What follows belongs to an exercise in optimizing a design on an open flow for small area; a production flow would make more cautious choices.
Only simulation tests tie the RTL to the original design; equivalence was not proved.
Not every run is shown, and edits may drop behaviour that the tests do not exercise. The clock port is modelled as an ideal driver; clocking choices that lean on that would not hold on a real chip.

`flow/run.sh`:
```
#!/bin/bash
# synth_recipe.tcl (not shown) runs the flow's synth.tcl, then flattens the netlist and writes it again
# the make line also repeats each setting of config.mk as NAME=value (left out here)
make -C /OpenROAD-flow-scripts/flow DESIGN_CONFIG=/design/flow/config.mk WORK_HOME=/design/flow/orfs CLKGATE_MAP_FILE= SYNTH_SCRIPT=/design/flow/synth_recipe.tcl finish
```
`flow/config.mk`:
```
export PLATFORM = sky130hd
export DESIGN_NAME = dct_top
export DESIGN_NICKNAME = dct_top
export VERILOG_FILES = /design/flow/design.v
export SDC_FILE = /design/flow/constraint.sdc
export NUM_CORES = 4
export LEC_CHECK = 0
export CAP_MARGIN = 20
export CORE_MARGIN = 2
export CORE_UTILIZATION = 40
export SLEW_MARGIN = 20
```
`flow/constraint.sdc`:
```
create_clock -name core_clock -period 12.0 [get_ports {clk}]
set_input_delay 2.4000 -clock core_clock [delete_from_list [all_inputs] [get_ports {clk}]]
set_output_delay 2.4000 -clock core_clock [all_outputs]
set_load 0.01 [all_outputs]
```
`flow/design.v`:
```
`timescale 1ns / 1ps
module apad0b1(
    input A,
    input B,
    input Cin,
    output S,
    output Cout
    );
assign S = A ^ B ^ Cin;
assign Cout = (A & B) | (A & Cin) | (B & Cin);
endmodule
module apad1b1(
    input A,
    input B,
    input Cin,
    output S,
    output Cout
    );
assign S = (A ==0  & B ==0 & Cin ==0 ) ? 1'b0 : 
           (A ==0  & B ==0 & Cin ==1 ) ? 1'b0 : 
			  (A ==0  & B ==1 & Cin ==0 ) ? 1'b1 : 
           (A ==0  & B ==1 & Cin ==1 ) ? 1'b0 : 
			  (A ==1  & B ==0 & Cin ==0 ) ? 1'b1 : 
           (A ==1  & B ==0 & Cin ==1 ) ? 1'b0 : 
			  (A ==1  & B ==1 & Cin ==0 ) ? 1'b0 : 
           (A ==1  & B ==1 & Cin ==1 ) ? 1'b1 : 
			  0;
assign Cout = (A ==0  & B ==0 & Cin ==0 ) ? 1'b0 : 
				  (A ==0  & B ==0 & Cin ==1 ) ? 1'b1 : 
				  (A ==0  & B ==1 & Cin ==0 ) ? 1'b0 : 
				  (A ==0  & B ==1 & Cin ==1 ) ? 1'b1 : 
				  (A ==1  & B ==0 & Cin ==0 ) ? 1'b0 : 
				  (A ==1  & B ==0 & Cin ==1 ) ? 1'b1 : 
				  (A ==1  & B ==1 & Cin ==0 ) ? 1'b1 : 
				  (A ==1  & B ==1 & Cin ==1 ) ? 1'b1 : 
				  0;
endmodule
module apad2b1(
    input A,
    input B,
    input Cin,
    output S,
    output Cout
    );
assign S = (A ==0  & B ==0 & Cin ==0 ) ? 1'b0 : 
           (A ==0  & B ==0 & Cin ==1 ) ? 1'b1 : 
			  (A ==0  & B ==1 & Cin ==0 ) ? 1'b1 : 
           (A ==0  & B ==1 & Cin ==1 ) ? 1'b1 : 
			  (A ==1  & B ==0 & Cin ==0 ) ? 1'b0 : 
           (A ==1  & B ==0 & Cin ==1 ) ? 1'b0 : 
			  (A ==1  & B ==1 & Cin ==0 ) ? 1'b0 : 
           (A ==1  & B ==1 & Cin ==1 ) ? 1'b1 : 
			  0;
assign Cout = (A ==0  & B ==0 & Cin ==0 ) ? 1'b0 : 
				  (A ==0  & B ==0 & Cin ==1 ) ? 1'b0 : 
				  (A ==0  & B ==1 & Cin ==0 ) ? 1'b0 : 
				  (A ==0  & B ==1 & Cin ==1 ) ? 1'b0 : 
				  (A ==1  & B ==0 & Cin ==0 ) ? 1'b1 : 
				  (A ==1  & B ==0 & Cin ==1 ) ? 1'b1 : 
				  (A ==1  & B ==1 & Cin ==0 ) ? 1'b1 : 
				  (A ==1  & B ==1 & Cin ==1 ) ? 1'b1 : 
				  0;
endmodule
module apad3b1( input A,
    input B,
    input Cin,
    output S,
    output Cout
    );
assign S = (A ==0  & B ==0 & Cin ==0 ) ? 1'b0 : 
           (A ==0  & B ==0 & Cin ==1 ) ? 1'b1 : 
			  (A ==0  & B ==1 & Cin ==0 ) ? 1'b1 : 
           (A ==0  & B ==1 & Cin ==1 ) ? 1'b1 : 
			  (A ==1  & B ==0 & Cin ==0 ) ? 1'b0 : 
           (A ==1  & B ==0 & Cin ==1 ) ? 1'b0 : 
			  (A ==1  & B ==1 & Cin ==0 ) ? 1'b1 : 
           (A ==1  & B ==1 & Cin ==1 ) ? 1'b1 : 
			  0;
assign Cout = (A ==0  & B ==0 & Cin ==0 ) ? 1'b0 : 
				  (A ==0  & B ==0 & Cin ==1 ) ? 1'b0 : 
				  (A ==0  & B ==1 & Cin ==0 ) ? 1'b0 : 
				  (A ==0  & B ==1 & Cin ==1 ) ? 1'b0 : 
				  (A ==1  & B ==0 & Cin ==0 ) ? 1'b1 : 
				  (A ==1  & B ==0 & Cin ==1 ) ? 1'b1 : 
				  (A ==1  & B ==1 & Cin ==0 ) ? 1'b1 : 
				  (A ==1  & B ==1 & Cin ==1 ) ? 1'b1 : 
				  0;
endmodule
module apad4b1( input A,
   input B,
    input Cin,
    output S,
    output Cout
    );
assign S = B;
assign Cout = A;
endmodule
`timescale 1ns / 1ps
module apads2000_(
    input [12:0] A,
    input [12:0] B,
    input Cin,
    output [12:0] S,
    output Cout
    );
	(*KEEP="TRUE"*)wire S0 , S1 ,  S2 ,  S3 , S4 , S5 ,  S6 ,  S7 , S8 , S9 , S10 ,S11 , S12;
	(*KEEP="TRUE"*)wire Cout0 , Cout1 , Cout2 , Cout3 ,  Cout4  , Cout5 , Cout6 ,  Cout7, Cout8,	
							  Cout9 , Cout10 , Cout11 , Cout12 ;
(*KEEP_HIERARCHY="TRUE"*)
apad2b1 ins0 (
    .A(A[0]), 
    .B(B[0]^Cin), 
    .Cin(Cin), 
    .S(S0), 
    .Cout(Cout0)
    );
(*KEEP_HIERARCHY="TRUE"*) 
apad0b1 inst1 (
    .A(A[1]), 
    .B(B[1]^Cin), 
    .Cin(Cout0), 
    .S(S1), 
    .Cout(Cout1)
    );
(*KEEP_HIERARCHY="TRUE"*)
apad0b1 inst2 (
    .A(A[2]), 
    .B(B[2]^Cin), 
    .Cin(Cout1), 
    .S(S2), 
    .Cout(Cout2)
    );
(*KEEP_HIERARCHY="TRUE"*)	 
apad0b1 inst3 (
    .A(A[3]), 
    .B(B[3]^Cin), 
    .Cin(Cout2), 
    .S(S3), 
    .Cout(Cout3)
    );
(*KEEP_HIERARCHY="TRUE"*)	 
apad0b1 inst4 (
    .A(A[4]), 
    .B(B[4]^Cin), 
    .Cin(Cout3), 
    .S(S4), 
    .Cout(Cout4)
    );
(*KEEP_HIERARCHY="TRUE"*)	 
apad0b1 inst5 (
    .A(A[5]), 
    .B(B[5]^Cin), 
    .Cin(Cout4), 
    .S(S5), 
    .Cout(Cout5)
    );
(*KEEP_HIERARCHY="TRUE"*)	 
apad0b1 inst6 (
    .A(A[6]), 
    .B(B[6]^Cin), 
    .Cin(Cout5), 
    .S(S6), 
    .Cout(Cout6)
    );
(*KEEP_HIERARCHY="TRUE"*)	 
apad0b1 inst7 (
    .A(A[7]), 
    .B(B[7]^Cin), 
    .Cin(Cout6), 
    .S(S7), 
    .Cout(Cout7)
    );
(*KEEP_HIERARCHY="TRUE"*)	 
apad0b1 inst8 (
    .A(A[8]), 
    .B(B[8]^Cin), 
    .Cin(Cout7), 
    .S(S8), 
    .Cout(Cout8)
    );
(*KEEP_HIERARCHY="TRUE"*)	 
apad0b1 inst9 (
    .A(A[9]), 
    .B(B[9]^Cin), 
    .Cin(Cout8), 
    .S(S9), 
    .Cout(Cout9)
    );
(*KEEP_HIERARCHY="TRUE"*)	 
apad0b1 inst10 (
    .A(A[10]), 
    .B(B[10]^Cin), 
    .Cin(Cout9), 
    .S(S10), 
    .Cout(Cout10)
    );
(*KEEP_HIERARCHY="TRUE"*)	 
apad0b1 inst11 (
    .A(A[11]), 
    .B(B[11]^Cin), 
    .Cin(Cout10), 
    .S(S11), 
    .Cout(Cout11)
    );
(*KEEP_HIERARCHY="TRUE"*)	 
apad0b1 inst12 (
    .A(A[12]), 
    .B(B[12]^Cin), 
    .Cin(Cout11), 
    .S(S12), 
    .Cout(Cout12)
    );
assign Cout = ((A[12]^B[12])^Cout12)^Cin ;
 assign S = {S12, S11, S10, S9 , S8, S7 , S6 ,  S5 ,  S4 , S3 , S2 ,  S1 ,  S0 };
endmodule
module apads4000_(
    input [12:0] A,
    input [12:0] B,
    input Cin,
    output [12:0] S,
    output Cout
    );
	(*KEEP="TRUE"*)wire S0 , S1 ,  S2 ,  S3 , S4 , S5 ,  S6 ,  S7 , S8 , S9 , S10 ,S11 , S12;
	(*KEEP="TRUE"*)wire Cout0 , Cout1 , Cout2 , Cout3 ,  Cout4  , Cout5 , Cout6 ,  Cout7, Cout8,	
							  Cout9 , Cout10 , Cout11 , Cout12 ;
	(*KEEP="TRUE"*)wire cin_w;
	assign cin_w = Cin;
(*KEEP_HIERARCHY="TRUE"*)
apad4b1 ins0 (
    .A(A[0]), 
    .B(B[0]^Cin), 
    .Cin(cin_w), 
    .S(S0), 
    .Cout(Cout0)
    );
apad0b1 inst1 (
    .A(A[1]), 
    .B(B[1]^Cin), 
    .Cin(Cout0), 
    .S(S1), 
    .Cout(Cout1)
    );
apad0b1 inst2 (
    .A(A[2]), 
    .B(B[2]^Cin), 
    .Cin(Cout1), 
    .S(S2), 
    .Cout(Cout2)
    );
apad0b1 inst3 (
    .A(A[3]), 
    .B(B[3]^Cin), 
    .Cin(Cout2), 
    .S(S3), 
    .Cout(Cout3)
    );
apad0b1 inst4 (
    .A(A[4]), 
    .B(B[4]^Cin), 
    .Cin(Cout3), 
    .S(S4), 
    .Cout(Cout4)
    );
apad0b1 inst5 (
    .A(A[5]), 
    .B(B[5]^Cin), 
    .Cin(Cout4), 
    .S(S5), 
    .Cout(Cout5)
    );
apad0b1 inst6 (
    .A(A[6]), 
    .B(B[6]^Cin), 
    .Cin(Cout5), 
    .S(S6), 
    .Cout(Cout6)
    );
apad0b1 inst7 (
    .A(A[7]), 
    .B(B[7]^Cin), 
    .Cin(Cout6), 
    .S(S7), 
    .Cout(Cout7)
    );
(*KEEP_HIERARCHY="TRUE"*)	 
apad0b1 inst8 (
    .A(A[8]), 
    .B(B[8]^Cin), 
    .Cin(Cout7), 
    .S(S8), 
    .Cout(Cout8)
    );
(*KEEP_HIERARCHY="TRUE"*)	 
apad0b1 inst9 (
    .A(A[9]), 
    .B(B[9]^Cin), 
    .Cin(Cout8), 
    .S(S9), 
    .Cout(Cout9)
    );
(*KEEP_HIERARCHY="TRUE"*)	 
apad0b1 inst10 (
    .A(A[10]), 
    .B(B[10]^Cin), 
    .Cin(Cout9), 
    .S(S10), 
    .Cout(Cout10)
    );
(*KEEP_HIERARCHY="TRUE"*)	 
apad0b1 inst11 (
    .A(A[11]), 
    .B(B[11]^Cin), 
    .Cin(Cout10), 
    .S(S11), 
    .Cout(Cout11)
    );
(*KEEP_HIERARCHY="TRUE"*)	 
apad0b1 inst12 (
    .A(A[12]), 
    .B(B[12]^Cin), 
    .Cin(Cout11), 
    .S(S12), 
    .Cout(Cout12)
    );
 assign Cout = ((A[12]^B[12])^Cout12)^Cin ;
 assign S = {S12, S11, S10, S9 , S8, S7 , S6 ,  S5 ,  S4 , S3 , S2 ,  S1 ,  S0 };
endmodule
module apads4443(
    input [12:0] A,
    input [12:0] B,
    input Cin,
    output [12:0] S,
    output Cout
    );
	(*KEEP="TRUE"*)wire S0 , S1 ,  S2 ,  S3 , S4 , S5 ,  S6 ,  S7 , S8 , S9 , S10 ,S11 , S12;
	(*KEEP="TRUE"*)wire Cout0 , Cout1 , Cout2 , Cout3 ,  Cout4  , Cout5 , Cout6 ,  Cout7, Cout8,	
							  Cout9 , Cout10 , Cout11 , Cout12 ;
(*KEEP_HIERARCHY="TRUE"*)
apad4b1 ins0 (
    .A(A[0]), 
    .B(B[0]^Cin), 
    .Cin(Cin), 
    .S(S0), 
    .Cout(Cout0)
    );
(*KEEP_HIERARCHY="TRUE"*) 
apad4b1 inst1 (
    .A(A[1]), 
    .B(B[1]^Cin), 
    .Cin(Cout0), 
    .S(S1), 
    .Cout(Cout1)
    );
(*KEEP_HIERARCHY="TRUE"*)
apad4b1 inst2 (
    .A(A[2]), 
    .B(B[2]^Cin), 
    .Cin(Cout1), 
    .S(S2), 
    .Cout(Cout2)
    );
(*KEEP_HIERARCHY="TRUE"*)	 
apad3b1 inst3 (
    .A(A[3]), 
    .B(B[3]^Cin), 
    .Cin(Cout2), 
    .S(S3), 
    .Cout(Cout3)
    );
(*KEEP_HIERARCHY="TRUE"*)	 
apad0b1 inst4 (
    .A(A[4]), 
    .B(B[4]^Cin), 
    .Cin(Cout3), 
    .S(S4), 
    .Cout(Cout4)
    );
(*KEEP_HIERARCHY="TRUE"*)	 
apad0b1 inst5 (
    .A(A[5]), 
    .B(B[5]^Cin), 
    .Cin(Cout4), 
    .S(S5), 
    .Cout(Cout5)
    );
(*KEEP_HIERARCHY="TRUE"*)	 
apad0b1 inst6 (
    .A(A[6]), 
    .B(B[6]^Cin), 
    .Cin(Cout5), 
    .S(S6), 
    .Cout(Cout6)
    );
(*KEEP_HIERARCHY="TRUE"*)	 
apad0b1 inst7 (
    .A(A[7]), 
    .B(B[7]^Cin), 
    .Cin(Cout6), 
    .S(S7), 
    .Cout(Cout7)
    );
(*KEEP_HIERARCHY="TRUE"*)	 
apad0b1 inst8 (
    .A(A[8]), 
    .B(B[8]^Cin), 
    .Cin(Cout7), 
    .S(S8), 
    .Cout(Cout8)
    );
(*KEEP_HIERARCHY="TRUE"*)	 
apad0b1 inst9 (
    .A(A[9]), 
    .B(B[9]^Cin), 
    .Cin(Cout8), 
    .S(S9), 
    .Cout(Cout9)
    );
(*KEEP_HIERARCHY="TRUE"*)	 
apad0b1 inst10 (
    .A(A[10]), 
    .B(B[10]^Cin), 
    .Cin(Cout9), 
    .S(S10), 
    .Cout(Cout10)
    );
(*KEEP_HIERARCHY="TRUE"*)	 
apad0b1 inst11 (
    .A(A[11]), 
    .B(B[11]^Cin), 
    .Cin(Cout10), 
    .S(S11), 
    .Cout(Cout11)
    );
(*KEEP_HIERARCHY="TRUE"*)	 
apad0b1 inst12 (
    .A(A[12]), 
    .B(B[12]^Cin), 
    .Cin(Cout11), 
    .S(S12), 
    .Cout(Cout12)
    );
 assign Cout = ((A[12]^B[12])^Cout12)^Cin ;
 assign S = {S12, S11, S10, S9 , S8, S7 , S6 ,  S5 ,  S4 , S3 , S2 ,  S1 ,  S0 };
endmodule
module apads221(
    input [12:0] A,
    input [12:0] B,
    input Cin,
    output [12:0] S,
    output Cout
    );
	(*KEEP="TRUE"*)wire S0 , S1 ,  S2 ,  S3 , S4 , S5 ,  S6 ,  S7 , S8 , S9 , S10 ,S11 , S12;
	(*KEEP="TRUE"*)wire Cout0 , Cout1 , Cout2 , Cout3 ,  Cout4  , Cout5 , Cout6 ,  Cout7, Cout8,	
							  Cout9 , Cout10 , Cout11 , Cout12 ;
(*KEEP_HIERARCHY="TRUE"*)
apad2b1 ins0 (
    .A(A[0]), 
    .B(B[0]^Cin), 
    .Cin(Cin), 
    .S(S0), 
    .Cout(Cout0)
    );
(*KEEP_HIERARCHY="TRUE"*) 
apad2b1 inst1 (
    .A(A[1]), 
    .B(B[1]^Cin), 
    .Cin(Cout0), 
    .S(S1), 
    .Cout(Cout1)
    );
(*KEEP_HIERARCHY="TRUE"*)
apad1b1 inst2 (
    .A(A[2]), 
    .B(B[2]^Cin), 
    .Cin(Cout1), 
    .S(S2), 
    .Cout(Cout2)
    );
(*KEEP_HIERARCHY="TRUE"*)	 
apad0b1 inst3 (
    .A(A[3]), 
    .B(B[3]^Cin), 
    .Cin(Cout2), 
    .S(S3), 
    .Cout(Cout3)
    );
(*KEEP_HIERARCHY="TRUE"*)	 
apad0b1 inst4 (
    .A(A[4]), 
    .B(B[4]^Cin), 
    .Cin(Cout3), 
    .S(S4), 
    .Cout(Cout4)
    );
(*KEEP_HIERARCHY="TRUE"*)	 
apad0b1 inst5 (
    .A(A[5]), 
    .B(B[5]^Cin), 
    .Cin(Cout4), 
    .S(S5), 
    .Cout(Cout5)
    );
(*KEEP_HIERARCHY="TRUE"*)	 
apad0b1 inst6 (
    .A(A[6]), 
    .B(B[6]^Cin), 
    .Cin(Cout5), 
    .S(S6), 
    .Cout(Cout6)
    );
(*KEEP_HIERARCHY="TRUE"*)	 
apad0b1 inst7 (
    .A(A[7]), 
    .B(B[7]^Cin), 
    .Cin(Cout6), 
    .S(S7), 
    .Cout(Cout7)
    );
(*KEEP_HIERARCHY="TRUE"*)	 
apad0b1 inst8 (
    .A(A[8]), 
    .B(B[8]^Cin), 
    .Cin(Cout7), 
    .S(S8), 
    .Cout(Cout8)
    );
(*KEEP_HIERARCHY="TRUE"*)	 
apad0b1 inst9 (
    .A(A[9]), 
    .B(B[9]^Cin), 
    .Cin(Cout8), 
    .S(S9), 
    .Cout(Cout9)
    );
(*KEEP_HIERARCHY="TRUE"*)	 
apad0b1 inst10 (
    .A(A[10]), 
    .B(B[10]^Cin), 
    .Cin(Cout9), 
    .S(S10), 
    .Cout(Cout10)
    );
(*KEEP_HIERARCHY="TRUE"*)	 
apad0b1 inst11 (
    .A(A[11]), 
    .B(B[11]^Cin), 
    .Cin(Cout10), 
    .S(S11), 
    .Cout(Cout11)
    );
(*KEEP_HIERARCHY="TRUE"*)	 
apad0b1 inst12 (
    .A(A[12]), 
    .B(B[12]^Cin), 
    .Cin(Cout11), 
    .S(S12), 
    .Cout(Cout12)
    );
 assign Cout = ((A[12]^B[12])^Cout12)^Cin ;
 assign S = {S12, S11, S10, S9 , S8, S7 , S6 ,  S5 ,  S4 , S3 , S2 ,  S1 ,  S0 };
endmodule
module uns_apads2000_(
    input [12:0] A,
    input [12:0] B,
    input Cin,
    output [12:0] S,
    output Cout
    );
	(*KEEP="TRUE"*)wire S0 , S1 ,  S2 ,  S3 , S4 , S5 ,  S6 ,  S7 , S8 , S9 , S10 ,S11 , S12;
	(*KEEP="TRUE"*)wire Cout0 , Cout1 , Cout2 , Cout3 ,  Cout4  , Cout5 , Cout6 ,  Cout7, Cout8,	
							  Cout9 , Cout10 , Cout11 , Cout12 ;
(*KEEP_HIERARCHY="TRUE"*)
apad2b1 ins0 (
    .A(A[0]), 
    .B(B[0]^Cin), 
    .Cin(Cin), 
    .S(S0), 
    .Cout(Cout0)
    );
(*KEEP_HIERARCHY="TRUE"*) 
apad0b1 inst1 (
    .A(A[1]), 
    .B(B[1]^Cin), 
    .Cin(Cout0), 
    .S(S1), 
    .Cout(Cout1)
    );
(*KEEP_HIERARCHY="TRUE"*)
apad0b1 inst2 (
    .A(A[2]), 
    .B(B[2]^Cin), 
    .Cin(Cout1), 
    .S(S2), 
    .Cout(Cout2)
    );
(*KEEP_HIERARCHY="TRUE"*)	 
apad0b1 inst3 (
    .A(A[3]), 
    .B(B[3]^Cin), 
    .Cin(Cout2), 
    .S(S3), 
    .Cout(Cout3)
    );
(*KEEP_HIERARCHY="TRUE"*)	 
apad0b1 inst4 (
    .A(A[4]), 
    .B(B[4]^Cin), 
    .Cin(Cout3), 
    .S(S4), 
    .Cout(Cout4)
    );
(*KEEP_HIERARCHY="TRUE"*)	 
apad0b1 inst5 (
    .A(A[5]), 
    .B(B[5]^Cin), 
    .Cin(Cout4), 
    .S(S5), 
    .Cout(Cout5)
    );
(*KEEP_HIERARCHY="TRUE"*)	 
apad0b1 inst6 (
    .A(A[6]), 
    .B(B[6]^Cin), 
    .Cin(Cout5), 
    .S(S6), 
    .Cout(Cout6)
    );
(*KEEP_HIERARCHY="TRUE"*)	 
apad0b1 inst7 (
    .A(A[7]), 
    .B(B[7]^Cin), 
    .Cin(Cout6), 
    .S(S7), 
    .Cout(Cout7)
    );
(*KEEP_HIERARCHY="TRUE"*)	 
apad0b1 inst8 (
    .A(A[8]), 
    .B(B[8]^Cin), 
    .Cin(Cout7), 
    .S(S8), 
    .Cout(Cout8)
    );
(*KEEP_HIERARCHY="TRUE"*)	 
apad0b1 inst9 (
    .A(A[9]), 
    .B(B[9]^Cin), 
    .Cin(Cout8), 
    .S(S9), 
    .Cout(Cout9)
    );
(*KEEP_HIERARCHY="TRUE"*)	 
apad0b1 inst10 (
    .A(A[10]), 
    .B(B[10]^Cin), 
    .Cin(Cout9), 
    .S(S10), 
    .Cout(Cout10)
    );
(*KEEP_HIERARCHY="TRUE"*)	 
apad0b1 inst11 (
    .A(A[11]), 
    .B(B[11]^Cin), 
    .Cin(Cout10), 
    .S(S11), 
    .Cout(Cout11)
    );
(*KEEP_HIERARCHY="TRUE"*)	 
apad0b1 inst12 (
    .A(A[12]), 
    .B(B[12]^Cin), 
    .Cin(Cout11), 
    .S(S12), 
    .Cout(Cout12)
    );
 assign Cout = (B==13'b0) ? Cout12: 
					  (Cin && ~Cout12) || (~Cin && Cout12);
 assign S = {S12, S11, S10, S9 , S8, S7 , S6 ,  S5 ,  S4 , S3 , S2 ,  S1 ,  S0 };
endmodule
module uns_apads4443(
    input [12:0] A,
    input [12:0] B,
    input Cin,
    output [12:0] S,
    output Cout
    );
	(*KEEP="TRUE"*)wire S0 , S1 ,  S2 ,  S3 , S4 , S5 ,  S6 ,  S7 , S8 , S9 , S10 ,S11 , S12;
	(*KEEP="TRUE"*)wire Cout0 , Cout1 , Cout2 , Cout3 ,  Cout4  , Cout5 , Cout6 ,  Cout7, Cout8,	
							  Cout9 , Cout10 , Cout11 , Cout12 ;
(*KEEP_HIERARCHY="TRUE"*)
apad4b1 ins0 (
    .A(A[0]), 
    .B(B[0]^Cin), 
    .Cin(Cin), 
    .S(S0), 
    .Cout(Cout0)
    );
(*KEEP_HIERARCHY="TRUE"*) 
apad4b1 inst1 (
    .A(A[1]), 
    .B(B[1]^Cin), 
    .Cin(Cout0), 
    .S(S1), 
    .Cout(Cout1)
    );
(*KEEP_HIERARCHY="TRUE"*)
apad4b1 inst2 (
    .A(A[2]), 
    .B(B[2]^Cin), 
    .Cin(Cout1), 
    .S(S2), 
    .Cout(Cout2)
    );
(*KEEP_HIERARCHY="TRUE"*)	 
apad3b1 inst3 (
    .A(A[3]), 
    .B(B[3]^Cin), 
    .Cin(Cout2), 
    .S(S3), 
    .Cout(Cout3)
    );
(*KEEP_HIERARCHY="TRUE"*)	 
apad0b1 inst4 (
    .A(A[4]), 
    .B(B[4]^Cin), 
    .Cin(Cout3), 
    .S(S4), 
    .Cout(Cout4)
    );
(*KEEP_HIERARCHY="TRUE"*)	 
apad0b1 inst5 (
    .A(A[5]), 
    .B(B[5]^Cin), 
    .Cin(Cout4), 
    .S(S5), 
    .Cout(Cout5)
    );
(*KEEP_HIERARCHY="TRUE"*)	 
apad0b1 inst6 (
    .A(A[6]), 
    .B(B[6]^Cin), 
    .Cin(Cout5), 
    .S(S6), 
    .Cout(Cout6)
    );
(*KEEP_HIERARCHY="TRUE"*)	 
apad0b1 inst7 (
    .A(A[7]), 
    .B(B[7]^Cin), 
    .Cin(Cout6), 
    .S(S7), 
    .Cout(Cout7)
    );
(*KEEP_HIERARCHY="TRUE"*)	 
apad0b1 inst8 (
    .A(A[8]), 
    .B(B[8]^Cin), 
    .Cin(Cout7), 
    .S(S8), 
    .Cout(Cout8)
    );
(*KEEP_HIERARCHY="TRUE"*)	 
apad0b1 inst9 (
    .A(A[9]), 
    .B(B[9]^Cin), 
    .Cin(Cout8), 
    .S(S9), 
    .Cout(Cout9)
    );
(*KEEP_HIERARCHY="TRUE"*)	 
apad0b1 inst10 (
    .A(A[10]), 
    .B(B[10]^Cin), 
    .Cin(Cout9), 
    .S(S10), 
    .Cout(Cout10)
    );
(*KEEP_HIERARCHY="TRUE"*)	 
apad0b1 inst11 (
    .A(A[11]), 
    .B(B[11]^Cin), 
    .Cin(Cout10), 
    .S(S11), 
    .Cout(Cout11)
    );
(*KEEP_HIERARCHY="TRUE"*)	 
apad0b1 inst12 (
    .A(A[12]), 
    .B(B[12]^Cin), 
    .Cin(Cout11), 
    .S(S12), 
    .Cout(Cout12)
    );
 assign Cout = (B==13'b0) ? Cout12: 
					  (Cin && ~Cout12) || (~Cin && Cout12);
 assign S = {S12, S11, S10, S9 , S8, S7 , S6 ,  S5 ,  S4 , S3 , S2 ,  S1 ,  S0 };
endmodule
module apads9 (
    input [12:0] A,
    input [12:0] B,
    input Cin,
    output [12:0] S,
    output Cout
    );
	(*KEEP="TRUE"*)wire S0 , S1 ,  S2 ,  S3 , S4 , S5 ,  S6 ,  S7 , S8 , S9 , S10 ,S11 , S12;
	(*KEEP="TRUE"*)wire Cout0 , Cout1 , Cout2 , Cout3 ,  Cout4  , Cout5 , Cout6 ,  Cout7, Cout8,	
							  Cout9 , Cout10 , Cout11 , Cout12 ;
(*KEEP_HIERARCHY="TRUE"*)
apad2b1 ins0 (
    .A(A[0]), 
    .B(B[0]^Cin), 
    .Cin(Cin), 
    .S(S0), 
    .Cout(Cout0)
    );
(*KEEP_HIERARCHY="TRUE"*) 
apad0b1 inst1 (
    .A(A[1]), 
    .B(B[1]^Cin), 
    .Cin(1'b0), 
    .S(S1), 
    .Cout(Cout1)
    );
(*KEEP_HIERARCHY="TRUE"*)
apad0b1 inst2 (
    .A(A[2]), 
    .B(B[2]^Cin), 
    .Cin(Cout1), 
    .S(S2), 
    .Cout(Cout2)
    );
(*KEEP_HIERARCHY="TRUE"*)	 
apad0b1 inst3 (
    .A(A[3]), 
    .B(B[3]^Cin), 
    .Cin(Cout2), 
    .S(S3), 
    .Cout(Cout3)
    );
(*KEEP_HIERARCHY="TRUE"*)	 
apad0b1 inst4 (
    .A(A[4]), 
    .B(B[4]^Cin), 
    .Cin(Cout3), 
    .S(S4), 
    .Cout(Cout4)
    );
(*KEEP_HIERARCHY="TRUE"*)	 
apad0b1 inst5 (
    .A(A[5]), 
    .B(B[5]^Cin), 
    .Cin(Cout4), 
    .S(S5), 
    .Cout(Cout5)
    );
(*KEEP_HIERARCHY="TRUE"*)	 
apad0b1 inst6 (
    .A(A[6]), 
    .B(B[6]^Cin), 
    .Cin(Cout5), 
    .S(S6), 
    .Cout(Cout6)
    );
(*KEEP_HIERARCHY="TRUE"*)	 
apad0b1 inst7 (
    .A(A[7]), 
    .B(B[7]^Cin), 
    .Cin(Cout6), 
    .S(S7), 
    .Cout(Cout7)
    );
(*KEEP_HIERARCHY="TRUE"*)	 
apad0b1 inst8 (
    .A(A[8]), 
    .B(B[8]^Cin), 
    .Cin(Cout7), 
    .S(S8), 
    .Cout(Cout8)
    );
(*KEEP_HIERARCHY="TRUE"*)	 
apad0b1 inst9 (
    .A(A[9]), 
    .B(B[9]^Cin), 
    .Cin(Cout8), 
    .S(S9), 
    .Cout(Cout9)
    );
(*KEEP_HIERARCHY="TRUE"*)	 
apad0b1 inst10 (
    .A(A[10]), 
    .B(B[10]^Cin), 
    .Cin(Cout9), 
    .S(S10), 
    .Cout(Cout10)
    );
(*KEEP_HIERARCHY="TRUE"*)	 
apad0b1 inst11 (
    .A(A[11]), 
    .B(B[11]^Cin), 
    .Cin(Cout10), 
    .S(S11), 
    .Cout(Cout11)
    );
(*KEEP_HIERARCHY="TRUE"*)	 
apad0b1 inst12 (
    .A(A[12]), 
    .B(B[12]^Cin), 
    .Cin(Cout11), 
    .S(S12), 
    .Cout(Cout12)
    );
assign Cout = ((A[12]^B[12])^Cout12)^Cin ;
 assign S = {S12, S11, S10, S9 , S8, S7 , S6 ,  S5 ,  S4 , S3 , S2 ,  S1 ,  1'b0};
endmodule
module apad_exact (
    input [12:0] A,
    input [12:0] B,
    input Cin,
    output [12:0] S,
    output Cout
    );
	(*KEEP="TRUE"*)wire S0 , S1 ,  S2 ,  S3 , S4 , S5 ,  S6 ,  S7 , S8 , S9 , S10 ,S11 , S12;
	(*KEEP="TRUE"*)wire Cout0 , Cout1 , Cout2 , Cout3 ,  Cout4  , Cout5 , Cout6 ,  Cout7, Cout8,	
							  Cout9 , Cout10 , Cout11 , Cout12 ;
(*KEEP_HIERARCHY="TRUE"*)
apad0b1 ins0 (
    .A(A[0]), 
    .B(B[0]^Cin), 
    .Cin(Cin), 
    .S(S0), 
    .Cout(Cout0)
    );
(*KEEP_HIERARCHY="TRUE"*) 
apad0b1 inst1 (
    .A(A[1]), 
    .B(B[1]^Cin), 
    .Cin(Cout0), 
    .S(S1), 
    .Cout(Cout1)
    );
(*KEEP_HIERARCHY="TRUE"*)
apad0b1 inst2 (
    .A(A[2]), 
    .B(B[2]^Cin), 
    .Cin(Cout1), 
    .S(S2), 
    .Cout(Cout2)
    );
(*KEEP_HIERARCHY="TRUE"*)	 
apad0b1 inst3 (
    .A(A[3]), 
    .B(B[3]^Cin), 
    .Cin(Cout2), 
    .S(S3), 
    .Cout(Cout3)
    );
(*KEEP_HIERARCHY="TRUE"*)	 
apad0b1 inst4 (
    .A(A[4]), 
    .B(B[4]^Cin), 
    .Cin(Cout3), 
    .S(S4), 
    .Cout(Cout4)
    );
(*KEEP_HIERARCHY="TRUE"*)	 
apad0b1 inst5 (
    .A(A[5]), 
    .B(B[5]^Cin), 
    .Cin(Cout4), 
    .S(S5), 
    .Cout(Cout5)
    );
(*KEEP_HIERARCHY="TRUE"*)	 
apad0b1 inst6 (
    .A(A[6]), 
    .B(B[6]^Cin), 
    .Cin(Cout5), 
    .S(S6), 
    .Cout(Cout6)
    );
(*KEEP_HIERARCHY="TRUE"*)	 
apad0b1 inst7 (
    .A(A[7]), 
    .B(B[7]^Cin), 
    .Cin(Cout6), 
    .S(S7), 
    .Cout(Cout7)
    );
(*KEEP_HIERARCHY="TRUE"*)	 
apad0b1 inst8 (
    .A(A[8]), 
    .B(B[8]^Cin), 
    .Cin(Cout7), 
    .S(S8), 
    .Cout(Cout8)
    );
(*KEEP_HIERARCHY="TRUE"*)	 
apad0b1 inst9 (
    .A(A[9]), 
    .B(B[9]^Cin), 
    .Cin(Cout8), 
    .S(S9), 
    .Cout(Cout9)
    );
(*KEEP_HIERARCHY="TRUE"*)	 
apad0b1 inst10 (
    .A(A[10]), 
    .B(B[10]^Cin), 
    .Cin(Cout9), 
    .S(S10), 
    .Cout(Cout10)
    );
(*KEEP_HIERARCHY="TRUE"*)	 
apad0b1 inst11 (
    .A(A[11]), 
    .B(B[11]^Cin), 
    .Cin(Cout10), 
    .S(S11), 
    .Cout(Cout11)
    );
(*KEEP_HIERARCHY="TRUE"*)	 
apad0b1 inst12 (
    .A(A[12]), 
    .B(B[12]^Cin), 
    .Cin(Cout11), 
    .S(S12), 
    .Cout(Cout12)
    );
assign Cout = ((A[12]^B[12])^Cout12)^Cin ;
 assign S = {S12, S11, S10, S9 , S8, S7 , S6 ,  S5 ,  S4 , S3 , S2 ,  S1 ,  S0};
 endmodule
module apads4(input [12:0] A, input [12:0] B, input Cin, output [12:0] S, output Cout);
(*KEEP="TRUE"*)wire S0 , S1 ,  S2 ,  S3 , S4 , S5 ,  S6 ,  S7 , S8 , S9 , S10 ,S11 , S12;
(*KEEP="TRUE"*)wire Cout0 , Cout1 , Cout2 , Cout3 ,  Cout4  , Cout5 , Cout6 ,  Cout7, Cout8, Cout9 , Cout10 , Cout11 , Cout12;
(*KEEP_HIERARCHY="TRUE"*)
apad4b1 ins0 (
    .A(A[0]),
    .B(B[0]^Cin),
    .Cin(Cin),
    .S(S0),
    .Cout(Cout0) );
(*KEEP_HIERARCHY="TRUE"*)
apad0b1 ins1 (
    .A(A[1]),
    .B(B[1]^Cin),
    .Cin(Cout0),
    .S(S1),
    .Cout(Cout1) );
(*KEEP_HIERARCHY="TRUE"*)
apad0b1 ins2 (
    .A(A[2]),
    .B(B[2]^Cin),
    .Cin(Cout1),
    .S(S2),
    .Cout(Cout2) );
(*KEEP_HIERARCHY="TRUE"*)
apad0b1 ins3 (
    .A(A[3]),
    .B(B[3]^Cin),
    .Cin(Cout2),
    .S(S3),
    .Cout(Cout3) );
(*KEEP_HIERARCHY="TRUE"*)
apad0b1 ins4 (
    .A(A[4]),
    .B(B[4]^Cin),
    .Cin(Cout3),
    .S(S4),
    .Cout(Cout4) );
(*KEEP_HIERARCHY="TRUE"*)
apad0b1 ins5 (
    .A(A[5]),
    .B(B[5]^Cin),
    .Cin(Cout4),
    .S(S5),
    .Cout(Cout5) );
(*KEEP_HIERARCHY="TRUE"*)
apad0b1 ins6 (
    .A(A[6]),
    .B(B[6]^Cin),
    .Cin(Cout5),
    .S(S6),
    .Cout(Cout6) );
(*KEEP_HIERARCHY="TRUE"*)
apad0b1 ins7 (
    .A(A[7]),
    .B(B[7]^Cin),
    .Cin(Cout6),
    .S(S7),
    .Cout(Cout7) );
(*KEEP_HIERARCHY="TRUE"*)
apad0b1 ins8 (
    .A(A[8]),
    .B(B[8]^Cin),
    .Cin(Cout7),
    .S(S8),
    .Cout(Cout8) );
(*KEEP_HIERARCHY="TRUE"*)
apad0b1 ins9 (
    .A(A[9]),
    .B(B[9]^Cin),
    .Cin(Cout8),
    .S(S9),
    .Cout(Cout9) );
(*KEEP_HIERARCHY="TRUE"*)
apad0b1 ins10 (
    .A(A[10]),
    .B(B[10]^Cin),
    .Cin(Cout9),
    .S(S10),
    .Cout(Cout10) );
(*KEEP_HIERARCHY="TRUE"*)
apad0b1 ins11 (
    .A(A[11]),
    .B(B[11]^Cin),
    .Cin(Cout10),
    .S(S11),
    .Cout(Cout11) );
(*KEEP_HIERARCHY="TRUE"*)
apad0b1 ins12 (
    .A(A[12]),
    .B(B[12]^Cin),
    .Cin(Cout11),
    .S(S12),
    .Cout(Cout12) );
 assign Cout = ((A[12]^B[12])^Cout12)^Cin ;
assign S = {S12, S11, S10, S9 , S8, S7 , S6 ,  S5 ,  S4 , S3 , S2 ,  S1 ,  S0 };
endmodule
module uns_apads44433(input [12:0] A, input [12:0] B, input Cin, output [12:0] S, output Cout);
(*KEEP="TRUE"*)wire S0 , S1 ,  S2 ,  S3 , S4 , S5 ,  S6 ,  S7 , S8 , S9 , S10 ,S11 , S12;
(*KEEP="TRUE"*)wire Cout0 , Cout1 , Cout2 , Cout3 ,  Cout4  , Cout5 , Cout6 ,  Cout7, Cout8, Cout9 , Cout10 , Cout11 , Cout12;
(*KEEP_HIERARCHY="TRUE"*)
apad4b1 inst0(
.A(A[0]),
.B(B[0]^Cin),
.Cin(Cin),
.S(S0),
.Cout(Cout0) );
(*KEEP_HIERARCHY="TRUE"*)
apad4b1 inst1(
.A(A[1]),
.B(B[1]^Cin),
.Cin(Cout0),
.S(S1),
.Cout(Cout1) );
(*KEEP_HIERARCHY="TRUE"*)
apad4b1 inst2(
.A(A[2]),
.B(B[2]^Cin),
.Cin(Cout1),
.S(S2),
.Cout(Cout2) );
(*KEEP_HIERARCHY="TRUE"*)
apad3b1 inst3(
.A(A[3]),
.B(B[3]^Cin),
.Cin(Cout2),
.S(S3),
.Cout(Cout3) );
(*KEEP_HIERARCHY="TRUE"*)
apad3b1 inst4(
.A(A[4]),
.B(B[4]^Cin),
.Cin(Cout3),
.S(S4),
.Cout(Cout4) );
(*KEEP_HIERARCHY="TRUE"*)
apad0b1 inst5(
.A(A[5]),
.B(B[5]^Cin),
.Cin(Cout4),
.S(S5),
.Cout(Cout5) );
(*KEEP_HIERARCHY="TRUE"*)
apad0b1 inst6(
.A(A[6]),
.B(B[6]^Cin),
.Cin(Cout5),
.S(S6),
.Cout(Cout6) );
(*KEEP_HIERARCHY="TRUE"*)
apad0b1 inst7(
.A(A[7]),
.B(B[7]^Cin),
.Cin(Cout6),
.S(S7),
.Cout(Cout7) );
(*KEEP_HIERARCHY="TRUE"*)
apad0b1 inst8(
.A(A[8]),
.B(B[8]^Cin),
.Cin(Cout7),
.S(S8),
.Cout(Cout8) );
(*KEEP_HIERARCHY="TRUE"*)
apad0b1 inst9(
.A(A[9]),
.B(B[9]^Cin),
.Cin(Cout8),
.S(S9),
.Cout(Cout9) );
(*KEEP_HIERARCHY="TRUE"*)
apad0b1 inst10(
.A(A[10]),
.B(B[10]^Cin),
.Cin(Cout9),
.S(S10),
.Cout(Cout10) );
(*KEEP_HIERARCHY="TRUE"*)
apad0b1 inst11(
.A(A[11]),
.B(B[11]^Cin),
.Cin(Cout10),
.S(S11),
.Cout(Cout11) );
(*KEEP_HIERARCHY="TRUE"*)
apad0b1 inst12(
.A(A[12]),
.B(B[12]^Cin),
.Cin(Cout11),
.S(S12),
.Cout(Cout12) );
 assign Cout = (B==13'b0) ? Cout12: 
 (Cin && ~Cout12) || (~Cin && Cout12);
assign S = {S12, S11, S10, S9 , S8, S7 , S6 ,  S5 ,  S4 , S3 , S2 ,  S1 ,  S0 };
endmodule
module uns_apads44(input [12:0] A, input [12:0] B, input Cin, output [12:0] S, output Cout);
(*KEEP="TRUE"*)wire S0 , S1 ,  S2 ,  S3 , S4 , S5 ,  S6 ,  S7 , S8 , S9 , S10 ,S11 , S12;
(*KEEP="TRUE"*)wire Cout0 , Cout1 , Cout2 , Cout3 ,  Cout4  , Cout5 , Cout6 ,  Cout7, Cout8, Cout9 , Cout10 , Cout11 , Cout12;
(*KEEP_HIERARCHY="TRUE"*)
apad4b1 inst0(
.A(A[0]),
.B(B[0]^Cin),
.Cin(Cin),
.S(S0),
.Cout(Cout0) );
(*KEEP_HIERARCHY="TRUE"*)
apad4b1 inst1(
.A(A[1]),
.B(B[1]^Cin),
.Cin(Cout0),
.S(S1),
.Cout(Cout1) );
(*KEEP_HIERARCHY="TRUE"*)
apad0b1 inst2(
.A(A[2]),
.B(B[2]^Cin),
.Cin(Cout1),
.S(S2),
.Cout(Cout2) );
(*KEEP_HIERARCHY="TRUE"*)
apad0b1 inst3(
.A(A[3]),
.B(B[3]^Cin),
.Cin(Cout2),
.S(S3),
.Cout(Cout3) );
(*KEEP_HIERARCHY="TRUE"*)
apad0b1 inst4(
.A(A[4]),
.B(B[4]^Cin),
.Cin(Cout3),
.S(S4),
.Cout(Cout4) );
(*KEEP_HIERARCHY="TRUE"*)
apad0b1 inst5(
.A(A[5]),
.B(B[5]^Cin),
.Cin(Cout4),
.S(S5),
.Cout(Cout5) );
(*KEEP_HIERARCHY="TRUE"*)
apad0b1 inst6(
.A(A[6]),
.B(B[6]^Cin),
.Cin(Cout5),
.S(S6),
.Cout(Cout6) );
(*KEEP_HIERARCHY="TRUE"*)
apad0b1 inst7(
.A(A[7]),
.B(B[7]^Cin),
.Cin(Cout6),
.S(S7),
.Cout(Cout7) );
(*KEEP_HIERARCHY="TRUE"*)
apad0b1 inst8(
.A(A[8]),
.B(B[8]^Cin),
.Cin(Cout7),
.S(S8),
.Cout(Cout8) );
(*KEEP_HIERARCHY="TRUE"*)
apad0b1 inst9(
.A(A[9]),
.B(B[9]^Cin),
.Cin(Cout8),
.S(S9),
.Cout(Cout9) );
(*KEEP_HIERARCHY="TRUE"*)
apad0b1 inst10(
.A(A[10]),
.B(B[10]^Cin),
.Cin(Cout9),
.S(S10),
.Cout(Cout10) );
(*KEEP_HIERARCHY="TRUE"*)
apad0b1 inst11(
.A(A[11]),
.B(B[11]^Cin),
.Cin(Cout10),
.S(S11),
.Cout(Cout11) );
(*KEEP_HIERARCHY="TRUE"*)
apad0b1 inst12(
.A(A[12]),
.B(B[12]^Cin),
.Cin(Cout11),
.S(S12),
.Cout(Cout12) );
 assign Cout = (B==13'b0) ? Cout12: 
 (Cin && ~Cout12) || (~Cin && Cout12);
assign S = {S12, S11, S10, S9 , S8, S7 , S6 ,  S5 ,  S4 , S3 , S2 ,  S1 ,  S0 };
endmodule
module apads43(input [12:0] A, input [12:0] B, input Cin, output [12:0] S, output Cout);
(*KEEP="TRUE"*)wire S0 , S1 ,  S2 ,  S3 , S4 , S5 ,  S6 ,  S7 , S8 , S9 , S10 ,S11 , S12;
(*KEEP="TRUE"*)wire Cout0 , Cout1 , Cout2 , Cout3 ,  Cout4  , Cout5 , Cout6 ,  Cout7, Cout8, Cout9 , Cout10 , Cout11 , Cout12;
(*KEEP_HIERARCHY="TRUE"*)
apad4b1 ins0 (
    .A(A[0]),
    .B(B[0]^Cin),
    .Cin(Cin),
    .S(S0),
    .Cout(Cout0) );
(*KEEP_HIERARCHY="TRUE"*)
apad3b1 ins1 (
    .A(A[1]),
    .B(B[1]^Cin),
    .Cin(Cout0),
    .S(S1),
    .Cout(Cout1) );
(*KEEP_HIERARCHY="TRUE"*)
apad0b1 ins2 (
    .A(A[2]),
    .B(B[2]^Cin),
    .Cin(Cout1),
    .S(S2),
    .Cout(Cout2) );
(*KEEP_HIERARCHY="TRUE"*)
apad0b1 ins3 (
    .A(A[3]),
    .B(B[3]^Cin),
    .Cin(Cout2),
    .S(S3),
    .Cout(Cout3) );
(*KEEP_HIERARCHY="TRUE"*)
apad0b1 ins4 (
    .A(A[4]),
    .B(B[4]^Cin),
    .Cin(Cout3),
    .S(S4),
    .Cout(Cout4) );
(*KEEP_HIERARCHY="TRUE"*)
apad0b1 ins5 (
    .A(A[5]),
    .B(B[5]^Cin),
    .Cin(Cout4),
    .S(S5),
    .Cout(Cout5) );
(*KEEP_HIERARCHY="TRUE"*)
apad0b1 ins6 (
    .A(A[6]),
    .B(B[6]^Cin),
    .Cin(Cout5),
    .S(S6),
    .Cout(Cout6) );
(*KEEP_HIERARCHY="TRUE"*)
apad0b1 ins7 (
    .A(A[7]),
    .B(B[7]^Cin),
    .Cin(Cout6),
    .S(S7),
    .Cout(Cout7) );
(*KEEP_HIERARCHY="TRUE"*)
apad0b1 ins8 (
    .A(A[8]),
    .B(B[8]^Cin),
    .Cin(Cout7),
    .S(S8),
    .Cout(Cout8) );
(*KEEP_HIERARCHY="TRUE"*)
apad0b1 ins9 (
    .A(A[9]),
    .B(B[9]^Cin),
    .Cin(Cout8),
    .S(S9),
    .Cout(Cout9) );
(*KEEP_HIERARCHY="TRUE"*)
apad0b1 ins10 (
    .A(A[10]),
    .B(B[10]^Cin),
    .Cin(Cout9),
    .S(S10),
    .Cout(Cout10) );
(*KEEP_HIERARCHY="TRUE"*)
apad0b1 ins11 (
    .A(A[11]),
    .B(B[11]^Cin),
    .Cin(Cout10),
    .S(S11),
    .Cout(Cout11) );
(*KEEP_HIERARCHY="TRUE"*)
apad0b1 ins12 (
    .A(A[12]),
    .B(B[12]^Cin),
    .Cin(Cout11),
    .S(S12),
    .Cout(Cout12) );
 assign Cout = ((A[12]^B[12])^Cout12)^Cin ;
assign S = {S12, S11, S10, S9 , S8, S7 , S6 ,  S5 ,  S4 , S3 , S2 ,  S1 ,  S0 };
endmodule
module apads4444(input [12:0] A, input [12:0] B, input Cin, output [12:0] S, output Cout);
(*KEEP="TRUE"*)wire S0 , S1 ,  S2 ,  S3 , S4 , S5 ,  S6 ,  S7 , S8 , S9 , S10 ,S11 , S12;
(*KEEP="TRUE"*)wire Cout0 , Cout1 , Cout2 , Cout3 ,  Cout4  , Cout5 , Cout6 ,  Cout7, Cout8, Cout9 , Cout10 , Cout11 , Cout12;
(*KEEP_HIERARCHY="TRUE"*)
apad4b1 ins0 (
    .A(A[0]),
    .B(B[0]^Cin),
    .Cin(Cin),
    .S(S0),
    .Cout(Cout0) );
(*KEEP_HIERARCHY="TRUE"*)
apad4b1 ins1 (
    .A(A[1]),
    .B(B[1]^Cin),
    .Cin(Cout0),
    .S(S1),
    .Cout(Cout1) );
(*KEEP_HIERARCHY="TRUE"*)
apad4b1 ins2 (
    .A(A[2]),
    .B(B[2]^Cin),
    .Cin(Cout1),
    .S(S2),
    .Cout(Cout2) );
(*KEEP_HIERARCHY="TRUE"*)
apad4b1 ins3 (
    .A(A[3]),
    .B(B[3]^Cin),
    .Cin(Cout2),
    .S(S3),
    .Cout(Cout3) );
(*KEEP_HIERARCHY="TRUE"*)
apad0b1 ins4 (
    .A(A[4]),
    .B(B[4]^Cin),
    .Cin(Cout3),
    .S(S4),
    .Cout(Cout4) );
(*KEEP_HIERARCHY="TRUE"*)
apad0b1 ins5 (
    .A(A[5]),
    .B(B[5]^Cin),
    .Cin(Cout4),
    .S(S5),
    .Cout(Cout5) );
(*KEEP_HIERARCHY="TRUE"*)
apad0b1 ins6 (
    .A(A[6]),
    .B(B[6]^Cin),
    .Cin(Cout5),
    .S(S6),
    .Cout(Cout6) );
(*KEEP_HIERARCHY="TRUE"*)
apad0b1 ins7 (
    .A(A[7]),
    .B(B[7]^Cin),
    .Cin(Cout6),
    .S(S7),
    .Cout(Cout7) );
(*KEEP_HIERARCHY="TRUE"*)
apad0b1 ins8 (
    .A(A[8]),
    .B(B[8]^Cin),
    .Cin(Cout7),
    .S(S8),
    .Cout(Cout8) );
(*KEEP_HIERARCHY="TRUE"*)
apad0b1 ins9 (
    .A(A[9]),
    .B(B[9]^Cin),
    .Cin(Cout8),
    .S(S9),
    .Cout(Cout9) );
(*KEEP_HIERARCHY="TRUE"*)
apad0b1 ins10 (
    .A(A[10]),
    .B(B[10]^Cin),
    .Cin(Cout9),
    .S(S10),
    .Cout(Cout10) );
(*KEEP_HIERARCHY="TRUE"*)
apad0b1 ins11 (
    .A(A[11]),
    .B(B[11]^Cin),
    .Cin(Cout10),
    .S(S11),
    .Cout(Cout11) );
(*KEEP_HIERARCHY="TRUE"*)
apad0b1 ins12 (
    .A(A[12]),
    .B(B[12]^Cin),
    .Cin(Cout11),
    .S(S12),
    .Cout(Cout12) );
 assign Cout = ((A[12]^B[12])^Cout12)^Cin ;
assign S = {S12, S11, S10, S9 , S8, S7 , S6 ,  S5 ,  S4 , S3 , S2 ,  S1 ,  S0 };
endmodule
module apads42(input [12:0] A, input [12:0] B, input Cin, output [12:0] S, output Cout);
(*KEEP="TRUE"*)wire S0 , S1 ,  S2 ,  S3 , S4 , S5 ,  S6 ,  S7 , S8 , S9 , S10 ,S11 , S12;
(*KEEP="TRUE"*)wire Cout0 , Cout1 , Cout2 , Cout3 ,  Cout4  , Cout5 , Cout6 ,  Cout7, Cout8, Cout9 , Cout10 , Cout11 , Cout12;
(*KEEP_HIERARCHY="TRUE"*)
apad4b1 ins0 (
    .A(A[0]),
    .B(B[0]^Cin),
    .Cin(Cin),
    .S(S0),
    .Cout(Cout0) );
(*KEEP_HIERARCHY="TRUE"*)
apad2b1 ins1 (
    .A(A[1]),
    .B(B[1]^Cin),
    .Cin(Cout0),
    .S(S1),
    .Cout(Cout1) );
(*KEEP_HIERARCHY="TRUE"*)
apad0b1 ins2 (
    .A(A[2]),
    .B(B[2]^Cin),
    .Cin(Cout1),
    .S(S2),
    .Cout(Cout2) );
(*KEEP_HIERARCHY="TRUE"*)
apad0b1 ins3 (
    .A(A[3]),
    .B(B[3]^Cin),
    .Cin(Cout2),
    .S(S3),
    .Cout(Cout3) );
(*KEEP_HIERARCHY="TRUE"*)
apad0b1 ins4 (
    .A(A[4]),
    .B(B[4]^Cin),
    .Cin(Cout3),
    .S(S4),
    .Cout(Cout4) );
(*KEEP_HIERARCHY="TRUE"*)
apad0b1 ins5 (
    .A(A[5]),
    .B(B[5]^Cin),
    .Cin(Cout4),
    .S(S5),
    .Cout(Cout5) );
(*KEEP_HIERARCHY="TRUE"*)
apad0b1 ins6 (
    .A(A[6]),
    .B(B[6]^Cin),
    .Cin(Cout5),
    .S(S6),
    .Cout(Cout6) );
(*KEEP_HIERARCHY="TRUE"*)
apad0b1 ins7 (
    .A(A[7]),
    .B(B[7]^Cin),
    .Cin(Cout6),
    .S(S7),
    .Cout(Cout7) );
(*KEEP_HIERARCHY="TRUE"*)
apad0b1 ins8 (
    .A(A[8]),
    .B(B[8]^Cin),
    .Cin(Cout7),
    .S(S8),
    .Cout(Cout8) );
(*KEEP_HIERARCHY="TRUE"*)
apad0b1 ins9 (
    .A(A[9]),
    .B(B[9]^Cin),
    .Cin(Cout8),
    .S(S9),
    .Cout(Cout9) );
(*KEEP_HIERARCHY="TRUE"*)
apad0b1 ins10 (
    .A(A[10]),
    .B(B[10]^Cin),
    .Cin(Cout9),
    .S(S10),
    .Cout(Cout10) );
(*KEEP_HIERARCHY="TRUE"*)
apad0b1 ins11 (
    .A(A[11]),
    .B(B[11]^Cin),
    .Cin(Cout10),
    .S(S11),
    .Cout(Cout11) );
(*KEEP_HIERARCHY="TRUE"*)
apad0b1 ins12 (
    .A(A[12]),
    .B(B[12]^Cin),
    .Cin(Cout11),
    .S(S12),
    .Cout(Cout12) );
 assign Cout = ((A[12]^B[12])^Cout12)^Cin ;
assign S = {S12, S11, S10, S9 , S8, S7 , S6 ,  S5 ,  S4 , S3 , S2 ,  S1 ,  S0 };
endmodule
module apads443(input [12:0] A, input [12:0] B, input Cin, output [12:0] S, output Cout);
(*KEEP="TRUE"*)wire S0 , S1 ,  S2 ,  S3 , S4 , S5 ,  S6 ,  S7 , S8 , S9 , S10 ,S11 , S12;
(*KEEP="TRUE"*)wire Cout0 , Cout1 , Cout2 , Cout3 ,  Cout4  , Cout5 , Cout6 ,  Cout7, Cout8, Cout9 , Cout10 , Cout11 , Cout12;
(*KEEP_HIERARCHY="TRUE"*)
apad4b1 ins0 (
    .A(A[0]),
    .B(B[0]^Cin),
    .Cin(Cin),
    .S(S0),
    .Cout(Cout0) );
(*KEEP_HIERARCHY="TRUE"*)
apad4b1 ins1 (
    .A(A[1]),
    .B(B[1]^Cin),
    .Cin(Cout0),
    .S(S1),
    .Cout(Cout1) );
(*KEEP_HIERARCHY="TRUE"*)
apad3b1 ins2 (
    .A(A[2]),
    .B(B[2]^Cin),
    .Cin(Cout1),
    .S(S2),
    .Cout(Cout2) );
(*KEEP_HIERARCHY="TRUE"*)
apad0b1 ins3 (
    .A(A[3]),
    .B(B[3]^Cin),
    .Cin(Cout2),
    .S(S3),
    .Cout(Cout3) );
(*KEEP_HIERARCHY="TRUE"*)
apad0b1 ins4 (
    .A(A[4]),
    .B(B[4]^Cin),
    .Cin(Cout3),
    .S(S4),
    .Cout(Cout4) );
(*KEEP_HIERARCHY="TRUE"*)
apad0b1 ins5 (
    .A(A[5]),
    .B(B[5]^Cin),
    .Cin(Cout4),
    .S(S5),
    .Cout(Cout5) );
(*KEEP_HIERARCHY="TRUE"*)
apad0b1 ins6 (
    .A(A[6]),
    .B(B[6]^Cin),
    .Cin(Cout5),
    .S(S6),
    .Cout(Cout6) );
(*KEEP_HIERARCHY="TRUE"*)
apad0b1 ins7 (
    .A(A[7]),
    .B(B[7]^Cin),
    .Cin(Cout6),
    .S(S7),
    .Cout(Cout7) );
(*KEEP_HIERARCHY="TRUE"*)
apad0b1 ins8 (
    .A(A[8]),
    .B(B[8]^Cin),
    .Cin(Cout7),
    .S(S8),
    .Cout(Cout8) );
(*KEEP_HIERARCHY="TRUE"*)
apad0b1 ins9 (
    .A(A[9]),
    .B(B[9]^Cin),
    .Cin(Cout8),
    .S(S9),
    .Cout(Cout9) );
(*KEEP_HIERARCHY="TRUE"*)
apad0b1 ins10 (
    .A(A[10]),
    .B(B[10]^Cin),
    .Cin(Cout9),
    .S(S10),
    .Cout(Cout10) );
(*KEEP_HIERARCHY="TRUE"*)
apad0b1 ins11 (
    .A(A[11]),
    .B(B[11]^Cin),
    .Cin(Cout10),
    .S(S11),
    .Cout(Cout11) );
(*KEEP_HIERARCHY="TRUE"*)
apad0b1 ins12 (
    .A(A[12]),
    .B(B[12]^Cin),
    .Cin(Cout11),
    .S(S12),
    .Cout(Cout12) );
 assign Cout = ((A[12]^B[12])^Cout12)^Cin ;
assign S = {S12, S11, S10, S9 , S8, S7 , S6 ,  S5 ,  S4 , S3 , S2 ,  S1 ,  S0 };
endmodule
module apads44433(input [12:0] A, input [12:0] B, input Cin, output [12:0] S, output Cout);
(*KEEP="TRUE"*)wire S0 , S1 ,  S2 ,  S3 , S4 , S5 ,  S6 ,  S7 , S8 , S9 , S10 ,S11 , S12;
(*KEEP="TRUE"*)wire Cout0 , Cout1 , Cout2 , Cout3 ,  Cout4  , Cout5 , Cout6 ,  Cout7, Cout8, Cout9 , Cout10 , Cout11 , Cout12;
(*KEEP_HIERARCHY="TRUE"*)
apad4b1 ins0 (
    .A(A[0]),
    .B(B[0]^Cin),
    .Cin(Cin),
    .S(S0),
    .Cout(Cout0) );
(*KEEP_HIERARCHY="TRUE"*)
apad4b1 ins1 (
    .A(A[1]),
    .B(B[1]^Cin),
    .Cin(Cout0),
    .S(S1),
    .Cout(Cout1) );
(*KEEP_HIERARCHY="TRUE"*)
apad4b1 ins2 (
    .A(A[2]),
    .B(B[2]^Cin),
    .Cin(Cout1),
    .S(S2),
    .Cout(Cout2) );
(*KEEP_HIERARCHY="TRUE"*)
apad3b1 ins3 (
    .A(A[3]),
    .B(B[3]^Cin),
    .Cin(Cout2),
    .S(S3),
    .Cout(Cout3) );
(*KEEP_HIERARCHY="TRUE"*)
apad3b1 ins4 (
    .A(A[4]),
    .B(B[4]^Cin),
    .Cin(Cout3),
    .S(S4),
    .Cout(Cout4) );
(*KEEP_HIERARCHY="TRUE"*)
apad0b1 ins5 (
    .A(A[5]),
    .B(B[5]^Cin),
    .Cin(Cout4),
    .S(S5),
    .Cout(Cout5) );
(*KEEP_HIERARCHY="TRUE"*)
apad0b1 ins6 (
    .A(A[6]),
    .B(B[6]^Cin),
    .Cin(Cout5),
    .S(S6),
    .Cout(Cout6) );
(*KEEP_HIERARCHY="TRUE"*)
apad0b1 ins7 (
    .A(A[7]),
    .B(B[7]^Cin),
    .Cin(Cout6),
    .S(S7),
    .Cout(Cout7) );
(*KEEP_HIERARCHY="TRUE"*)
apad0b1 ins8 (
    .A(A[8]),
    .B(B[8]^Cin),
    .Cin(Cout7),
    .S(S8),
    .Cout(Cout8) );
(*KEEP_HIERARCHY="TRUE"*)
apad0b1 ins9 (
    .A(A[9]),
    .B(B[9]^Cin),
    .Cin(Cout8),
    .S(S9),
    .Cout(Cout9) );
(*KEEP_HIERARCHY="TRUE"*)
apad0b1 ins10 (
    .A(A[10]),
    .B(B[10]^Cin),
    .Cin(Cout9),
    .S(S10),
    .Cout(Cout10) );
(*KEEP_HIERARCHY="TRUE"*)
apad0b1 ins11 (
    .A(A[11]),
    .B(B[11]^Cin),
    .Cin(Cout10),
    .S(S11),
    .Cout(Cout11) );
(*KEEP_HIERARCHY="TRUE"*)
apad0b1 ins12 (
    .A(A[12]),
    .B(B[12]^Cin),
    .Cin(Cout11),
    .S(S12),
    .Cout(Cout12) );
 assign Cout = ((A[12]^B[12])^Cout12)^Cin ;
assign S = {S12, S11, S10, S9 , S8, S7 , S6 ,  S5 ,  S4 , S3 , S2 ,  S1 ,  S0 };
endmodule
module apads44(input [12:0] A, input [12:0] B, input Cin, output [12:0] S, output Cout);
(*KEEP="TRUE"*)wire S0 , S1 ,  S2 ,  S3 , S4 , S5 ,  S6 ,  S7 , S8 , S9 , S10 ,S11 , S12;
(*KEEP="TRUE"*)wire Cout0 , Cout1 , Cout2 , Cout3 ,  Cout4  , Cout5 , Cout6 ,  Cout7, Cout8, Cout9 , Cout10 , Cout11 , Cout12;
(*KEEP_HIERARCHY="TRUE"*)
apad4b1 ins0 (
    .A(A[0]),
    .B(B[0]^Cin),
    .Cin(Cin),
    .S(S0),
    .Cout(Cout0) );
(*KEEP_HIERARCHY="TRUE"*)
apad4b1 ins1 (
    .A(A[1]),
    .B(B[1]^Cin),
    .Cin(Cout0),
    .S(S1),
    .Cout(Cout1) );
(*KEEP_HIERARCHY="TRUE"*)
apad0b1 ins2 (
    .A(A[2]),
    .B(B[2]^Cin),
    .Cin(Cout1),
    .S(S2),
    .Cout(Cout2) );
(*KEEP_HIERARCHY="TRUE"*)
apad0b1 ins3 (
    .A(A[3]),
    .B(B[3]^Cin),
    .Cin(Cout2),
    .S(S3),
    .Cout(Cout3) );
(*KEEP_HIERARCHY="TRUE"*)
apad0b1 ins4 (
    .A(A[4]),
    .B(B[4]^Cin),
    .Cin(Cout3),
    .S(S4),
    .Cout(Cout4) );
(*KEEP_HIERARCHY="TRUE"*)
apad0b1 ins5 (
    .A(A[5]),
    .B(B[5]^Cin),
    .Cin(Cout4),
    .S(S5),
    .Cout(Cout5) );
(*KEEP_HIERARCHY="TRUE"*)
apad0b1 ins6 (
    .A(A[6]),
    .B(B[6]^Cin),
    .Cin(Cout5),
    .S(S6),
    .Cout(Cout6) );
(*KEEP_HIERARCHY="TRUE"*)
apad0b1 ins7 (
    .A(A[7]),
    .B(B[7]^Cin),
    .Cin(Cout6),
    .S(S7),
    .Cout(Cout7) );
(*KEEP_HIERARCHY="TRUE"*)
apad0b1 ins8 (
    .A(A[8]),
    .B(B[8]^Cin),
    .Cin(Cout7),
    .S(S8),
    .Cout(Cout8) );
(*KEEP_HIERARCHY="TRUE"*)
apad0b1 ins9 (
    .A(A[9]),
    .B(B[9]^Cin),
    .Cin(Cout8),
    .S(S9),
    .Cout(Cout9) );
(*KEEP_HIERARCHY="TRUE"*)
apad0b1 ins10 (
    .A(A[10]),
    .B(B[10]^Cin),
    .Cin(Cout9),
    .S(S10),
    .Cout(Cout10) );
(*KEEP_HIERARCHY="TRUE"*)
apad0b1 ins11 (
    .A(A[11]),
    .B(B[11]^Cin),
    .Cin(Cout10),
    .S(S11),
    .Cout(Cout11) );
(*KEEP_HIERARCHY="TRUE"*)
apad0b1 ins12 (
    .A(A[12]),
    .B(B[12]^Cin),
    .Cin(Cout11),
    .S(S12),
    .Cout(Cout12) );
 assign Cout = ((A[12]^B[12])^Cout12)^Cin ;
assign S = {S12, S11, S10, S9 , S8, S7 , S6 ,  S5 ,  S4 , S3 , S2 ,  S1 ,  S0 };
endmodule
module apads44444(input [12:0] A, input [12:0] B, input Cin, output [12:0] S, output Cout);
(*KEEP="TRUE"*)wire S0 , S1 ,  S2 ,  S3 , S4 , S5 ,  S6 ,  S7 , S8 , S9 , S10 ,S11 , S12;
(*KEEP="TRUE"*)wire Cout0 , Cout1 , Cout2 , Cout3 ,  Cout4  , Cout5 , Cout6 ,  Cout7, Cout8, Cout9 , Cout10 , Cout11 , Cout12;
(*KEEP_HIERARCHY="TRUE"*)
apad4b1 ins0 (
    .A(A[0]),
    .B(B[0]^Cin),
    .Cin(Cin),
    .S(S0),
    .Cout(Cout0) );
(*KEEP_HIERARCHY="TRUE"*)
apad4b1 ins1 (
    .A(A[1]),
    .B(B[1]^Cin),
    .Cin(Cout0),
    .S(S1),
    .Cout(Cout1) );
(*KEEP_HIERARCHY="TRUE"*)
apad4b1 ins2 (
    .A(A[2]),
    .B(B[2]^Cin),
    .Cin(Cout1),
    .S(S2),
    .Cout(Cout2) );
(*KEEP_HIERARCHY="TRUE"*)
apad4b1 ins3 (
    .A(A[3]),
    .B(B[3]^Cin),
    .Cin(Cout2),
    .S(S3),
    .Cout(Cout3) );
(*KEEP_HIERARCHY="TRUE"*)
apad4b1 ins4 (
    .A(A[4]),
    .B(B[4]^Cin),
    .Cin(Cout3),
    .S(S4),
    .Cout(Cout4) );
(*KEEP_HIERARCHY="TRUE"*)
apad0b1 ins5 (
    .A(A[5]),
    .B(B[5]^Cin),
    .Cin(Cout4),
    .S(S5),
    .Cout(Cout5) );
(*KEEP_HIERARCHY="TRUE"*)
apad0b1 ins6 (
    .A(A[6]),
    .B(B[6]^Cin),
    .Cin(Cout5),
    .S(S6),
    .Cout(Cout6) );
(*KEEP_HIERARCHY="TRUE"*)
apad0b1 ins7 (
    .A(A[7]),
    .B(B[7]^Cin),
    .Cin(Cout6),
    .S(S7),
    .Cout(Cout7) );
(*KEEP_HIERARCHY="TRUE"*)
apad0b1 ins8 (
    .A(A[8]),
    .B(B[8]^Cin),
    .Cin(Cout7),
    .S(S8),
    .Cout(Cout8) );
(*KEEP_HIERARCHY="TRUE"*)
apad0b1 ins9 (
    .A(A[9]),
    .B(B[9]^Cin),
    .Cin(Cout8),
    .S(S9),
    .Cout(Cout9) );
(*KEEP_HIERARCHY="TRUE"*)
apad0b1 ins10 (
    .A(A[10]),
    .B(B[10]^Cin),
    .Cin(Cout9),
    .S(S10),
    .Cout(Cout10) );
(*KEEP_HIERARCHY="TRUE"*)
apad0b1 ins11 (
    .A(A[11]),
    .B(B[11]^Cin),
    .Cin(Cout10),
    .S(S11),
    .Cout(Cout11) );
(*KEEP_HIERARCHY="TRUE"*)
apad0b1 ins12 (
    .A(A[12]),
    .B(B[12]^Cin),
    .Cin(Cout11),
    .S(S12),
    .Cout(Cout12) );
 assign Cout = ((A[12]^B[12])^Cout12)^Cin ;
assign S = {S12, S11, S10, S9 , S8, S7 , S6 ,  S5 ,  S4 , S3 , S2 ,  S1 ,  S0 };
endmodule
module apads442(input [12:0] A, input [12:0] B, input Cin, output [12:0] S, output Cout);
(*KEEP="TRUE"*)wire S0 , S1 ,  S2 ,  S3 , S4 , S5 ,  S6 ,  S7 , S8 , S9 , S10 ,S11 , S12;
(*KEEP="TRUE"*)wire Cout0 , Cout1 , Cout2 , Cout3 ,  Cout4  , Cout5 , Cout6 ,  Cout7, Cout8, Cout9 , Cout10 , Cout11 , Cout12;
(*KEEP_HIERARCHY="TRUE"*)
apad4b1 ins0 (
    .A(A[0]),
    .B(B[0]^Cin),
    .Cin(Cin),
    .S(S0),
    .Cout(Cout0) );
(*KEEP_HIERARCHY="TRUE"*)
apad4b1 ins1 (
    .A(A[1]),
    .B(B[1]^Cin),
    .Cin(Cout0),
    .S(S1),
    .Cout(Cout1) );
(*KEEP_HIERARCHY="TRUE"*)
apad2b1 ins2 (
    .A(A[2]),
    .B(B[2]^Cin),
    .Cin(Cout1),
    .S(S2),
    .Cout(Cout2) );
(*KEEP_HIERARCHY="TRUE"*)
apad0b1 ins3 (
    .A(A[3]),
    .B(B[3]^Cin),
    .Cin(Cout2),
    .S(S3),
    .Cout(Cout3) );
(*KEEP_HIERARCHY="TRUE"*)
apad0b1 ins4 (
    .A(A[4]),
    .B(B[4]^Cin),
    .Cin(Cout3),
    .S(S4),
    .Cout(Cout4) );
(*KEEP_HIERARCHY="TRUE"*)
apad0b1 ins5 (
    .A(A[5]),
    .B(B[5]^Cin),
    .Cin(Cout4),
    .S(S5),
    .Cout(Cout5) );
(*KEEP_HIERARCHY="TRUE"*)
apad0b1 ins6 (
    .A(A[6]),
    .B(B[6]^Cin),
    .Cin(Cout5),
    .S(S6),
    .Cout(Cout6) );
(*KEEP_HIERARCHY="TRUE"*)
apad0b1 ins7 (
    .A(A[7]),
    .B(B[7]^Cin),
    .Cin(Cout6),
    .S(S7),
    .Cout(Cout7) );
(*KEEP_HIERARCHY="TRUE"*)
apad0b1 ins8 (
    .A(A[8]),
    .B(B[8]^Cin),
    .Cin(Cout7),
    .S(S8),
    .Cout(Cout8) );
(*KEEP_HIERARCHY="TRUE"*)
apad0b1 ins9 (
    .A(A[9]),
    .B(B[9]^Cin),
    .Cin(Cout8),
    .S(S9),
    .Cout(Cout9) );
(*KEEP_HIERARCHY="TRUE"*)
apad0b1 ins10 (
    .A(A[10]),
    .B(B[10]^Cin),
    .Cin(Cout9),
    .S(S10),
    .Cout(Cout10) );
(*KEEP_HIERARCHY="TRUE"*)
apad0b1 ins11 (
    .A(A[11]),
    .B(B[11]^Cin),
    .Cin(Cout10),
    .S(S11),
    .Cout(Cout11) );
(*KEEP_HIERARCHY="TRUE"*)
apad0b1 ins12 (
    .A(A[12]),
    .B(B[12]^Cin),
    .Cin(Cout11),
    .S(S12),
    .Cout(Cout12) );
 assign Cout = ((A[12]^B[12])^Cout12)^Cin ;
assign S = {S12, S11, S10, S9 , S8, S7 , S6 ,  S5 ,  S4 , S3 , S2 ,  S1 ,  S0 };
endmodule
module apads444433(input [12:0] A, input [12:0] B, input Cin, output [12:0] S, output Cout);
(*KEEP="TRUE"*)wire S0 , S1 ,  S2 ,  S3 , S4 , S5 ,  S6 ,  S7 , S8 , S9 , S10 ,S11 , S12;
(*KEEP="TRUE"*)wire Cout0 , Cout1 , Cout2 , Cout3 ,  Cout4  , Cout5 , Cout6 ,  Cout7, Cout8, Cout9 , Cout10 , Cout11 , Cout12;
(*KEEP_HIERARCHY="TRUE"*)
apad4b1 ins0 (
    .A(A[0]),
    .B(B[0]^Cin),
    .Cin(Cin),
    .S(S0),
    .Cout(Cout0) );
(*KEEP_HIERARCHY="TRUE"*)
apad4b1 ins1 (
    .A(A[1]),
    .B(B[1]^Cin),
    .Cin(Cout0),
    .S(S1),
    .Cout(Cout1) );
(*KEEP_HIERARCHY="TRUE"*)
apad4b1 ins2 (
    .A(A[2]),
    .B(B[2]^Cin),
    .Cin(Cout1),
    .S(S2),
    .Cout(Cout2) );
(*KEEP_HIERARCHY="TRUE"*)
apad4b1 ins3 (
    .A(A[3]),
    .B(B[3]^Cin),
    .Cin(Cout2),
    .S(S3),
    .Cout(Cout3) );
(*KEEP_HIERARCHY="TRUE"*)
apad3b1 ins4 (
    .A(A[4]),
    .B(B[4]^Cin),
    .Cin(Cout3),
    .S(S4),
    .Cout(Cout4) );
(*KEEP_HIERARCHY="TRUE"*)
apad3b1 ins5 (
    .A(A[5]),
    .B(B[5]^Cin),
    .Cin(Cout4),
    .S(S5),
    .Cout(Cout5) );
(*KEEP_HIERARCHY="TRUE"*)
apad0b1 ins6 (
    .A(A[6]),
    .B(B[6]^Cin),
    .Cin(Cout5),
    .S(S6),
    .Cout(Cout6) );
(*KEEP_HIERARCHY="TRUE"*)
apad0b1 ins7 (
    .A(A[7]),
    .B(B[7]^Cin),
    .Cin(Cout6),
    .S(S7),
    .Cout(Cout7) );
(*KEEP_HIERARCHY="TRUE"*)
apad0b1 ins8 (
    .A(A[8]),
    .B(B[8]^Cin),
    .Cin(Cout7),
    .S(S8),
    .Cout(Cout8) );
(*KEEP_HIERARCHY="TRUE"*)
apad0b1 ins9 (
    .A(A[9]),
    .B(B[9]^Cin),
    .Cin(Cout8),
    .S(S9),
    .Cout(Cout9) );
(*KEEP_HIERARCHY="TRUE"*)
apad0b1 ins10 (
    .A(A[10]),
    .B(B[10]^Cin),
    .Cin(Cout9),
    .S(S10),
    .Cout(Cout10) );
(*KEEP_HIERARCHY="TRUE"*)
apad0b1 ins11 (
    .A(A[11]),
    .B(B[11]^Cin),
    .Cin(Cout10),
    .S(S11),
    .Cout(Cout11) );
(*KEEP_HIERARCHY="TRUE"*)
apad0b1 ins12 (
    .A(A[12]),
    .B(B[12]^Cin),
    .Cin(Cout11),
    .S(S12),
    .Cout(Cout12) );
 assign Cout = ((A[12]^B[12])^Cout12)^Cin ;
assign S = {S12, S11, S10, S9 , S8, S7 , S6 ,  S5 ,  S4 , S3 , S2 ,  S1 ,  S0 };
endmodule
module apads444(input [12:0] A, input [12:0] B, input Cin, output [12:0] S, output Cout);
(*KEEP="TRUE"*)wire S0 , S1 ,  S2 ,  S3 , S4 , S5 ,  S6 ,  S7 , S8 , S9 , S10 ,S11 , S12;
(*KEEP="TRUE"*)wire Cout0 , Cout1 , Cout2 , Cout3 ,  Cout4  , Cout5 , Cout6 ,  Cout7, Cout8, Cout9 , Cout10 , Cout11 , Cout12;
(*KEEP_HIERARCHY="TRUE"*)
apad4b1 ins0 (
    .A(A[0]),
    .B(B[0]^Cin),
    .Cin(Cin),
    .S(S0),
    .Cout(Cout0) );
(*KEEP_HIERARCHY="TRUE"*)
apad4b1 ins1 (
    .A(A[1]),
    .B(B[1]^Cin),
    .Cin(Cout0),
    .S(S1),
    .Cout(Cout1) );
(*KEEP_HIERARCHY="TRUE"*)
apad4b1 ins2 (
    .A(A[2]),
    .B(B[2]^Cin),
    .Cin(Cout1),
    .S(S2),
    .Cout(Cout2) );
(*KEEP_HIERARCHY="TRUE"*)
apad0b1 ins3 (
    .A(A[3]),
    .B(B[3]^Cin),
    .Cin(Cout2),
    .S(S3),
    .Cout(Cout3) );
(*KEEP_HIERARCHY="TRUE"*)
apad0b1 ins4 (
    .A(A[4]),
    .B(B[4]^Cin),
    .Cin(Cout3),
    .S(S4),
    .Cout(Cout4) );
(*KEEP_HIERARCHY="TRUE"*)
apad0b1 ins5 (
    .A(A[5]),
    .B(B[5]^Cin),
    .Cin(Cout4),
    .S(S5),
    .Cout(Cout5) );
(*KEEP_HIERARCHY="TRUE"*)
apad0b1 ins6 (
    .A(A[6]),
    .B(B[6]^Cin),
    .Cin(Cout5),
    .S(S6),
    .Cout(Cout6) );
(*KEEP_HIERARCHY="TRUE"*)
apad0b1 ins7 (
    .A(A[7]),
    .B(B[7]^Cin),
    .Cin(Cout6),
    .S(S7),
    .Cout(Cout7) );
(*KEEP_HIERARCHY="TRUE"*)
apad0b1 ins8 (
    .A(A[8]),
    .B(B[8]^Cin),
    .Cin(Cout7),
    .S(S8),
    .Cout(Cout8) );
(*KEEP_HIERARCHY="TRUE"*)
apad0b1 ins9 (
    .A(A[9]),
    .B(B[9]^Cin),
    .Cin(Cout8),
    .S(S9),
    .Cout(Cout9) );
(*KEEP_HIERARCHY="TRUE"*)
apad0b1 ins10 (
    .A(A[10]),
    .B(B[10]^Cin),
    .Cin(Cout9),
    .S(S10),
    .Cout(Cout10) );
(*KEEP_HIERARCHY="TRUE"*)
apad0b1 ins11 (
    .A(A[11]),
    .B(B[11]^Cin),
    .Cin(Cout10),
    .S(S11),
    .Cout(Cout11) );
(*KEEP_HIERARCHY="TRUE"*)
apad0b1 ins12 (
    .A(A[12]),
    .B(B[12]^Cin),
    .Cin(Cout11),
    .S(S12),
    .Cout(Cout12) );
 assign Cout = ((A[12]^B[12])^Cout12)^Cin ;
assign S = {S12, S11, S10, S9 , S8, S7 , S6 ,  S5 ,  S4 , S3 , S2 ,  S1 ,  S0 };
endmodule
module uns_apads444(input [12:0] A, input [12:0] B, input Cin, output [12:0] S, output Cout);
(*KEEP="TRUE"*)wire S0 , S1 ,  S2 ,  S3 , S4 , S5 ,  S6 ,  S7 , S8 , S9 , S10 ,S11 , S12;
(*KEEP="TRUE"*)wire Cout0 , Cout1 , Cout2 , Cout3 ,  Cout4  , Cout5 , Cout6 ,  Cout7, Cout8, Cout9 , Cout10 , Cout11 , Cout12;
(*KEEP_HIERARCHY="TRUE"*)
apad4b1 inst0(
.A(A[0]),
.B(B[0]^Cin),
.Cin(Cin),
.S(S0),
.Cout(Cout0) );
(*KEEP_HIERARCHY="TRUE"*)
apad4b1 inst1(
.A(A[1]),
.B(B[1]^Cin),
.Cin(Cout0),
.S(S1),
.Cout(Cout1) );
(*KEEP_HIERARCHY="TRUE"*)
apad4b1 inst2(
.A(A[2]),
.B(B[2]^Cin),
.Cin(Cout1),
.S(S2),
.Cout(Cout2) );
(*KEEP_HIERARCHY="TRUE"*)
apad0b1 inst3(
.A(A[3]),
.B(B[3]^Cin),
.Cin(Cout2),
.S(S3),
.Cout(Cout3) );
(*KEEP_HIERARCHY="TRUE"*)
apad0b1 inst4(
.A(A[4]),
.B(B[4]^Cin),
.Cin(Cout3),
.S(S4),
.Cout(Cout4) );
(*KEEP_HIERARCHY="TRUE"*)
apad0b1 inst5(
.A(A[5]),
.B(B[5]^Cin),
.Cin(Cout4),
.S(S5),
.Cout(Cout5) );
(*KEEP_HIERARCHY="TRUE"*)
apad0b1 inst6(
.A(A[6]),
.B(B[6]^Cin),
.Cin(Cout5),
.S(S6),
.Cout(Cout6) );
(*KEEP_HIERARCHY="TRUE"*)
apad0b1 inst7(
.A(A[7]),
.B(B[7]^Cin),
.Cin(Cout6),
.S(S7),
.Cout(Cout7) );
(*KEEP_HIERARCHY="TRUE"*)
apad0b1 inst8(
.A(A[8]),
.B(B[8]^Cin),
.Cin(Cout7),
.S(S8),
.Cout(Cout8) );
(*KEEP_HIERARCHY="TRUE"*)
apad0b1 inst9(
.A(A[9]),
.B(B[9]^Cin),
.Cin(Cout8),
.S(S9),
.Cout(Cout9) );
(*KEEP_HIERARCHY="TRUE"*)
apad0b1 inst10(
.A(A[10]),
.B(B[10]^Cin),
.Cin(Cout9),
.S(S10),
.Cout(Cout10) );
(*KEEP_HIERARCHY="TRUE"*)
apad0b1 inst11(
.A(A[11]),
.B(B[11]^Cin),
.Cin(Cout10),
.S(S11),
.Cout(Cout11) );
(*KEEP_HIERARCHY="TRUE"*)
apad0b1 inst12(
.A(A[12]),
.B(B[12]^Cin),
.Cin(Cout11),
.S(S12),
.Cout(Cout12) );
 assign Cout = (B==13'b0) ? Cout12: 
 (Cin && ~Cout12) || (~Cin && Cout12);
assign S = {S12, S11, S10, S9 , S8, S7 , S6 ,  S5 ,  S4 , S3 , S2 ,  S1 ,  S0 };
endmodule
module uns_apads444433(input [12:0] A, input [12:0] B, input Cin, output [12:0] S, output Cout);
(*KEEP="TRUE"*)wire S0 , S1 ,  S2 ,  S3 , S4 , S5 ,  S6 ,  S7 , S8 , S9 , S10 ,S11 , S12;
(*KEEP="TRUE"*)wire Cout0 , Cout1 , Cout2 , Cout3 ,  Cout4  , Cout5 , Cout6 ,  Cout7, Cout8, Cout9 , Cout10 , Cout11 , Cout12;
(*KEEP_HIERARCHY="TRUE"*)
apad4b1 inst0(
.A(A[0]),
.B(B[0]^Cin),
.Cin(Cin),
.S(S0),
.Cout(Cout0) );
(*KEEP_HIERARCHY="TRUE"*)
apad4b1 inst1(
.A(A[1]),
.B(B[1]^Cin),
.Cin(Cout0),
.S(S1),
.Cout(Cout1) );
(*KEEP_HIERARCHY="TRUE"*)
apad4b1 inst2(
.A(A[2]),
.B(B[2]^Cin),
.Cin(Cout1),
.S(S2),
.Cout(Cout2) );
(*KEEP_HIERARCHY="TRUE"*)
apad4b1 inst3(
.A(A[3]),
.B(B[3]^Cin),
.Cin(Cout2),
.S(S3),
.Cout(Cout3) );
(*KEEP_HIERARCHY="TRUE"*)
apad3b1 inst4(
.A(A[4]),
.B(B[4]^Cin),
.Cin(Cout3),
.S(S4),
.Cout(Cout4) );
(*KEEP_HIERARCHY="TRUE"*)
apad3b1 inst5(
.A(A[5]),
.B(B[5]^Cin),
.Cin(Cout4),
.S(S5),
.Cout(Cout5) );
(*KEEP_HIERARCHY="TRUE"*)
apad0b1 inst6(
.A(A[6]),
.B(B[6]^Cin),
.Cin(Cout5),
.S(S6),
.Cout(Cout6) );
(*KEEP_HIERARCHY="TRUE"*)
apad0b1 inst7(
.A(A[7]),
.B(B[7]^Cin),
.Cin(Cout6),
.S(S7),
.Cout(Cout7) );
(*KEEP_HIERARCHY="TRUE"*)
apad0b1 inst8(
.A(A[8]),
.B(B[8]^Cin),
.Cin(Cout7),
.S(S8),
.Cout(Cout8) );
(*KEEP_HIERARCHY="TRUE"*)
apad0b1 inst9(
.A(A[9]),
.B(B[9]^Cin),
.Cin(Cout8),
.S(S9),
.Cout(Cout9) );
(*KEEP_HIERARCHY="TRUE"*)
apad0b1 inst10(
.A(A[10]),
.B(B[10]^Cin),
.Cin(Cout9),
.S(S10),
.Cout(Cout10) );
(*KEEP_HIERARCHY="TRUE"*)
apad0b1 inst11(
.A(A[11]),
.B(B[11]^Cin),
.Cin(Cout10),
.S(S11),
.Cout(Cout11) );
(*KEEP_HIERARCHY="TRUE"*)
apad0b1 inst12(
.A(A[12]),
.B(B[12]^Cin),
.Cin(Cout11),
.S(S12),
.Cout(Cout12) );
 assign Cout = (B==13'b0) ? Cout12: 
 (Cin && ~Cout12) || (~Cin && Cout12);
assign S = {S12, S11, S10, S9 , S8, S7 , S6 ,  S5 ,  S4 , S3 , S2 ,  S1 ,  S0 };
endmodule
module apads99 (
    input [12:0] A,
    input [12:0] B,
    input Cin,
    output [12:0] S,
    output Cout
    );
    (*KEEP="TRUE"*)wire S2 ,  S3 , S4 , S5 ,  S6 ,  S7 , S8 , S9 , S10 ,S11 , S12;
    (*KEEP="TRUE"*)wire Cout2 , Cout3 ,  Cout4  , Cout5 , Cout6 ,  Cout7, Cout8,   
                              Cout9 , Cout10 , Cout11 , Cout12 ;
(*KEEP_HIERARCHY="TRUE"*)
apad0b1 inst2 (
    .A(A[2]),
    .B(B[2]^Cin),
    .Cin(1'b0),
    .S(S2),
    .Cout(Cout2)
    );
(*KEEP_HIERARCHY="TRUE"*)     
apad0b1 inst3 (
    .A(A[3]),
    .B(B[3]^Cin),
    .Cin(Cout2),
    .S(S3),
    .Cout(Cout3)
    );
(*KEEP_HIERARCHY="TRUE"*)     
apad0b1 inst4 (
    .A(A[4]),
    .B(B[4]^Cin),
    .Cin(Cout3),
    .S(S4),
    .Cout(Cout4)
    );
(*KEEP_HIERARCHY="TRUE"*)     
apad0b1 inst5 (
    .A(A[5]),
    .B(B[5]^Cin),
    .Cin(Cout4),
    .S(S5),
    .Cout(Cout5)
    );
(*KEEP_HIERARCHY="TRUE"*)     
apad0b1 inst6 (
    .A(A[6]),
    .B(B[6]^Cin),
    .Cin(Cout5),
    .S(S6),
    .Cout(Cout6)
    );
(*KEEP_HIERARCHY="TRUE"*)     
apad0b1 inst7 (
    .A(A[7]),
    .B(B[7]^Cin),
    .Cin(Cout6),
    .S(S7),
    .Cout(Cout7)
    );
(*KEEP_HIERARCHY="TRUE"*)     
apad0b1 inst8 (
    .A(A[8]),
    .B(B[8]^Cin),
    .Cin(Cout7),
    .S(S8),
    .Cout(Cout8)
    );
(*KEEP_HIERARCHY="TRUE"*)     
apad0b1 inst9 (
    .A(A[9]),
    .B(B[9]^Cin),
    .Cin(Cout8),
    .S(S9),
    .Cout(Cout9)
    );
(*KEEP_HIERARCHY="TRUE"*)     
apad0b1 inst10 (
    .A(A[10]),
    .B(B[10]^Cin),
    .Cin(Cout9),
    .S(S10),
    .Cout(Cout10)
    );
(*KEEP_HIERARCHY="TRUE"*)     
apad0b1 inst11 (
    .A(A[11]),
    .B(B[11]^Cin),
    .Cin(Cout10),
    .S(S11),
    .Cout(Cout11)
    );
(*KEEP_HIERARCHY="TRUE"*)     
apad0b1 inst12 (
    .A(A[12]),
    .B(B[12]^Cin),
    .Cin(Cout11),
    .S(S12),
    .Cout(Cout12)
    );
assign Cout = ((A[12]^B[12])^Cout12)^Cin ;
 assign S = {S12, S11, S10, S9 , S8, S7 , S6 ,  S5 ,  S4 , S3 , S2 , 1'b0 ,  1'b0};
endmodule
module apads999 (
    input [12:0] A,
    input [12:0] B,
    input Cin,
    output [12:0] S,
    output Cout
    );
    (*KEEP="TRUE"*)wire S3 , S4 , S5 ,  S6 ,  S7 , S8 , S9 , S10 ,S11 , S12;
    (*KEEP="TRUE"*)wire Cout3 ,  Cout4  , Cout5 , Cout6 ,  Cout7, Cout8,   
                              Cout9 , Cout10 , Cout11 , Cout12 ;
(*KEEP_HIERARCHY="TRUE"*)     
apad0b1 inst3 (
    .A(A[3]),
    .B(B[3]^Cin),
    .Cin(1'b0),
    .S(S3),
    .Cout(Cout3)
    );
(*KEEP_HIERARCHY="TRUE"*)     
apad0b1 inst4 (
    .A(A[4]),
    .B(B[4]^Cin),
    .Cin(Cout3),
    .S(S4),
    .Cout(Cout4)
    );
(*KEEP_HIERARCHY="TRUE"*)     
apad0b1 inst5 (
    .A(A[5]),
    .B(B[5]^Cin),
    .Cin(Cout4),
    .S(S5),
    .Cout(Cout5)
    );
(*KEEP_HIERARCHY="TRUE"*)     
apad0b1 inst6 (
    .A(A[6]),
    .B(B[6]^Cin),
    .Cin(Cout5),
    .S(S6),
    .Cout(Cout6)
    );
(*KEEP_HIERARCHY="TRUE"*)     
apad0b1 inst7 (
    .A(A[7]),
    .B(B[7]^Cin),
    .Cin(Cout6),
    .S(S7),
    .Cout(Cout7)
    );
(*KEEP_HIERARCHY="TRUE"*)     
apad0b1 inst8 (
    .A(A[8]),
    .B(B[8]^Cin),
    .Cin(Cout7),
    .S(S8),
    .Cout(Cout8)
    );
(*KEEP_HIERARCHY="TRUE"*)     
apad0b1 inst9 (
    .A(A[9]),
    .B(B[9]^Cin),
    .Cin(Cout8),
    .S(S9),
    .Cout(Cout9)
    );
(*KEEP_HIERARCHY="TRUE"*)     
apad0b1 inst10 (
    .A(A[10]),
    .B(B[10]^Cin),
    .Cin(Cout9),
    .S(S10),
    .Cout(Cout10)
    );
(*KEEP_HIERARCHY="TRUE"*)     
apad0b1 inst11 (
    .A(A[11]),
    .B(B[11]^Cin),
    .Cin(Cout10),
    .S(S11),
    .Cout(Cout11)
    );
(*KEEP_HIERARCHY="TRUE"*)     
apad0b1 inst12 (
    .A(A[12]),
    .B(B[12]^Cin),
    .Cin(Cout11),
    .S(S12),
    .Cout(Cout12)
    );
assign Cout = ((A[12]^B[12])^Cout12)^Cin ;
 assign S = {S12, S11, S10, S9 , S8, S7 , S6 ,  S5 ,  S4 , S3 , 1'b0  , 1'b0 ,  1'b0};
endmodule
module apads9999 (
    input [12:0] A,
    input [12:0] B,
    input Cin,
    output [12:0] S,
    output Cout
    );
    (*KEEP="TRUE"*)wire S4 , S5 ,  S6 ,  S7 , S8 , S9 , S10 ,S11 , S12;
    (*KEEP="TRUE"*)wire Cout4  , Cout5 , Cout6 ,  Cout7, Cout8,   
                              Cout9 , Cout10 , Cout11 , Cout12 ;
(*KEEP_HIERARCHY="TRUE"*)     
apad0b1 inst4 (
    .A(A[4]),
    .B(B[4]^Cin),
    .Cin(1'b0),
    .S(S4),
    .Cout(Cout4)
    );
(*KEEP_HIERARCHY="TRUE"*)     
apad0b1 inst5 (
    .A(A[5]),
    .B(B[5]^Cin),
    .Cin(Cout4),
    .S(S5),
    .Cout(Cout5)
    );
(*KEEP_HIERARCHY="TRUE"*)     
apad0b1 inst6 (
    .A(A[6]),
    .B(B[6]^Cin),
    .Cin(Cout5),
    .S(S6),
    .Cout(Cout6)
    );
(*KEEP_HIERARCHY="TRUE"*)     
apad0b1 inst7 (
    .A(A[7]),
    .B(B[7]^Cin),
    .Cin(Cout6),
    .S(S7),
    .Cout(Cout7)
    );
(*KEEP_HIERARCHY="TRUE"*)     
apad0b1 inst8 (
    .A(A[8]),
    .B(B[8]^Cin),
    .Cin(Cout7),
    .S(S8),
    .Cout(Cout8)
    );
(*KEEP_HIERARCHY="TRUE"*)     
apad0b1 inst9 (
    .A(A[9]),
    .B(B[9]^Cin),
    .Cin(Cout8),
    .S(S9),
    .Cout(Cout9)
    );
(*KEEP_HIERARCHY="TRUE"*)     
apad0b1 inst10 (
    .A(A[10]),
    .B(B[10]^Cin),
    .Cin(Cout9),
    .S(S10),
    .Cout(Cout10)
    );
(*KEEP_HIERARCHY="TRUE"*)     
apad0b1 inst11 (
    .A(A[11]),
    .B(B[11]^Cin),
    .Cin(Cout10),
    .S(S11),
    .Cout(Cout11)
    );
(*KEEP_HIERARCHY="TRUE"*)     
apad0b1 inst12 (
    .A(A[12]),
    .B(B[12]^Cin),
    .Cin(Cout11),
    .S(S12),
    .Cout(Cout12)
    );
assign Cout = ((A[12]^B[12])^Cout12)^Cin ;
 assign S = {S12, S11, S10, S9 , S8, S7 , S6 ,  S5 ,  S4 , 1'b0  , 1'b0  , 1'b0 ,  1'b0};
endmodule
module apads99999 (
    input [12:0] A,
    input [12:0] B,
    input Cin,
    output [12:0] S,
    output Cout
    );
    (*KEEP="TRUE"*)wire S5 ,  S6 ,  S7 , S8 , S9 , S10 ,S11 , S12;
    (*KEEP="TRUE"*)wire Cout5 , Cout6 ,  Cout7, Cout8,    Cout9 , Cout10 , Cout11 , Cout12 ;
(*KEEP_HIERARCHY="TRUE"*)     
apad0b1 inst5 (
    .A(A[5]),
    .B(B[5]^Cin),
    .Cin(1'b0),
    .S(S5),
    .Cout(Cout5)
    );
(*KEEP_HIERARCHY="TRUE"*)     
apad0b1 inst6 (
    .A(A[6]),
    .B(B[6]^Cin),
    .Cin(Cout5),
    .S(S6),
    .Cout(Cout6)
    );
(*KEEP_HIERARCHY="TRUE"*)     
apad0b1 inst7 (
    .A(A[7]),
    .B(B[7]^Cin),
    .Cin(Cout6),
    .S(S7),
    .Cout(Cout7)
    );
(*KEEP_HIERARCHY="TRUE"*)     
apad0b1 inst8 (
    .A(A[8]),
    .B(B[8]^Cin),
    .Cin(Cout7),
    .S(S8),
    .Cout(Cout8)
    );
(*KEEP_HIERARCHY="TRUE"*)     
apad0b1 inst9 (
    .A(A[9]),
    .B(B[9]^Cin),
    .Cin(Cout8),
    .S(S9),
    .Cout(Cout9)
    );
(*KEEP_HIERARCHY="TRUE"*)     
apad0b1 inst10 (
    .A(A[10]),
    .B(B[10]^Cin),
    .Cin(Cout9),
    .S(S10),
    .Cout(Cout10)
    );
(*KEEP_HIERARCHY="TRUE"*)     
apad0b1 inst11 (
    .A(A[11]),
    .B(B[11]^Cin),
    .Cin(Cout10),
    .S(S11),
    .Cout(Cout11)
    );
(*KEEP_HIERARCHY="TRUE"*)     
apad0b1 inst12 (
    .A(A[12]),
    .B(B[12]^Cin),
    .Cin(Cout11),
    .S(S12),
    .Cout(Cout12)
    );
assign Cout = ((A[12]^B[12])^Cout12)^Cin ;
 assign S = {S12, S11, S10, S9 , S8, S7 , S6 ,  S5 ,  1'b0  , 1'b0  , 1'b0  , 1'b0 ,  1'b0};
endmodule
module apads99933(input [12:0] A, input [12:0] B, input Cin, output [12:0] S, output Cout);
(*KEEP="TRUE"*)wire S3, S4, S5, S6, S7, S8, S9, S10, S11, Cout12;
(*KEEP="TRUE"*)wire Cout3, Cout4, Cout5, Cout6, Cout7, Cout8, Cout9, Cout10, Cout11, S12;
(*KEEP_HIERARCHY="TRUE"*)
apad3b1 ins3 (
    .A(A[3]),
    .B(B[3]^Cin),
    .Cin(Cin),
    .S(S3),
    .Cout(Cout3) );
(*KEEP_HIERARCHY="TRUE"*)
apad3b1 ins4 (
    .A(A[4]),
    .B(B[4]^Cin),
    .Cin(Cout3),
    .S(S4),
    .Cout(Cout4) );
(*KEEP_HIERARCHY="TRUE"*)
apad0b1 ins5 (
    .A(A[5]),
    .B(B[5]^Cin),
    .Cin(Cout4),
    .S(S5),
    .Cout(Cout5) );
(*KEEP_HIERARCHY="TRUE"*)
apad0b1 ins6 (
    .A(A[6]),
    .B(B[6]^Cin),
    .Cin(Cout5),
    .S(S6),
    .Cout(Cout6) );
(*KEEP_HIERARCHY="TRUE"*)
apad0b1 ins7 (
    .A(A[7]),
    .B(B[7]^Cin),
    .Cin(Cout6),
    .S(S7),
    .Cout(Cout7) );
(*KEEP_HIERARCHY="TRUE"*)
apad0b1 ins8 (
    .A(A[8]),
    .B(B[8]^Cin),
    .Cin(Cout7),
    .S(S8),
    .Cout(Cout8) );
(*KEEP_HIERARCHY="TRUE"*)
apad0b1 ins9 (
    .A(A[9]),
    .B(B[9]^Cin),
    .Cin(Cout8),
    .S(S9),
    .Cout(Cout9) );
(*KEEP_HIERARCHY="TRUE"*)
apad0b1 ins10 (
    .A(A[10]),
    .B(B[10]^Cin),
    .Cin(Cout9),
    .S(S10),
    .Cout(Cout10) );
(*KEEP_HIERARCHY="TRUE"*)
apad0b1 ins11 (
    .A(A[11]),
    .B(B[11]^Cin),
    .Cin(Cout10),
    .S(S11),
    .Cout(Cout11) );
(*KEEP_HIERARCHY="TRUE"*)
apad0b1 ins12 (
    .A(A[12]),
    .B(B[12]^Cin),
    .Cin(Cout11),
    .S(S12),
    .Cout(Cout12) );
 assign Cout = ((A[12]^B[12])^Cout12)^Cin ;
assign S = {S12, S11, S10, S9, S8, S7, S6, S5, S4, S3, 1'b0,1'b0,1'b0};
endmodule
module apads993(input [12:0] A, input [12:0] B, input Cin, output [12:0] S, output Cout);
(*KEEP="TRUE"*)wire S2, S3, S4, S5, S6, S7, S8, S9, S10, S11, Cout12;
(*KEEP="TRUE"*)wire Cout2, Cout3, Cout4, Cout5, Cout6, Cout7, Cout8, Cout9, Cout10, Cout11, S12;
(*KEEP_HIERARCHY="TRUE"*)
apad3b1 ins2 (
    .A(A[2]),
    .B(B[2]^Cin),
    .Cin(Cin),
    .S(S2),
    .Cout(Cout2) );
(*KEEP_HIERARCHY="TRUE"*)
apad0b1 ins3 (
    .A(A[3]),
    .B(B[3]^Cin),
    .Cin(Cout2),
    .S(S3),
    .Cout(Cout3) );
(*KEEP_HIERARCHY="TRUE"*)
apad0b1 ins4 (
    .A(A[4]),
    .B(B[4]^Cin),
    .Cin(Cout3),
    .S(S4),
    .Cout(Cout4) );
(*KEEP_HIERARCHY="TRUE"*)
apad0b1 ins5 (
    .A(A[5]),
    .B(B[5]^Cin),
    .Cin(Cout4),
    .S(S5),
    .Cout(Cout5) );
(*KEEP_HIERARCHY="TRUE"*)
apad0b1 ins6 (
    .A(A[6]),
    .B(B[6]^Cin),
    .Cin(Cout5),
    .S(S6),
    .Cout(Cout6) );
(*KEEP_HIERARCHY="TRUE"*)
apad0b1 ins7 (
    .A(A[7]),
    .B(B[7]^Cin),
    .Cin(Cout6),
    .S(S7),
    .Cout(Cout7) );
(*KEEP_HIERARCHY="TRUE"*)
apad0b1 ins8 (
    .A(A[8]),
    .B(B[8]^Cin),
    .Cin(Cout7),
    .S(S8),
    .Cout(Cout8) );
(*KEEP_HIERARCHY="TRUE"*)
apad0b1 ins9 (
    .A(A[9]),
    .B(B[9]^Cin),
    .Cin(Cout8),
    .S(S9),
    .Cout(Cout9) );
(*KEEP_HIERARCHY="TRUE"*)
apad0b1 ins10 (
    .A(A[10]),
    .B(B[10]^Cin),
    .Cin(Cout9),
    .S(S10),
    .Cout(Cout10) );
(*KEEP_HIERARCHY="TRUE"*)
apad0b1 ins11 (
    .A(A[11]),
    .B(B[11]^Cin),
    .Cin(Cout10),
    .S(S11),
    .Cout(Cout11) );
(*KEEP_HIERARCHY="TRUE"*)
apad0b1 ins12 (
    .A(A[12]),
    .B(B[12]^Cin),
    .Cin(Cout11),
    .S(S12),
    .Cout(Cout12) );
 assign Cout = ((A[12]^B[12])^Cout12)^Cin ;
assign S = {S12, S11, S10, S9, S8, S7, S6, S5, S4, S3, S2, 1'b0,1'b0};
endmodule
module apads9993(input [12:0] A, input [12:0] B, input Cin, output [12:0] S, output Cout);
(*KEEP="TRUE"*)wire S3, S4, S5, S6, S7, S8, S9, S10, S11, Cout12;
(*KEEP="TRUE"*)wire Cout3, Cout4, Cout5, Cout6, Cout7, Cout8, Cout9, Cout10, Cout11, S12;
(*KEEP_HIERARCHY="TRUE"*)
apad3b1 ins3 (
    .A(A[3]),
    .B(B[3]^Cin),
    .Cin(Cin),
    .S(S3),
    .Cout(Cout3) );
(*KEEP_HIERARCHY="TRUE"*)
apad0b1 ins4 (
    .A(A[4]),
    .B(B[4]^Cin),
    .Cin(Cout3),
    .S(S4),
    .Cout(Cout4) );
(*KEEP_HIERARCHY="TRUE"*)
apad0b1 ins5 (
    .A(A[5]),
    .B(B[5]^Cin),
    .Cin(Cout4),
    .S(S5),
    .Cout(Cout5) );
(*KEEP_HIERARCHY="TRUE"*)
apad0b1 ins6 (
    .A(A[6]),
    .B(B[6]^Cin),
    .Cin(Cout5),
    .S(S6),
    .Cout(Cout6) );
(*KEEP_HIERARCHY="TRUE"*)
apad0b1 ins7 (
    .A(A[7]),
    .B(B[7]^Cin),
    .Cin(Cout6),
    .S(S7),
    .Cout(Cout7) );
(*KEEP_HIERARCHY="TRUE"*)
apad0b1 ins8 (
    .A(A[8]),
    .B(B[8]^Cin),
    .Cin(Cout7),
    .S(S8),
    .Cout(Cout8) );
(*KEEP_HIERARCHY="TRUE"*)
apad0b1 ins9 (
    .A(A[9]),
    .B(B[9]^Cin),
    .Cin(Cout8),
    .S(S9),
    .Cout(Cout9) );
(*KEEP_HIERARCHY="TRUE"*)
apad0b1 ins10 (
    .A(A[10]),
    .B(B[10]^Cin),
    .Cin(Cout9),
    .S(S10),
    .Cout(Cout10) );
(*KEEP_HIERARCHY="TRUE"*)
apad0b1 ins11 (
    .A(A[11]),
    .B(B[11]^Cin),
    .Cin(Cout10),
    .S(S11),
    .Cout(Cout11) );
(*KEEP_HIERARCHY="TRUE"*)
apad0b1 ins12 (
    .A(A[12]),
    .B(B[12]^Cin),
    .Cin(Cout11),
    .S(S12),
    .Cout(Cout12) );
 assign Cout = ((A[12]^B[12])^Cout12)^Cin ;
assign S = {S12, S11, S10, S9, S8, S7, S6, S5, S4, S3, 1'b0,1'b0,1'b0};
endmodule
`timescale 1ns / 1ps
module DCT_app(
	 input [7:0]x0,
	 input [7:0]x1,
	 input [7:0]x2,
	 input [7:0]x3,
	 input [7:0]x4,
	 input [7:0]x5,
	 input [7:0]x6,
	 input [7:0]x7,
	 output signed [12:0]y0,
	 output signed [12:0]y1,
	 output signed [12:0]y2,
	 output signed [12:0]y3,
	 output signed [12:0]y4,
	 output signed [12:0]y5, 
	 output signed [12:0]y6,
	 output signed [12:0]y7
    );
	wire signed [12:0]w1[7:0];
	wire signed [12:0]w2[7:0];
	wire signed [12:0]w3[7:0];
apads44   add1({5'd0,x7},{5'd0,x0},1'b0,w1[0],);
apads44   add2({5'd0,x6},{5'd0,x1},1'b0,w1[1],);
apads44   add3({5'd0,x5},{5'd0,x2},1'b0,w1[2],);
apads44   add4({5'd0,x4},{5'd0,x3},1'b0,w1[3],);
apads44   add5({5'd0,x3},{5'd0,x4},1'b1,w1[4],);
apads44   add6({5'd0,x2},{5'd0,x5},1'b1,w1[5],);
apads44   add7({5'd0,x1},{5'd0,x6},1'b1,w1[6],);
apads44   add8({5'd0,x0},{5'd0,x7},1'b1,w1[7],);
apads44   add9( w1[0],w1[3],1'b0,w2[0],);
apads44   add10(w1[1],w1[2],1'b0,w2[1],);
apads44   add11(w1[1],w1[2],1'b1,w2[2],);
apads44   add12(w1[0],w1[3],1'b1,w2[3],);
 assign w2[4] = w1[4];
 assign w2[5] = w1[5];
apads44   add13(w1[6],w1[7],1'b0,w2[6],);
apads44   add14(w1[6],w1[7],1'b1,w2[7],);
apads44   add15(w2[0],w2[1],1'b0,w3[0],);
apads44	add16(w2[0],w2[1],1'b1,w3[1],);
	assign w3[2] = w2[2];
	assign w3[3] = w2[3];
	assign w3[4] = w2[4];
	assign w3[5] = w2[5];
	assign w3[6] = w2[6];
	assign w3[7] = w2[7];
	assign y0 = w3[0];
	assign y1 = w3[6];
	assign y2 = w3[3];
	assign y3 = w3[5];
	assign y4 = w3[1];
	assign y5 = w3[4];
	assign y6 = -w3[7];
	assign y7 = -w3[2];
endmodule
`timescale 1ns / 1ps
module DCT2_app(
	 input [12:0]x0,
	 input [12:0]x1,
	 input [12:0]x2,
	 input [12:0]x3,
	 input [12:0]x4,
	 input [12:0]x5,
	 input [12:0]x6,
	 input [12:0]x7, 
	 input [2:0]addr,
	 output signed [13:0]y0,
	 output signed [13:0]y1,
	 output signed [13:0]y2,
	 output signed [13:0]y3,
	 output signed [13:0]y4,
	 output signed [13:0]y5,
	 output signed [13:0]y6,
	 output signed [13:0]y7
    );
	wire signed [12:0]w1[7:0];
	wire signed [12:0]w2[7:0];
	wire signed [13:0]w3[7:0];
	(*KEEP="TRUE"*)wire [13:0]w3u[1:0];
	uns_apads44 addu15(w2[0],w2[1],1'b0,w3u[0][12:0],w3u[0][13]);
	uns_apads44 addu16(w2[0],w2[1],1'b1,w3u[1][12:0],w3u[1][13]);
apads44   add1(x7,x0,1'b0,w1[0],);
apads44   add2(x6,x1,1'b0,w1[1],);
apads44   add3(x5,x2,1'b0,w1[2],);
apads44   add4(x4,x3,1'b0,w1[3],);
apads44   add5(x3,x4,1'b1,w1[4],); 
apads44   add6(x2,x5,1'b1,w1[5],);
apads44   add7(x1,x6,1'b1,w1[6],);
apads44   add8(x0,x7,1'b1,w1[7],);
apads44   add9( w1[0],w1[3],1'b0,w2[0],);
apads44    add10(w1[1],w1[2],1'b0,w2[1],);
apads44      add11(w1[1],w1[2],1'b1,w2[2],);
apads44     add12(w1[0],w1[3],1'b1,w2[3],);
 assign w2[4] = w1[4];
 assign w2[5] = w1[5];
apads44     add13(w1[6],w1[7],1'b0,w2[6],);
apads44    add14(w1[6],w1[7],1'b1,w2[7],);
apads44   add15(w2[0],w2[1],1'b0,w3[0][12:0],w3[0][13]);
apads44   add16(w2[0],w2[1],1'b1,w3[1][12:0],w3[1][13]);
	assign w3[2] = {w2[2][12],w2[2]};
	assign w3[3] = {w2[3][12],w2[3]};
	assign w3[4] = {w2[4][12],w2[4]};
	assign w3[5] = {w2[5][12],w2[5]};
	assign w3[6] = {w2[6][12],w2[6]};
	assign w3[7] = {w2[7][12],w2[7]};
	assign y0 = (addr==8'b1) ? w3u[0] : w3[0];
	assign y1 = w3[6];
	assign y2 = w3[3];
	assign y3 = w3[5];
	assign y4 = (addr==8'b1) ? w3u[1] : w3[1];
	assign y5 = w3[4];
	assign y6 = -w3[7];
	assign y7 = -w3[2];
endmodule
`timescale 1ns / 1ps
module dct_ram(
	input [12:0]in0,
	input [12:0]in1,
	input [12:0]in2,
	input [12:0]in3,
	input [12:0]in4,
	input [12:0]in5,
	input [12:0]in6,
	input [12:0]in7, 
	input clk,
	input we,
	input [2:0]addr,
	output reg [12:0]out0,
	output reg [12:0]out1,
	output reg [12:0]out2,
	output reg [12:0]out3,
	output reg [12:0]out4,
	output reg [12:0]out5,
	output reg [12:0]out6,
	output reg [12:0]out7
    );
	 reg [12:0]r_0[7:0];
	 reg [12:0]r_1[7:0];
	 reg [12:0]r_2[7:0];
	 reg [12:0]r_3[7:0];
	 reg [12:0]r_4[7:0];
	 reg [12:0]r_5[7:0];
	 reg [12:0]r_6[7:0];
	 reg [12:0]r_7[7:0];
	 always@(posedge clk) 
	 begin
			case(addr)
				0: begin
					if(we) begin
					r_0[0] = in0; r_0[1] = in1; r_0[2] = in2; r_0[3] = in3; 
					r_0[4] = in4; r_0[5] = in5; r_0[6] = in6; r_0[7] = in7;
					end
					else begin
					out0 <= r_0[0]; out1 <= r_1[0]; out2 <= r_2[0]; out3 <= r_3[0];
					out4 <= r_4[0]; out5 <= r_5[0]; out6 <= r_6[0]; out7 <= r_7[0];
					end
				end
				1:begin
				  if(we) begin
					r_1[0] = in0; r_1[1] = in1; r_1[2] = in2; r_1[3] = in3; 
					r_1[4] = in4; r_1[5] = in5; r_1[6] = in6; r_1[7] = in7; 
					end
					else begin
					out0 <= r_0[1]; out1 <= r_1[1]; out2 <= r_2[1]; out3 <= r_3[1];
					out4 <= r_4[1]; out5 <= r_5[1]; out6 <= r_6[1]; out7 <= r_7[1];
					end
				end
				2:begin
					if(we) begin
					r_2[0] = in0; r_2[1] = in1; r_2[2] = in2; r_2[3] = in3; 
					r_2[4] = in4; r_2[5] = in5; r_2[6] = in6; r_2[7] = in7; 
					end
					else begin
					out0 <= r_0[2]; out1 <= r_1[2]; out2 <= r_2[2]; out3 <= r_3[2];
					out4 <= r_4[2]; out5 <= r_5[2]; out6 <= r_6[2]; out7 <= r_7[2];
					end
				end
				3:begin
					if(we) begin
					r_3[0] = in0; r_3[1] = in1; r_3[2] = in2; r_3[3] = in3; 
					r_3[4] = in4; r_3[5] = in5; r_3[6] = in6; r_3[7] = in7; 
					end
					else begin
					out0 <= r_0[3]; out1 <= r_1[3]; out2 <= r_2[3]; out3 <= r_3[3];
					out4 <= r_4[3]; out5 <= r_5[3]; out6 <= r_6[3]; out7 <= r_7[3];
					end
				end
				4:begin
					if(we) begin
					r_4[0] = in0; r_4[1] = in1; r_4[2] = in2; r_4[3] = in3; 
					r_4[4] = in4; r_4[5] = in5; r_4[6] = in6; r_4[7] = in7;
					end
					else begin
					out0 <= r_0[4]; out1 <= r_1[4]; out2 <= r_2[4]; out3 <= r_3[4];
					out4 <= r_4[4]; out5 <= r_5[4]; out6 <= r_6[4]; out7 <= r_7[4];
					end
				end
				5:begin
					if(we) begin
					r_5[0] = in0; r_5[1] = in1; r_5[2] = in2; r_5[3] = in3; 
					r_5[4] = in4; r_5[5] = in5; r_5[6] = in6; r_5[7] = in7;
					end
					else begin
					out0 <= r_0[5]; out1 <= r_1[5]; out2 <= r_2[5]; out3 <= r_3[5];
					out4 <= r_4[5]; out5 <= r_5[5]; out6 <= r_6[5]; out7 <= r_7[5];
					end
				end
				6:begin
					if(we) begin
					r_6[0] = in0; r_6[1] = in1; r_6[2] = in2; r_6[3] = in3; 
					r_6[4] = in4; r_6[5] = in5; r_6[6] = in6; r_6[7] = in7; 
					end
					else begin
					out0 <= r_0[6]; out1 <= r_1[6]; out2 <= r_2[6]; out3 <= r_3[6];
					out4 <= r_4[6]; out5 <= r_5[6]; out6 <= r_6[6]; out7 <= r_7[6];
					end
				end
				7:begin
					if(we) begin
					r_7[0] = in0; r_7[1] = in1; r_7[2] = in2; r_7[3] = in3; 
					r_7[4] = in4; r_7[5] = in5; r_7[6] = in6; r_7[7] = in7; 
					end
					else begin
					out0 <= r_0[7]; out1 <= r_1[7]; out2 <= r_2[7]; out3 <= r_3[7];
					out4 <= r_4[7]; out5 <= r_5[7]; out6 <= r_6[7]; out7 <= r_7[7];
					end
				end
			endcase
	 end
endmodule
`timescale 1ns / 1ps
module dct_top(
	 input [7:0]x0,
	 input [7:0]x1,
	 input [7:0]x2,
	 input [7:0]x3,
	 input [7:0]x4,
	 input [7:0]x5,
	 input [7:0]x6,
	 input [7:0]x7,
	 input en,
	 input clk,
	 input rst,
	 output [13:0]y0,
	 output [13:0]y1,
	 output [13:0]y2,
	 output [13:0]y3,
	 output [13:0]y4,
	 output [13:0]y5,
	 output [13:0]y6,
	 output [13:0]y7 
    );
	reg [2:0]addr;
	wire [12:0]w_0[7:0];
	wire [12:0]w_1[7:0];
	DCT_app dct1(x0,x1,x2,x3,x4,x5,x6,x7,w_0[0],w_0[1],w_0[2],w_0[3],w_0[4],w_0[5],w_0[6],w_0[7]);
	dct_ram dctRAM(w_0[0],w_0[1],w_0[2],w_0[3],w_0[4],w_0[5],w_0[6],w_0[7],clk,en,addr,
						w_1[0],w_1[1],w_1[2],w_1[3],w_1[4],w_1[5],w_1[6],w_1[7]);
	DCT2_app dct2(w_1[0],w_1[1],w_1[2],w_1[3],w_1[4],w_1[5],w_1[6],w_1[7],addr,y0,y1,y2,y3,y4,y5,y6,y7);
	always@(posedge clk) begin
		if (rst) addr <= 3'd0;
		else addr <= addr+1;
	end
endmodule
```
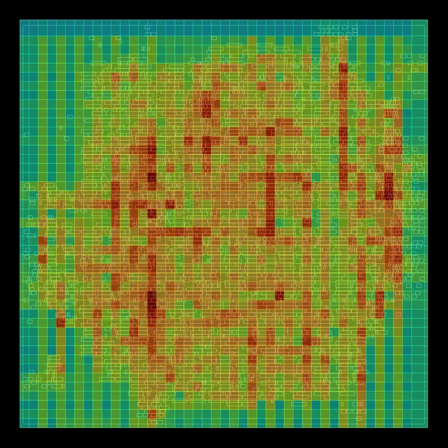
*Track usage over the die, run 1*
global-route met3 utilization: 2.82%
routed length per instance: 24.3 um
met2 Usage GRT: 31.5%

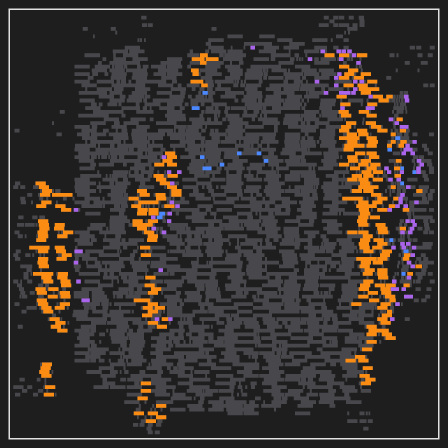
*Selected gate families, run 1*
orange -> fa/ha/maj cells  # cells 288
blue -> non-inverting ao/oa cells  # cells 19
purple -> xor and xnor cells  # cells 93
final cell count without fillers: 3821
share of cell area taken by multi-input logic gates: 27.9%
most common library cell in the layout ignoring fill and taps: sky130_fd_sc_hd__edfxtp_1

==> out/summary.md, run 1 <==
* outcome: complete, no violations
* tightest slew margin relative to the limit: 22.9%
* number of cells traversed by the worst register-to-register path: 9
* setup slack on the worst flop-to-flop path: 7700 ps
* leading cell type by number of instances after synthesis: sky130_fd_sc_hd__edfxtp_1
* via count of the routed design: 20100
* CP startpoint: dctRAM.out7[1]$_DFFE_PP_
* vias in the first global route: 20900
* worst clock skew on the final layout: 22.0 ps
* total routed wirelength: 92.9 mm
* Post-Syn Area: 0.0371 sq mm
* proportion of layout cells with a drive suffix above 1: 11.0%
* total CTS buffers: 75
* dpl cell area: 0.0398 sq mm
* detailed placement HPWL: 65.2 mm
* Hold Buf Count CTS: 0
* Fmax achieved: 87.4 MHz
* minimum clock period after layout: 11450 ps
* fraction of synthesis flops using an asynchronous set or reset pin: 0%
* share of cell area taken by muxes after synthesis: 3.96%
* Final GP Congestion: 0.874
* cell depth of the worst hold path: 1
* actual transition at the worst max-transition pin: 1160 ps
* buffer count from post-CTS setup fixing: 0
* clock transition time at the flip-flop clock pins of the worst setup and hold paths: 60 ps
* hold-critical path endpoint: addr[0]$_SDFF_PP0_
* overflow left after global routing: 0
* fill count: 7942
* dominant cells by area after synthesis: sky130_fd_sc_hd__edfxtp_1 (63%), sky130_fd_sc_hd__fa_1 (14%), sky130_fd_sc_hd__mux2_2 (3.9%)
* post-placement worst setup slack: 1080 ps
* number of vias per cell after detailed routing: 5.26
* leading register cell type out of synthesis: sky130_fd_sc_hd__edfxtp_1
* horizontal die dimension: 309 um
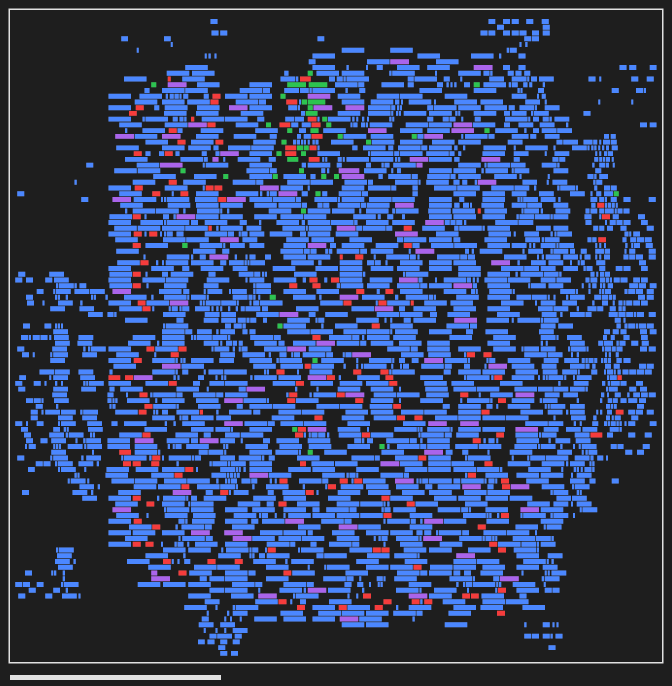
*Drive-strength map, run 1*
Scale bar: 100 um.
purple -> x6 and larger  # cells 88, share 3.4%, most used clkbuf_16
green -> x3 and x4  # cells 41, share 1.6%, most used buf_4
red -> x2  # cells 155, share 6.0%, most used mux2_2
blue -> x1 and smaller  # cells 2292, share 89%, most used edfxtp_1

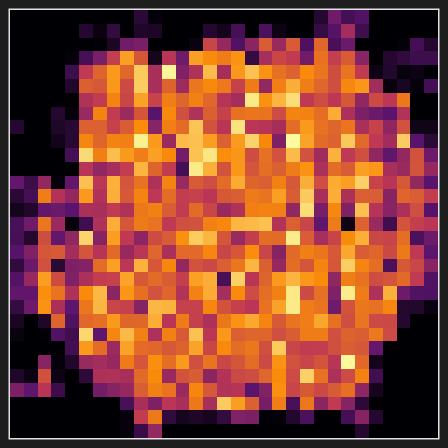
*Local utilization, run 1*
The die is cut into 31 by 31 equal tiles; black is low, pale yellow is high, 0 to 100% covered.
emptiest ninth of the die = upper left
mean over tiles = 43%
tiles over 75% full = 13%
fullest tile = 99%
densest ninth of the die = centre
final core utilization: 46.0%
placeable core area: 0.0918 sq mm
initial standard-cell utilization of the core: 40.5%

[run 1: worst max-delay path by stage]
stage | endpoint | slack [ps] | cells past startpoint
after global placement | y0[13] | 1120 | 21
after global routing | y0[13] | 40 | 22
after floorplan | dctRAM.r_7[0][0]$_DFFE_PP_ | -720 | 2
after CTS | y0[13] | 410 | 21
after detailed placement | y0[13] | 1080 | 21
final | y0[13] | 550 | 21
[run 1: cell families (layout without fill, tap and decap cells)]
family / Yosys count / in the layout
simple gates: 352 / 352
buf+inv: 485 / 645
xor+xnor: 93 / 93
flops: 779 / 779
other cells: 0 / 2
compound gates: 288 / 288
fa+ha+maj: 288 / 288
mux: 131 / 131
[run 1: routing by layer]
| layer | share of wire [%] | wire length, um | global-route usage [%] |
|---|---|---|---|
| met5 | 0 | 0 | 0 |
| met1 | 43 | 40300 | 28.6 |
| met3 | 8.1 | 7520 | 2.82 |
| met2 | 47 | 43600 | 31.5 |
| met4 | 1.7 | 1540 | 4.65 |
[run 1: cell usage in the layout, fill, tap and decap left out, types with 4 or more instances in the layout]
cell type | netlist | routed
sky130_fd_sc_hd__buf_4 | 84 | 31
sky130_fd_sc_hd__a22o_1 | 7 | 7
sky130_fd_sc_hd__inv_1 | 311 | 311
sky130_fd_sc_hd__xor2_1 | 27 | 26
sky130_fd_sc_hd__nor2b_1 | 9 | 7
sky130_fd_sc_hd__xnor2_1 | 64 | 63
sky130_fd_sc_hd__clkinv_2 | 0 | 7
sky130_fd_sc_hd__ha_1 | 26 | 22
sky130_fd_sc_hd__nand2b_1 | 5 | 5
sky130_fd_sc_hd__clkbuf_16 | 0 | 77
sky130_fd_sc_hd__fa_1 | 253 | 253
sky130_fd_sc_hd__nor4_1 | 6 | 4
sky130_fd_sc_hd__a2111oi_2 | 0 | 4
sky130_fd_sc_hd__clkbuf_1 | 82 | 17
sky130_fd_sc_hd__a21oi_1 | 27 | 27
sky130_fd_sc_hd__nor2_1 | 130 | 130
sky130_fd_sc_hd__clkdlybuf4s50_1 | 0 | 175
sky130_fd_sc_hd__a31oi_1 | 22 | 22
sky130_fd_sc_hd__nand3_1 | 10 | 10
sky130_fd_sc_hd__a41oi_1 | 65 | 65
sky130_fd_sc_hd__edfxtp_1 | 776 | 776
sky130_fd_sc_hd__a22oi_1 | 32 | 32
sky130_fd_sc_hd__nand4_1 | 9 | 9
sky130_fd_sc_hd__mux2_2 | 128 | 128
sky130_fd_sc_hd__a211oi_1 | 5 | 5
sky130_fd_sc_hd__o21bai_1 | 4 | 4
sky130_fd_sc_hd__maj3_1 | 6 | 6
sky130_fd_sc_hd__nor3_1 | 13 | 12
sky130_fd_sc_hd__clkinv_1 | 0 | 13
sky130_fd_sc_hd__a221oi_1 | 16 | 16
sky130_fd_sc_hd__a21boi_0 | 8 | 8
sky130_fd_sc_hd__nand2_1 | 153 | 153
sky130_fd_sc_hd__bufinv_16 | 0 | 7
sky130_fd_sc_hd__a222oi_1 | 74 | 74
[run 1: flip-flops by register name (all words and copies together), names as in the netlist, 12 cells and up]
name / cells
dctRAM.r_0: 80
dctRAM.out1: 12
dctRAM.out6: 12
dctRAM.out5: 13
dctRAM.out2: 13
dctRAM.out3: 13
dctRAM.r_3: 87
dctRAM.r_7: 87
dctRAM.out0: 12
dctRAM.r_4: 87
dctRAM.out7: 13
dctRAM.out4: 13
dctRAM.r_5: 87
dctRAM.r_1: 80
dctRAM.r_6: 80
dctRAM.r_2: 87
[run 1: stage by stage]
step	utilization, %	std cells
after floorplan	-	2416
final	46.0	3821
after CTS	45.9	3817
after detailed placement	43.4	3691
after global placement	43.4	3691
after global routing	46.0	3819
[run 1: final cells by class]
class	instances	area, sq um	area share [%]
flip-flops and latches	779	23400	55.4
inverters	311	1170	2.77
well taps	1243	1560	3.68
diodes	2	5.00	0.0119
repair buffers	208	2020	4.78
multi-input cells	1152	11800	27.9
clock buffers	94	1990	4.72
clock inverters	32	338	0.800
### I/O nets highlighted, run 1

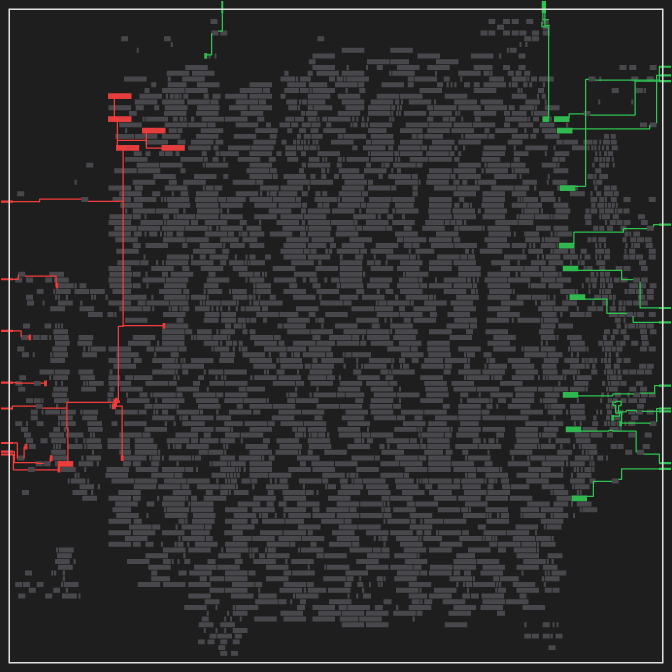

--- run 2 (changed files replaced; the others as in run 1) ---
==> flow/design.v <==
`timescale 1ns / 1ps
module apadd #(parameter W = 13, parameter SUB = 0) (
    input  [W-1:0] A,
    input  [W-1:0] B,
    output [W-1:0] S,
    output C
);
    wire [W-1:0] Bp = SUB ? ~B : B;
    wire [W:2] c;
    assign c[2] = A[1];
    assign S[1:0] = Bp[1:0];
    genvar i;
    generate for (i = 2; i < W; i = i + 1) begin : g
        assign S[i] = A[i] ^ Bp[i] ^ c[i];
        assign c[i+1] = (A[i] & Bp[i]) | (A[i] & c[i]) | (Bp[i] & c[i]);
    end endgenerate
    assign C = c[W];
endmodule
module negw #(parameter W = 8) (
    input  [W-1:0] A,
    output [W-1:0] Y
);
    wire [W:0] c;
    assign c[0] = 1'b1;
    genvar i;
    generate for (i = 0; i < W; i = i + 1) begin : g
        assign Y[i] = ~A[i] ^ c[i];
        assign c[i+1] = ~A[i] & c[i];
    end endgenerate
endmodule
`timescale 1ns / 1ps
module DCT_app(
    input [7:0] x0, input [7:0] x1, input [7:0] x2, input [7:0] x3,
    input [7:0] x4, input [7:0] x5, input [7:0] x6, input [7:0] x7,
    output [74:0] row
);
  wire [8:0] a1_0;
  apadd #(.W(9), .SUB(0)) u_a1_0 (.A({{1{1'b0}}, x7}), .B({{1{1'b0}}, x0}), .S(a1_0), .C());
  wire [8:0] a1_1;
  apadd #(.W(9), .SUB(0)) u_a1_1 (.A({{1{1'b0}}, x6}), .B({{1{1'b0}}, x1}), .S(a1_1), .C());
  wire [8:0] a1_2;
  apadd #(.W(9), .SUB(0)) u_a1_2 (.A({{1{1'b0}}, x5}), .B({{1{1'b0}}, x2}), .S(a1_2), .C());
  wire [8:0] a1_3;
  apadd #(.W(9), .SUB(0)) u_a1_3 (.A({{1{1'b0}}, x4}), .B({{1{1'b0}}, x3}), .S(a1_3), .C());
  wire [8:0] a1_4;
  apadd #(.W(9), .SUB(1)) u_a1_4 (.A({{1{1'b0}}, x3}), .B({{1{1'b0}}, x4}), .S(a1_4), .C());
  wire [8:0] a1_5;
  apadd #(.W(9), .SUB(1)) u_a1_5 (.A({{1{1'b0}}, x2}), .B({{1{1'b0}}, x5}), .S(a1_5), .C());
  wire [8:0] a1_6;
  apadd #(.W(9), .SUB(1)) u_a1_6 (.A({{1{1'b0}}, x1}), .B({{1{1'b0}}, x6}), .S(a1_6), .C());
  wire [8:0] a1_7;
  apadd #(.W(9), .SUB(1)) u_a1_7 (.A({{1{1'b0}}, x0}), .B({{1{1'b0}}, x7}), .S(a1_7), .C());
  wire [9:0] a2_0;
  apadd #(.W(10), .SUB(0)) u_a2_0 (.A({{1{1'b0}}, a1_0}), .B({{1{1'b0}}, a1_3}), .S(a2_0), .C());
  wire [9:0] a2_1;
  apadd #(.W(10), .SUB(0)) u_a2_1 (.A({{1{1'b0}}, a1_1}), .B({{1{1'b0}}, a1_2}), .S(a2_1), .C());
  wire [9:0] a2_2;
  apadd #(.W(10), .SUB(1)) u_a2_2 (.A({{1{1'b0}}, a1_1}), .B({{1{1'b0}}, a1_2}), .S(a2_2), .C());
  wire [9:0] a2_3;
  apadd #(.W(10), .SUB(1)) u_a2_3 (.A({{1{1'b0}}, a1_0}), .B({{1{1'b0}}, a1_3}), .S(a2_3), .C());
  wire [9:0] a2_6;
  apadd #(.W(10), .SUB(0)) u_a2_6 (.A({{1{a1_6[8]}}, a1_6}), .B({{1{a1_7[8]}}, a1_7}), .S(a2_6), .C());
  wire [9:0] a2_7;
  apadd #(.W(10), .SUB(1)) u_a2_7 (.A({{1{a1_6[8]}}, a1_6}), .B({{1{a1_7[8]}}, a1_7}), .S(a2_7), .C());
  wire [10:0] a3_0;
  apadd #(.W(11), .SUB(0)) u_a3_0 (.A({{1{1'b0}}, a2_0}), .B({{1{1'b0}}, a2_1}), .S(a3_0), .C());
  wire [10:0] a3_1;
  apadd #(.W(11), .SUB(1)) u_a3_1 (.A({{1{1'b0}}, a2_0}), .B({{1{1'b0}}, a2_1}), .S(a3_1), .C());
  wire [10:0] n_7;
  negw #(.W(11)) u_n_7 (.A({{1{a2_7[9]}}, a2_7}), .Y(n_7));
  wire [10:0] n_2;
  negw #(.W(11)) u_n_2 (.A({{1{a2_2[9]}}, a2_2}), .Y(n_2));
  assign row = {n_2[10:2], n_7[10:2], a1_4[8:0], a3_1[10:3], a1_5[8:0], a2_3[9:0], a2_6[9:0], a3_0[10:0]};
endmodule
`timescale 1ns / 1ps
module DCT2_app(
    input [11:0] x0, input [11:0] x1, input [11:0] x2, input [11:0] x3,
    input [11:0] x4, input [11:0] x5, input [11:0] x6, input [11:0] x7,
    input col0,
    output [13:0] y0, output [13:0] y1, output [13:0] y2, output [13:0] y3,
    output [13:0] y4, output [13:0] y5, output [13:0] y6, output [13:0] y7
);
  wire [12:0] a1_0;
  apadd #(.W(13), .SUB(0)) u_a1_0 (.A({{1{x7[11]}}, x7}), .B({{1{x0[11]}}, x0}), .S(a1_0), .C());
  wire [12:0] a1_1;
  apadd #(.W(13), .SUB(0)) u_a1_1 (.A({{1{x6[11]}}, x6}), .B({{1{x1[11]}}, x1}), .S(a1_1), .C());
  wire [12:0] a1_2;
  apadd #(.W(13), .SUB(0)) u_a1_2 (.A({{1{x5[11]}}, x5}), .B({{1{x2[11]}}, x2}), .S(a1_2), .C());
  wire [12:0] a1_3;
  apadd #(.W(13), .SUB(0)) u_a1_3 (.A({{1{x4[11]}}, x4}), .B({{1{x3[11]}}, x3}), .S(a1_3), .C());
  wire [11:0] a1_4;
  apadd #(.W(12), .SUB(1)) u_a1_4 (.A(x3), .B(x4), .S(a1_4), .C());
  wire [11:0] a1_5;
  apadd #(.W(12), .SUB(1)) u_a1_5 (.A(x2), .B(x5), .S(a1_5), .C());
  wire [11:0] a1_6;
  apadd #(.W(12), .SUB(1)) u_a1_6 (.A(x1), .B(x6), .S(a1_6), .C());
  wire [11:0] a1_7;
  apadd #(.W(12), .SUB(1)) u_a1_7 (.A(x0), .B(x7), .S(a1_7), .C());
  wire [12:0] a2_0;
  apadd #(.W(13), .SUB(0)) u_a2_0 (.A(a1_0), .B(a1_3), .S(a2_0), .C());
  wire [12:0] a2_1;
  apadd #(.W(13), .SUB(0)) u_a2_1 (.A(a1_1), .B(a1_2), .S(a2_1), .C());
  wire [12:0] a2_2;
  apadd #(.W(13), .SUB(1)) u_a2_2 (.A(a1_1), .B(a1_2), .S(a2_2), .C());
  wire [12:0] a2_3;
  apadd #(.W(13), .SUB(1)) u_a2_3 (.A(a1_0), .B(a1_3), .S(a2_3), .C());
  wire [12:0] a2_6;
  apadd #(.W(13), .SUB(0)) u_a2_6 (.A({{1{a1_6[11]}}, a1_6}), .B({{1{a1_7[11]}}, a1_7}), .S(a2_6), .C());
  wire [12:0] a2_7;
  apadd #(.W(13), .SUB(1)) u_a2_7 (.A({{1{a1_6[11]}}, a1_6}), .B({{1{a1_7[11]}}, a1_7}), .S(a2_7), .C());
  wire [12:0] p0 = a2_0;
  wire [12:0] p1 = a2_1;
  wire [12:0] s0, s1; wire k0, k1;
  apadd #(.W(13), .SUB(0)) u_s0 (.A(p0), .B(p1), .S(s0), .C(k0));
  apadd #(.W(13), .SUB(1)) u_s1 (.A(p0), .B(p1), .S(s1), .C(k1));
  wire [13:0] n_7;
  negw #(.W(14)) u_n_7 (.A({{1{a2_7[12]}}, a2_7}), .Y(n_7));
  wire [13:0] n_2;
  negw #(.W(14)) u_n_2 (.A({{1{a2_2[12]}}, a2_2}), .Y(n_2));
  assign y0 = {col0 ? k0 : (p0[12] ^ p1[12] ^ k0), s0};
  assign y4 = {col0 ? (k1 ^ (p1 != 13'd0)) : (p0[12] ^ ~p1[12] ^ k1), s1};
  assign y1 = {{1{a2_6[12]}}, a2_6};
  assign y2 = {{1{a2_3[12]}}, a2_3};
  assign y3 = {{2{a1_5[11]}}, a1_5};
  assign y5 = {{2{a1_4[11]}}, a1_4};
  assign y6 = n_7;
  assign y7 = n_2;
endmodule
`timescale 1ns / 1ps
module dct_ram(
    input clk,
    input we,
    input [74:0] din,
    input [7:0] col,
    output [11:0] c0, output [11:0] c1, output [11:0] c2, output [11:0] c3,
    output [11:0] c4, output [11:0] c5, output [11:0] c6, output [11:0] c7
);
  reg [74:0] st0, st1, st2, st3, st4, st5, st6, st7;
  always @(posedge clk) begin
    st0 <= we ? din : st7;
    st1 <= st0;
    st2 <= st1;
    st3 <= st2;
    st4 <= st3;
    st5 <= st4;
    st6 <= st5;
    st7 <= st6;
  end
  assign c0 =
      ({12{col[0]}} & {1'b0, st0[10], st0[9], st0[8], st0[7], st0[6], st0[5], st0[4], st0[3], st0[2], st0[1], st0[0]})
    | ({12{col[1]}} & {st1[20], st1[20], st1[20], st1[19], st1[18], st1[17], st1[16], st1[15], st1[14], st1[13], st1[12], st1[11]})
    | ({12{col[2]}} & {st2[30], st2[30], st2[30], st2[29], st2[28], st2[27], st2[26], st2[25], st2[24], st2[23], st2[22], st2[21]})
    | ({12{col[3]}} & {st3[39], st3[39], st3[39], st3[39], st3[38], st3[37], st3[36], st3[35], st3[34], st3[33], st3[32], st3[31]})
    | ({12{col[4]}} & {st4[47], st4[47], st4[46], st4[45], st4[44], st4[43], st4[42], st4[41], st4[40], ~st4[2], ~st4[1], ~st4[0]})
    | ({12{col[5]}} & {st5[56], st5[56], st5[56], st5[56], st5[55], st5[54], st5[53], st5[52], st5[51], st5[50], st5[49], st5[48]})
    | ({12{col[6]}} & {st6[65], st6[65], st6[64], st6[63], st6[62], st6[61], st6[60], st6[59], st6[58], st6[57], (st6[12] ^ st6[11]), ~st6[11]})
    | ({12{col[7]}} & {st7[74], st7[74], st7[73], st7[72], st7[71], st7[70], st7[69], st7[68], st7[67], st7[66], (st7[1] ^ st7[0]), ~st7[0]});
  assign c1 =
      ({12{col[0]}} & {1'b0, st7[10], st7[9], st7[8], st7[7], st7[6], st7[5], st7[4], st7[3], st7[2], st7[1], st7[0]})
    | ({12{col[1]}} & {st0[20], st0[20], st0[20], st0[19], st0[18], st0[17], st0[16], st0[15], st0[14], st0[13], st0[12], st0[11]})
    | ({12{col[2]}} & {st1[30], st1[30], st1[30], st1[29], st1[28], st1[27], st1[26], st1[25], st1[24], st1[23], st1[22], st1[21]})
    | ({12{col[3]}} & {st2[39], st2[39], st2[39], st2[39], st2[38], st2[37], st2[36], st2[35], st2[34], st2[33], st2[32], st2[31]})
    | ({12{col[4]}} & {st3[47], st3[47], st3[46], st3[45], st3[44], st3[43], st3[42], st3[41], st3[40], ~st3[2], ~st3[1], ~st3[0]})
    | ({12{col[5]}} & {st4[56], st4[56], st4[56], st4[56], st4[55], st4[54], st4[53], st4[52], st4[51], st4[50], st4[49], st4[48]})
    | ({12{col[6]}} & {st5[65], st5[65], st5[64], st5[63], st5[62], st5[61], st5[60], st5[59], st5[58], st5[57], (st5[12] ^ st5[11]), ~st5[11]})
    | ({12{col[7]}} & {st6[74], st6[74], st6[73], st6[72], st6[71], st6[70], st6[69], st6[68], st6[67], st6[66], (st6[1] ^ st6[0]), ~st6[0]});
  assign c2 =
      ({12{col[0]}} & {1'b0, st6[10], st6[9], st6[8], st6[7], st6[6], st6[5], st6[4], st6[3], st6[2], st6[1], st6[0]})
    | ({12{col[1]}} & {st7[20], st7[20], st7[20], st7[19], st7[18], st7[17], st7[16], st7[15], st7[14], st7[13], st7[12], st7[11]})
    | ({12{col[2]}} & {st0[30], st0[30], st0[30], st0[29], st0[28], st0[27], st0[26], st0[25], st0[24], st0[23], st0[22], st0[21]})
    | ({12{col[3]}} & {st1[39], st1[39], st1[39], st1[39], st1[38], st1[37], st1[36], st1[35], st1[34], st1[33], st1[32], st1[31]})
    | ({12{col[4]}} & {st2[47], st2[47], st2[46], st2[45], st2[44], st2[43], st2[42], st2[41], st2[40], ~st2[2], ~st2[1], ~st2[0]})
    | ({12{col[5]}} & {st3[56], st3[56], st3[56], st3[56], st3[55], st3[54], st3[53], st3[52], st3[51], st3[50], st3[49], st3[48]})
    | ({12{col[6]}} & {st4[65], st4[65], st4[64], st4[63], st4[62], st4[61], st4[60], st4[59], st4[58], st4[57], (st4[12] ^ st4[11]), ~st4[11]})
    | ({12{col[7]}} & {st5[74], st5[74], st5[73], st5[72], st5[71], st5[70], st5[69], st5[68], st5[67], st5[66], (st5[1] ^ st5[0]), ~st5[0]});
  assign c3 =
      ({12{col[0]}} & {1'b0, st5[10], st5[9], st5[8], st5[7], st5[6], st5[5], st5[4], st5[3], st5[2], st5[1], st5[0]})
    | ({12{col[1]}} & {st6[20], st6[20], st6[20], st6[19], st6[18], st6[17], st6[16], st6[15], st6[14], st6[13], st6[12], st6[11]})
    | ({12{col[2]}} & {st7[30], st7[30], st7[30], st7[29], st7[28], st7[27], st7[26], st7[25], st7[24], st7[23], st7[22], st7[21]})
    | ({12{col[3]}} & {st0[39], st0[39], st0[39], st0[39], st0[38], st0[37], st0[36], st0[35], st0[34], st0[33], st0[32], st0[31]})
    | ({12{col[4]}} & {st1[47], st1[47], st1[46], st1[45], st1[44], st1[43], st1[42], st1[41], st1[40], ~st1[2], ~st1[1], ~st1[0]})
    | ({12{col[5]}} & {st2[56], st2[56], st2[56], st2[56], st2[55], st2[54], st2[53], st2[52], st2[51], st2[50], st2[49], st2[48]})
    | ({12{col[6]}} & {st3[65], st3[65], st3[64], st3[63], st3[62], st3[61], st3[60], st3[59], st3[58], st3[57], (st3[12] ^ st3[11]), ~st3[11]})
    | ({12{col[7]}} & {st4[74], st4[74], st4[73], st4[72], st4[71], st4[70], st4[69], st4[68], st4[67], st4[66], (st4[1] ^ st4[0]), ~st4[0]});
  assign c4 =
      ({12{col[0]}} & {1'b0, st4[10], st4[9], st4[8], st4[7], st4[6], st4[5], st4[4], st4[3], st4[2], st4[1], st4[0]})
    | ({12{col[1]}} & {st5[20], st5[20], st5[20], st5[19], st5[18], st5[17], st5[16], st5[15], st5[14], st5[13], st5[12], st5[11]})
    | ({12{col[2]}} & {st6[30], st6[30], st6[30], st6[29], st6[28], st6[27], st6[26], st6[25], st6[24], st6[23], st6[22], st6[21]})
    | ({12{col[3]}} & {st7[39], st7[39], st7[39], st7[39], st7[38], st7[37], st7[36], st7[35], st7[34], st7[33], st7[32], st7[31]})
    | ({12{col[4]}} & {st0[47], st0[47], st0[46], st0[45], st0[44], st0[43], st0[42], st0[41], st0[40], ~st0[2], ~st0[1], ~st0[0]})
    | ({12{col[5]}} & {st1[56], st1[56], st1[56], st1[56], st1[55], st1[54], st1[53], st1[52], st1[51], st1[50], st1[49], st1[48]})
    | ({12{col[6]}} & {st2[65], st2[65], st2[64], st2[63], st2[62], st2[61], st2[60], st2[59], st2[58], st2[57], (st2[12] ^ st2[11]), ~st2[11]})
    | ({12{col[7]}} & {st3[74], st3[74], st3[73], st3[72], st3[71], st3[70], st3[69], st3[68], st3[67], st3[66], (st3[1] ^ st3[0]), ~st3[0]});
  assign c5 =
      ({12{col[0]}} & {1'b0, st3[10], st3[9], st3[8], st3[7], st3[6], st3[5], st3[4], st3[3], st3[2], st3[1], st3[0]})
    | ({12{col[1]}} & {st4[20], st4[20], st4[20], st4[19], st4[18], st4[17], st4[16], st4[15], st4[14], st4[13], st4[12], st4[11]})
    | ({12{col[2]}} & {st5[30], st5[30], st5[30], st5[29], st5[28], st5[27], st5[26], st5[25], st5[24], st5[23], st5[22], st5[21]})
    | ({12{col[3]}} & {st6[39], st6[39], st6[39], st6[39], st6[38], st6[37], st6[36], st6[35], st6[34], st6[33], st6[32], st6[31]})
    | ({12{col[4]}} & {st7[47], st7[47], st7[46], st7[45], st7[44], st7[43], st7[42], st7[41], st7[40], ~st7[2], ~st7[1], ~st7[0]})
    | ({12{col[5]}} & {st0[56], st0[56], st0[56], st0[56], st0[55], st0[54], st0[53], st0[52], st0[51], st0[50], st0[49], st0[48]})
    | ({12{col[6]}} & {st1[65], st1[65], st1[64], st1[63], st1[62], st1[61], st1[60], st1[59], st1[58], st1[57], (st1[12] ^ st1[11]), ~st1[11]})
    | ({12{col[7]}} & {st2[74], st2[74], st2[73], st2[72], st2[71], st2[70], st2[69], st2[68], st2[67], st2[66], (st2[1] ^ st2[0]), ~st2[0]});
  assign c6 =
      ({12{col[0]}} & {1'b0, st2[10], st2[9], st2[8], st2[7], st2[6], st2[5], st2[4], st2[3], st2[2], st2[1], st2[0]})
    | ({12{col[1]}} & {st3[20], st3[20], st3[20], st3[19], st3[18], st3[17], st3[16], st3[15], st3[14], st3[13], st3[12], st3[11]})
    | ({12{col[2]}} & {st4[30], st4[30], st4[30], st4[29], st4[28], st4[27], st4[26], st4[25], st4[24], st4[23], st4[22], st4[21]})
    | ({12{col[3]}} & {st5[39], st5[39], st5[39], st5[39], st5[38], st5[37], st5[36], st5[35], st5[34], st5[33], st5[32], st5[31]})
    | ({12{col[4]}} & {st6[47], st6[47], st6[46], st6[45], st6[44], st6[43], st6[42], st6[41], st6[40], ~st6[2], ~st6[1], ~st6[0]})
    | ({12{col[5]}} & {st7[56], st7[56], st7[56], st7[56], st7[55], st7[54], st7[53], st7[52], st7[51], st7[50], st7[49], st7[48]})
    | ({12{col[6]}} & {st0[65], st0[65], st0[64], st0[63], st0[62], st0[61], st0[60], st0[59], st0[58], st0[57], (st0[12] ^ st0[11]), ~st0[11]})
    | ({12{col[7]}} & {st1[74], st1[74], st1[73], st1[72], st1[71], st1[70], st1[69], st1[68], st1[67], st1[66], (st1[1] ^ st1[0]), ~st1[0]});
  assign c7 =
      ({12{col[0]}} & {1'b0, st1[10], st1[9], st1[8], st1[7], st1[6], st1[5], st1[4], st1[3], st1[2], st1[1], st1[0]})
    | ({12{col[1]}} & {st2[20], st2[20], st2[20], st2[19], st2[18], st2[17], st2[16], st2[15], st2[14], st2[13], st2[12], st2[11]})
    | ({12{col[2]}} & {st3[30], st3[30], st3[30], st3[29], st3[28], st3[27], st3[26], st3[25], st3[24], st3[23], st3[22], st3[21]})
    | ({12{col[3]}} & {st4[39], st4[39], st4[39], st4[39], st4[38], st4[37], st4[36], st4[35], st4[34], st4[33], st4[32], st4[31]})
    | ({12{col[4]}} & {st5[47], st5[47], st5[46], st5[45], st5[44], st5[43], st5[42], st5[41], st5[40], ~st5[2], ~st5[1], ~st5[0]})
    | ({12{col[5]}} & {st6[56], st6[56], st6[56], st6[56], st6[55], st6[54], st6[53], st6[52], st6[51], st6[50], st6[49], st6[48]})
    | ({12{col[6]}} & {st7[65], st7[65], st7[64], st7[63], st7[62], st7[61], st7[60], st7[59], st7[58], st7[57], (st7[12] ^ st7[11]), ~st7[11]})
    | ({12{col[7]}} & {st0[74], st0[74], st0[73], st0[72], st0[71], st0[70], st0[69], st0[68], st0[67], st0[66], (st0[1] ^ st0[0]), ~st0[0]});
endmodule
`timescale 1ns / 1ps
module dct_top(
	 input [7:0]x0,
	 input [7:0]x1,
	 input [7:0]x2,
	 input [7:0]x3,
	 input [7:0]x4,
	 input [7:0]x5,
	 input [7:0]x6,
	 input [7:0]x7,
	 input en,
	 input clk,
	 input rst,
	 output [13:0]y0,
	 output [13:0]y1,
	 output [13:0]y2,
	 output [13:0]y3,
	 output [13:0]y4,
	 output [13:0]y5,
	 output [13:0]y6,
	 output [13:0]y7
    );
	reg [2:0]addr;
	wire [74:0] row;
	wire [11:0] c0, c1, c2, c3, c4, c5, c6, c7;
	wire [7:0] col;
	genvar i;
	generate for (i = 0; i < 8; i = i + 1) begin : g
		assign col[i] = (addr == ((i + 1) & 7));
	end endgenerate
	DCT_app dct1(x0,x1,x2,x3,x4,x5,x6,x7,row);
	dct_ram dctRAM(clk,en,row,col,c0,c1,c2,c3,c4,c5,c6,c7);
	DCT2_app dct2(c0,c1,c2,c3,c4,c5,c6,c7,col[0],y0,y1,y2,y3,y4,y5,y6,y7);
	always@(posedge clk) begin
		if (rst) addr <= 3'd0;
		else addr <= addr+1;
	end
endmodule
==> flow/config.mk <==
export PLATFORM = sky130hd
export DESIGN_NAME = dct_top
export DESIGN_NICKNAME = dct_top
export VERILOG_FILES = /design/flow/design.v
export SDC_FILE = /design/flow/constraint.sdc
export NUM_CORES = 4
export LEC_CHECK = 0
export CAP_MARGIN = 20
export CORE_MARGIN = 2
export CORE_UTILIZATION = 40
export CTS_BUF_LIST = sky130_fd_sc_hd__clkbuf_8
export CTS_CLUSTER_SIZE = 30
export SLEW_MARGIN = 20
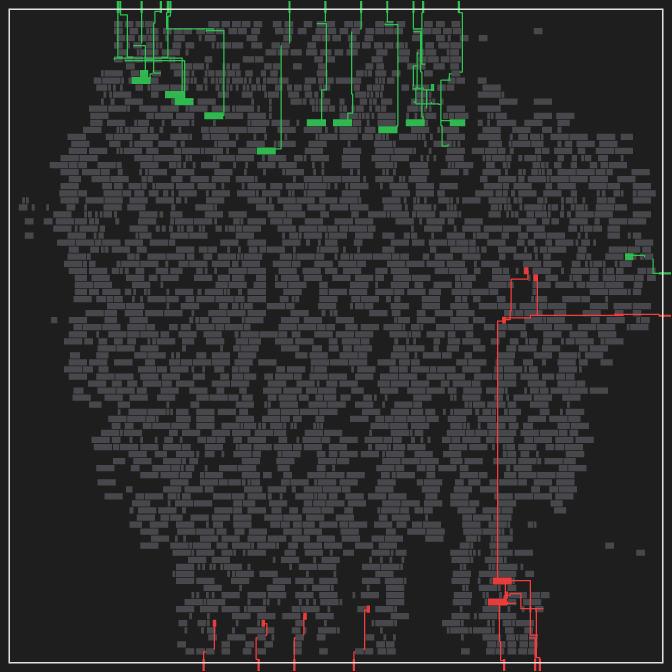
*I/O nets highlighted, run 2*
red -> `x7`  # bits 8, direction input, edge 7 bottom, 1 right, end cells 10, wire 412 um
green -> `y2`  # bits 14, direction output, edge 13 top, 1 right, end cells 13, wire 688 um
io pins: 179
port buffer count: 175

==> out/summary.md, run 2 <==
* fill count: 5353, -33%
* Final GP Congestion: 0.864, -1.1%
* tightest slew margin relative to the limit: 27.2%, +4.3 points
* Cell Count Post-Placement: 2882, -22%
* most common library cell in the layout ignoring fill and taps: sky130_fd_sc_hd__dfxtp_1
* via count of the routed design: 15600, -22%
* worst clock skew on the final layout: 30.9 ps, +8.85 ps
* fraction of synthesis flops using an asynchronous set or reset pin: 0%, unchanged
* combined area of the multi-input logic cells: 0.0110 sq mm, -6.8%
* leading cell types in the layout, fill and taps excluded: sky130_fd_sc_hd__dfxtp_1 (602), sky130_fd_sc_hd__inv_1 (330), sky130_fd_sc_hd__fa_1 (242), sky130_fd_sc_hd__clkdlybuf4s50_1 (174), sky130_fd_sc_hd__a222oi_1 (153)
* number of antenna repair diodes: 0, -2
* overflow left after global routing: 0, unchanged
* dominant cells by area after synthesis: sky130_fd_sc_hd__dfxtp_1 (49%), sky130_fd_sc_hd__fa_1 (20%), sky130_fd_sc_hd__a222oi_1 (6.2%)
* vias in the first global route: 16800, -20%
* placeable core area: 0.0605 sq mm, -34%
* leading register cell type out of synthesis: sky130_fd_sc_hd__dfxtp_1
* minimum clock period after layout: 11610 ps, +159 ps
* initial standard-cell utilization of the core: 40.6%, +0.098 points
* Fmax achieved: 86.2 MHz, -1.4%
* detailed placement HPWL: 48.6 mm, -25%
* proportion of layout cells with a drive suffix above 1: 9.99%, -1.0 points
* total number of nets in the final design: 2573
* hold-critical path endpoint: dctRAM.st6[48]$_DFF_P_
* leading cell type by number of instances after synthesis: sky130_fd_sc_hd__dfxtp_1
* clock transition time at the flip-flop clock pins of the worst setup and hold paths: 60 ps, about the same
* actual transition at the worst max-transition pin: 1090 ps, -63.9 ps
* Post-Syn Area: 0.0245 sq mm, -34%
* number of vias per cell after detailed routing: 5.13, -2.6%
* horizontal die dimension: 252 um, -18%
* number of cells traversed by the worst register-to-register path: 3, -6
* cell depth of the worst hold path: 0, -1
* outcome: complete, no violations
* Iter 0 DRT Violations: 1367
* sequential cell area in the final layout: 0.0121 sq mm, -48%
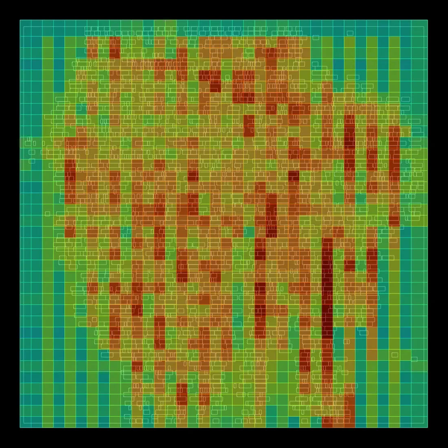
*Track usage over the die, run 2*
routed length per instance: 21.1 um
overall track demand over capacity in global routing: 20.4%
met1 usage in global routing: 24.2%
final core utilization: 47.7%
gr busiest metal: met2

[run 2: cell types whose count changed after synthesis, sizes merged, moves of 42 or more]
cell and delta:
a222oi +79, dfxtp +600, xnor2 -42, ha +47, edfxtp -776, a41oi -64
a21oi +43, nor2 -71, buf -75, mux2 -68
[run 2: critical path: cells and delay by family (launching register included)]
| family | cells | cell delay [ps] |
|---|---|---|
| DFF | 1 | 420 |
| xor gates and xnor gates | 1 | 150 |
| and+or+nand+nor | 1 | 380 |
| buffers and inverters | 6 | 1310 |
| AOI/OAI and AO/OA | 4 | 1300 |
| muxes | 1 | 170 |
| adders and majority gates | 12 | 4820 |
[run 2: metal layers]
layer	global-route usage [%]	vias to the layer above	part of all wire [%]	routed length [um]
met3	2.53	93	3.5	2270
met1	24.2	7904	39	25200
met4	6.80	0	3.1	1980
li1	-	7207	-	-
met5	0	-	0	0
met2	38.1	399	54	34600
[run 2: metrics by stage]
step	setup WS [ps]	TNS, ps	hold WS, ps
detailed placement	879	0	312
floorplan	1750	0	310
global placement	984	0	312
global route	-2.12	-2.12	324
CTS	161	0	320
finish	394	0	324
[run 2: final cells by class]
type | count | share of cell area, %
Tap cell | 782 | 3.39
Inverter | 301 | 3.91
Clock inverter | 48 | 0.949
Timing Repair Buffer | 190 | 6.54
Multi-Input combinational cell | 1007 | 38.0
Sequential cell | 603 | 41.8
Clock buffer | 113 | 5.39
[run 2: how the worst max path moves through the flow]
stage / start / to / slack, ps
2_1_floorplan: addr[2]$_SDFF_PP0_ / y0[13] / 1750
3_3_place_gp: addr[0]$_SDFF_PP0_ / y0[13] / 980
3_5_place_dp: addr[0]$_SDFF_PP0_ / y0[13] / 880
4_1_cts: addr[0]$_SDFF_PP0_ / y0[13] / 160
5_1_grt: addr[0]$_SDFF_PP0_ / y0[13] / -2
6_report: addr[0]$_SDFF_PP0_ / y0[13] / 390
[run 2: kinds of logic (layout without fill, tap and decap cells)]
family,Yosys count,count (layout),share of synthesized area (%)
flops,603,603,49.2
compound gates,328,328,11.3
mux,89,89,3.94
xor+xnor,53,53,1.89
simple gates,221,221,3.90
buf+inv,402,652,6.26
fa+ha+maj,316,316,23.5
[run 2: repair_timing]
action	4_1_cts	5_1_grt
setup endpoints to repair	0	3
resized for setup	0	1
hold buffers	0	0
buffers inserted	0	1
hold endpoints to repair	0	0
### Selected gate families, run 2

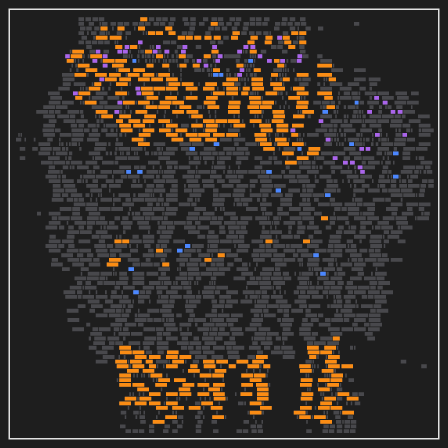

--- run 3 (diff from run 2) ---
--- a/flow/config.mk
+++ b/flow/config.mk
@@ -9,5 +9,3 @@
 export CORE_MARGIN = 2
 export CORE_UTILIZATION = 40
-export CTS_BUF_LIST = sky130_fd_sc_hd__clkbuf_8
-export CTS_CLUSTER_SIZE = 30
 export SLEW_MARGIN = 20
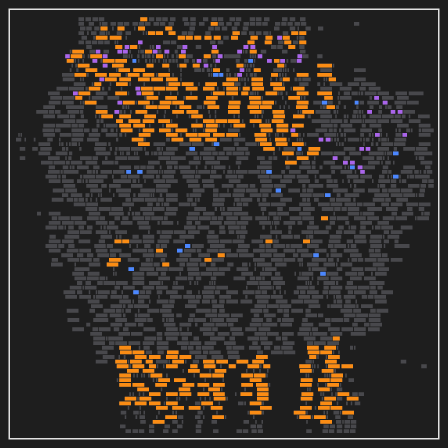
*Selected gate families, run 3*
orange -> fa/ha/maj cells  # cells 316
blue -> non-inverting ao/oa cells  # cells 23
purple -> xor and xnor cells  # cells 53, where a band across the top

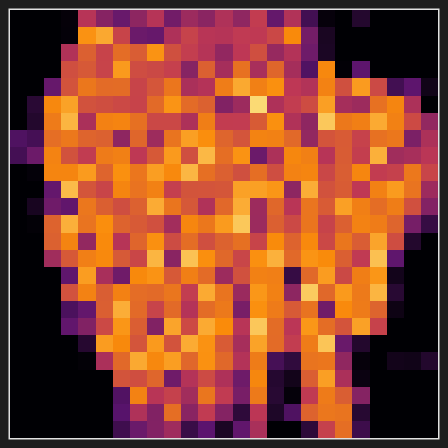
*Local utilization, run 3*
The die is cut into 25 by 25 equal tiles; black is low, pale yellow is high, 0 to 100% covered.
densest ninth of the die = centre
tiles over 75% full = 12%
emptiest ninth of the die = lower left
fullest tile = 92%
mean over tiles = 44%
nearly empty tiles = 22%
final core utilization: 47.4%
initial standard-cell utilization of the core: 40.6%
placeable core area: 0.0605 sq mm

==> out/summary.md, run 3 <==
* number of cells produced by synthesis: 2012
* vias in the first global route: 16400, -2.6%
* proportion of layout cells with a drive suffix above 1: 7.63%, -2.4 points
* buffer count from post-CTS setup fixing: 0, unchanged
* port buffer count: 175, unchanged
* clock transition time at the flip-flop clock pins of the worst setup and hold paths: 70 ps, about the same
* Worst Setup Slack, final: 461 ps, +66.7 ps
* tightest slew margin relative to the limit: 27.7%, +0.54 points
* leading register cell type out of synthesis: sky130_fd_sc_hd__dfxtp_1
* worst clock skew on the final layout: 10.6 ps, -20.3 ps
* fraction of synthesis flops using an asynchronous set or reset pin: 0%, unchanged
* routed length per instance: 21.3 um, +1.0%
* number of vias per cell after detailed routing: 5.16, +0.67%
* horizontal die dimension: 252 um, unchanged
* overflow left after global routing: 0, unchanged
* Clock H-tree levels: 2
* number of antenna repair diodes: 0, unchanged
* outcome: complete, no violations
* via count of the routed design: 15300, -1.8%
* minimum clock period after layout: 11540 ps, -66.7 ps
* overall track demand over capacity in global routing: 20.1%, -0.35 points
* fill count: 5327, -0.49%
* pin count of the biggest net entering global routing: 89
* clock sinks: 603
* Final GP Congestion: 0.864, unchanged
* most common library cell in the layout ignoring fill and taps: sky130_fd_sc_hd__dfxtp_1
* dominant cells by area after synthesis: sky130_fd_sc_hd__dfxtp_1 (49%), sky130_fd_sc_hd__fa_1 (20%), sky130_fd_sc_hd__a222oi_1 (6.2%)
* post-placement worst setup slack: 879 ps, unchanged
* leading cell type by number of instances after synthesis: sky130_fd_sc_hd__dfxtp_1
* total number of nets in the final design: 2535, -1.5%
* Fmax achieved: 86.7 MHz, +0.58%
* Iter 0 DRT Violations: 1420, +3.9%
* Post-Syn Area: 0.0245 sq mm, unchanged
* io pins: 179, unchanged
* actual transition at the worst max-transition pin: 1080 ps, -8.09 ps
* detailed placement HPWL: 48.6 mm, unchanged
## run 3: metal layers
layer	track usage, %	vias up	part of all wire (%)
li1	-	7100	-
met1	23.9	7689	39
met2	36.7	425	53
met3	2.21	112	4.0
met4	8.32	0	4.3
met5	0	-	0
## run 3: what timing repair did
item,4_1_cts,5_1_grt
hold buffers,0,0
endpoints found under the setup margin,0,3
hold endpoints to repair,0,0
gates resized for setup,0,1
## run 3: critical path: stages (launching register included)
cell	delay, ps
sky130_fd_sc_hd__dfxtp_1	430
sky130_fd_sc_hd__inv_1	150
sky130_fd_sc_hd__ha_4	370
sky130_fd_sc_hd__a222oi_1	470
sky130_fd_sc_hd__mux2i_1	200
sky130_fd_sc_hd__a221oi_1	660
sky130_fd_sc_hd__inv_1	170
sky130_fd_sc_hd__fa_1	570
sky130_fd_sc_hd__inv_1	80
sky130_fd_sc_hd__fa_1	410
sky130_fd_sc_hd__fa_1	400
sky130_fd_sc_hd__fa_1	390
sky130_fd_sc_hd__fa_1	410
sky130_fd_sc_hd__fa_1	420
sky130_fd_sc_hd__fa_1	390
sky130_fd_sc_hd__fa_1	400
sky130_fd_sc_hd__fa_1	390
sky130_fd_sc_hd__fa_1	530
sky130_fd_sc_hd__inv_1	80
sky130_fd_sc_hd__ha_1	210
sky130_fd_sc_hd__or3_1	380
sky130_fd_sc_hd__o21a_1	140
sky130_fd_sc_hd__a21oi_2	130
sky130_fd_sc_hd__xnor2_1	150
sky130_fd_sc_hd__clkdlybuf4s50_1	590
## run 3: cell type report
type	count	area, sq um	area share, %
multi-input cells	1007	11000	38.2
repair buffers	189	1870	6.51
clock inverters	12	165	0.576
clock buffers	76	1490	5.21
inverters	301	1130	3.94
flip-flops and latches	603	12100	42.1
well taps	782	978	3.41
## run 3: kinds of logic (layout without fill, tap and decap cells)
group | Yosys count | after routing | synth area share, %
and+or+nand+nor | 221 | 221 | 3.90
AOI/OAI and AO/OA | 328 | 328 | 11.3
DFF | 603 | 603 | 49.2
buffers and inverters | 402 | 578 | 6.26
adders and majority gates | 316 | 316 | 23.5
xor gates and xnor gates | 53 | 53 | 1.89
muxes | 89 | 89 | 3.94
## run 3: path summary, 6_finish.rpt
| kind | from | end | cells past startpoint |
|---|---|---|---|
| worst max-delay path | addr[0]$_SDFF_PP0_ | y0[13] | 24 |
| worst min-delay path | dctRAM.st5[48]$_DFF_P_ | dctRAM.st6[48]$_DFF_P_ | 0 |
| worst max register to register | addr[2]$_SDFF_PP0_ | addr[2]$_SDFF_PP0_ | 3 |
| worst min register to register | dctRAM.st5[48]$_DFF_P_ | dctRAM.st6[48]$_DFF_P_ | 0 |
## run 3: through the flow
stage | hold slack [ps] | instance area [sq um] | utilization, %
2_1_floorplan | 310 | 24500 | -
5_1_grt | 338 | 28700 | 47.4
3_3_place_gp | 312 | 27000 | 44.7
3_5_place_dp | 312 | 27000 | 44.7
6_report | 325 | 28700 | 47.4
4_1_cts | 326 | 28700 | 47.4
### Drive-strength map, run 3

Scale bar: 100 um.
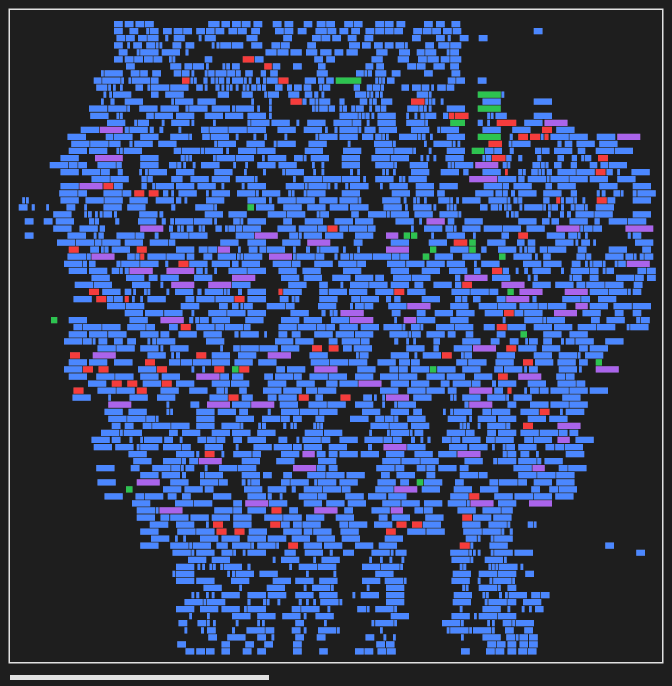

--- run 4 (diff from run 3) ---
--- a/flow/config.mk
+++ b/flow/config.mk
@@ -9,3 +9,5 @@
 export CORE_MARGIN = 2
 export CORE_UTILIZATION = 40
+export CTS_BUF_LIST = sky130_fd_sc_hd__clkbuf_4
+export CTS_CLUSTER_SIZE = 20
 export SLEW_MARGIN = 20
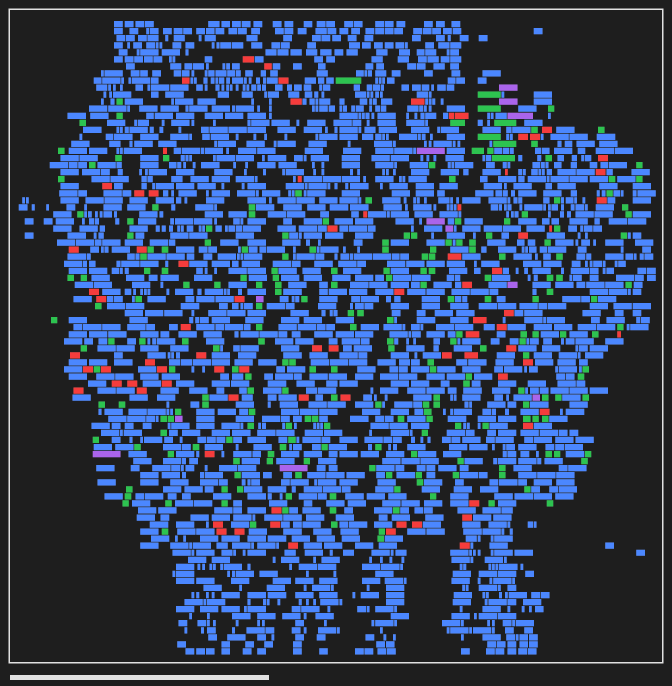
*Drive-strength map, run 4*
Scale bar: 100 um.
red -> x2  # cells 79, share 3.4%, most used mux2_2
blue -> x1 and smaller  # cells 2019, share 86%, most used dfxtp_1
purple -> x6 and larger  # cells 12, share 0.51%, most used inv_6
green -> x3 and x4  # cells 225, share 9.6%, most used clkbuf_4

==> out/summary.md, run 4 <==
* outcome: complete, no violations
* Worst Setup Slack, final: 375 ps, -86.3 ps
* global-route met3 utilization: 3.49%, +1.3 points
* setup slack on the worst flop-to-flop path: 10800 ps
* most common library cell in the layout ignoring fill and taps: sky130_fd_sc_hd__dfxtp_1
* fill count: 5385, +1.1%
* Crit. End Element: output pin
* startpoint of the most critical register-to-register path: addr[2]$_SDFF_PP0_
* gr busiest metal: met2
* largest stage delay on the critical path: 600 ps, -60 ps
* fraction of synthesis flops using an asynchronous set or reset pin: 0%, unchanged
* Clock H-tree levels: 4, +2
* io pins: 179, unchanged
* dominant cells by area after synthesis: sky130_fd_sc_hd__dfxtp_1 (49%), sky130_fd_sc_hd__fa_1 (20%), sky130_fd_sc_hd__a222oi_1 (6.2%)
* routed length per instance: 20.8 um, -2.1%
* overflow left after global routing: 0, unchanged
* Core Rows: 90
* vias in the first global route: 17200, +4.7%
* total number of nets in the final design: 2628, +3.7%
* number of cells produced by synthesis: 2012, unchanged
* Hold Buf Count CTS: 0, unchanged
* actual transition at the worst max-transition pin: 1090 ps, +3.88 ps
* cell depth of the worst hold path: 0, unchanged
* worst clock skew on the final layout: 75.5 ps, +64.8 ps
* minimum clock period after layout: 11630 ps, +86.3 ps
* met2 Usage GRT: 38.1%, +1.3 points
* Post-Syn Area: 0.0245 sq mm, unchanged
* TritonRoute pass-1 iters: 9
* Crit path arrival time: 9230 ps
* placeable core area: 0.0605 sq mm, unchanged
* port buffer count: 175, unchanged
* horizontal die dimension: 252 um, unchanged
* number of cells traversed by the worst register-to-register path: 3, unchanged
* leading cell type by number of instances after synthesis: sky130_fd_sc_hd__dfxtp_1
* clock transition time at the flip-flop clock pins of the worst setup and hold paths: 90 ps, +20 ps
* post-placement worst setup slack: 879 ps, unchanged
* tightest slew margin relative to the limit: 27.5%, -0.26 points
* design area: 0.0289 sq mm, +0.69%
* met1 usage in global routing: 24.1%, +0.20 points
* proportion of layout cells with a drive suffix above 1: 13.5%, +5.9 points
* detailed placement HPWL: 48.6 mm, unchanged
* ordered cell list for the critical path: inv_1 -> ha_4 -> a222oi_1 -> mux2i_1 -> a221o_1 -> fa_1 -> inv_1 -> fa_1 -> fa_1 -> fa_1 -> fa_1 -> fa_1 -> fa_1 -> fa_1 -> fa_1 -> fa_1 -> fa_1 -> inv_1 -> ha_1 -> or3_1 -> o21a_1 -> a21oi_2 -> xnor2_1 -> clkdlybuf4s50_1
* beginning of the worst hold path: dctRAM.st3[29]$_DFF_P_
* leading register cell type out of synthesis: sky130_fd_sc_hd__dfxtp_1
* dpl cell area: 0.0270 sq mm, unchanged
* clock sinks: 603, unchanged
* pin count of the biggest net entering global routing: 89, unchanged
* Top cell by count, worst path: sky130_fd_sc_hd__fa_1
* via count of the routed design: 15900, +3.9%
* hold-critical path endpoint: dctRAM.st4[29]$_DFF_P_
* synth-to-layout area growth: 17.7%
* final core utilization: 47.7%, +0.33 points
* Final GP Congestion: 0.864, unchanged
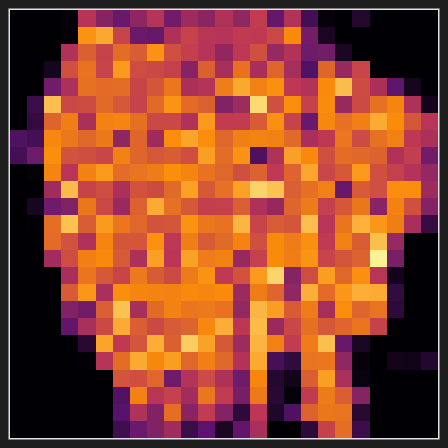
*Local utilization, run 4*
The die is cut into 25 by 25 equal tiles; black is low, pale yellow is high, 0 to 100% covered.
nearly empty tiles = 21%
fullest tile = 97%
tiles over 75% full = 12%
mean over tiles = 44%
densest ninth of the die = centre

## run 4: cell types whose count changed in the layout (fill, tap and decap cells not counted), moves of 4 or more
cell                         before  now
sky130_fd_sc_hd__clkbuf_4         0  193
sky130_fd_sc_hd__clkbuf_16       53    0
sky130_fd_sc_hd__clkinv_1         0   16
sky130_fd_sc_hd__clkbuf_1        15    0
sky130_fd_sc_hd__clkbuf_8         8    0
sky130_fd_sc_hd__clkinvlp_4       2    6
sky130_fd_sc_hd__inv_6            0    4
## run 4: kinds of logic after synthesis
group | after synthesis | share of synthesized area (%)
flops | 603 | 49.2
buf+inv | 402 | 6.26
compound gates | 328 | 11.3
fa+ha+maj | 316 | 23.5
simple gates | 221 | 3.90
mux | 89 | 3.94
xor+xnor | 53 | 1.89
## run 4: worst max-delay path by stage
stage / startpoint / to / depth (start not counted)
floorplan: addr[2]$_SDFF_PP0_ / y0[13] / 26
global placement: addr[0]$_SDFF_PP0_ / y0[13] / 23
detailed placement: addr[0]$_SDFF_PP0_ / y0[13] / 23
CTS: addr[0]$_SDFF_PP0_ / y0[13] / 24
global route: addr[0]$_SDFF_PP0_ / y0[13] / 24
finish: addr[0]$_SDFF_PP0_ / y0[13] / 24
## run 4: cell type report
cell class / count / area (sq um) / area share [%]
clock buffer: 193 / 1450 / 5.02
multi-input combinational: 1007 / 11000 / 38.1
antenna: 1 / 2.50 / 0.00867
sequential: 603 / 12100 / 41.8
clock inverter: 38 / 285 / 0.988
tap: 782 / 978 / 3.39
inverter: 301 / 1130 / 3.91
timing repair buffer: 193 / 1950 / 6.74
## run 4: per-stage QoR
stage	setup TNS, ps	hold slack, ps	cells
6_report	0	291	3118
5_1_grt	-9.21	291	3118
4_1_cts	0	294	3113
3_5_place_dp	0	312	2882
2_1_floorplan	0	310	2012
3_3_place_gp	0	312	2882
## run 4: timing repair
| action | 4_1_cts | 5_1_grt |
|---|---|---|
| gates resized for setup | 1 | 7 |
| pin swaps | 0 | 2 |
| endpoints found under the setup margin | 1 | 4 |
| setup buffers | 0 | 4 |
## run 4: critical path: cells and delay by family (launching register included)
family                   cells  cell delay, ps
adder cells (fa/ha/maj)     13            5260
AO/OA/AOI/OAI                4            1070
buffers and inverters        4             890
flip-flops                   1             440
AND/OR/NAND/NOR              1             390
multiplexers                 1             190
XOR/XNOR                     1             150
## run 4: routing by layer
layer | vias to the layer above | part of all wire (%)
met3 | 98 | 4.7
met4 | 0 | 3.0
met1 | 7955 | 39
met2 | 505 | 54
met5 | - | 0
li1 | 7359 | -
### I/O nets highlighted, run 4

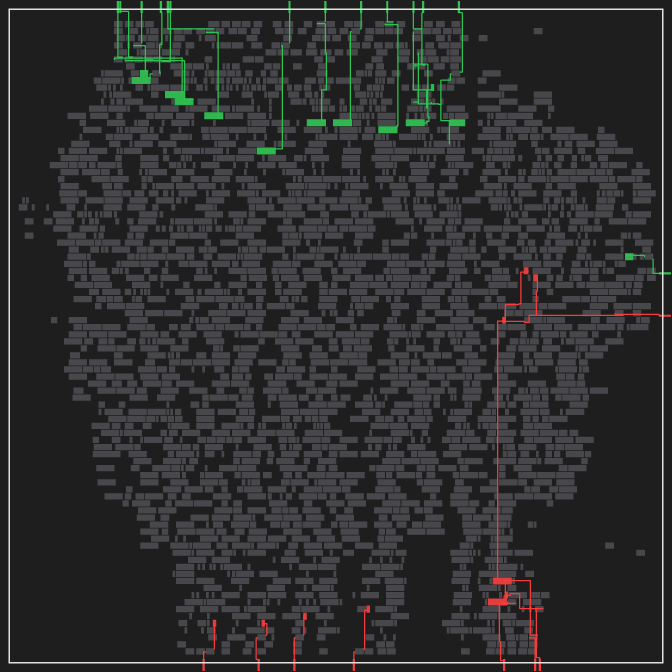

--- run 5 (changed files replaced; the others as in run 4) ---
removed: flow/run.sh
==> flow/design.v <==
`timescale 1ns / 1ps
module apadd #(parameter W = 13, parameter SUB = 0) (
    input  [W-1:0] A,
    input  [W-1:0] B,
    output [W-1:0] S,
    output C
);
    wire [W-1:0] Bp = SUB ? ~B : B;
    wire [W:2] c;
    assign c[2] = A[1];
    assign S[1:0] = Bp[1:0];
    genvar i;
    generate for (i = 2; i < W; i = i + 1) begin : g
        assign S[i] = A[i] ^ Bp[i] ^ c[i];
        assign c[i+1] = (A[i] & Bp[i]) | (A[i] & c[i]) | (Bp[i] & c[i]);
    end endgenerate
    assign C = c[W];
endmodule
module negw #(parameter W = 8) (
    input  [W-1:0] A,
    output [W-1:0] Y
);
    wire [W:0] c;
    assign c[0] = 1'b1;
    genvar i;
    generate for (i = 0; i < W; i = i + 1) begin : g
        assign Y[i] = ~A[i] ^ c[i];
        assign c[i+1] = ~A[i] & c[i];
    end endgenerate
endmodule
`timescale 1ns / 1ps
module DCT_app(
    input [7:0] x0, input [7:0] x1, input [7:0] x2, input [7:0] x3,
    input [7:0] x4, input [7:0] x5, input [7:0] x6, input [7:0] x7,
    output [74:0] row
);
  wire [8:0] a1_0;
  apadd #(.W(9), .SUB(0)) u_a1_0 (.A({{1{1'b0}}, x7}), .B({{1{1'b0}}, x0}), .S(a1_0), .C());
  wire [8:0] a1_1;
  apadd #(.W(9), .SUB(0)) u_a1_1 (.A({{1{1'b0}}, x6}), .B({{1{1'b0}}, x1}), .S(a1_1), .C());
  wire [8:0] a1_2;
  apadd #(.W(9), .SUB(0)) u_a1_2 (.A({{1{1'b0}}, x5}), .B({{1{1'b0}}, x2}), .S(a1_2), .C());
  wire [8:0] a1_3;
  apadd #(.W(9), .SUB(0)) u_a1_3 (.A({{1{1'b0}}, x4}), .B({{1{1'b0}}, x3}), .S(a1_3), .C());
  wire [8:0] a1_4;
  apadd #(.W(9), .SUB(1)) u_a1_4 (.A({{1{1'b0}}, x3}), .B({{1{1'b0}}, x4}), .S(a1_4), .C());
  wire [8:0] a1_5;
  apadd #(.W(9), .SUB(1)) u_a1_5 (.A({{1{1'b0}}, x2}), .B({{1{1'b0}}, x5}), .S(a1_5), .C());
  wire [8:0] a1_6;
  apadd #(.W(9), .SUB(1)) u_a1_6 (.A({{1{1'b0}}, x1}), .B({{1{1'b0}}, x6}), .S(a1_6), .C());
  wire [8:0] a1_7;
  apadd #(.W(9), .SUB(1)) u_a1_7 (.A({{1{1'b0}}, x0}), .B({{1{1'b0}}, x7}), .S(a1_7), .C());
  wire [9:0] a2_0;
  apadd #(.W(10), .SUB(0)) u_a2_0 (.A({{1{1'b0}}, a1_0}), .B({{1{1'b0}}, a1_3}), .S(a2_0), .C());
  wire [9:0] a2_1;
  apadd #(.W(10), .SUB(0)) u_a2_1 (.A({{1{1'b0}}, a1_1}), .B({{1{1'b0}}, a1_2}), .S(a2_1), .C());
  wire [9:0] a2_2;
  apadd #(.W(10), .SUB(1)) u_a2_2 (.A({{1{1'b0}}, a1_1}), .B({{1{1'b0}}, a1_2}), .S(a2_2), .C());
  wire [9:0] a2_3;
  apadd #(.W(10), .SUB(1)) u_a2_3 (.A({{1{1'b0}}, a1_0}), .B({{1{1'b0}}, a1_3}), .S(a2_3), .C());
  wire [9:0] a2_6;
  apadd #(.W(10), .SUB(0)) u_a2_6 (.A({{1{a1_6[8]}}, a1_6}), .B({{1{a1_7[8]}}, a1_7}), .S(a2_6), .C());
  wire [9:0] a2_7;
  apadd #(.W(10), .SUB(1)) u_a2_7 (.A({{1{a1_6[8]}}, a1_6}), .B({{1{a1_7[8]}}, a1_7}), .S(a2_7), .C());
  wire [10:0] a3_0;
  apadd #(.W(11), .SUB(0)) u_a3_0 (.A({{1{1'b0}}, a2_0}), .B({{1{1'b0}}, a2_1}), .S(a3_0), .C());
  wire [10:0] a3_1;
  apadd #(.W(11), .SUB(1)) u_a3_1 (.A({{1{1'b0}}, a2_0}), .B({{1{1'b0}}, a2_1}), .S(a3_1), .C());
  wire [10:0] n_7;
  negw #(.W(11)) u_n_7 (.A({{1{a2_7[9]}}, a2_7}), .Y(n_7));
  wire [10:0] n_2;
  negw #(.W(11)) u_n_2 (.A({{1{a2_2[9]}}, a2_2}), .Y(n_2));
  assign row = {n_2[10:2], n_7[10:2], a1_4[8:0], a3_1[10:3], a1_5[8:0], a2_3[9:0], a2_6[9:0], a3_0[10:0]};
endmodule
`timescale 1ns / 1ps
module DCT2_app(
    input [10:0] x0, input [10:0] x1, input [10:0] x2, input [10:0] x3,
    input [10:0] x4, input [10:0] x5, input [10:0] x6, input [10:0] x7,
    input col0,
    output [13:0] y0, output [13:0] y1, output [13:0] y2, output [13:0] y3,
    output [13:0] y4, output [13:0] y5, output [13:0] y6, output [13:0] y7
);
  wire [11:0] a1_0;
  apadd #(.W(12), .SUB(0)) u_a1_0 (.A({{1{x7[10]}}, x7}), .B({{1{x0[10]}}, x0}), .S(a1_0), .C());
  wire [11:0] a1_1;
  apadd #(.W(12), .SUB(0)) u_a1_1 (.A({{1{x6[10]}}, x6}), .B({{1{x1[10]}}, x1}), .S(a1_1), .C());
  wire [11:0] a1_2;
  apadd #(.W(12), .SUB(0)) u_a1_2 (.A({{1{x5[10]}}, x5}), .B({{1{x2[10]}}, x2}), .S(a1_2), .C());
  wire [11:0] a1_3;
  apadd #(.W(12), .SUB(0)) u_a1_3 (.A({{1{x4[10]}}, x4}), .B({{1{x3[10]}}, x3}), .S(a1_3), .C());
  wire [11:0] a1_4;
  apadd #(.W(12), .SUB(1)) u_a1_4 (.A({{1{x3[10]}}, x3}), .B({{1{x4[10]}}, x4}), .S(a1_4), .C());
  wire [11:0] a1_5;
  apadd #(.W(12), .SUB(1)) u_a1_5 (.A({{1{x2[10]}}, x2}), .B({{1{x5[10]}}, x5}), .S(a1_5), .C());
  wire [11:0] a1_6;
  apadd #(.W(12), .SUB(1)) u_a1_6 (.A({{1{x1[10]}}, x1}), .B({{1{x6[10]}}, x6}), .S(a1_6), .C());
  wire [11:0] a1_7;
  apadd #(.W(12), .SUB(1)) u_a1_7 (.A({{1{x0[10]}}, x0}), .B({{1{x7[10]}}, x7}), .S(a1_7), .C());
  wire [12:0] a2_0;
  apadd #(.W(13), .SUB(0)) u_a2_0 (.A({{1{a1_0[11]}}, a1_0}), .B({{1{a1_3[11]}}, a1_3}), .S(a2_0), .C());
  wire [12:0] a2_1;
  apadd #(.W(13), .SUB(0)) u_a2_1 (.A({{1{a1_1[11]}}, a1_1}), .B({{1{a1_2[11]}}, a1_2}), .S(a2_1), .C());
  wire [12:0] a2_2;
  apadd #(.W(13), .SUB(1)) u_a2_2 (.A({{1{a1_1[11]}}, a1_1}), .B({{1{a1_2[11]}}, a1_2}), .S(a2_2), .C());
  wire [12:0] a2_3;
  apadd #(.W(13), .SUB(1)) u_a2_3 (.A({{1{a1_0[11]}}, a1_0}), .B({{1{a1_3[11]}}, a1_3}), .S(a2_3), .C());
  wire [12:0] a2_6;
  apadd #(.W(13), .SUB(0)) u_a2_6 (.A({{1{a1_6[11]}}, a1_6}), .B({{1{a1_7[11]}}, a1_7}), .S(a2_6), .C());
  wire [12:0] a2_7;
  apadd #(.W(13), .SUB(1)) u_a2_7 (.A({{1{a1_6[11]}}, a1_6}), .B({{1{a1_7[11]}}, a1_7}), .S(a2_7), .C());
  wire [12:0] p0 = a2_0;
  wire [12:0] p1 = a2_1;
  wire [12:0] s0, s1; wire k0, k1;
  apadd #(.W(13), .SUB(0)) u_s0 (.A(p0), .B(p1), .S(s0), .C(k0));
  apadd #(.W(13), .SUB(1)) u_s1 (.A(p0), .B(p1), .S(s1), .C(k1));
  wire [13:0] n_7;
  negw #(.W(14)) u_n_7 (.A({{1{a2_7[12]}}, a2_7}), .Y(n_7));
  wire [13:0] n_2;
  negw #(.W(14)) u_n_2 (.A({{1{a2_2[12]}}, a2_2}), .Y(n_2));
  wire ci0 = s0[12] ^ p0[12] ^ p1[12];
  wire ci1 = s1[12] ^ p0[12] ^ ~p1[12];
  wire u0 = (~p0[12] & ~p1[12]) | (~p0[12] & ci0) | (~p1[12] & ci0);
  wire u1 = (~p0[12] & p1[12]) | (~p0[12] & ci1) | (p1[12] & ci1);
  assign y0 = {col0 ? u0 : (p0[12] ^ p1[12] ^ k0), s0};
  assign y4 = {col0 ? (u1 ^ (p1 != 13'h1000)) : (p0[12] ^ ~p1[12] ^ k1), s1};
  assign y1 = {{1{a2_6[12]}}, a2_6};
  assign y2 = {{1{a2_3[12]}}, a2_3};
  assign y3 = {{2{a1_5[11]}}, a1_5};
  assign y5 = {{2{a1_4[11]}}, a1_4};
  assign y6 = n_7;
  assign y7 = n_2;
endmodule
`timescale 1ns / 1ps
module dct_ram(
    input clk,
    input we,
    input [74:0] din,
    input [7:0] col,
    input [2:0] addr,
    output [10:0] c0, output [10:0] c1, output [10:0] c2, output [10:0] c3,
    output [10:0] c4, output [10:0] c5, output [10:0] c6, output [10:0] c7
);
  reg [74:0] st0, st1, st2, st3, st4, st5, st6, st7;
  always @(posedge clk) begin
    st0 <= we ? din : st7;
    st1 <= st0;
    st2 <= st1;
    st3 <= st2;
    st4 <= st3;
    st5 <= st4;
    st6 <= st5;
    st7 <= st6;
  end
  assign c0 =
      ({11{col[0]}} & {~st0[10], st0[9], st0[8], st0[7], st0[6], st0[5], st0[4], st0[3], st0[2], st0[1], st0[0]})
    | ({11{col[1]}} & {st1[20], st1[20], st1[19], st1[18], st1[17], st1[16], st1[15], st1[14], st1[13], st1[12], st1[11]})
    | ({11{col[2]}} & {st2[30], st2[30], st2[29], st2[28], st2[27], st2[26], st2[25], st2[24], st2[23], st2[22], st2[21]})
    | ({11{col[3]}} & {st3[39], st3[39], st3[39], st3[38], st3[37], st3[36], st3[35], st3[34], st3[33], st3[32], st3[31]})
    | ({11{col[4]}} & {st4[47], st4[46], st4[45], st4[44], st4[43], st4[42], st4[41], st4[40], ~st4[2], ~st4[1], ~st4[0]})
    | ({11{col[5]}} & {st5[56], st5[56], st5[56], st5[55], st5[54], st5[53], st5[52], st5[51], st5[50], st5[49], st5[48]})
    | ({11{col[6]}} & {st6[65], st6[64], st6[63], st6[62], st6[61], st6[60], st6[59], st6[58], st6[57], (st6[12] ^ st6[11]), ~st6[11]})
    | ({11{col[7]}} & {st7[74], st7[73], st7[72], st7[71], st7[70], st7[69], st7[68], st7[67], st7[66], (st7[1] ^ st7[0]), ~st7[0]});
  assign c1 =
      ({11{col[0]}} & {~st7[10], st7[9], st7[8], st7[7], st7[6], st7[5], st7[4], st7[3], st7[2], st7[1], st7[0]})
    | ({11{col[1]}} & {st0[20], st0[20], st0[19], st0[18], st0[17], st0[16], st0[15], st0[14], st0[13], st0[12], st0[11]})
    | ({11{col[2]}} & {st1[30], st1[30], st1[29], st1[28], st1[27], st1[26], st1[25], st1[24], st1[23], st1[22], st1[21]})
    | ({11{col[3]}} & {st2[39], st2[39], st2[39], st2[38], st2[37], st2[36], st2[35], st2[34], st2[33], st2[32], st2[31]})
    | ({11{col[4]}} & {st3[47], st3[46], st3[45], st3[44], st3[43], st3[42], st3[41], st3[40], ~st3[2], ~st3[1], ~st3[0]})
    | ({11{col[5]}} & {st4[56], st4[56], st4[56], st4[55], st4[54], st4[53], st4[52], st4[51], st4[50], st4[49], st4[48]})
    | ({11{col[6]}} & {st5[65], st5[64], st5[63], st5[62], st5[61], st5[60], st5[59], st5[58], st5[57], (st5[12] ^ st5[11]), ~st5[11]})
    | ({11{col[7]}} & {st6[74], st6[73], st6[72], st6[71], st6[70], st6[69], st6[68], st6[67], st6[66], (st6[1] ^ st6[0]), ~st6[0]});
  assign c2 =
      ({11{col[0]}} & {~st6[10], st6[9], st6[8], st6[7], st6[6], st6[5], st6[4], st6[3], st6[2], st6[1], st6[0]})
    | ({11{col[1]}} & {st7[20], st7[20], st7[19], st7[18], st7[17], st7[16], st7[15], st7[14], st7[13], st7[12], st7[11]})
    | ({11{col[2]}} & {st0[30], st0[30], st0[29], st0[28], st0[27], st0[26], st0[25], st0[24], st0[23], st0[22], st0[21]})
    | ({11{col[3]}} & {st1[39], st1[39], st1[39], st1[38], st1[37], st1[36], st1[35], st1[34], st1[33], st1[32], st1[31]})
    | ({11{col[4]}} & {st2[47], st2[46], st2[45], st2[44], st2[43], st2[42], st2[41], st2[40], ~st2[2], ~st2[1], ~st2[0]})
    | ({11{col[5]}} & {st3[56], st3[56], st3[56], st3[55], st3[54], st3[53], st3[52], st3[51], st3[50], st3[49], st3[48]})
    | ({11{col[6]}} & {st4[65], st4[64], st4[63], st4[62], st4[61], st4[60], st4[59], st4[58], st4[57], (st4[12] ^ st4[11]), ~st4[11]})
    | ({11{col[7]}} & {st5[74], st5[73], st5[72], st5[71], st5[70], st5[69], st5[68], st5[67], st5[66], (st5[1] ^ st5[0]), ~st5[0]});
  assign c3 =
      ({11{col[0]}} & {~st5[10], st5[9], st5[8], st5[7], st5[6], st5[5], st5[4], st5[3], st5[2], st5[1], st5[0]})
    | ({11{col[1]}} & {st6[20], st6[20], st6[19], st6[18], st6[17], st6[16], st6[15], st6[14], st6[13], st6[12], st6[11]})
    | ({11{col[2]}} & {st7[30], st7[30], st7[29], st7[28], st7[27], st7[26], st7[25], st7[24], st7[23], st7[22], st7[21]})
    | ({11{col[3]}} & {st0[39], st0[39], st0[39], st0[38], st0[37], st0[36], st0[35], st0[34], st0[33], st0[32], st0[31]})
    | ({11{col[4]}} & {st1[47], st1[46], st1[45], st1[44], st1[43], st1[42], st1[41], st1[40], ~st1[2], ~st1[1], ~st1[0]})
    | ({11{col[5]}} & {st2[56], st2[56], st2[56], st2[55], st2[54], st2[53], st2[52], st2[51], st2[50], st2[49], st2[48]})
    | ({11{col[6]}} & {st3[65], st3[64], st3[63], st3[62], st3[61], st3[60], st3[59], st3[58], st3[57], (st3[12] ^ st3[11]), ~st3[11]})
    | ({11{col[7]}} & {st4[74], st4[73], st4[72], st4[71], st4[70], st4[69], st4[68], st4[67], st4[66], (st4[1] ^ st4[0]), ~st4[0]});
  assign c4 =
      ({11{col[0]}} & {~st4[10], st4[9], st4[8], st4[7], st4[6], st4[5], st4[4], st4[3], st4[2], st4[1], st4[0]})
    | ({11{col[1]}} & {st5[20], st5[20], st5[19], st5[18], st5[17], st5[16], st5[15], st5[14], st5[13], st5[12], st5[11]})
    | ({11{col[2]}} & {st6[30], st6[30], st6[29], st6[28], st6[27], st6[26], st6[25], st6[24], st6[23], st6[22], st6[21]})
    | ({11{col[3]}} & {st7[39], st7[39], st7[39], st7[38], st7[37], st7[36], st7[35], st7[34], st7[33], st7[32], st7[31]})
    | ({11{col[4]}} & {st0[47], st0[46], st0[45], st0[44], st0[43], st0[42], st0[41], st0[40], ~st0[2], ~st0[1], ~st0[0]})
    | ({11{col[5]}} & {st1[56], st1[56], st1[56], st1[55], st1[54], st1[53], st1[52], st1[51], st1[50], st1[49], st1[48]})
    | ({11{col[6]}} & {st2[65], st2[64], st2[63], st2[62], st2[61], st2[60], st2[59], st2[58], st2[57], (st2[12] ^ st2[11]), ~st2[11]})
    | ({11{col[7]}} & {st3[74], st3[73], st3[72], st3[71], st3[70], st3[69], st3[68], st3[67], st3[66], (st3[1] ^ st3[0]), ~st3[0]});
  assign c5 =
      ({11{col[0]}} & {~st3[10], st3[9], st3[8], st3[7], st3[6], st3[5], st3[4], st3[3], st3[2], st3[1], st3[0]})
    | ({11{col[1]}} & {st4[20], st4[20], st4[19], st4[18], st4[17], st4[16], st4[15], st4[14], st4[13], st4[12], st4[11]})
    | ({11{col[2]}} & {st5[30], st5[30], st5[29], st5[28], st5[27], st5[26], st5[25], st5[24], st5[23], st5[22], st5[21]})
    | ({11{col[3]}} & {st6[39], st6[39], st6[39], st6[38], st6[37], st6[36], st6[35], st6[34], st6[33], st6[32], st6[31]})
    | ({11{col[4]}} & {st7[47], st7[46], st7[45], st7[44], st7[43], st7[42], st7[41], st7[40], ~st7[2], ~st7[1], ~st7[0]})
    | ({11{col[5]}} & {st0[56], st0[56], st0[56], st0[55], st0[54], st0[53], st0[52], st0[51], st0[50], st0[49], st0[48]})
    | ({11{col[6]}} & {st1[65], st1[64], st1[63], st1[62], st1[61], st1[60], st1[59], st1[58], st1[57], (st1[12] ^ st1[11]), ~st1[11]})
    | ({11{col[7]}} & {st2[74], st2[73], st2[72], st2[71], st2[70], st2[69], st2[68], st2[67], st2[66], (st2[1] ^ st2[0]), ~st2[0]});
  assign c6 =
      ({11{col[0]}} & {~st2[10], st2[9], st2[8], st2[7], st2[6], st2[5], st2[4], st2[3], st2[2], st2[1], st2[0]})
    | ({11{col[1]}} & {st3[20], st3[20], st3[19], st3[18], st3[17], st3[16], st3[15], st3[14], st3[13], st3[12], st3[11]})
    | ({11{col[2]}} & {st4[30], st4[30], st4[29], st4[28], st4[27], st4[26], st4[25], st4[24], st4[23], st4[22], st4[21]})
    | ({11{col[3]}} & {st5[39], st5[39], st5[39], st5[38], st5[37], st5[36], st5[35], st5[34], st5[33], st5[32], st5[31]})
    | ({11{col[4]}} & {st6[47], st6[46], st6[45], st6[44], st6[43], st6[42], st6[41], st6[40], ~st6[2], ~st6[1], ~st6[0]})
    | ({11{col[5]}} & {st7[56], st7[56], st7[56], st7[55], st7[54], st7[53], st7[52], st7[51], st7[50], st7[49], st7[48]})
    | ({11{col[6]}} & {st0[65], st0[64], st0[63], st0[62], st0[61], st0[60], st0[59], st0[58], st0[57], (st0[12] ^ st0[11]), ~st0[11]})
    | ({11{col[7]}} & {st1[74], st1[73], st1[72], st1[71], st1[70], st1[69], st1[68], st1[67], st1[66], (st1[1] ^ st1[0]), ~st1[0]});
  assign c7 =
      ({11{col[0]}} & {~st1[10], st1[9], st1[8], st1[7], st1[6], st1[5], st1[4], st1[3], st1[2], st1[1], st1[0]})
    | ({11{col[1]}} & {st2[20], st2[20], st2[19], st2[18], st2[17], st2[16], st2[15], st2[14], st2[13], st2[12], st2[11]})
    | ({11{col[2]}} & {st3[30], st3[30], st3[29], st3[28], st3[27], st3[26], st3[25], st3[24], st3[23], st3[22], st3[21]})
    | ({11{col[3]}} & {st4[39], st4[39], st4[39], st4[38], st4[37], st4[36], st4[35], st4[34], st4[33], st4[32], st4[31]})
    | ({11{col[4]}} & {st5[47], st5[46], st5[45], st5[44], st5[43], st5[42], st5[41], st5[40], ~st5[2], ~st5[1], ~st5[0]})
    | ({11{col[5]}} & {st6[56], st6[56], st6[56], st6[55], st6[54], st6[53], st6[52], st6[51], st6[50], st6[49], st6[48]})
    | ({11{col[6]}} & {st7[65], st7[64], st7[63], st7[62], st7[61], st7[60], st7[59], st7[58], st7[57], (st7[12] ^ st7[11]), ~st7[11]})
    | ({11{col[7]}} & {st0[74], st0[73], st0[72], st0[71], st0[70], st0[69], st0[68], st0[67], st0[66], (st0[1] ^ st0[0]), ~st0[0]});
endmodule
`timescale 1ns / 1ps
module dct_top(
	 input [7:0]x0,
	 input [7:0]x1,
	 input [7:0]x2,
	 input [7:0]x3,
	 input [7:0]x4,
	 input [7:0]x5,
	 input [7:0]x6,
	 input [7:0]x7,
	 input en,
	 input clk,
	 input rst,
	 output [13:0]y0,
	 output [13:0]y1,
	 output [13:0]y2,
	 output [13:0]y3,
	 output [13:0]y4,
	 output [13:0]y5,
	 output [13:0]y6,
	 output [13:0]y7
    );
	reg [7:0]addr;
	wire [74:0] row;
	wire [10:0] c0, c1, c2, c3, c4, c5, c6, c7;
	wire [7:0] col = {addr[0], addr[7:1]};
	DCT_app dct1(x0,x1,x2,x3,x4,x5,x6,x7,row);
	dct_ram dctRAM(clk,en,row,col,3'd0,c0,c1,c2,c3,c4,c5,c6,c7);
	DCT2_app dct2(c0,c1,c2,c3,c4,c5,c6,c7,col[0],y0,y1,y2,y3,y4,y5,y6,y7);
	always@(posedge clk) begin
		if (rst) addr <= 8'd1;
		else addr <= {addr[6:0], addr[7]};
	end
endmodule
==> flow/flow/run.sh <==
#!/bin/bash
# Standard ORFS layout (standard.sh, unchanged synthesis), with two changes:
#  - port buffers use the smallest buffer cell (buf_1) instead of the default choice;
#  - clock tree: larger sink clusters and no dummy loads, so fewer clock buffers.
set -euo pipefail
bash standard.sh \
  BUFFER_PORTS_ARGS="-buffer_cell sky130_fd_sc_hd__buf_1" \
  CTS_ARGS="-sink_clustering_enable -repair_clock_nets -dont_use_dummy_load -sink_clustering_size 25 -sink_clustering_max_diameter 80" \
  finish > standard_make.log 2>&1
==> flow/standard.sh <==
#!/bin/bash
# synth_recipe.tcl (not shown) runs the flow's synth.tcl, then flattens the netlist and writes it again
# the make line also repeats each setting of config.mk as NAME=value (left out here)
make -C /OpenROAD-flow-scripts/flow DESIGN_CONFIG=/design/flow/config.mk WORK_HOME=/design/flow/orfs CLKGATE_MAP_FILE= SYNTH_SCRIPT=/design/flow/synth_recipe.tcl "${@:-finish}"
==> flow/config.mk <==
export PLATFORM = sky130hd
export DESIGN_NAME = dct_top
export DESIGN_NICKNAME = dct_top
export VERILOG_FILES = /design/flow/design.v
export SDC_FILE = /design/flow/constraint.sdc
export NUM_CORES = 4
export LEC_CHECK = 0
export CAP_MARGIN = 20
export CORE_MARGIN = 2
export CORE_UTILIZATION = 40
export SLEW_MARGIN = 20
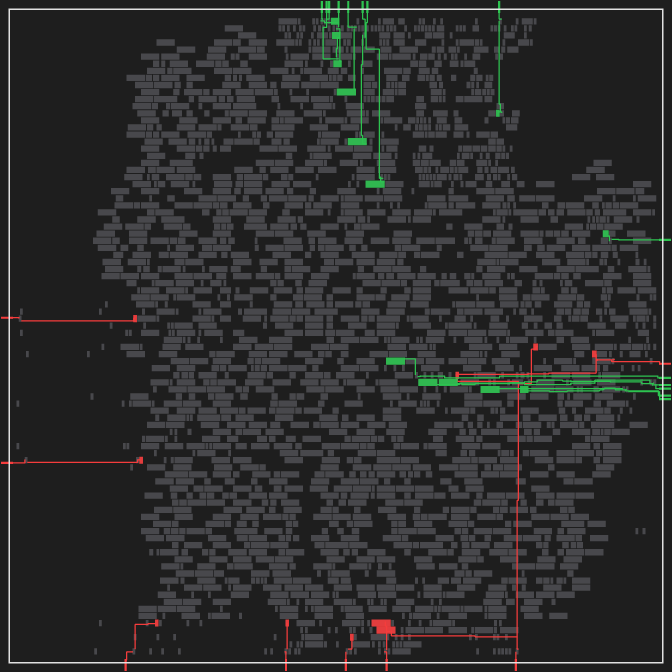
*I/O nets highlighted, run 5*
red -> `x7`  # bits 8, direction input, edge 5 bottom, 2 left, 1 right, end cells 10, wire 458 um
green -> `y2`  # bits 14, direction output, edge 8 top, 6 right, end cells 13, wire 693 um

==> out/summary.md, run 5 <==
* outcome: complete, no violations
* met2 Usage GRT: 36.5%, -1.6 points
* proportion of layout cells with a drive suffix above 1: 5.50%, -8.0 points
* fill count: 5579, +3.6%
* most common library cell in the layout ignoring fill and taps: sky130_fd_sc_hd__dfxtp_1
* fraction of synthesis flops using an asynchronous set or reset pin: 0%, unchanged
* number of cells produced by synthesis: 2003, -0.45%
* io pins: 179, unchanged
* Crit path arrival time: 8960 ps, -270 ps
* Post-Syn Area: 0.0243 sq mm, -0.90%
* minimum clock period after layout: 11360 ps, -264 ps
* initial antenna violation count: 3
* detailed placement HPWL: 50.7 mm, +4.2%
* leading cell type by number of instances after synthesis: sky130_fd_sc_hd__dfxtp_1
* via count of the routed design: 15100, -5.3%
* horizontal die dimension: 250 um, -0.45%
* total negative slack for setup checks: 0 ps, unchanged
* placeable core area: 0.0602 sq mm, -0.37%
* vias in the first global route: 16000, -6.6%
* Antenna Nets Post-Route: 0
* Clock H-tree levels: 1, -3
* Top cell by count, worst path: sky130_fd_sc_hd__fa_1
* Yosys top cell by area: sky130_fd_sc_hd__dfxtp_1
* Core Rows: 90, unchanged
* pin count of the biggest net entering global routing: 59, -34%
* worst hold margin: 311 ps, +20.3 ps
* tightest slew margin relative to the limit: 36.1%, +8.6 points
* overflow left after global routing: 0, unchanged
* Crit. End Element: output pin
* total number of nets in the final design: 2495, -5.1%
* largest stage delay on the critical path: 580 ps, -20 ps
* area share of the largest cell type after synthesis: 50.1%
* worst clock skew on the final layout: 52.6 ps, -22.9 ps
* clock sinks: 608, +0.83%
* clock transition time at the flip-flop clock pins of the worst setup and hold paths: 90 ps, about the same
* Iter 0 DRT Violations: 1023
* dominant cells by area after synthesis: sky130_fd_sc_hd__dfxtp_1 (50%), sky130_fd_sc_hd__fa_1 (19%), sky130_fd_sc_hd__a22oi_1 (8.0%)
* actual transition at the worst max-transition pin: 959 ps, -129 ps
* distinct cell type count after synthesis: 62
* synth-to-layout area growth: 8.66%
* Final GP Congestion: 0.877, +1.5%
* number of antenna repair diodes: 0, -1
* gr busiest metal: met2
* TritonRoute pass-1 iters: 7, -2
* Final Max Slew Viols: 0
* library cell used as clock root buffer: sky130_fd_sc_hd__clkbuf_16
* port buffer count: 175, unchanged
* leading register cell type out of synthesis: sky130_fd_sc_hd__dfxtp_1
* total CTS buffers: 29
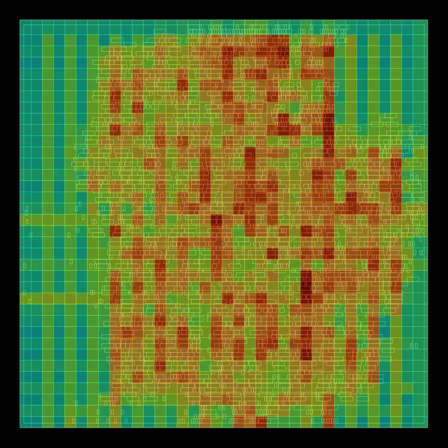
*Track usage over the die, run 5*
met1 usage in global routing: 27.1%
overall track demand over capacity in global routing: 20.7%
routed length per instance: 22.3 um
final core utilization: 43.8%
global-route met3 utilization: 2.77%

==> run 5: final timing paths <==
path | from | endpoint | slack [ps] | depth (start not counted)
max reg2reg | addr[0]$_SDFF_PP1_ | addr[1]$_SDFF_PP0_ | 10200 | 2
min reg2reg | dctRAM.st1[71]$_DFF_P_ | dctRAM.st2[71]$_DFF_P_ | 310 | 0
min | dctRAM.st1[71]$_DFF_P_ | dctRAM.st2[71]$_DFF_P_ | 310 | 0
max | addr[5]$_SDFF_PP0_ | y4[13] | 640 | 30
==> run 5: critical path: cells and delay by family, from the launching register on <==
kind / cells / cell delay, ps
AOI/OAI and AO/OA: 7 / 1420
DFF: 1 / 580
xor gates and xnor gates: 2 / 380
and+or+nand+nor: 5 / 830
adders and majority gates: 11 / 4480
buffers and inverters: 5 / 670
==> run 5: routing by layer <==
metal  share of wire, %  up-vias
li1                   -     6935
met1                 43     7677
met2                 50      387
met3                4.8       74
met4                2.2        6
met5              0.045        -
==> run 5: metrics by stage <==
| step | cell area [sq um] | utilization, % | setup slack, ps | std cells |
|---|---|---|---|---|
| final | 26400 | 43.8 | 639 | 2911 |
| after global routing | 26400 | 43.8 | 85.9 | 2911 |
| after CTS | 26400 | 43.8 | 497 | 2908 |
| after detailed placement | 25700 | 42.6 | 1120 | 2879 |
| after global placement | 25700 | 42.6 | 1220 | 2879 |
| after floorplan | 24300 | - | 1850 | 2003 |
==> run 5: what timing repair did <==
item                       in CTS  in global routing
gates resized for setup         0                  1
hold buffers                    0                  0
setup endpoints to repair       0                  1
buffers inserted                0                  2
==> run 5: final cells by class <==
type | count | area (sq um) | share of cell area (%)
Clock buffer | 29 | 726 | 2.75
Inverter | 299 | 1130 | 4.26
Multi-Input combinational cell | 1001 | 10600 | 40.2
Sequential cell | 608 | 12200 | 46.1
Tap cell | 782 | 978 | 3.70
Timing Repair Buffer | 191 | 781 | 2.96
Timing Repair inverter | 1 | 5.00 | 0.0190
==> run 5: kinds of logic (layout without fill, tap and decap cells) <==
kind of cell	after synthesis	count (layout)	synth area share (%)
AOI/OAI and AO/OA	393	393	12.0
muxes	45	45	2.05
xor gates and xnor gates	61	61	2.23
buffers and inverters	394	520	6.26
adders and majority gates	304	304	22.8
and+or+nand+nor	198	198	4.56
DFF	608	608	50.1
### Local utilization, run 5

The die is cut into 25 by 25 equal tiles; black is low, pale yellow is high, 0 to 100% covered.
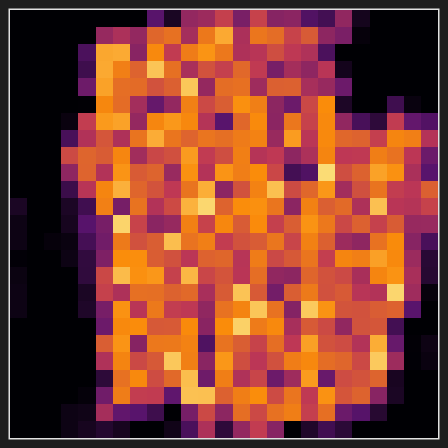

## Run 6: files that changed since run 5, shown whole
==> flow/design.v <==
`timescale 1ns / 1ps
module apadd #(parameter W = 13, parameter SUB = 0) (
    input  [W-1:0] A,
    input  [W-1:0] B,
    output [W-1:0] S,
    output C
);
    wire [W-1:0] Bp = SUB ? ~B : B;
    wire [W:2] c;
    assign c[2] = A[1];
    assign S[1:0] = Bp[1:0];
    genvar i;
    generate for (i = 2; i < W; i = i + 1) begin : g
        assign S[i] = A[i] ^ Bp[i] ^ c[i];
        assign c[i+1] = (A[i] & Bp[i]) | (A[i] & c[i]) | (Bp[i] & c[i]);
    end endgenerate
    assign C = c[W];
endmodule
module apnegsub #(parameter W = 13) (
    input  [W-1:0] A,
    input  [W-1:0] B,
    output [W-1:0] Y
);
    wire [W-1:2] h;
    wire [W:2] c, d;
    assign c[2] = ~A[1];
    assign d[2] = B[1] & B[0];
    assign Y[1:0] = {B[1] ^ B[0], ~B[0]};
    genvar i;
    generate for (i = 2; i < W; i = i + 1) begin : g
        assign h[i] = ~A[i] ^ B[i] ^ c[i];
        assign c[i+1] = (~A[i] & B[i]) | (~A[i] & c[i]) | (B[i] & c[i]);
        assign Y[i] = h[i] ^ d[i];
        assign d[i+1] = h[i] & d[i];
    end endgenerate
endmodule
module negw #(parameter W = 8) (
    input  [W-1:0] A,
    output [W-1:0] Y
);
    wire [W:0] c;
    assign c[0] = 1'b1;
    genvar i;
    generate for (i = 0; i < W; i = i + 1) begin : g
        assign Y[i] = ~A[i] ^ c[i];
        assign c[i+1] = ~A[i] & c[i];
    end endgenerate
endmodule
`timescale 1ns / 1ps
module DCT_app(
    input [7:0] x0, input [7:0] x1, input [7:0] x2, input [7:0] x3,
    input [7:0] x4, input [7:0] x5, input [7:0] x6, input [7:0] x7,
    output [74:0] row
);
  wire [8:0] a1_0;
  apadd #(.W(9), .SUB(0)) u_a1_0 (.A({{1{1'b0}}, x7}), .B({{1{1'b0}}, x0}), .S(a1_0), .C());
  wire [8:0] a1_1;
  apadd #(.W(9), .SUB(0)) u_a1_1 (.A({{1{1'b0}}, x6}), .B({{1{1'b0}}, x1}), .S(a1_1), .C());
  wire [8:0] a1_2;
  apadd #(.W(9), .SUB(0)) u_a1_2 (.A({{1{1'b0}}, x5}), .B({{1{1'b0}}, x2}), .S(a1_2), .C());
  wire [8:0] a1_3;
  apadd #(.W(9), .SUB(0)) u_a1_3 (.A({{1{1'b0}}, x4}), .B({{1{1'b0}}, x3}), .S(a1_3), .C());
  wire [8:0] a1_4;
  apadd #(.W(9), .SUB(1)) u_a1_4 (.A({{1{1'b0}}, x3}), .B({{1{1'b0}}, x4}), .S(a1_4), .C());
  wire [8:0] a1_5;
  apadd #(.W(9), .SUB(1)) u_a1_5 (.A({{1{1'b0}}, x2}), .B({{1{1'b0}}, x5}), .S(a1_5), .C());
  wire [8:0] a1_6;
  apadd #(.W(9), .SUB(1)) u_a1_6 (.A({{1{1'b0}}, x1}), .B({{1{1'b0}}, x6}), .S(a1_6), .C());
  wire [8:0] a1_7;
  apadd #(.W(9), .SUB(1)) u_a1_7 (.A({{1{1'b0}}, x0}), .B({{1{1'b0}}, x7}), .S(a1_7), .C());
  wire [9:0] a2_0;
  apadd #(.W(10), .SUB(0)) u_a2_0 (.A({{1{1'b0}}, a1_0}), .B({{1{1'b0}}, a1_3}), .S(a2_0), .C());
  wire [9:0] a2_1;
  apadd #(.W(10), .SUB(0)) u_a2_1 (.A({{1{1'b0}}, a1_1}), .B({{1{1'b0}}, a1_2}), .S(a2_1), .C());
  wire [9:0] a2_3;
  apadd #(.W(10), .SUB(1)) u_a2_3 (.A({{1{1'b0}}, a1_0}), .B({{1{1'b0}}, a1_3}), .S(a2_3), .C());
  wire [9:0] a2_6;
  apadd #(.W(10), .SUB(0)) u_a2_6 (.A({{1{a1_6[8]}}, a1_6}), .B({{1{a1_7[8]}}, a1_7}), .S(a2_6), .C());
  wire [10:0] a3_0;
  apadd #(.W(11), .SUB(0)) u_a3_0 (.A({{1{1'b0}}, a2_0}), .B({{1{1'b0}}, a2_1}), .S(a3_0), .C());
  wire [10:0] a3_1;
  apadd #(.W(11), .SUB(1)) u_a3_1 (.A({{1{1'b0}}, a2_0}), .B({{1{1'b0}}, a2_1}), .S(a3_1), .C());
  wire [10:0] n_7;
  apnegsub #(.W(11)) u_n_7 (.A({{2{a1_6[8]}}, a1_6}), .B({{2{a1_7[8]}}, a1_7}), .Y(n_7));
  wire [10:0] n_2;
  apnegsub #(.W(11)) u_n_2 (.A({{2{1'b0}}, a1_1}), .B({{2{1'b0}}, a1_2}), .Y(n_2));
  assign row = {n_2[10:2], n_7[10:2], a1_4[8:0], a3_1[10:3], a1_5[8:0], a2_3[9:0], a2_6[9:0], a3_0[10:0]};
endmodule
`timescale 1ns / 1ps
module DCT2_app(
    input [10:0] x0, input [10:0] x1, input [10:0] x2, input [10:0] x3,
    input [10:0] x4, input [10:0] x5, input [10:0] x6, input [10:0] x7,
    input col0,
    output [13:0] y0, output [13:0] y1, output [13:0] y2, output [13:0] y3,
    output [13:0] y4, output [13:0] y5, output [13:0] y6, output [13:0] y7
);
  wire [11:0] a1_0;
  apadd #(.W(12), .SUB(0)) u_a1_0 (.A({{1{x7[10]}}, x7}), .B({{1{x0[10]}}, x0}), .S(a1_0), .C());
  wire [11:0] a1_1;
  apadd #(.W(12), .SUB(0)) u_a1_1 (.A({{1{x6[10]}}, x6}), .B({{1{x1[10]}}, x1}), .S(a1_1), .C());
  wire [11:0] a1_2;
  apadd #(.W(12), .SUB(0)) u_a1_2 (.A({{1{x5[10]}}, x5}), .B({{1{x2[10]}}, x2}), .S(a1_2), .C());
  wire [11:0] a1_3;
  apadd #(.W(12), .SUB(0)) u_a1_3 (.A({{1{x4[10]}}, x4}), .B({{1{x3[10]}}, x3}), .S(a1_3), .C());
  wire [11:0] a1_4;
  apadd #(.W(12), .SUB(1)) u_a1_4 (.A({{1{x3[10]}}, x3}), .B({{1{x4[10]}}, x4}), .S(a1_4), .C());
  wire [11:0] a1_5;
  apadd #(.W(12), .SUB(1)) u_a1_5 (.A({{1{x2[10]}}, x2}), .B({{1{x5[10]}}, x5}), .S(a1_5), .C());
  wire [11:0] a1_6;
  apadd #(.W(12), .SUB(1)) u_a1_6 (.A({{1{x1[10]}}, x1}), .B({{1{x6[10]}}, x6}), .S(a1_6), .C());
  wire [11:0] a1_7;
  apadd #(.W(12), .SUB(1)) u_a1_7 (.A({{1{x0[10]}}, x0}), .B({{1{x7[10]}}, x7}), .S(a1_7), .C());
  wire [12:0] a2_0;
  apadd #(.W(13), .SUB(0)) u_a2_0 (.A({{1{a1_0[11]}}, a1_0}), .B({{1{a1_3[11]}}, a1_3}), .S(a2_0), .C());
  wire [12:0] a2_1;
  apadd #(.W(13), .SUB(0)) u_a2_1 (.A({{1{a1_1[11]}}, a1_1}), .B({{1{a1_2[11]}}, a1_2}), .S(a2_1), .C());
  wire [12:0] a2_3;
  apadd #(.W(13), .SUB(1)) u_a2_3 (.A({{1{a1_0[11]}}, a1_0}), .B({{1{a1_3[11]}}, a1_3}), .S(a2_3), .C());
  wire [12:0] a2_6;
  apadd #(.W(13), .SUB(0)) u_a2_6 (.A({{1{a1_6[11]}}, a1_6}), .B({{1{a1_7[11]}}, a1_7}), .S(a2_6), .C());
  wire [12:0] p0 = a2_0;
  wire [12:0] p1 = a2_1;
  wire [12:0] s0, s1; wire k0, k1;
  apadd #(.W(13), .SUB(0)) u_s0 (.A(p0), .B(p1), .S(s0), .C(k0));
  apadd #(.W(13), .SUB(1)) u_s1 (.A(p0), .B(p1), .S(s1), .C(k1));
  wire [13:0] n_7;
  apnegsub #(.W(14)) u_n_7 (.A({{2{a1_6[11]}}, a1_6}), .B({{2{a1_7[11]}}, a1_7}), .Y(n_7));
  wire [13:0] n_2;
  apnegsub #(.W(14)) u_n_2 (.A({{2{a1_1[11]}}, a1_1}), .B({{2{a1_2[11]}}, a1_2}), .Y(n_2));
  wire ci0 = s0[12] ^ p0[12] ^ p1[12];
  wire ci1 = s1[12] ^ p0[12] ^ ~p1[12];
  wire u0 = (~p0[12] & ~p1[12]) | (~p0[12] & ci0) | (~p1[12] & ci0);
  wire u1 = (~p0[12] & p1[12]) | (~p0[12] & ci1) | (p1[12] & ci1);
  assign y0 = {col0 ? u0 : (p0[12] ^ p1[12] ^ k0), s0};
  assign y4 = {col0 ? (u1 ^ (p1 != 13'h1000)) : (p0[12] ^ ~p1[12] ^ k1), s1};
  assign y1 = {{1{a2_6[12]}}, a2_6};
  assign y2 = {{1{a2_3[12]}}, a2_3};
  assign y3 = {{2{a1_5[11]}}, a1_5};
  assign y5 = {{2{a1_4[11]}}, a1_4};
  assign y6 = n_7;
  assign y7 = n_2;
endmodule
`timescale 1ns / 1ps
module dct_ram(
    input clk,
    input we,
    input [74:0] din,
    input [7:0] col,
    input [2:0] addr,
    output [10:0] c0, output [10:0] c1, output [10:0] c2, output [10:0] c3,
    output [10:0] c4, output [10:0] c5, output [10:0] c6, output [10:0] c7
);
  reg [74:0] st0, st1, st2, st3, st4, st5, st6, st7;
  always @(posedge clk) begin
    st0 <= we ? din : st7;
    st1 <= st0;
    st2 <= st1;
    st3 <= st2;
    st4 <= st3;
    st5 <= st4;
    st6 <= st5;
    st7 <= st6;
  end
  wire [10:0] o0;
  assign o0[0] = (col[0] & st0[0])
      | (col[1] & st1[11])
      | (col[2] & st2[21])
      | (col[3] & st3[31])
      | (col[4] & ~st4[0])
      | (col[5] & st5[48])
      | (col[6] & ~st6[11])
      | (col[7] & ~st7[0]);
  assign o0[1] = (col[0] & st0[1])
      | (col[1] & st1[12])
      | (col[2] & st2[22])
      | (col[3] & st3[32])
      | (col[4] & ~st4[1])
      | (col[5] & st5[49])
      | (col[6] & (st6[12] ^ st6[11]))
      | (col[7] & (st7[1] ^ st7[0]));
  assign o0[2] = (col[0] & st0[2])
      | (col[1] & st1[13])
      | (col[2] & st2[23])
      | (col[3] & st3[33])
      | (col[4] & ~st4[2])
      | (col[5] & st5[50])
      | (col[6] & st6[57])
      | (col[7] & st7[66]);
  assign o0[3] = (col[0] & st0[3])
      | (col[1] & st1[14])
      | (col[2] & st2[24])
      | (col[3] & st3[34])
      | (col[4] & st4[40])
      | (col[5] & st5[51])
      | (col[6] & st6[58])
      | (col[7] & st7[67]);
  assign o0[4] = (col[0] & st0[4])
      | (col[1] & st1[15])
      | (col[2] & st2[25])
      | (col[3] & st3[35])
      | (col[4] & st4[41])
      | (col[5] & st5[52])
      | (col[6] & st6[59])
      | (col[7] & st7[68]);
  assign o0[5] = (col[0] & st0[5])
      | (col[1] & st1[16])
      | (col[2] & st2[26])
      | (col[3] & st3[36])
      | (col[4] & st4[42])
      | (col[5] & st5[53])
      | (col[6] & st6[60])
      | (col[7] & st7[69]);
  assign o0[6] = (col[0] & st0[6])
      | (col[1] & st1[17])
      | (col[2] & st2[27])
      | (col[3] & st3[37])
      | (col[4] & st4[43])
      | (col[5] & st5[54])
      | (col[6] & st6[61])
      | (col[7] & st7[70]);
  assign o0[7] = (col[0] & st0[7])
      | (col[1] & st1[18])
      | (col[2] & st2[28])
      | (col[3] & st3[38])
      | (col[4] & st4[44])
      | (col[5] & st5[55])
      | (col[6] & st6[62])
      | (col[7] & st7[71]);
  wire g0_8 = (col[3] & st3[39]) | (col[5] & st5[56]);
  assign o0[8] = (col[0] & st0[8])
      | (col[1] & st1[19])
      | (col[2] & st2[29])
      | (col[4] & st4[45])
      | (col[6] & st6[63])
      | (col[7] & st7[72])
      | g0_8;
  wire g0_9 = g0_8 | (col[1] & st1[20]) | (col[2] & st2[30]);
  assign o0[9] = (col[0] & st0[9])
      | (col[4] & st4[46])
      | (col[6] & st6[64])
      | (col[7] & st7[73])
      | g0_9;
  wire g0_10 = g0_9 | (col[0] & ~st0[10]) | (col[4] & st4[47]) | (col[6] & st6[65]) | (col[7] & st7[74]);
  assign o0[10] = g0_10;
  assign c0 = o0;
  wire [10:0] o1;
  assign o1[0] = (col[0] & st7[0])
      | (col[1] & st0[11])
      | (col[2] & st1[21])
      | (col[3] & st2[31])
      | (col[4] & ~st3[0])
      | (col[5] & st4[48])
      | (col[6] & ~st5[11])
      | (col[7] & ~st6[0]);
  assign o1[1] = (col[0] & st7[1])
      | (col[1] & st0[12])
      | (col[2] & st1[22])
      | (col[3] & st2[32])
      | (col[4] & ~st3[1])
      | (col[5] & st4[49])
      | (col[6] & (st5[12] ^ st5[11]))
      | (col[7] & (st6[1] ^ st6[0]));
  assign o1[2] = (col[0] & st7[2])
      | (col[1] & st0[13])
      | (col[2] & st1[23])
      | (col[3] & st2[33])
      | (col[4] & ~st3[2])
      | (col[5] & st4[50])
      | (col[6] & st5[57])
      | (col[7] & st6[66]);
  assign o1[3] = (col[0] & st7[3])
      | (col[1] & st0[14])
      | (col[2] & st1[24])
      | (col[3] & st2[34])
      | (col[4] & st3[40])
      | (col[5] & st4[51])
      | (col[6] & st5[58])
      | (col[7] & st6[67]);
  assign o1[4] = (col[0] & st7[4])
      | (col[1] & st0[15])
      | (col[2] & st1[25])
      | (col[3] & st2[35])
      | (col[4] & st3[41])
      | (col[5] & st4[52])
      | (col[6] & st5[59])
      | (col[7] & st6[68]);
  assign o1[5] = (col[0] & st7[5])
      | (col[1] & st0[16])
      | (col[2] & st1[26])
      | (col[3] & st2[36])
      | (col[4] & st3[42])
      | (col[5] & st4[53])
      | (col[6] & st5[60])
      | (col[7] & st6[69]);
  assign o1[6] = (col[0] & st7[6])
      | (col[1] & st0[17])
      | (col[2] & st1[27])
      | (col[3] & st2[37])
      | (col[4] & st3[43])
      | (col[5] & st4[54])
      | (col[6] & st5[61])
      | (col[7] & st6[70]);
  assign o1[7] = (col[0] & st7[7])
      | (col[1] & st0[18])
      | (col[2] & st1[28])
      | (col[3] & st2[38])
      | (col[4] & st3[44])
      | (col[5] & st4[55])
      | (col[6] & st5[62])
      | (col[7] & st6[71]);
  wire g1_8 = (col[3] & st2[39]) | (col[5] & st4[56]);
  assign o1[8] = (col[0] & st7[8])
      | (col[1] & st0[19])
      | (col[2] & st1[29])
      | (col[4] & st3[45])
      | (col[6] & st5[63])
      | (col[7] & st6[72])
      | g1_8;
  wire g1_9 = g1_8 | (col[1] & st0[20]) | (col[2] & st1[30]);
  assign o1[9] = (col[0] & st7[9])
      | (col[4] & st3[46])
      | (col[6] & st5[64])
      | (col[7] & st6[73])
      | g1_9;
  wire g1_10 = g1_9 | (col[0] & ~st7[10]) | (col[4] & st3[47]) | (col[6] & st5[65]) | (col[7] & st6[74]);
  assign o1[10] = g1_10;
  assign c1 = o1;
  wire [10:0] o2;
  assign o2[0] = (col[0] & st6[0])
      | (col[1] & st7[11])
      | (col[2] & st0[21])
      | (col[3] & st1[31])
      | (col[4] & ~st2[0])
      | (col[5] & st3[48])
      | (col[6] & ~st4[11])
      | (col[7] & ~st5[0]);
  assign o2[1] = (col[0] & st6[1])
      | (col[1] & st7[12])
      | (col[2] & st0[22])
      | (col[3] & st1[32])
      | (col[4] & ~st2[1])
      | (col[5] & st3[49])
      | (col[6] & (st4[12] ^ st4[11]))
      | (col[7] & (st5[1] ^ st5[0]));
  assign o2[2] = (col[0] & st6[2])
      | (col[1] & st7[13])
      | (col[2] & st0[23])
      | (col[3] & st1[33])
      | (col[4] & ~st2[2])
      | (col[5] & st3[50])
      | (col[6] & st4[57])
      | (col[7] & st5[66]);
  assign o2[3] = (col[0] & st6[3])
      | (col[1] & st7[14])
      | (col[2] & st0[24])
      | (col[3] & st1[34])
      | (col[4] & st2[40])
      | (col[5] & st3[51])
      | (col[6] & st4[58])
      | (col[7] & st5[67]);
  assign o2[4] = (col[0] & st6[4])
      | (col[1] & st7[15])
      | (col[2] & st0[25])
      | (col[3] & st1[35])
      | (col[4] & st2[41])
      | (col[5] & st3[52])
      | (col[6] & st4[59])
      | (col[7] & st5[68]);
  assign o2[5] = (col[0] & st6[5])
      | (col[1] & st7[16])
      | (col[2] & st0[26])
      | (col[3] & st1[36])
      | (col[4] & st2[42])
      | (col[5] & st3[53])
      | (col[6] & st4[60])
      | (col[7] & st5[69]);
  assign o2[6] = (col[0] & st6[6])
      | (col[1] & st7[17])
      | (col[2] & st0[27])
      | (col[3] & st1[37])
      | (col[4] & st2[43])
      | (col[5] & st3[54])
      | (col[6] & st4[61])
      | (col[7] & st5[70]);
  assign o2[7] = (col[0] & st6[7])
      | (col[1] & st7[18])
      | (col[2] & st0[28])
      | (col[3] & st1[38])
      | (col[4] & st2[44])
      | (col[5] & st3[55])
      | (col[6] & st4[62])
      | (col[7] & st5[71]);
  wire g2_8 = (col[3] & st1[39]) | (col[5] & st3[56]);
  assign o2[8] = (col[0] & st6[8])
      | (col[1] & st7[19])
      | (col[2] & st0[29])
      | (col[4] & st2[45])
      | (col[6] & st4[63])
      | (col[7] & st5[72])
      | g2_8;
  wire g2_9 = g2_8 | (col[1] & st7[20]) | (col[2] & st0[30]);
  assign o2[9] = (col[0] & st6[9])
      | (col[4] & st2[46])
      | (col[6] & st4[64])
      | (col[7] & st5[73])
      | g2_9;
  wire g2_10 = g2_9 | (col[0] & ~st6[10]) | (col[4] & st2[47]) | (col[6] & st4[65]) | (col[7] & st5[74]);
  assign o2[10] = g2_10;
  assign c2 = o2;
  wire [10:0] o3;
  assign o3[0] = (col[0] & st5[0])
      | (col[1] & st6[11])
      | (col[2] & st7[21])
      | (col[3] & st0[31])
      | (col[4] & ~st1[0])
      | (col[5] & st2[48])
      | (col[6] & ~st3[11])
      | (col[7] & ~st4[0]);
  assign o3[1] = (col[0] & st5[1])
      | (col[1] & st6[12])
      | (col[2] & st7[22])
      | (col[3] & st0[32])
      | (col[4] & ~st1[1])
      | (col[5] & st2[49])
      | (col[6] & (st3[12] ^ st3[11]))
      | (col[7] & (st4[1] ^ st4[0]));
  assign o3[2] = (col[0] & st5[2])
      | (col[1] & st6[13])
      | (col[2] & st7[23])
      | (col[3] & st0[33])
      | (col[4] & ~st1[2])
      | (col[5] & st2[50])
      | (col[6] & st3[57])
      | (col[7] & st4[66]);
  assign o3[3] = (col[0] & st5[3])
      | (col[1] & st6[14])
      | (col[2] & st7[24])
      | (col[3] & st0[34])
      | (col[4] & st1[40])
      | (col[5] & st2[51])
      | (col[6] & st3[58])
      | (col[7] & st4[67]);
  assign o3[4] = (col[0] & st5[4])
      | (col[1] & st6[15])
      | (col[2] & st7[25])
      | (col[3] & st0[35])
      | (col[4] & st1[41])
      | (col[5] & st2[52])
      | (col[6] & st3[59])
      | (col[7] & st4[68]);
  assign o3[5] = (col[0] & st5[5])
      | (col[1] & st6[16])
      | (col[2] & st7[26])
      | (col[3] & st0[36])
      | (col[4] & st1[42])
      | (col[5] & st2[53])
      | (col[6] & st3[60])
      | (col[7] & st4[69]);
  assign o3[6] = (col[0] & st5[6])
      | (col[1] & st6[17])
      | (col[2] & st7[27])
      | (col[3] & st0[37])
      | (col[4] & st1[43])
      | (col[5] & st2[54])
      | (col[6] & st3[61])
      | (col[7] & st4[70]);
  assign o3[7] = (col[0] & st5[7])
      | (col[1] & st6[18])
      | (col[2] & st7[28])
      | (col[3] & st0[38])
      | (col[4] & st1[44])
      | (col[5] & st2[55])
      | (col[6] & st3[62])
      | (col[7] & st4[71]);
  wire g3_8 = (col[3] & st0[39]) | (col[5] & st2[56]);
  assign o3[8] = (col[0] & st5[8])
      | (col[1] & st6[19])
      | (col[2] & st7[29])
      | (col[4] & st1[45])
      | (col[6] & st3[63])
      | (col[7] & st4[72])
      | g3_8;
  wire g3_9 = g3_8 | (col[1] & st6[20]) | (col[2] & st7[30]);
  assign o3[9] = (col[0] & st5[9])
      | (col[4] & st1[46])
      | (col[6] & st3[64])
      | (col[7] & st4[73])
      | g3_9;
  wire g3_10 = g3_9 | (col[0] & ~st5[10]) | (col[4] & st1[47]) | (col[6] & st3[65]) | (col[7] & st4[74]);
  assign o3[10] = g3_10;
  assign c3 = o3;
  wire [10:0] o4;
  assign o4[0] = (col[0] & st4[0])
      | (col[1] & st5[11])
      | (col[2] & st6[21])
      | (col[3] & st7[31])
      | (col[4] & ~st0[0])
      | (col[5] & st1[48])
      | (col[6] & ~st2[11])
      | (col[7] & ~st3[0]);
  assign o4[1] = (col[0] & st4[1])
      | (col[1] & st5[12])
      | (col[2] & st6[22])
      | (col[3] & st7[32])
      | (col[4] & ~st0[1])
      | (col[5] & st1[49])
      | (col[6] & (st2[12] ^ st2[11]))
      | (col[7] & (st3[1] ^ st3[0]));
  assign o4[2] = (col[0] & st4[2])
      | (col[1] & st5[13])
      | (col[2] & st6[23])
      | (col[3] & st7[33])
      | (col[4] & ~st0[2])
      | (col[5] & st1[50])
      | (col[6] & st2[57])
      | (col[7] & st3[66]);
  assign o4[3] = (col[0] & st4[3])
      | (col[1] & st5[14])
      | (col[2] & st6[24])
      | (col[3] & st7[34])
      | (col[4] & st0[40])
      | (col[5] & st1[51])
      | (col[6] & st2[58])
      | (col[7] & st3[67]);
  assign o4[4] = (col[0] & st4[4])
      | (col[1] & st5[15])
      | (col[2] & st6[25])
      | (col[3] & st7[35])
      | (col[4] & st0[41])
      | (col[5] & st1[52])
      | (col[6] & st2[59])
      | (col[7] & st3[68]);
  assign o4[5] = (col[0] & st4[5])
      | (col[1] & st5[16])
      | (col[2] & st6[26])
      | (col[3] & st7[36])
      | (col[4] & st0[42])
      | (col[5] & st1[53])
      | (col[6] & st2[60])
      | (col[7] & st3[69]);
  assign o4[6] = (col[0] & st4[6])
      | (col[1] & st5[17])
      | (col[2] & st6[27])
      | (col[3] & st7[37])
      | (col[4] & st0[43])
      | (col[5] & st1[54])
      | (col[6] & st2[61])
      | (col[7] & st3[70]);
  assign o4[7] = (col[0] & st4[7])
      | (col[1] & st5[18])
      | (col[2] & st6[28])
      | (col[3] & st7[38])
      | (col[4] & st0[44])
      | (col[5] & st1[55])
      | (col[6] & st2[62])
      | (col[7] & st3[71]);
  wire g4_8 = (col[3] & st7[39]) | (col[5] & st1[56]);
  assign o4[8] = (col[0] & st4[8])
      | (col[1] & st5[19])
      | (col[2] & st6[29])
      | (col[4] & st0[45])
      | (col[6] & st2[63])
      | (col[7] & st3[72])
      | g4_8;
  wire g4_9 = g4_8 | (col[1] & st5[20]) | (col[2] & st6[30]);
  assign o4[9] = (col[0] & st4[9])
      | (col[4] & st0[46])
      | (col[6] & st2[64])
      | (col[7] & st3[73])
      | g4_9;
  wire g4_10 = g4_9 | (col[0] & ~st4[10]) | (col[4] & st0[47]) | (col[6] & st2[65]) | (col[7] & st3[74]);
  assign o4[10] = g4_10;
  assign c4 = o4;
  wire [10:0] o5;
  assign o5[0] = (col[0] & st3[0])
      | (col[1] & st4[11])
      | (col[2] & st5[21])
      | (col[3] & st6[31])
      | (col[4] & ~st7[0])
      | (col[5] & st0[48])
      | (col[6] & ~st1[11])
      | (col[7] & ~st2[0]);
  assign o5[1] = (col[0] & st3[1])
      | (col[1] & st4[12])
      | (col[2] & st5[22])
      | (col[3] & st6[32])
      | (col[4] & ~st7[1])
      | (col[5] & st0[49])
      | (col[6] & (st1[12] ^ st1[11]))
      | (col[7] & (st2[1] ^ st2[0]));
  assign o5[2] = (col[0] & st3[2])
      | (col[1] & st4[13])
      | (col[2] & st5[23])
      | (col[3] & st6[33])
      | (col[4] & ~st7[2])
      | (col[5] & st0[50])
      | (col[6] & st1[57])
      | (col[7] & st2[66]);
  assign o5[3] = (col[0] & st3[3])
      | (col[1] & st4[14])
      | (col[2] & st5[24])
      | (col[3] & st6[34])
      | (col[4] & st7[40])
      | (col[5] & st0[51])
      | (col[6] & st1[58])
      | (col[7] & st2[67]);
  assign o5[4] = (col[0] & st3[4])
      | (col[1] & st4[15])
      | (col[2] & st5[25])
      | (col[3] & st6[35])
      | (col[4] & st7[41])
      | (col[5] & st0[52])
      | (col[6] & st1[59])
      | (col[7] & st2[68]);
  assign o5[5] = (col[0] & st3[5])
      | (col[1] & st4[16])
      | (col[2] & st5[26])
      | (col[3] & st6[36])
      | (col[4] & st7[42])
      | (col[5] & st0[53])
      | (col[6] & st1[60])
      | (col[7] & st2[69]);
  assign o5[6] = (col[0] & st3[6])
      | (col[1] & st4[17])
      | (col[2] & st5[27])
      | (col[3] & st6[37])
      | (col[4] & st7[43])
      | (col[5] & st0[54])
      | (col[6] & st1[61])
      | (col[7] & st2[70]);
  assign o5[7] = (col[0] & st3[7])
      | (col[1] & st4[18])
      | (col[2] & st5[28])
      | (col[3] & st6[38])
      | (col[4] & st7[44])
      | (col[5] & st0[55])
      | (col[6] & st1[62])
      | (col[7] & st2[71]);
  wire g5_8 = (col[3] & st6[39]) | (col[5] & st0[56]);
  assign o5[8] = (col[0] & st3[8])
      | (col[1] & st4[19])
      | (col[2] & st5[29])
      | (col[4] & st7[45])
      | (col[6] & st1[63])
      | (col[7] & st2[72])
      | g5_8;
  wire g5_9 = g5_8 | (col[1] & st4[20]) | (col[2] & st5[30]);
  assign o5[9] = (col[0] & st3[9])
      | (col[4] & st7[46])
      | (col[6] & st1[64])
      | (col[7] & st2[73])
      | g5_9;
  wire g5_10 = g5_9 | (col[0] & ~st3[10]) | (col[4] & st7[47]) | (col[6] & st1[65]) | (col[7] & st2[74]);
  assign o5[10] = g5_10;
  assign c5 = o5;
  wire [10:0] o6;
  assign o6[0] = (col[0] & st2[0])
      | (col[1] & st3[11])
      | (col[2] & st4[21])
      | (col[3] & st5[31])
      | (col[4] & ~st6[0])
      | (col[5] & st7[48])
      | (col[6] & ~st0[11])
      | (col[7] & ~st1[0]);
  assign o6[1] = (col[0] & st2[1])
      | (col[1] & st3[12])
      | (col[2] & st4[22])
      | (col[3] & st5[32])
      | (col[4] & ~st6[1])
      | (col[5] & st7[49])
      | (col[6] & (st0[12] ^ st0[11]))
      | (col[7] & (st1[1] ^ st1[0]));
  assign o6[2] = (col[0] & st2[2])
      | (col[1] & st3[13])
      | (col[2] & st4[23])
      | (col[3] & st5[33])
      | (col[4] & ~st6[2])
      | (col[5] & st7[50])
      | (col[6] & st0[57])
      | (col[7] & st1[66]);
  assign o6[3] = (col[0] & st2[3])
      | (col[1] & st3[14])
      | (col[2] & st4[24])
      | (col[3] & st5[34])
      | (col[4] & st6[40])
      | (col[5] & st7[51])
      | (col[6] & st0[58])
      | (col[7] & st1[67]);
  assign o6[4] = (col[0] & st2[4])
      | (col[1] & st3[15])
      | (col[2] & st4[25])
      | (col[3] & st5[35])
      | (col[4] & st6[41])
      | (col[5] & st7[52])
      | (col[6] & st0[59])
      | (col[7] & st1[68]);
  assign o6[5] = (col[0] & st2[5])
      | (col[1] & st3[16])
      | (col[2] & st4[26])
      | (col[3] & st5[36])
      | (col[4] & st6[42])
      | (col[5] & st7[53])
      | (col[6] & st0[60])
      | (col[7] & st1[69]);
  assign o6[6] = (col[0] & st2[6])
      | (col[1] & st3[17])
      | (col[2] & st4[27])
      | (col[3] & st5[37])
      | (col[4] & st6[43])
      | (col[5] & st7[54])
      | (col[6] & st0[61])
      | (col[7] & st1[70]);
  assign o6[7] = (col[0] & st2[7])
      | (col[1] & st3[18])
      | (col[2] & st4[28])
      | (col[3] & st5[38])
      | (col[4] & st6[44])
      | (col[5] & st7[55])
      | (col[6] & st0[62])
      | (col[7] & st1[71]);
  wire g6_8 = (col[3] & st5[39]) | (col[5] & st7[56]);
  assign o6[8] = (col[0] & st2[8])
      | (col[1] & st3[19])
      | (col[2] & st4[29])
      | (col[4] & st6[45])
      | (col[6] & st0[63])
      | (col[7] & st1[72])
      | g6_8;
  wire g6_9 = g6_8 | (col[1] & st3[20]) | (col[2] & st4[30]);
  assign o6[9] = (col[0] & st2[9])
      | (col[4] & st6[46])
      | (col[6] & st0[64])
      | (col[7] & st1[73])
      | g6_9;
  wire g6_10 = g6_9 | (col[0] & ~st2[10]) | (col[4] & st6[47]) | (col[6] & st0[65]) | (col[7] & st1[74]);
  assign o6[10] = g6_10;
  assign c6 = o6;
  wire [10:0] o7;
  assign o7[0] = (col[0] & st1[0])
      | (col[1] & st2[11])
      | (col[2] & st3[21])
      | (col[3] & st4[31])
      | (col[4] & ~st5[0])
      | (col[5] & st6[48])
      | (col[6] & ~st7[11])
      | (col[7] & ~st0[0]);
  assign o7[1] = (col[0] & st1[1])
      | (col[1] & st2[12])
      | (col[2] & st3[22])
      | (col[3] & st4[32])
      | (col[4] & ~st5[1])
      | (col[5] & st6[49])
      | (col[6] & (st7[12] ^ st7[11]))
      | (col[7] & (st0[1] ^ st0[0]));
  assign o7[2] = (col[0] & st1[2])
      | (col[1] & st2[13])
      | (col[2] & st3[23])
      | (col[3] & st4[33])
      | (col[4] & ~st5[2])
      | (col[5] & st6[50])
      | (col[6] & st7[57])
      | (col[7] & st0[66]);
  assign o7[3] = (col[0] & st1[3])
      | (col[1] & st2[14])
      | (col[2] & st3[24])
      | (col[3] & st4[34])
      | (col[4] & st5[40])
      | (col[5] & st6[51])
      | (col[6] & st7[58])
      | (col[7] & st0[67]);
  assign o7[4] = (col[0] & st1[4])
      | (col[1] & st2[15])
      | (col[2] & st3[25])
      | (col[3] & st4[35])
      | (col[4] & st5[41])
      | (col[5] & st6[52])
      | (col[6] & st7[59])
      | (col[7] & st0[68]);
  assign o7[5] = (col[0] & st1[5])
      | (col[1] & st2[16])
      | (col[2] & st3[26])
      | (col[3] & st4[36])
      | (col[4] & st5[42])
      | (col[5] & st6[53])
      | (col[6] & st7[60])
      | (col[7] & st0[69]);
  assign o7[6] = (col[0] & st1[6])
      | (col[1] & st2[17])
      | (col[2] & st3[27])
      | (col[3] & st4[37])
      | (col[4] & st5[43])
      | (col[5] & st6[54])
      | (col[6] & st7[61])
      | (col[7] & st0[70]);
  assign o7[7] = (col[0] & st1[7])
      | (col[1] & st2[18])
      | (col[2] & st3[28])
      | (col[3] & st4[38])
      | (col[4] & st5[44])
      | (col[5] & st6[55])
      | (col[6] & st7[62])
      | (col[7] & st0[71]);
  wire g7_8 = (col[3] & st4[39]) | (col[5] & st6[56]);
  assign o7[8] = (col[0] & st1[8])
      | (col[1] & st2[19])
      | (col[2] & st3[29])
      | (col[4] & st5[45])
      | (col[6] & st7[63])
      | (col[7] & st0[72])
      | g7_8;
  wire g7_9 = g7_8 | (col[1] & st2[20]) | (col[2] & st3[30]);
  assign o7[9] = (col[0] & st1[9])
      | (col[4] & st5[46])
      | (col[6] & st7[64])
      | (col[7] & st0[73])
      | g7_9;
  wire g7_10 = g7_9 | (col[0] & ~st1[10]) | (col[4] & st5[47]) | (col[6] & st7[65]) | (col[7] & st0[74]);
  assign o7[10] = g7_10;
  assign c7 = o7;
endmodule
`timescale 1ns / 1ps
module dct_top(
	 input [7:0]x0,
	 input [7:0]x1,
	 input [7:0]x2,
	 input [7:0]x3,
	 input [7:0]x4,
	 input [7:0]x5,
	 input [7:0]x6,
	 input [7:0]x7,
	 input en,
	 input clk,
	 input rst,
	 output [13:0]y0,
	 output [13:0]y1,
	 output [13:0]y2,
	 output [13:0]y3,
	 output [13:0]y4,
	 output [13:0]y5,
	 output [13:0]y6,
	 output [13:0]y7
    );
	reg [7:0]addr;
	wire [74:0] row;
	wire [10:0] c0, c1, c2, c3, c4, c5, c6, c7;
	wire [7:0] col = {addr[0], addr[7:1]};
	DCT_app dct1(x0,x1,x2,x3,x4,x5,x6,x7,row);
	dct_ram dctRAM(clk,en,row,col,3'd0,c0,c1,c2,c3,c4,c5,c6,c7);
	DCT2_app dct2(c0,c1,c2,c3,c4,c5,c6,c7,col[0],y0,y1,y2,y3,y4,y5,y6,y7);
	always@(posedge clk) begin
		if (rst) addr <= 8'd1;
		else addr <= {addr[6:0], addr[7]};
	end
endmodule
==> flow/flow/run.sh <==
#!/bin/bash
# Standard ORFS layout (standard.sh, unchanged synthesis), with two changes:
#  - port buffers use the smallest buffer cell (buf_1) instead of the default choice;
#  - clock tree: larger sink clusters and no dummy loads, so fewer clock buffers.
set -euo pipefail
bash standard.sh \
  BUFFER_PORTS_ARGS="-buffer_cell sky130_fd_sc_hd__buf_1" \
  CTS_ARGS="-sink_clustering_enable -repair_clock_nets -dont_use_dummy_load -sink_clustering_size 30 -sink_clustering_max_diameter 100" \
  finish > standard_make.log 2>&1
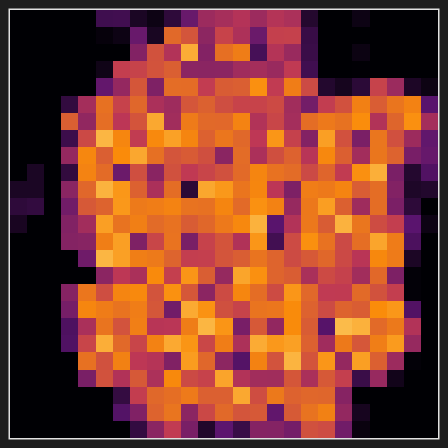
*Local utilization, run 6*
The die is cut into 25 by 25 equal tiles; black is low, pale yellow is high, 0 to 100% covered.
tiles over 75% full = 8.5%
nearly empty tiles = 24%
mean over tiles = 40%
fullest tile = 85%
emptiest ninth of the die = upper left

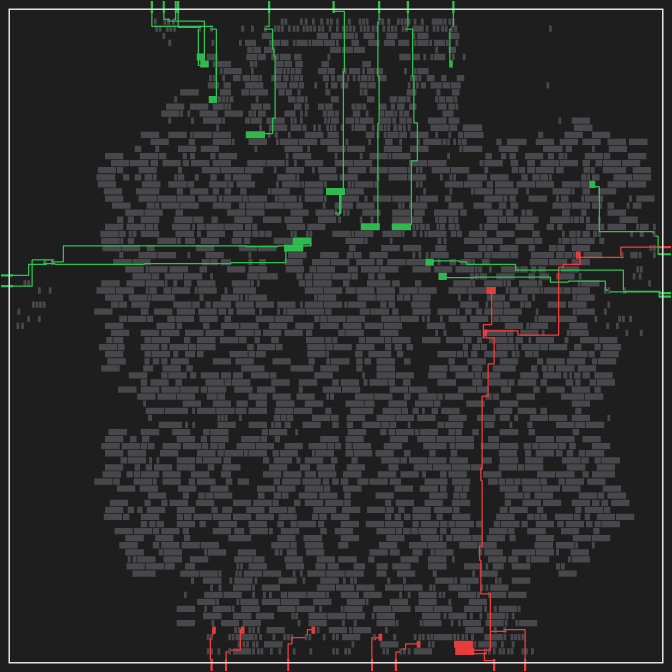
*I/O nets highlighted, run 6*
red -> `x7`  # bits 8, direction input, edge 7 bottom, 1 right, end cells 10, wire 386 um
green -> `y2`  # bits 14, direction output, edge 9 top, 3 right, 2 left, end cells 13, wire 968 um

==> out/summary.md, run 6 <==
* horizontal die dimension: 251 um, about the same
* worst hold margin: 303 ps, -7.76 ps
* total negative slack for setup checks: 0 ps, unchanged
* clock sinks: 608, unchanged
* placeable core area: 0.0602 sq mm, unchanged
* port buffer count: 175, unchanged
* Clock H-tree levels: 1, unchanged
* routed length per instance: 22.5 um, +1.0%
* Iter 0 DRT Violations: 971, -5.1%
* tightest slew margin relative to the limit: 37.2%, +1.2 points
* cell depth of the worst hold path: 0, unchanged
* number of antenna repair diodes: 0, unchanged
* worst clock skew on the final layout: 47.9 ps, -4.63 ps
* fill count: 5520, -1.1%
* library cell used as clock root buffer: sky130_fd_sc_hd__clkbuf_16
* leading register cell type out of synthesis: sky130_fd_sc_hd__dfxtp_1
* io pins: 179, unchanged
* dominant cells by area after synthesis: sky130_fd_sc_hd__dfxtp_1 (50%), sky130_fd_sc_hd__fa_1 (19%), sky130_fd_sc_hd__a22oi_1 (7.8%)
* via count of the routed design: 15000, -0.23%
* TritonRoute pass-1 iters: 6, -1
* detailed placement HPWL: 50.7 mm, +0.15%
* vias in the first global route: 16100, +0.45%
* outcome: complete, no violations
* total CTS buffers: 24, -17%
* Post-Syn Area: 0.0243 sq mm, +0.11%
* Crit path arrival time: 8860 ps, -100 ps
* number of cells traversed by the worst register-to-register path: 3, +1
* number of gates resized after CTS: 0, unchanged
* buffer count from post-CTS setup fixing: 0, unchanged
* Hold Buf Count CTS: 0, unchanged
* Crit. End Element: output pin
* most common library cell in the layout ignoring fill and taps: sky130_fd_sc_hd__dfxtp_1
* count of buffer and inverter cells on the critical path: 5, unchanged
-- run 6: changes by cell type in the layout (fill, tap and decap cells not counted), moves of 4 or more --
cell | before | now
sky130_fd_sc_hd__inv_1 | 295 | 282
sky130_fd_sc_hd__nor2_1 | 44 | 53
sky130_fd_sc_hd__xnor2_1 | 34 | 42
sky130_fd_sc_hd__nand2_1 | 41 | 35
sky130_fd_sc_hd__clkbuf_16 | 29 | 24
sky130_fd_sc_hd__o21ai_0 | 14 | 19
sky130_fd_sc_hd__a22oi_1 | 258 | 254
-- run 6: final cells by class --
cell class | count | area (sq um) | area share [%]
clock buffers | 24 | 601 | 2.28
multi-input cells | 1015 | 10700 | 40.7
repair buffers | 188 | 758 | 2.88
well taps | 782 | 978 | 3.72
inverters | 284 | 1070 | 4.05
flip-flops and latches | 608 | 12200 | 46.3
-- run 6: kinds of logic (layout without fill, tap and decap cells) --
kind of cell | count (synthesis) | in the layout | share of synthesized area [%]
AOI/OAI and AO/OA | 398 | 398 | 12.1
xor gates and xnor gates | 68 | 68 | 2.45
adders and majority gates | 306 | 306 | 23.0
buffers and inverters | 375 | 496 | 5.96
DFF | 608 | 608 | 50.0
muxes | 45 | 45 | 2.06
and+or+nand+nor | 198 | 198 | 4.43
-- run 6: worst max-delay path by stage --
stage / startpoint / to / cells past startpoint
after global routing: addr[7]$_SDFF_PP0_ / y0[13] / 26
final: addr[7]$_SDFF_PP0_ / y0[13] / 26
after CTS: addr[7]$_SDFF_PP0_ / y0[13] / 26
after global placement: addr[7]$_SDFF_PP0_ / y0[13] / 26
after floorplan: addr[4]$_SDFF_PP0_ / y0[13] / 26
after detailed placement: addr[7]$_SDFF_PP0_ / y0[13] / 26
-- run 6: per-stage QoR --
step	setup WS (ps)	cell area, sq um	instances
after floorplan	2310	24300	1998
after global routing	282	26300	2901
after detailed placement	1340	25700	2877
final	736	26300	2901
after CTS	739	26300	2901
after global placement	1530	25700	2877
-- run 6: worst reg2reg max path, cell delays in order, from the launching register on --
cell                      delay, ps
sky130_fd_sc_hd__dfxtp_2        830
sky130_fd_sc_hd__buf_4          750
sky130_fd_sc_hd__inv_1          580
sky130_fd_sc_hd__nor2_1         200
-- run 6: per-layer routing --
metal | part of all wire (%) | wire length [um] | GRT usage (%) | up-vias
li1 | - | - | - | 6911
met5 | 0 | 0 | 0 | -
met4 | 4.4 | 2870 | 7.97 | 0
met1 | 40 | 26300 | 25.4 | 7598
met2 | 51 | 33500 | 37.7 | 432
met3 | 4.2 | 2740 | 2.21 | 104
### Track usage over the die, run 6

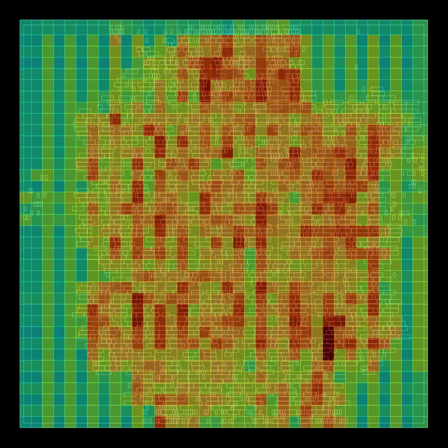

--- run 7: outline of the changes from run 6 ---
flow/design.v: 854 -> 883 lines; modules unchanged: 3
  DCT2_app: edited, 53 -> 55 lines
  dct_ram: edited, 677 -> 743 lines
  dct_top: edited, 33 -> 34 lines
  removed: DCT_app
==> module dct_top as of run 7 <==
module dct_top(
	 input [7:0]x0,
	 input [7:0]x1,
	 input [7:0]x2,
	 input [7:0]x3,
	 input [7:0]x4,
	 input [7:0]x5,
	 input [7:0]x6,
	 input [7:0]x7,
	 input en,
	 input clk,
	 input rst,
	 output [13:0]y0,
	 output [13:0]y1,
	 output [13:0]y2,
	 output [13:0]y3,
	 output [13:0]y4,
	 output [13:0]y5,
	 output [13:0]y6,
	 output [13:0]y7
    );
	reg [7:0]addr;
	reg wr;
	wire [74:0] row;
	wire [10:0] c0, c1, c2, c3, c4, c5, c6, c7;
	wire [7:0] col = {addr[0], addr[7:1]} & {8{~wr}};
	dct_ram dctRAM(clk,en,wr,row,col,wr,{x7,x6,x5,x4,x3,x2,x1,x0},c0,c1,c2,c3,c4,c5,c6,c7);
	DCT2_app dct2(c0,c1,c2,c3,c4,c5,c6,c7,col[0],y0,y1,y2,y3,y4,y5,y6,y7,row);
	always@(posedge clk) begin
		if (rst) addr <= 8'd1;
		else addr <= {addr[6:0], addr[7]};
		wr <= en;
	end
endmodule
==> module DCT2_app as of run 7 <==
module DCT2_app(
    input [10:0] x0, input [10:0] x1, input [10:0] x2, input [10:0] x3,
    input [10:0] x4, input [10:0] x5, input [10:0] x6, input [10:0] x7,
    input col0,
    output [13:0] y0, output [13:0] y1, output [13:0] y2, output [13:0] y3,
    output [13:0] y4, output [13:0] y5, output [13:0] y6, output [13:0] y7,
    output [74:0] row
);
  wire [11:0] a1_0;
  apadd #(.W(12), .SUB(0)) u_a1_0 (.A({{1{x7[10]}}, x7}), .B({{1{x0[10]}}, x0}), .S(a1_0), .C());
  wire [11:0] a1_1;
  apadd #(.W(12), .SUB(0)) u_a1_1 (.A({{1{x6[10]}}, x6}), .B({{1{x1[10]}}, x1}), .S(a1_1), .C());
  wire [11:0] a1_2;
  apadd #(.W(12), .SUB(0)) u_a1_2 (.A({{1{x5[10]}}, x5}), .B({{1{x2[10]}}, x2}), .S(a1_2), .C());
  wire [11:0] a1_3;
  apadd #(.W(12), .SUB(0)) u_a1_3 (.A({{1{x4[10]}}, x4}), .B({{1{x3[10]}}, x3}), .S(a1_3), .C());
  wire [11:0] a1_4;
  apadd #(.W(12), .SUB(1)) u_a1_4 (.A({{1{x3[10]}}, x3}), .B({{1{x4[10]}}, x4}), .S(a1_4), .C());
  wire [11:0] a1_5;
  apadd #(.W(12), .SUB(1)) u_a1_5 (.A({{1{x2[10]}}, x2}), .B({{1{x5[10]}}, x5}), .S(a1_5), .C());
  wire [11:0] a1_6;
  apadd #(.W(12), .SUB(1)) u_a1_6 (.A({{1{x1[10]}}, x1}), .B({{1{x6[10]}}, x6}), .S(a1_6), .C());
  wire [11:0] a1_7;
  apadd #(.W(12), .SUB(1)) u_a1_7 (.A({{1{x0[10]}}, x0}), .B({{1{x7[10]}}, x7}), .S(a1_7), .C());
  wire [12:0] a2_0;
  apadd #(.W(13), .SUB(0)) u_a2_0 (.A({{1{a1_0[11]}}, a1_0}), .B({{1{a1_3[11]}}, a1_3}), .S(a2_0), .C());
  wire [12:0] a2_1;
  apadd #(.W(13), .SUB(0)) u_a2_1 (.A({{1{a1_1[11]}}, a1_1}), .B({{1{a1_2[11]}}, a1_2}), .S(a2_1), .C());
  wire [12:0] a2_3;
  apadd #(.W(13), .SUB(1)) u_a2_3 (.A({{1{a1_0[11]}}, a1_0}), .B({{1{a1_3[11]}}, a1_3}), .S(a2_3), .C());
  wire [12:0] a2_6;
  apadd #(.W(13), .SUB(0)) u_a2_6 (.A({{1{a1_6[11]}}, a1_6}), .B({{1{a1_7[11]}}, a1_7}), .S(a2_6), .C());
  wire [12:0] p0 = a2_0;
  wire [12:0] p1 = a2_1;
  wire [12:0] s0, s1; wire k0, k1;
  apadd #(.W(13), .SUB(0)) u_s0 (.A(p0), .B(p1), .S(s0), .C(k0));
  apadd #(.W(13), .SUB(1)) u_s1 (.A(p0), .B(p1), .S(s1), .C(k1));
  wire [13:0] n_7;
  apnegsub #(.W(14)) u_n_7 (.A({{2{a1_6[11]}}, a1_6}), .B({{2{a1_7[11]}}, a1_7}), .Y(n_7));
  wire [13:0] n_2;
  apnegsub #(.W(14)) u_n_2 (.A({{2{a1_1[11]}}, a1_1}), .B({{2{a1_2[11]}}, a1_2}), .Y(n_2));
  wire ci0 = s0[12] ^ p0[12] ^ p1[12];
  wire ci1 = s1[12] ^ p0[12] ^ ~p1[12];
  wire u0 = (~p0[12] & ~p1[12]) | (~p0[12] & ci0) | (~p1[12] & ci0);
  wire u1 = (~p0[12] & p1[12]) | (~p0[12] & ci1) | (p1[12] & ci1);
  assign y0 = {col0 ? u0 : (p0[12] ^ p1[12] ^ k0), s0};
  assign y4 = {col0 ? (u1 ^ (p1 != 13'h1000)) : (p0[12] ^ ~p1[12] ^ k1), s1};
  assign y1 = {{1{a2_6[12]}}, a2_6};
  assign y2 = {{1{a2_3[12]}}, a2_3};
  assign y3 = {{2{a1_5[11]}}, a1_5};
  assign y5 = {{2{a1_4[11]}}, a1_4};
  assign y6 = n_7;
  assign y7 = n_2;
  assign row = {n_2[10:2], n_7[10:2], a1_4[8:0], s1[10:3], a1_5[8:0], a2_3[9:0], a2_6[9:0], s0[10:0]};
endmodule
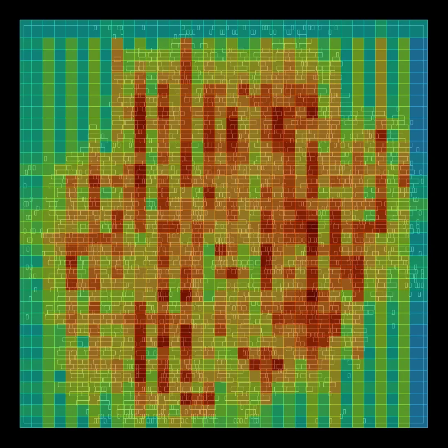
*Track usage over the die, run 7*
routed length per instance: 24.8 um
met1 usage in global routing: 30.1%
global-route met3 utilization: 4.04%
met2 Usage GRT: 39.4%

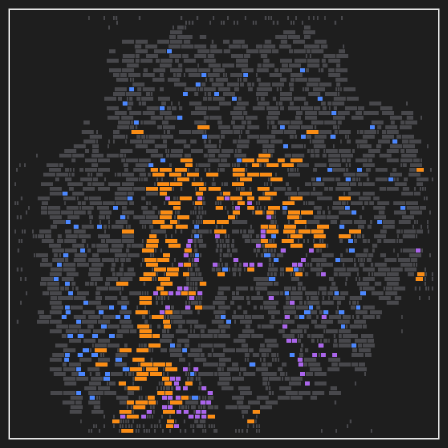
*Selected gate families, run 7*
blue -> non-inverting ao/oa cells  # cells 108
purple -> xor and xnor cells  # cells 79
orange -> fa/ha/maj cells  # cells 176
final cell count without fillers: 2901
share of cell area taken by multi-input logic gates: 40.1%

==> out/summary.md, run 7 <==
* Hold Buf Count CTS: 0, unchanged
* TritonRoute pass-1 iters: 7, +1
* total CTS buffers: 25, +4.2%
* Iter 0 DRT Violations: 1316, +36%
* placeable core area: 0.0576 sq mm, -4.4%
* detailed placement HPWL: 55.2 mm, +8.8%
* Worst Setup Slack, final: 754 ps, +18.1 ps
* horizontal die dimension: 245 um, -2.1%
* outcome: complete, no violations
* port buffer count: 178, +1.7%
* Crit path arrival time: 8850 ps, about the same
* Crit. End Element: output pin
* library cell used as clock root buffer: sky130_fd_sc_hd__clkbuf_16
* Clock H-tree levels: 1, unchanged
* worst clock skew on the final layout: 66.3 ps, +18.4 ps
* vias in the first global route: 16100, +0.15%
* gr busiest metal: met2
* clock sinks: 609, +0.16%
* io pins: 179, unchanged
* Post-Syn Area: 0.0233 sq mm, -4.3%
* CP startpoint: wr$_DFF_P_
* tightest slew margin relative to the limit: 24.4%, -13 points
* number of gates resized after CTS: 0, unchanged
* Cell Count Post-Placement: 2875, -0.070%
* dominant cells by area after synthesis: sky130_fd_sc_hd__dfxtp_1 (52%), sky130_fd_sc_hd__fa_1 (9.8%), sky130_fd_sc_hd__mux2_2 (5.9%)
* most common library cell in the layout ignoring fill and taps: sky130_fd_sc_hd__dfxtp_1
-- run 7: cell count changes after synthesis, sizes merged, moves of 18 or more --
| cell | before | now |
|---|---|---|
| a221oi | 25 | 48 |
| a22o | 6 | 74 |
| a22oi | 256 | 137 |
| and4 | 32 | 5 |
| buf | 26 | 45 |
| fa | 236 | 114 |
| inv | 283 | 157 |
| mux2 | 40 | 124 |
| nand2 | 35 | 132 |
| nand3 | 17 | 35 |
| nor2 | 53 | 92 |
| or3 | 1 | 28 |
-- run 7: critical path, stage by stage (launching register included) --
cell and delay, ps:
sky130_fd_sc_hd__dfxtp_4 820, sky130_fd_sc_hd__inv_1 120, sky130_fd_sc_hd__nand2_1 490, sky130_fd_sc_hd__o21ai_0 140, sky130_fd_sc_hd__a221o_1 270, sky130_fd_sc_hd__or3_1 350
sky130_fd_sc_hd__fa_1 420, sky130_fd_sc_hd__fa_1 400, sky130_fd_sc_hd__fa_1 440, sky130_fd_sc_hd__fa_1 430, sky130_fd_sc_hd__fa_1 400, sky130_fd_sc_hd__fa_1 430
sky130_fd_sc_hd__fa_1 390, sky130_fd_sc_hd__inv_1 80, sky130_fd_sc_hd__fa_1 190, sky130_fd_sc_hd__inv_1 60, sky130_fd_sc_hd__fa_1 520, sky130_fd_sc_hd__inv_1 70
sky130_fd_sc_hd__fa_1 470, sky130_fd_sc_hd__fa_1 400, sky130_fd_sc_hd__xnor2_1 490, sky130_fd_sc_hd__xnor2_1 230, sky130_fd_sc_hd__mux2_1 350, sky130_fd_sc_hd__mux2i_1 130
sky130_fd_sc_hd__buf_1 170
-- run 7: path summary, 6_finish.rpt --
path | end | slack (ps) | cells past startpoint
max | y0[13] | 750 | 24
min | dctRAM.st3[64]$_DFF_P_ | 270 | 0
max reg2reg | dctRAM.st1[47]$_DFF_P_ | 4360 | 22
min reg2reg | dctRAM.st3[64]$_DFF_P_ | 270 | 0
-- run 7: final cells by class --
| cell class | count | area (sq um) |
|---|---|---|
| clock buffers | 25 | 626 |
| inverters | 157 | 589 |
| fillers | 5416 | 32300 |
| flip-flops and latches | 609 | 12200 |
| repair buffers | 196 | 807 |
| multi-input cells | 1148 | 10200 |
| diodes | 1 | 2.50 |
| well taps | 765 | 957 |
-- run 7: cell families (layout without fill, tap and decap cells) --
family                   Yosys count  count (layout)  share of synthesized area [%]
XOR/XNOR                          79              79                           2.97
flip-flops                       609             609                           52.3
buffers and inverters            259             378                           4.34
multiplexers                     130             130                           6.27
adder cells (fa/ha/maj)          176             176                           13.1
AND/OR/NAND/NOR                  362             362                           7.28
other                              0               1                              0
AO/OA/AOI/OAI                    401             401                           13.7
-- run 7: per-layer routing --
metal | share of wire, % | vias to the layer above
met2 | 48 | 573
met1 | 42 | 7924
met3 | 6.2 | 127
li1 | - | 7231
met4 | 4.5 | 4
met5 | 0.038 | -
-- run 7: stage by stage --
stage | hold WS, ps | area, sq um | util (%)
after detailed placement | 312 | 24700 | 42.9
after CTS | 275 | 25300 | 44.0
final | 271 | 25300 | 44.0
after floorplan | 310 | 23300 | -
after global routing | 267 | 25300 | 44.0
after global placement | 312 | 24700 | 42.9
### Local utilization, run 7

The die is cut into 25 by 25 equal tiles; black is low, pale yellow is high, 0 to 100% covered.
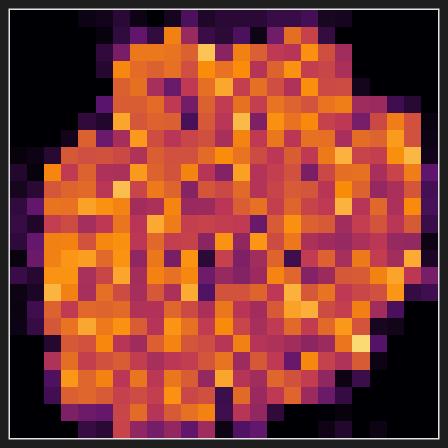

==> run 8: too many edits to list; what changed since run 7 <==
flow/design.v: 883 -> 835 lines; modules unchanged: 5
  dct_ram: edited, 743 -> 695 lines
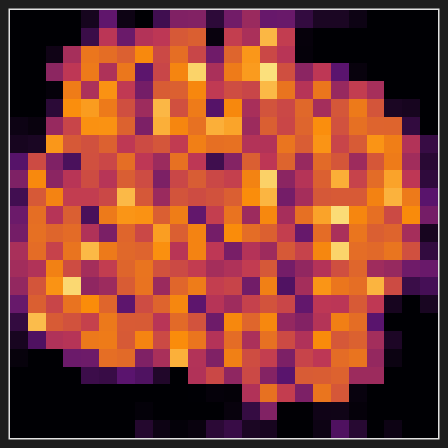
*Local utilization, run 8*
The die is cut into 24 by 24 equal tiles; black is low, pale yellow is high, 0 to 100% covered.
tiles over 75% full = 7.3%
fullest tile = 93%
nearly empty tiles = 20%
mean over tiles = 41%
initial standard-cell utilization of the core: 40.3%
final core utilization: 43.9%
placeable core area: 0.0562 sq mm

==> out/summary.md, run 8 <==
* total CTS buffers: 24, -4.0%
* number of gates resized after CTS: 0, unchanged
* library cell used as clock root buffer: sky130_fd_sc_hd__clkbuf_16
* post-synthesis average cell area: 12.0 sq um
* beginning of the worst hold path: dctRAM.st5[47]$_DFF_P_
* worst clock skew on the final layout: 48.3 ps, -18.0 ps
* Cell Count Post-Placement: 2734, -4.9%
* gr busiest metal: met2
* most common library cell in the layout ignoring fill and taps: sky130_fd_sc_hd__dfxtp_1
* worst reg2reg endpoint: dctRAM.st1[47]$_DFF_P_
* outcome: complete, no violations
* TritonRoute pass-1 iters: 6, -1
* initial antenna violation count: 1
* largest stage delay on the critical path: 810 ps, about the same
* Post-Syn Nets: 2114
* hold-critical path endpoint: dctRAM.st6[47]$_DFF_P_
* routed length per instance: 24.5 um, -0.94%
* port buffer count: 178, unchanged
* met1 usage in global routing: 31.2%, +1.0 points
* Iter 0 DRT Violations: 1546, +17%
* Crit path arrival time: 9140 ps, +290 ps
* number of cells traversed by the worst register-to-register path: 23, +4.5%
* DRC violations left: 0
* cell depth of the worst hold path: 0, unchanged
* final cell count without fillers: 2759, -4.9%
* horizontal die dimension: 242 um, -1.4%
* tightest slew margin relative to the limit: 30.4%, +5.9 points
* clock transition time at the flip-flop clock pins of the worst setup and hold paths: 110 ps
* RSZ-0062 raised after global routing: false
* io pins: 179, unchanged
* clock sinks: 609, unchanged
* leading cell type by number of instances after synthesis: sky130_fd_sc_hd__dfxtp_1
* Hold Buf Count CTS: 0, unchanged
* dominant cells by area after synthesis: sky130_fd_sc_hd__dfxtp_1 (54%), sky130_fd_sc_hd__fa_1 (10%), sky130_fd_sc_hd__mux2_2 (6.2%)
* vias in the first global route: 15300, -5.0%
* overflow left after global routing: 0
* fill count: 5304, -2.1%
* setup slack on the worst flop-to-flop path: 4110 ps, -250 ps
* standard cell with the maximum stage delay on the critical path: sky130_fd_sc_hd__dfxtp_4
* Crit. End Element: output pin
* Post-Syn Area: 0.0226 sq mm, -2.9%
* worst hold margin: 293 ps, +22.4 ps
* Top cell by count, worst path: sky130_fd_sc_hd__fa_1
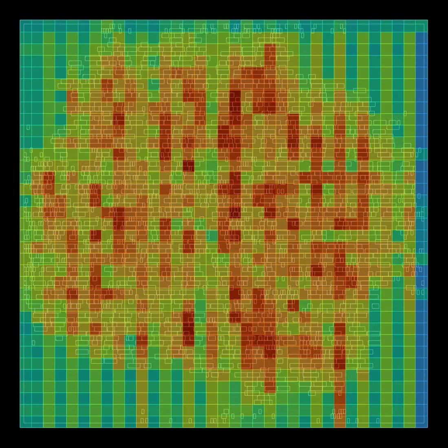
*Track usage over the die, run 8*
global-route met3 utilization: 4.87%
overall track demand over capacity in global routing: 22.7%
met2 Usage GRT: 36.0%

## run 8: layout make-up
cell class | count | area [sq um] | area share (%)
antenna | 1 | 2.50 | 0.0102
clock buffer | 24 | 601 | 2.44
inverter | 159 | 597 | 2.42
multi-input combinational | 1014 | 9490 | 38.5
sequential | 609 | 12200 | 49.5
tap | 756 | 946 | 3.84
timing repair buffer | 196 | 807 | 3.28
## run 8: through the flow
stage | setup WS [ps] | util [%] | instance area [sq um]
floorplan | 1870 | - | 22600
global placement | 1300 | 42.8 | 24000
detailed placement | 1090 | 42.8 | 24000
CTS | 438 | 43.9 | 24600
global route | 30.9 | 43.9 | 24600
finish | 458 | 43.9 | 24600
## run 8: per-layer routing
metal	vias to the layer above	part of all wire, %
met3	97	8.2
met5	-	0
met1	7392	43
li1	6745	-
met2	667	45
met4	0	3.3
## run 8: worst max path at each step
stage	to	depth (start not counted)	slack [ps]	start
after floorplan	y4[13]	29	1870	wr$_DFF_P_
after global placement	y4[13]	27	1300	wr$_DFF_P_
after detailed placement	y4[13]	27	1090	wr$_DFF_P_
after CTS	y4[13]	27	440	wr$_DFF_P_
after global routing	y4[13]	27	30	wr$_DFF_P_
final	y4[13]	27	460	wr$_DFF_P_
## run 8: cells by family after synthesis
group                    share of synthesized area (%)
AND/OR/NAND/NOR                                   6.11
AO/OA/AOI/OAI                                     13.0
buffers and inverters                             4.38
XOR/XNOR                                          2.89
flip-flops                                        53.9
adder cells (fa/ha/maj)                           13.5
multiplexers                                      6.17
## run 8: worst max-delay path, delay by kind of cell (launching register included)
family,cells,cell delay [ps]
flip-flops,1,810
AND/OR/NAND/NOR,6,1510
XOR/XNOR,2,540
adder cells (fa/ha/maj),11,4460
AO/OA/AOI/OAI,4,840
buffers and inverters,4,340
### Drive-strength map, run 8

Scale bar: 50 um.
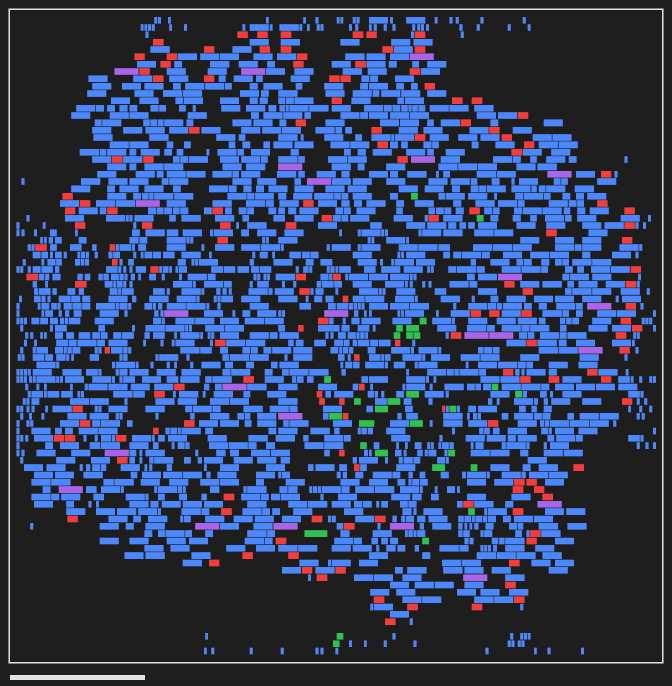

--- run 9 (diff from run 8) ---
==> flow/flow/run.sh (replaced) <==
#!/bin/bash
# Standard ORFS layout (standard.sh: ORFS synthesis and place-and-route), with:
#  - an area-oriented ABC mapping script (flow/abc_area_nf.script) in place of ORFS's
#    abc_speed.script, in a copy of ORFS's scripts folder; everything else in that
#    copy is ORFS's own, so the registers and the rest of synthesis are unchanged;
#  - port buffers of the smallest buffer cell (buf_1);
#  - clock tree: larger sink clusters and no dummy loads, so fewer clock buffers.
set -euo pipefail
SM="$PWD/scripts_abc"
rm -rf "$SM"
cp -r "$FLOW_HOME/scripts" "$SM"
cp flow/abc_area_nf.script "$SM/abc_speed.script"
bash standard.sh \
  SCRIPTS_DIR="$SM" \
  BUFFER_PORTS_ARGS="-buffer_cell sky130_fd_sc_hd__buf_1" \
  CTS_ARGS="-sink_clustering_enable -repair_clock_nets -dont_use_dummy_load -sink_clustering_size 30 -sink_clustering_max_diameter 100" \
  finish > standard_make.log 2>&1
==> flow/flow/abc_area_nf.script (new file) <==
&get -n
&st
&dch -f
&nf -a -F 4 -A 4
&put
topo
stime -c
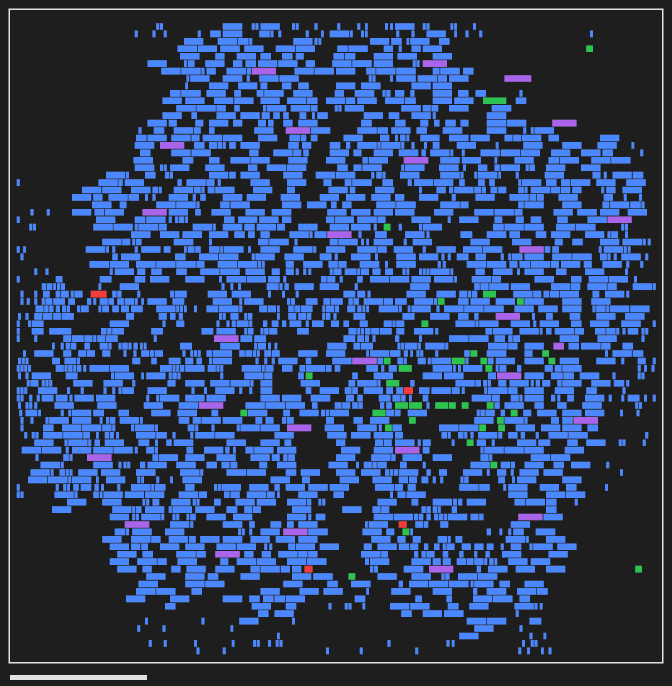
*Drive-strength map, run 9*
Scale bar: 50 um.
purple -> x6 and larger  # cells 26, share 1.3%, most used clkbuf_16
red -> x2  # cells 4, share 0.20%
blue -> x1 and smaller  # cells 1973, share 97%, most used dfxtp_1
green -> x3 and x4  # cells 36, share 1.8%, most used buf_4
count of buffers not belonging to the clock network in the layout: 206
Worst Setup Slack, final: 539 ps
design area: 0.0244 sq mm

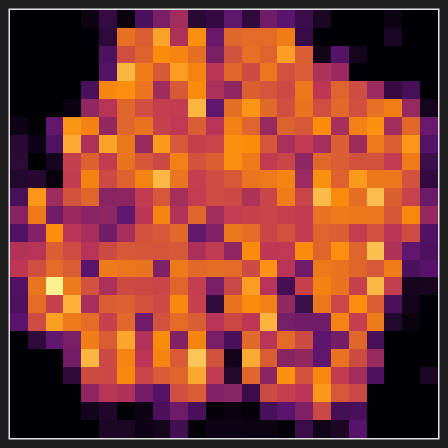
*Local utilization, run 9*
The die is cut into 24 by 24 equal tiles; black is low, pale yellow is high, 0 to 100% covered.
mean over tiles = 41%
nearly empty tiles = 17%
fullest tile = 97%
tiles over 75% full = 6.9%
initial standard-cell utilization of the core: 40.7%
placeable core area: 0.0541 sq mm
final core utilization: 45.1%

==> out/summary.md, run 9 <==
* port buffer count: 178, unchanged
* Crit path arrival time: 9060 ps, -80 ps
* horizontal die dimension: 239 um, -1.3%
* library cell used as clock root buffer: sky130_fd_sc_hd__clkbuf_16
* clock sinks: 609, unchanged
* leading cell type by number of instances after synthesis: sky130_fd_sc_hd__dfxtp_1
* sequential cell area in the final layout: 0.0122 sq mm, unchanged
* worst clock skew on the final layout: 33.0 ps, -15.4 ps
* count of flip-flops with a built-in enable after synthesis: 0
* TritonRoute pass-1 iters: 8, +2
* combined area of the multi-input logic cells: 0.00927 sq mm, -2.3%
* overall track demand over capacity in global routing: 22.9%, +0.21 points
* post-synthesis average cell area: 12.1 sq um, +0.66%
* dominant cells by area after synthesis: sky130_fd_sc_hd__dfxtp_1 (55%), sky130_fd_sc_hd__fa_1 (10%), sky130_fd_sc_hd__mux2_1 (6.3%)
* hold-critical path endpoint: dctRAM.st5[64]$_DFF_P_
* cell depth of the worst hold path: 0, unchanged
* outcome: complete, no violations
* most common library cell in the layout ignoring fill and taps: sky130_fd_sc_hd__dfxtp_1
* total CTS buffers: 24, unchanged
* overflow left after global routing: 0, unchanged
* number of antenna repair diodes: 0, -1
* routed length per instance: 24.1 um, -2.0%
* Hold Buf Count CTS: 0, unchanged
* tightest slew margin relative to the limit: 34.6%, +4.3 points
* Clock Latency Late Sink: 590 ps
* RSZ-0062 raised after global routing: false
* fraction of synthesis flops using an asynchronous set or reset pin: 0%
* initial antenna violation count: 4, +3
* Post-Syn Area: 0.0220 sq mm, -2.7%
* clock transition time at the flip-flop clock pins of the worst setup and hold paths: 100 ps, about the same
* vias in the first global route: 15100, -1.3%
* beginning of the worst hold path: dctRAM.st4[64]$_DFF_P_
* Iter 0 DRT Violations: 1563, +1.1%
* worst reg2reg endpoint: dctRAM.st1[65]$_DFF_P_
run 9: changes by cell type after synthesis, sizes merged, moves of 28 or more:
cell	delta
inv	-159
clkinv	+156
nand2	+112
a22oi	-81
a22o	-74
a222oi	+67
clkbuf	-60
buf	-28
run 9: how the worst max path moves through the flow:
stage,endpoint,cells past startpoint,startpoint
detailed placement,y4[13],28,wr$_DFF_P_
floorplan,y4[13],27,wr$_DFF_P_
global placement,y4[13],28,wr$_DFF_P_
CTS,y4[13],28,wr$_DFF_P_
global route,y4[13],26,wr$_DFF_P_
finish,y4[13],27,wr$_DFF_P_
run 9: cells by family after synthesis:
kind of cell               after synthesis  synth area share, %
and+or+nand+nor                        365                 7.76
buffers and inverters                  163                 2.90
AOI/OAI and AO/OA                      317                 11.3
DFF                                    609                 55.4
adders and majority gates              174                 13.7
xor gates and xnor gates                63                 2.57
muxes                                  124                 6.34
run 9: area by class of cell:
cell class	count	share of cell area [%]
flip-flops and latches	609	49.9
multi-input cells	1044	37.9
repair buffers	206	3.71
well taps	696	3.57
clock buffers	24	2.46
inverters	156	2.40
run 9: metrics by stage:
step / utilization (%) / instance area (sq um) / cells / hold slack [ps] / worst slack, ps
2_1_floorplan: - / 22000 / 1815 / 310 / 56.0
3_3_place_gp: 43.9 / 23800 / 2709 / 311 / 1140
3_5_place_dp: 43.9 / 23800 / 2709 / 312 / 854
4_1_cts: 45.0 / 24400 / 2733 / 327 / 202
5_1_grt: 45.1 / 24400 / 2735 / 330 / 112
6_report: 45.1 / 24400 / 2735 / 326 / 539
run 9: worst max-delay path: stages (launching register included):
cell	delay, ps
sky130_fd_sc_hd__dfxtp_4	510
sky130_fd_sc_hd__nor2b_4	750
sky130_fd_sc_hd__a221oi_1	210
sky130_fd_sc_hd__nand3b_1	240
sky130_fd_sc_hd__clkinv_1	180
sky130_fd_sc_hd__fa_1	450
sky130_fd_sc_hd__fa_1	400
sky130_fd_sc_hd__fa_1	420
sky130_fd_sc_hd__fa_1	390
sky130_fd_sc_hd__fa_1	410
sky130_fd_sc_hd__fa_1	390
sky130_fd_sc_hd__clkinv_1	70
sky130_fd_sc_hd__fa_1	180
sky130_fd_sc_hd__clkinv_1	80
sky130_fd_sc_hd__fa_1	390
sky130_fd_sc_hd__fa_1	530
sky130_fd_sc_hd__clkinv_1	90
sky130_fd_sc_hd__ha_1	200
sky130_fd_sc_hd__o21bai_1	180
sky130_fd_sc_hd__a21oi_1	230
sky130_fd_sc_hd__xnor2_2	220
sky130_fd_sc_hd__clkinv_1	200
sky130_fd_sc_hd__or4_1	510
sky130_fd_sc_hd__or4_1	400
sky130_fd_sc_hd__nor3_1	320
sky130_fd_sc_hd__xnor2_1	110
sky130_fd_sc_hd__o21ai_0	170
sky130_fd_sc_hd__buf_1	180
run 9: timing repair:
action | CTS | global route
setup endpoints to repair | 0 | 1
resized for setup | 0 | 3
buffers inserted | 0 | 1
run 9: layer usage:
metal	part of all wire [%]	global-route usage [%]	vias to the layer above
li1	-	-	6833
met1	45	32.1	7428
met2	46	37.0	582
met3	6.6	3.87	92
met4	2.5	5.49	0
met5	0	0	-

what the ideal ports hide:
How much do the figures lean on ideal ports? The routed layouts below were timed once more, with nothing changed but the port constraints. Step 1: set_driving_cell puts a clkbuf_16 on clk and a buf_2 on each other input, an assumption about the parent block. Step 2 times the ports against the registers' clock, not the clock port: input delays grow and output delays shrink by t, the midpoint of the rising clock arrivals with the driver on. Three values: ideal ports, drivers, drivers and shift; two values: the first two.
run	shift t [ns]	slack for setup (ns)	hold WS [ns]	latest minus earliest clock arrival (ns)	worst data-port slew with drivers (ns)
run 1	0.669	0.554 / 0.491 / 1.159	0.518 / 0.518 / 0.518	0.023 / 0.023	0.08
run 2	0.689	0.394 / 0.340 / 1.029	0.324 / 0.324 / 0.324	0.036 / 0.036	0.05
run 3	0.621	0.461 / 0.404 / 1.026	0.325 / 0.325 / 0.325	0.013 / 0.013	0.05
run 4	0.875	0.375 / 0.316 / 1.191	0.291 / 0.291 / 0.291	0.083 / 0.084	0.05
run 5	0.621	0.639 / 0.581 / 1.202	0.311 / 0.311 / 0.311	0.057 / 0.056	0.07
run 6	0.623	0.736 / 0.683 / 1.306	0.303 / 0.303 / 0.303	0.058 / 0.058	0.05
run 7	0.623	0.754 / 0.695 / 1.318	0.271 / 0.271 / 0.271	0.070 / 0.069	0.07
run 8	0.628	0.458 / 0.399 / 1.027	0.293 / 0.293 / 0.293	0.048 / 0.048	0.08
run 9	0.636	0.539 / 0.478 / 1.114	0.326 / 0.326 / 0.326	0.034 / 0.034	0.12
After both steps every run listed still meets setup and hold.
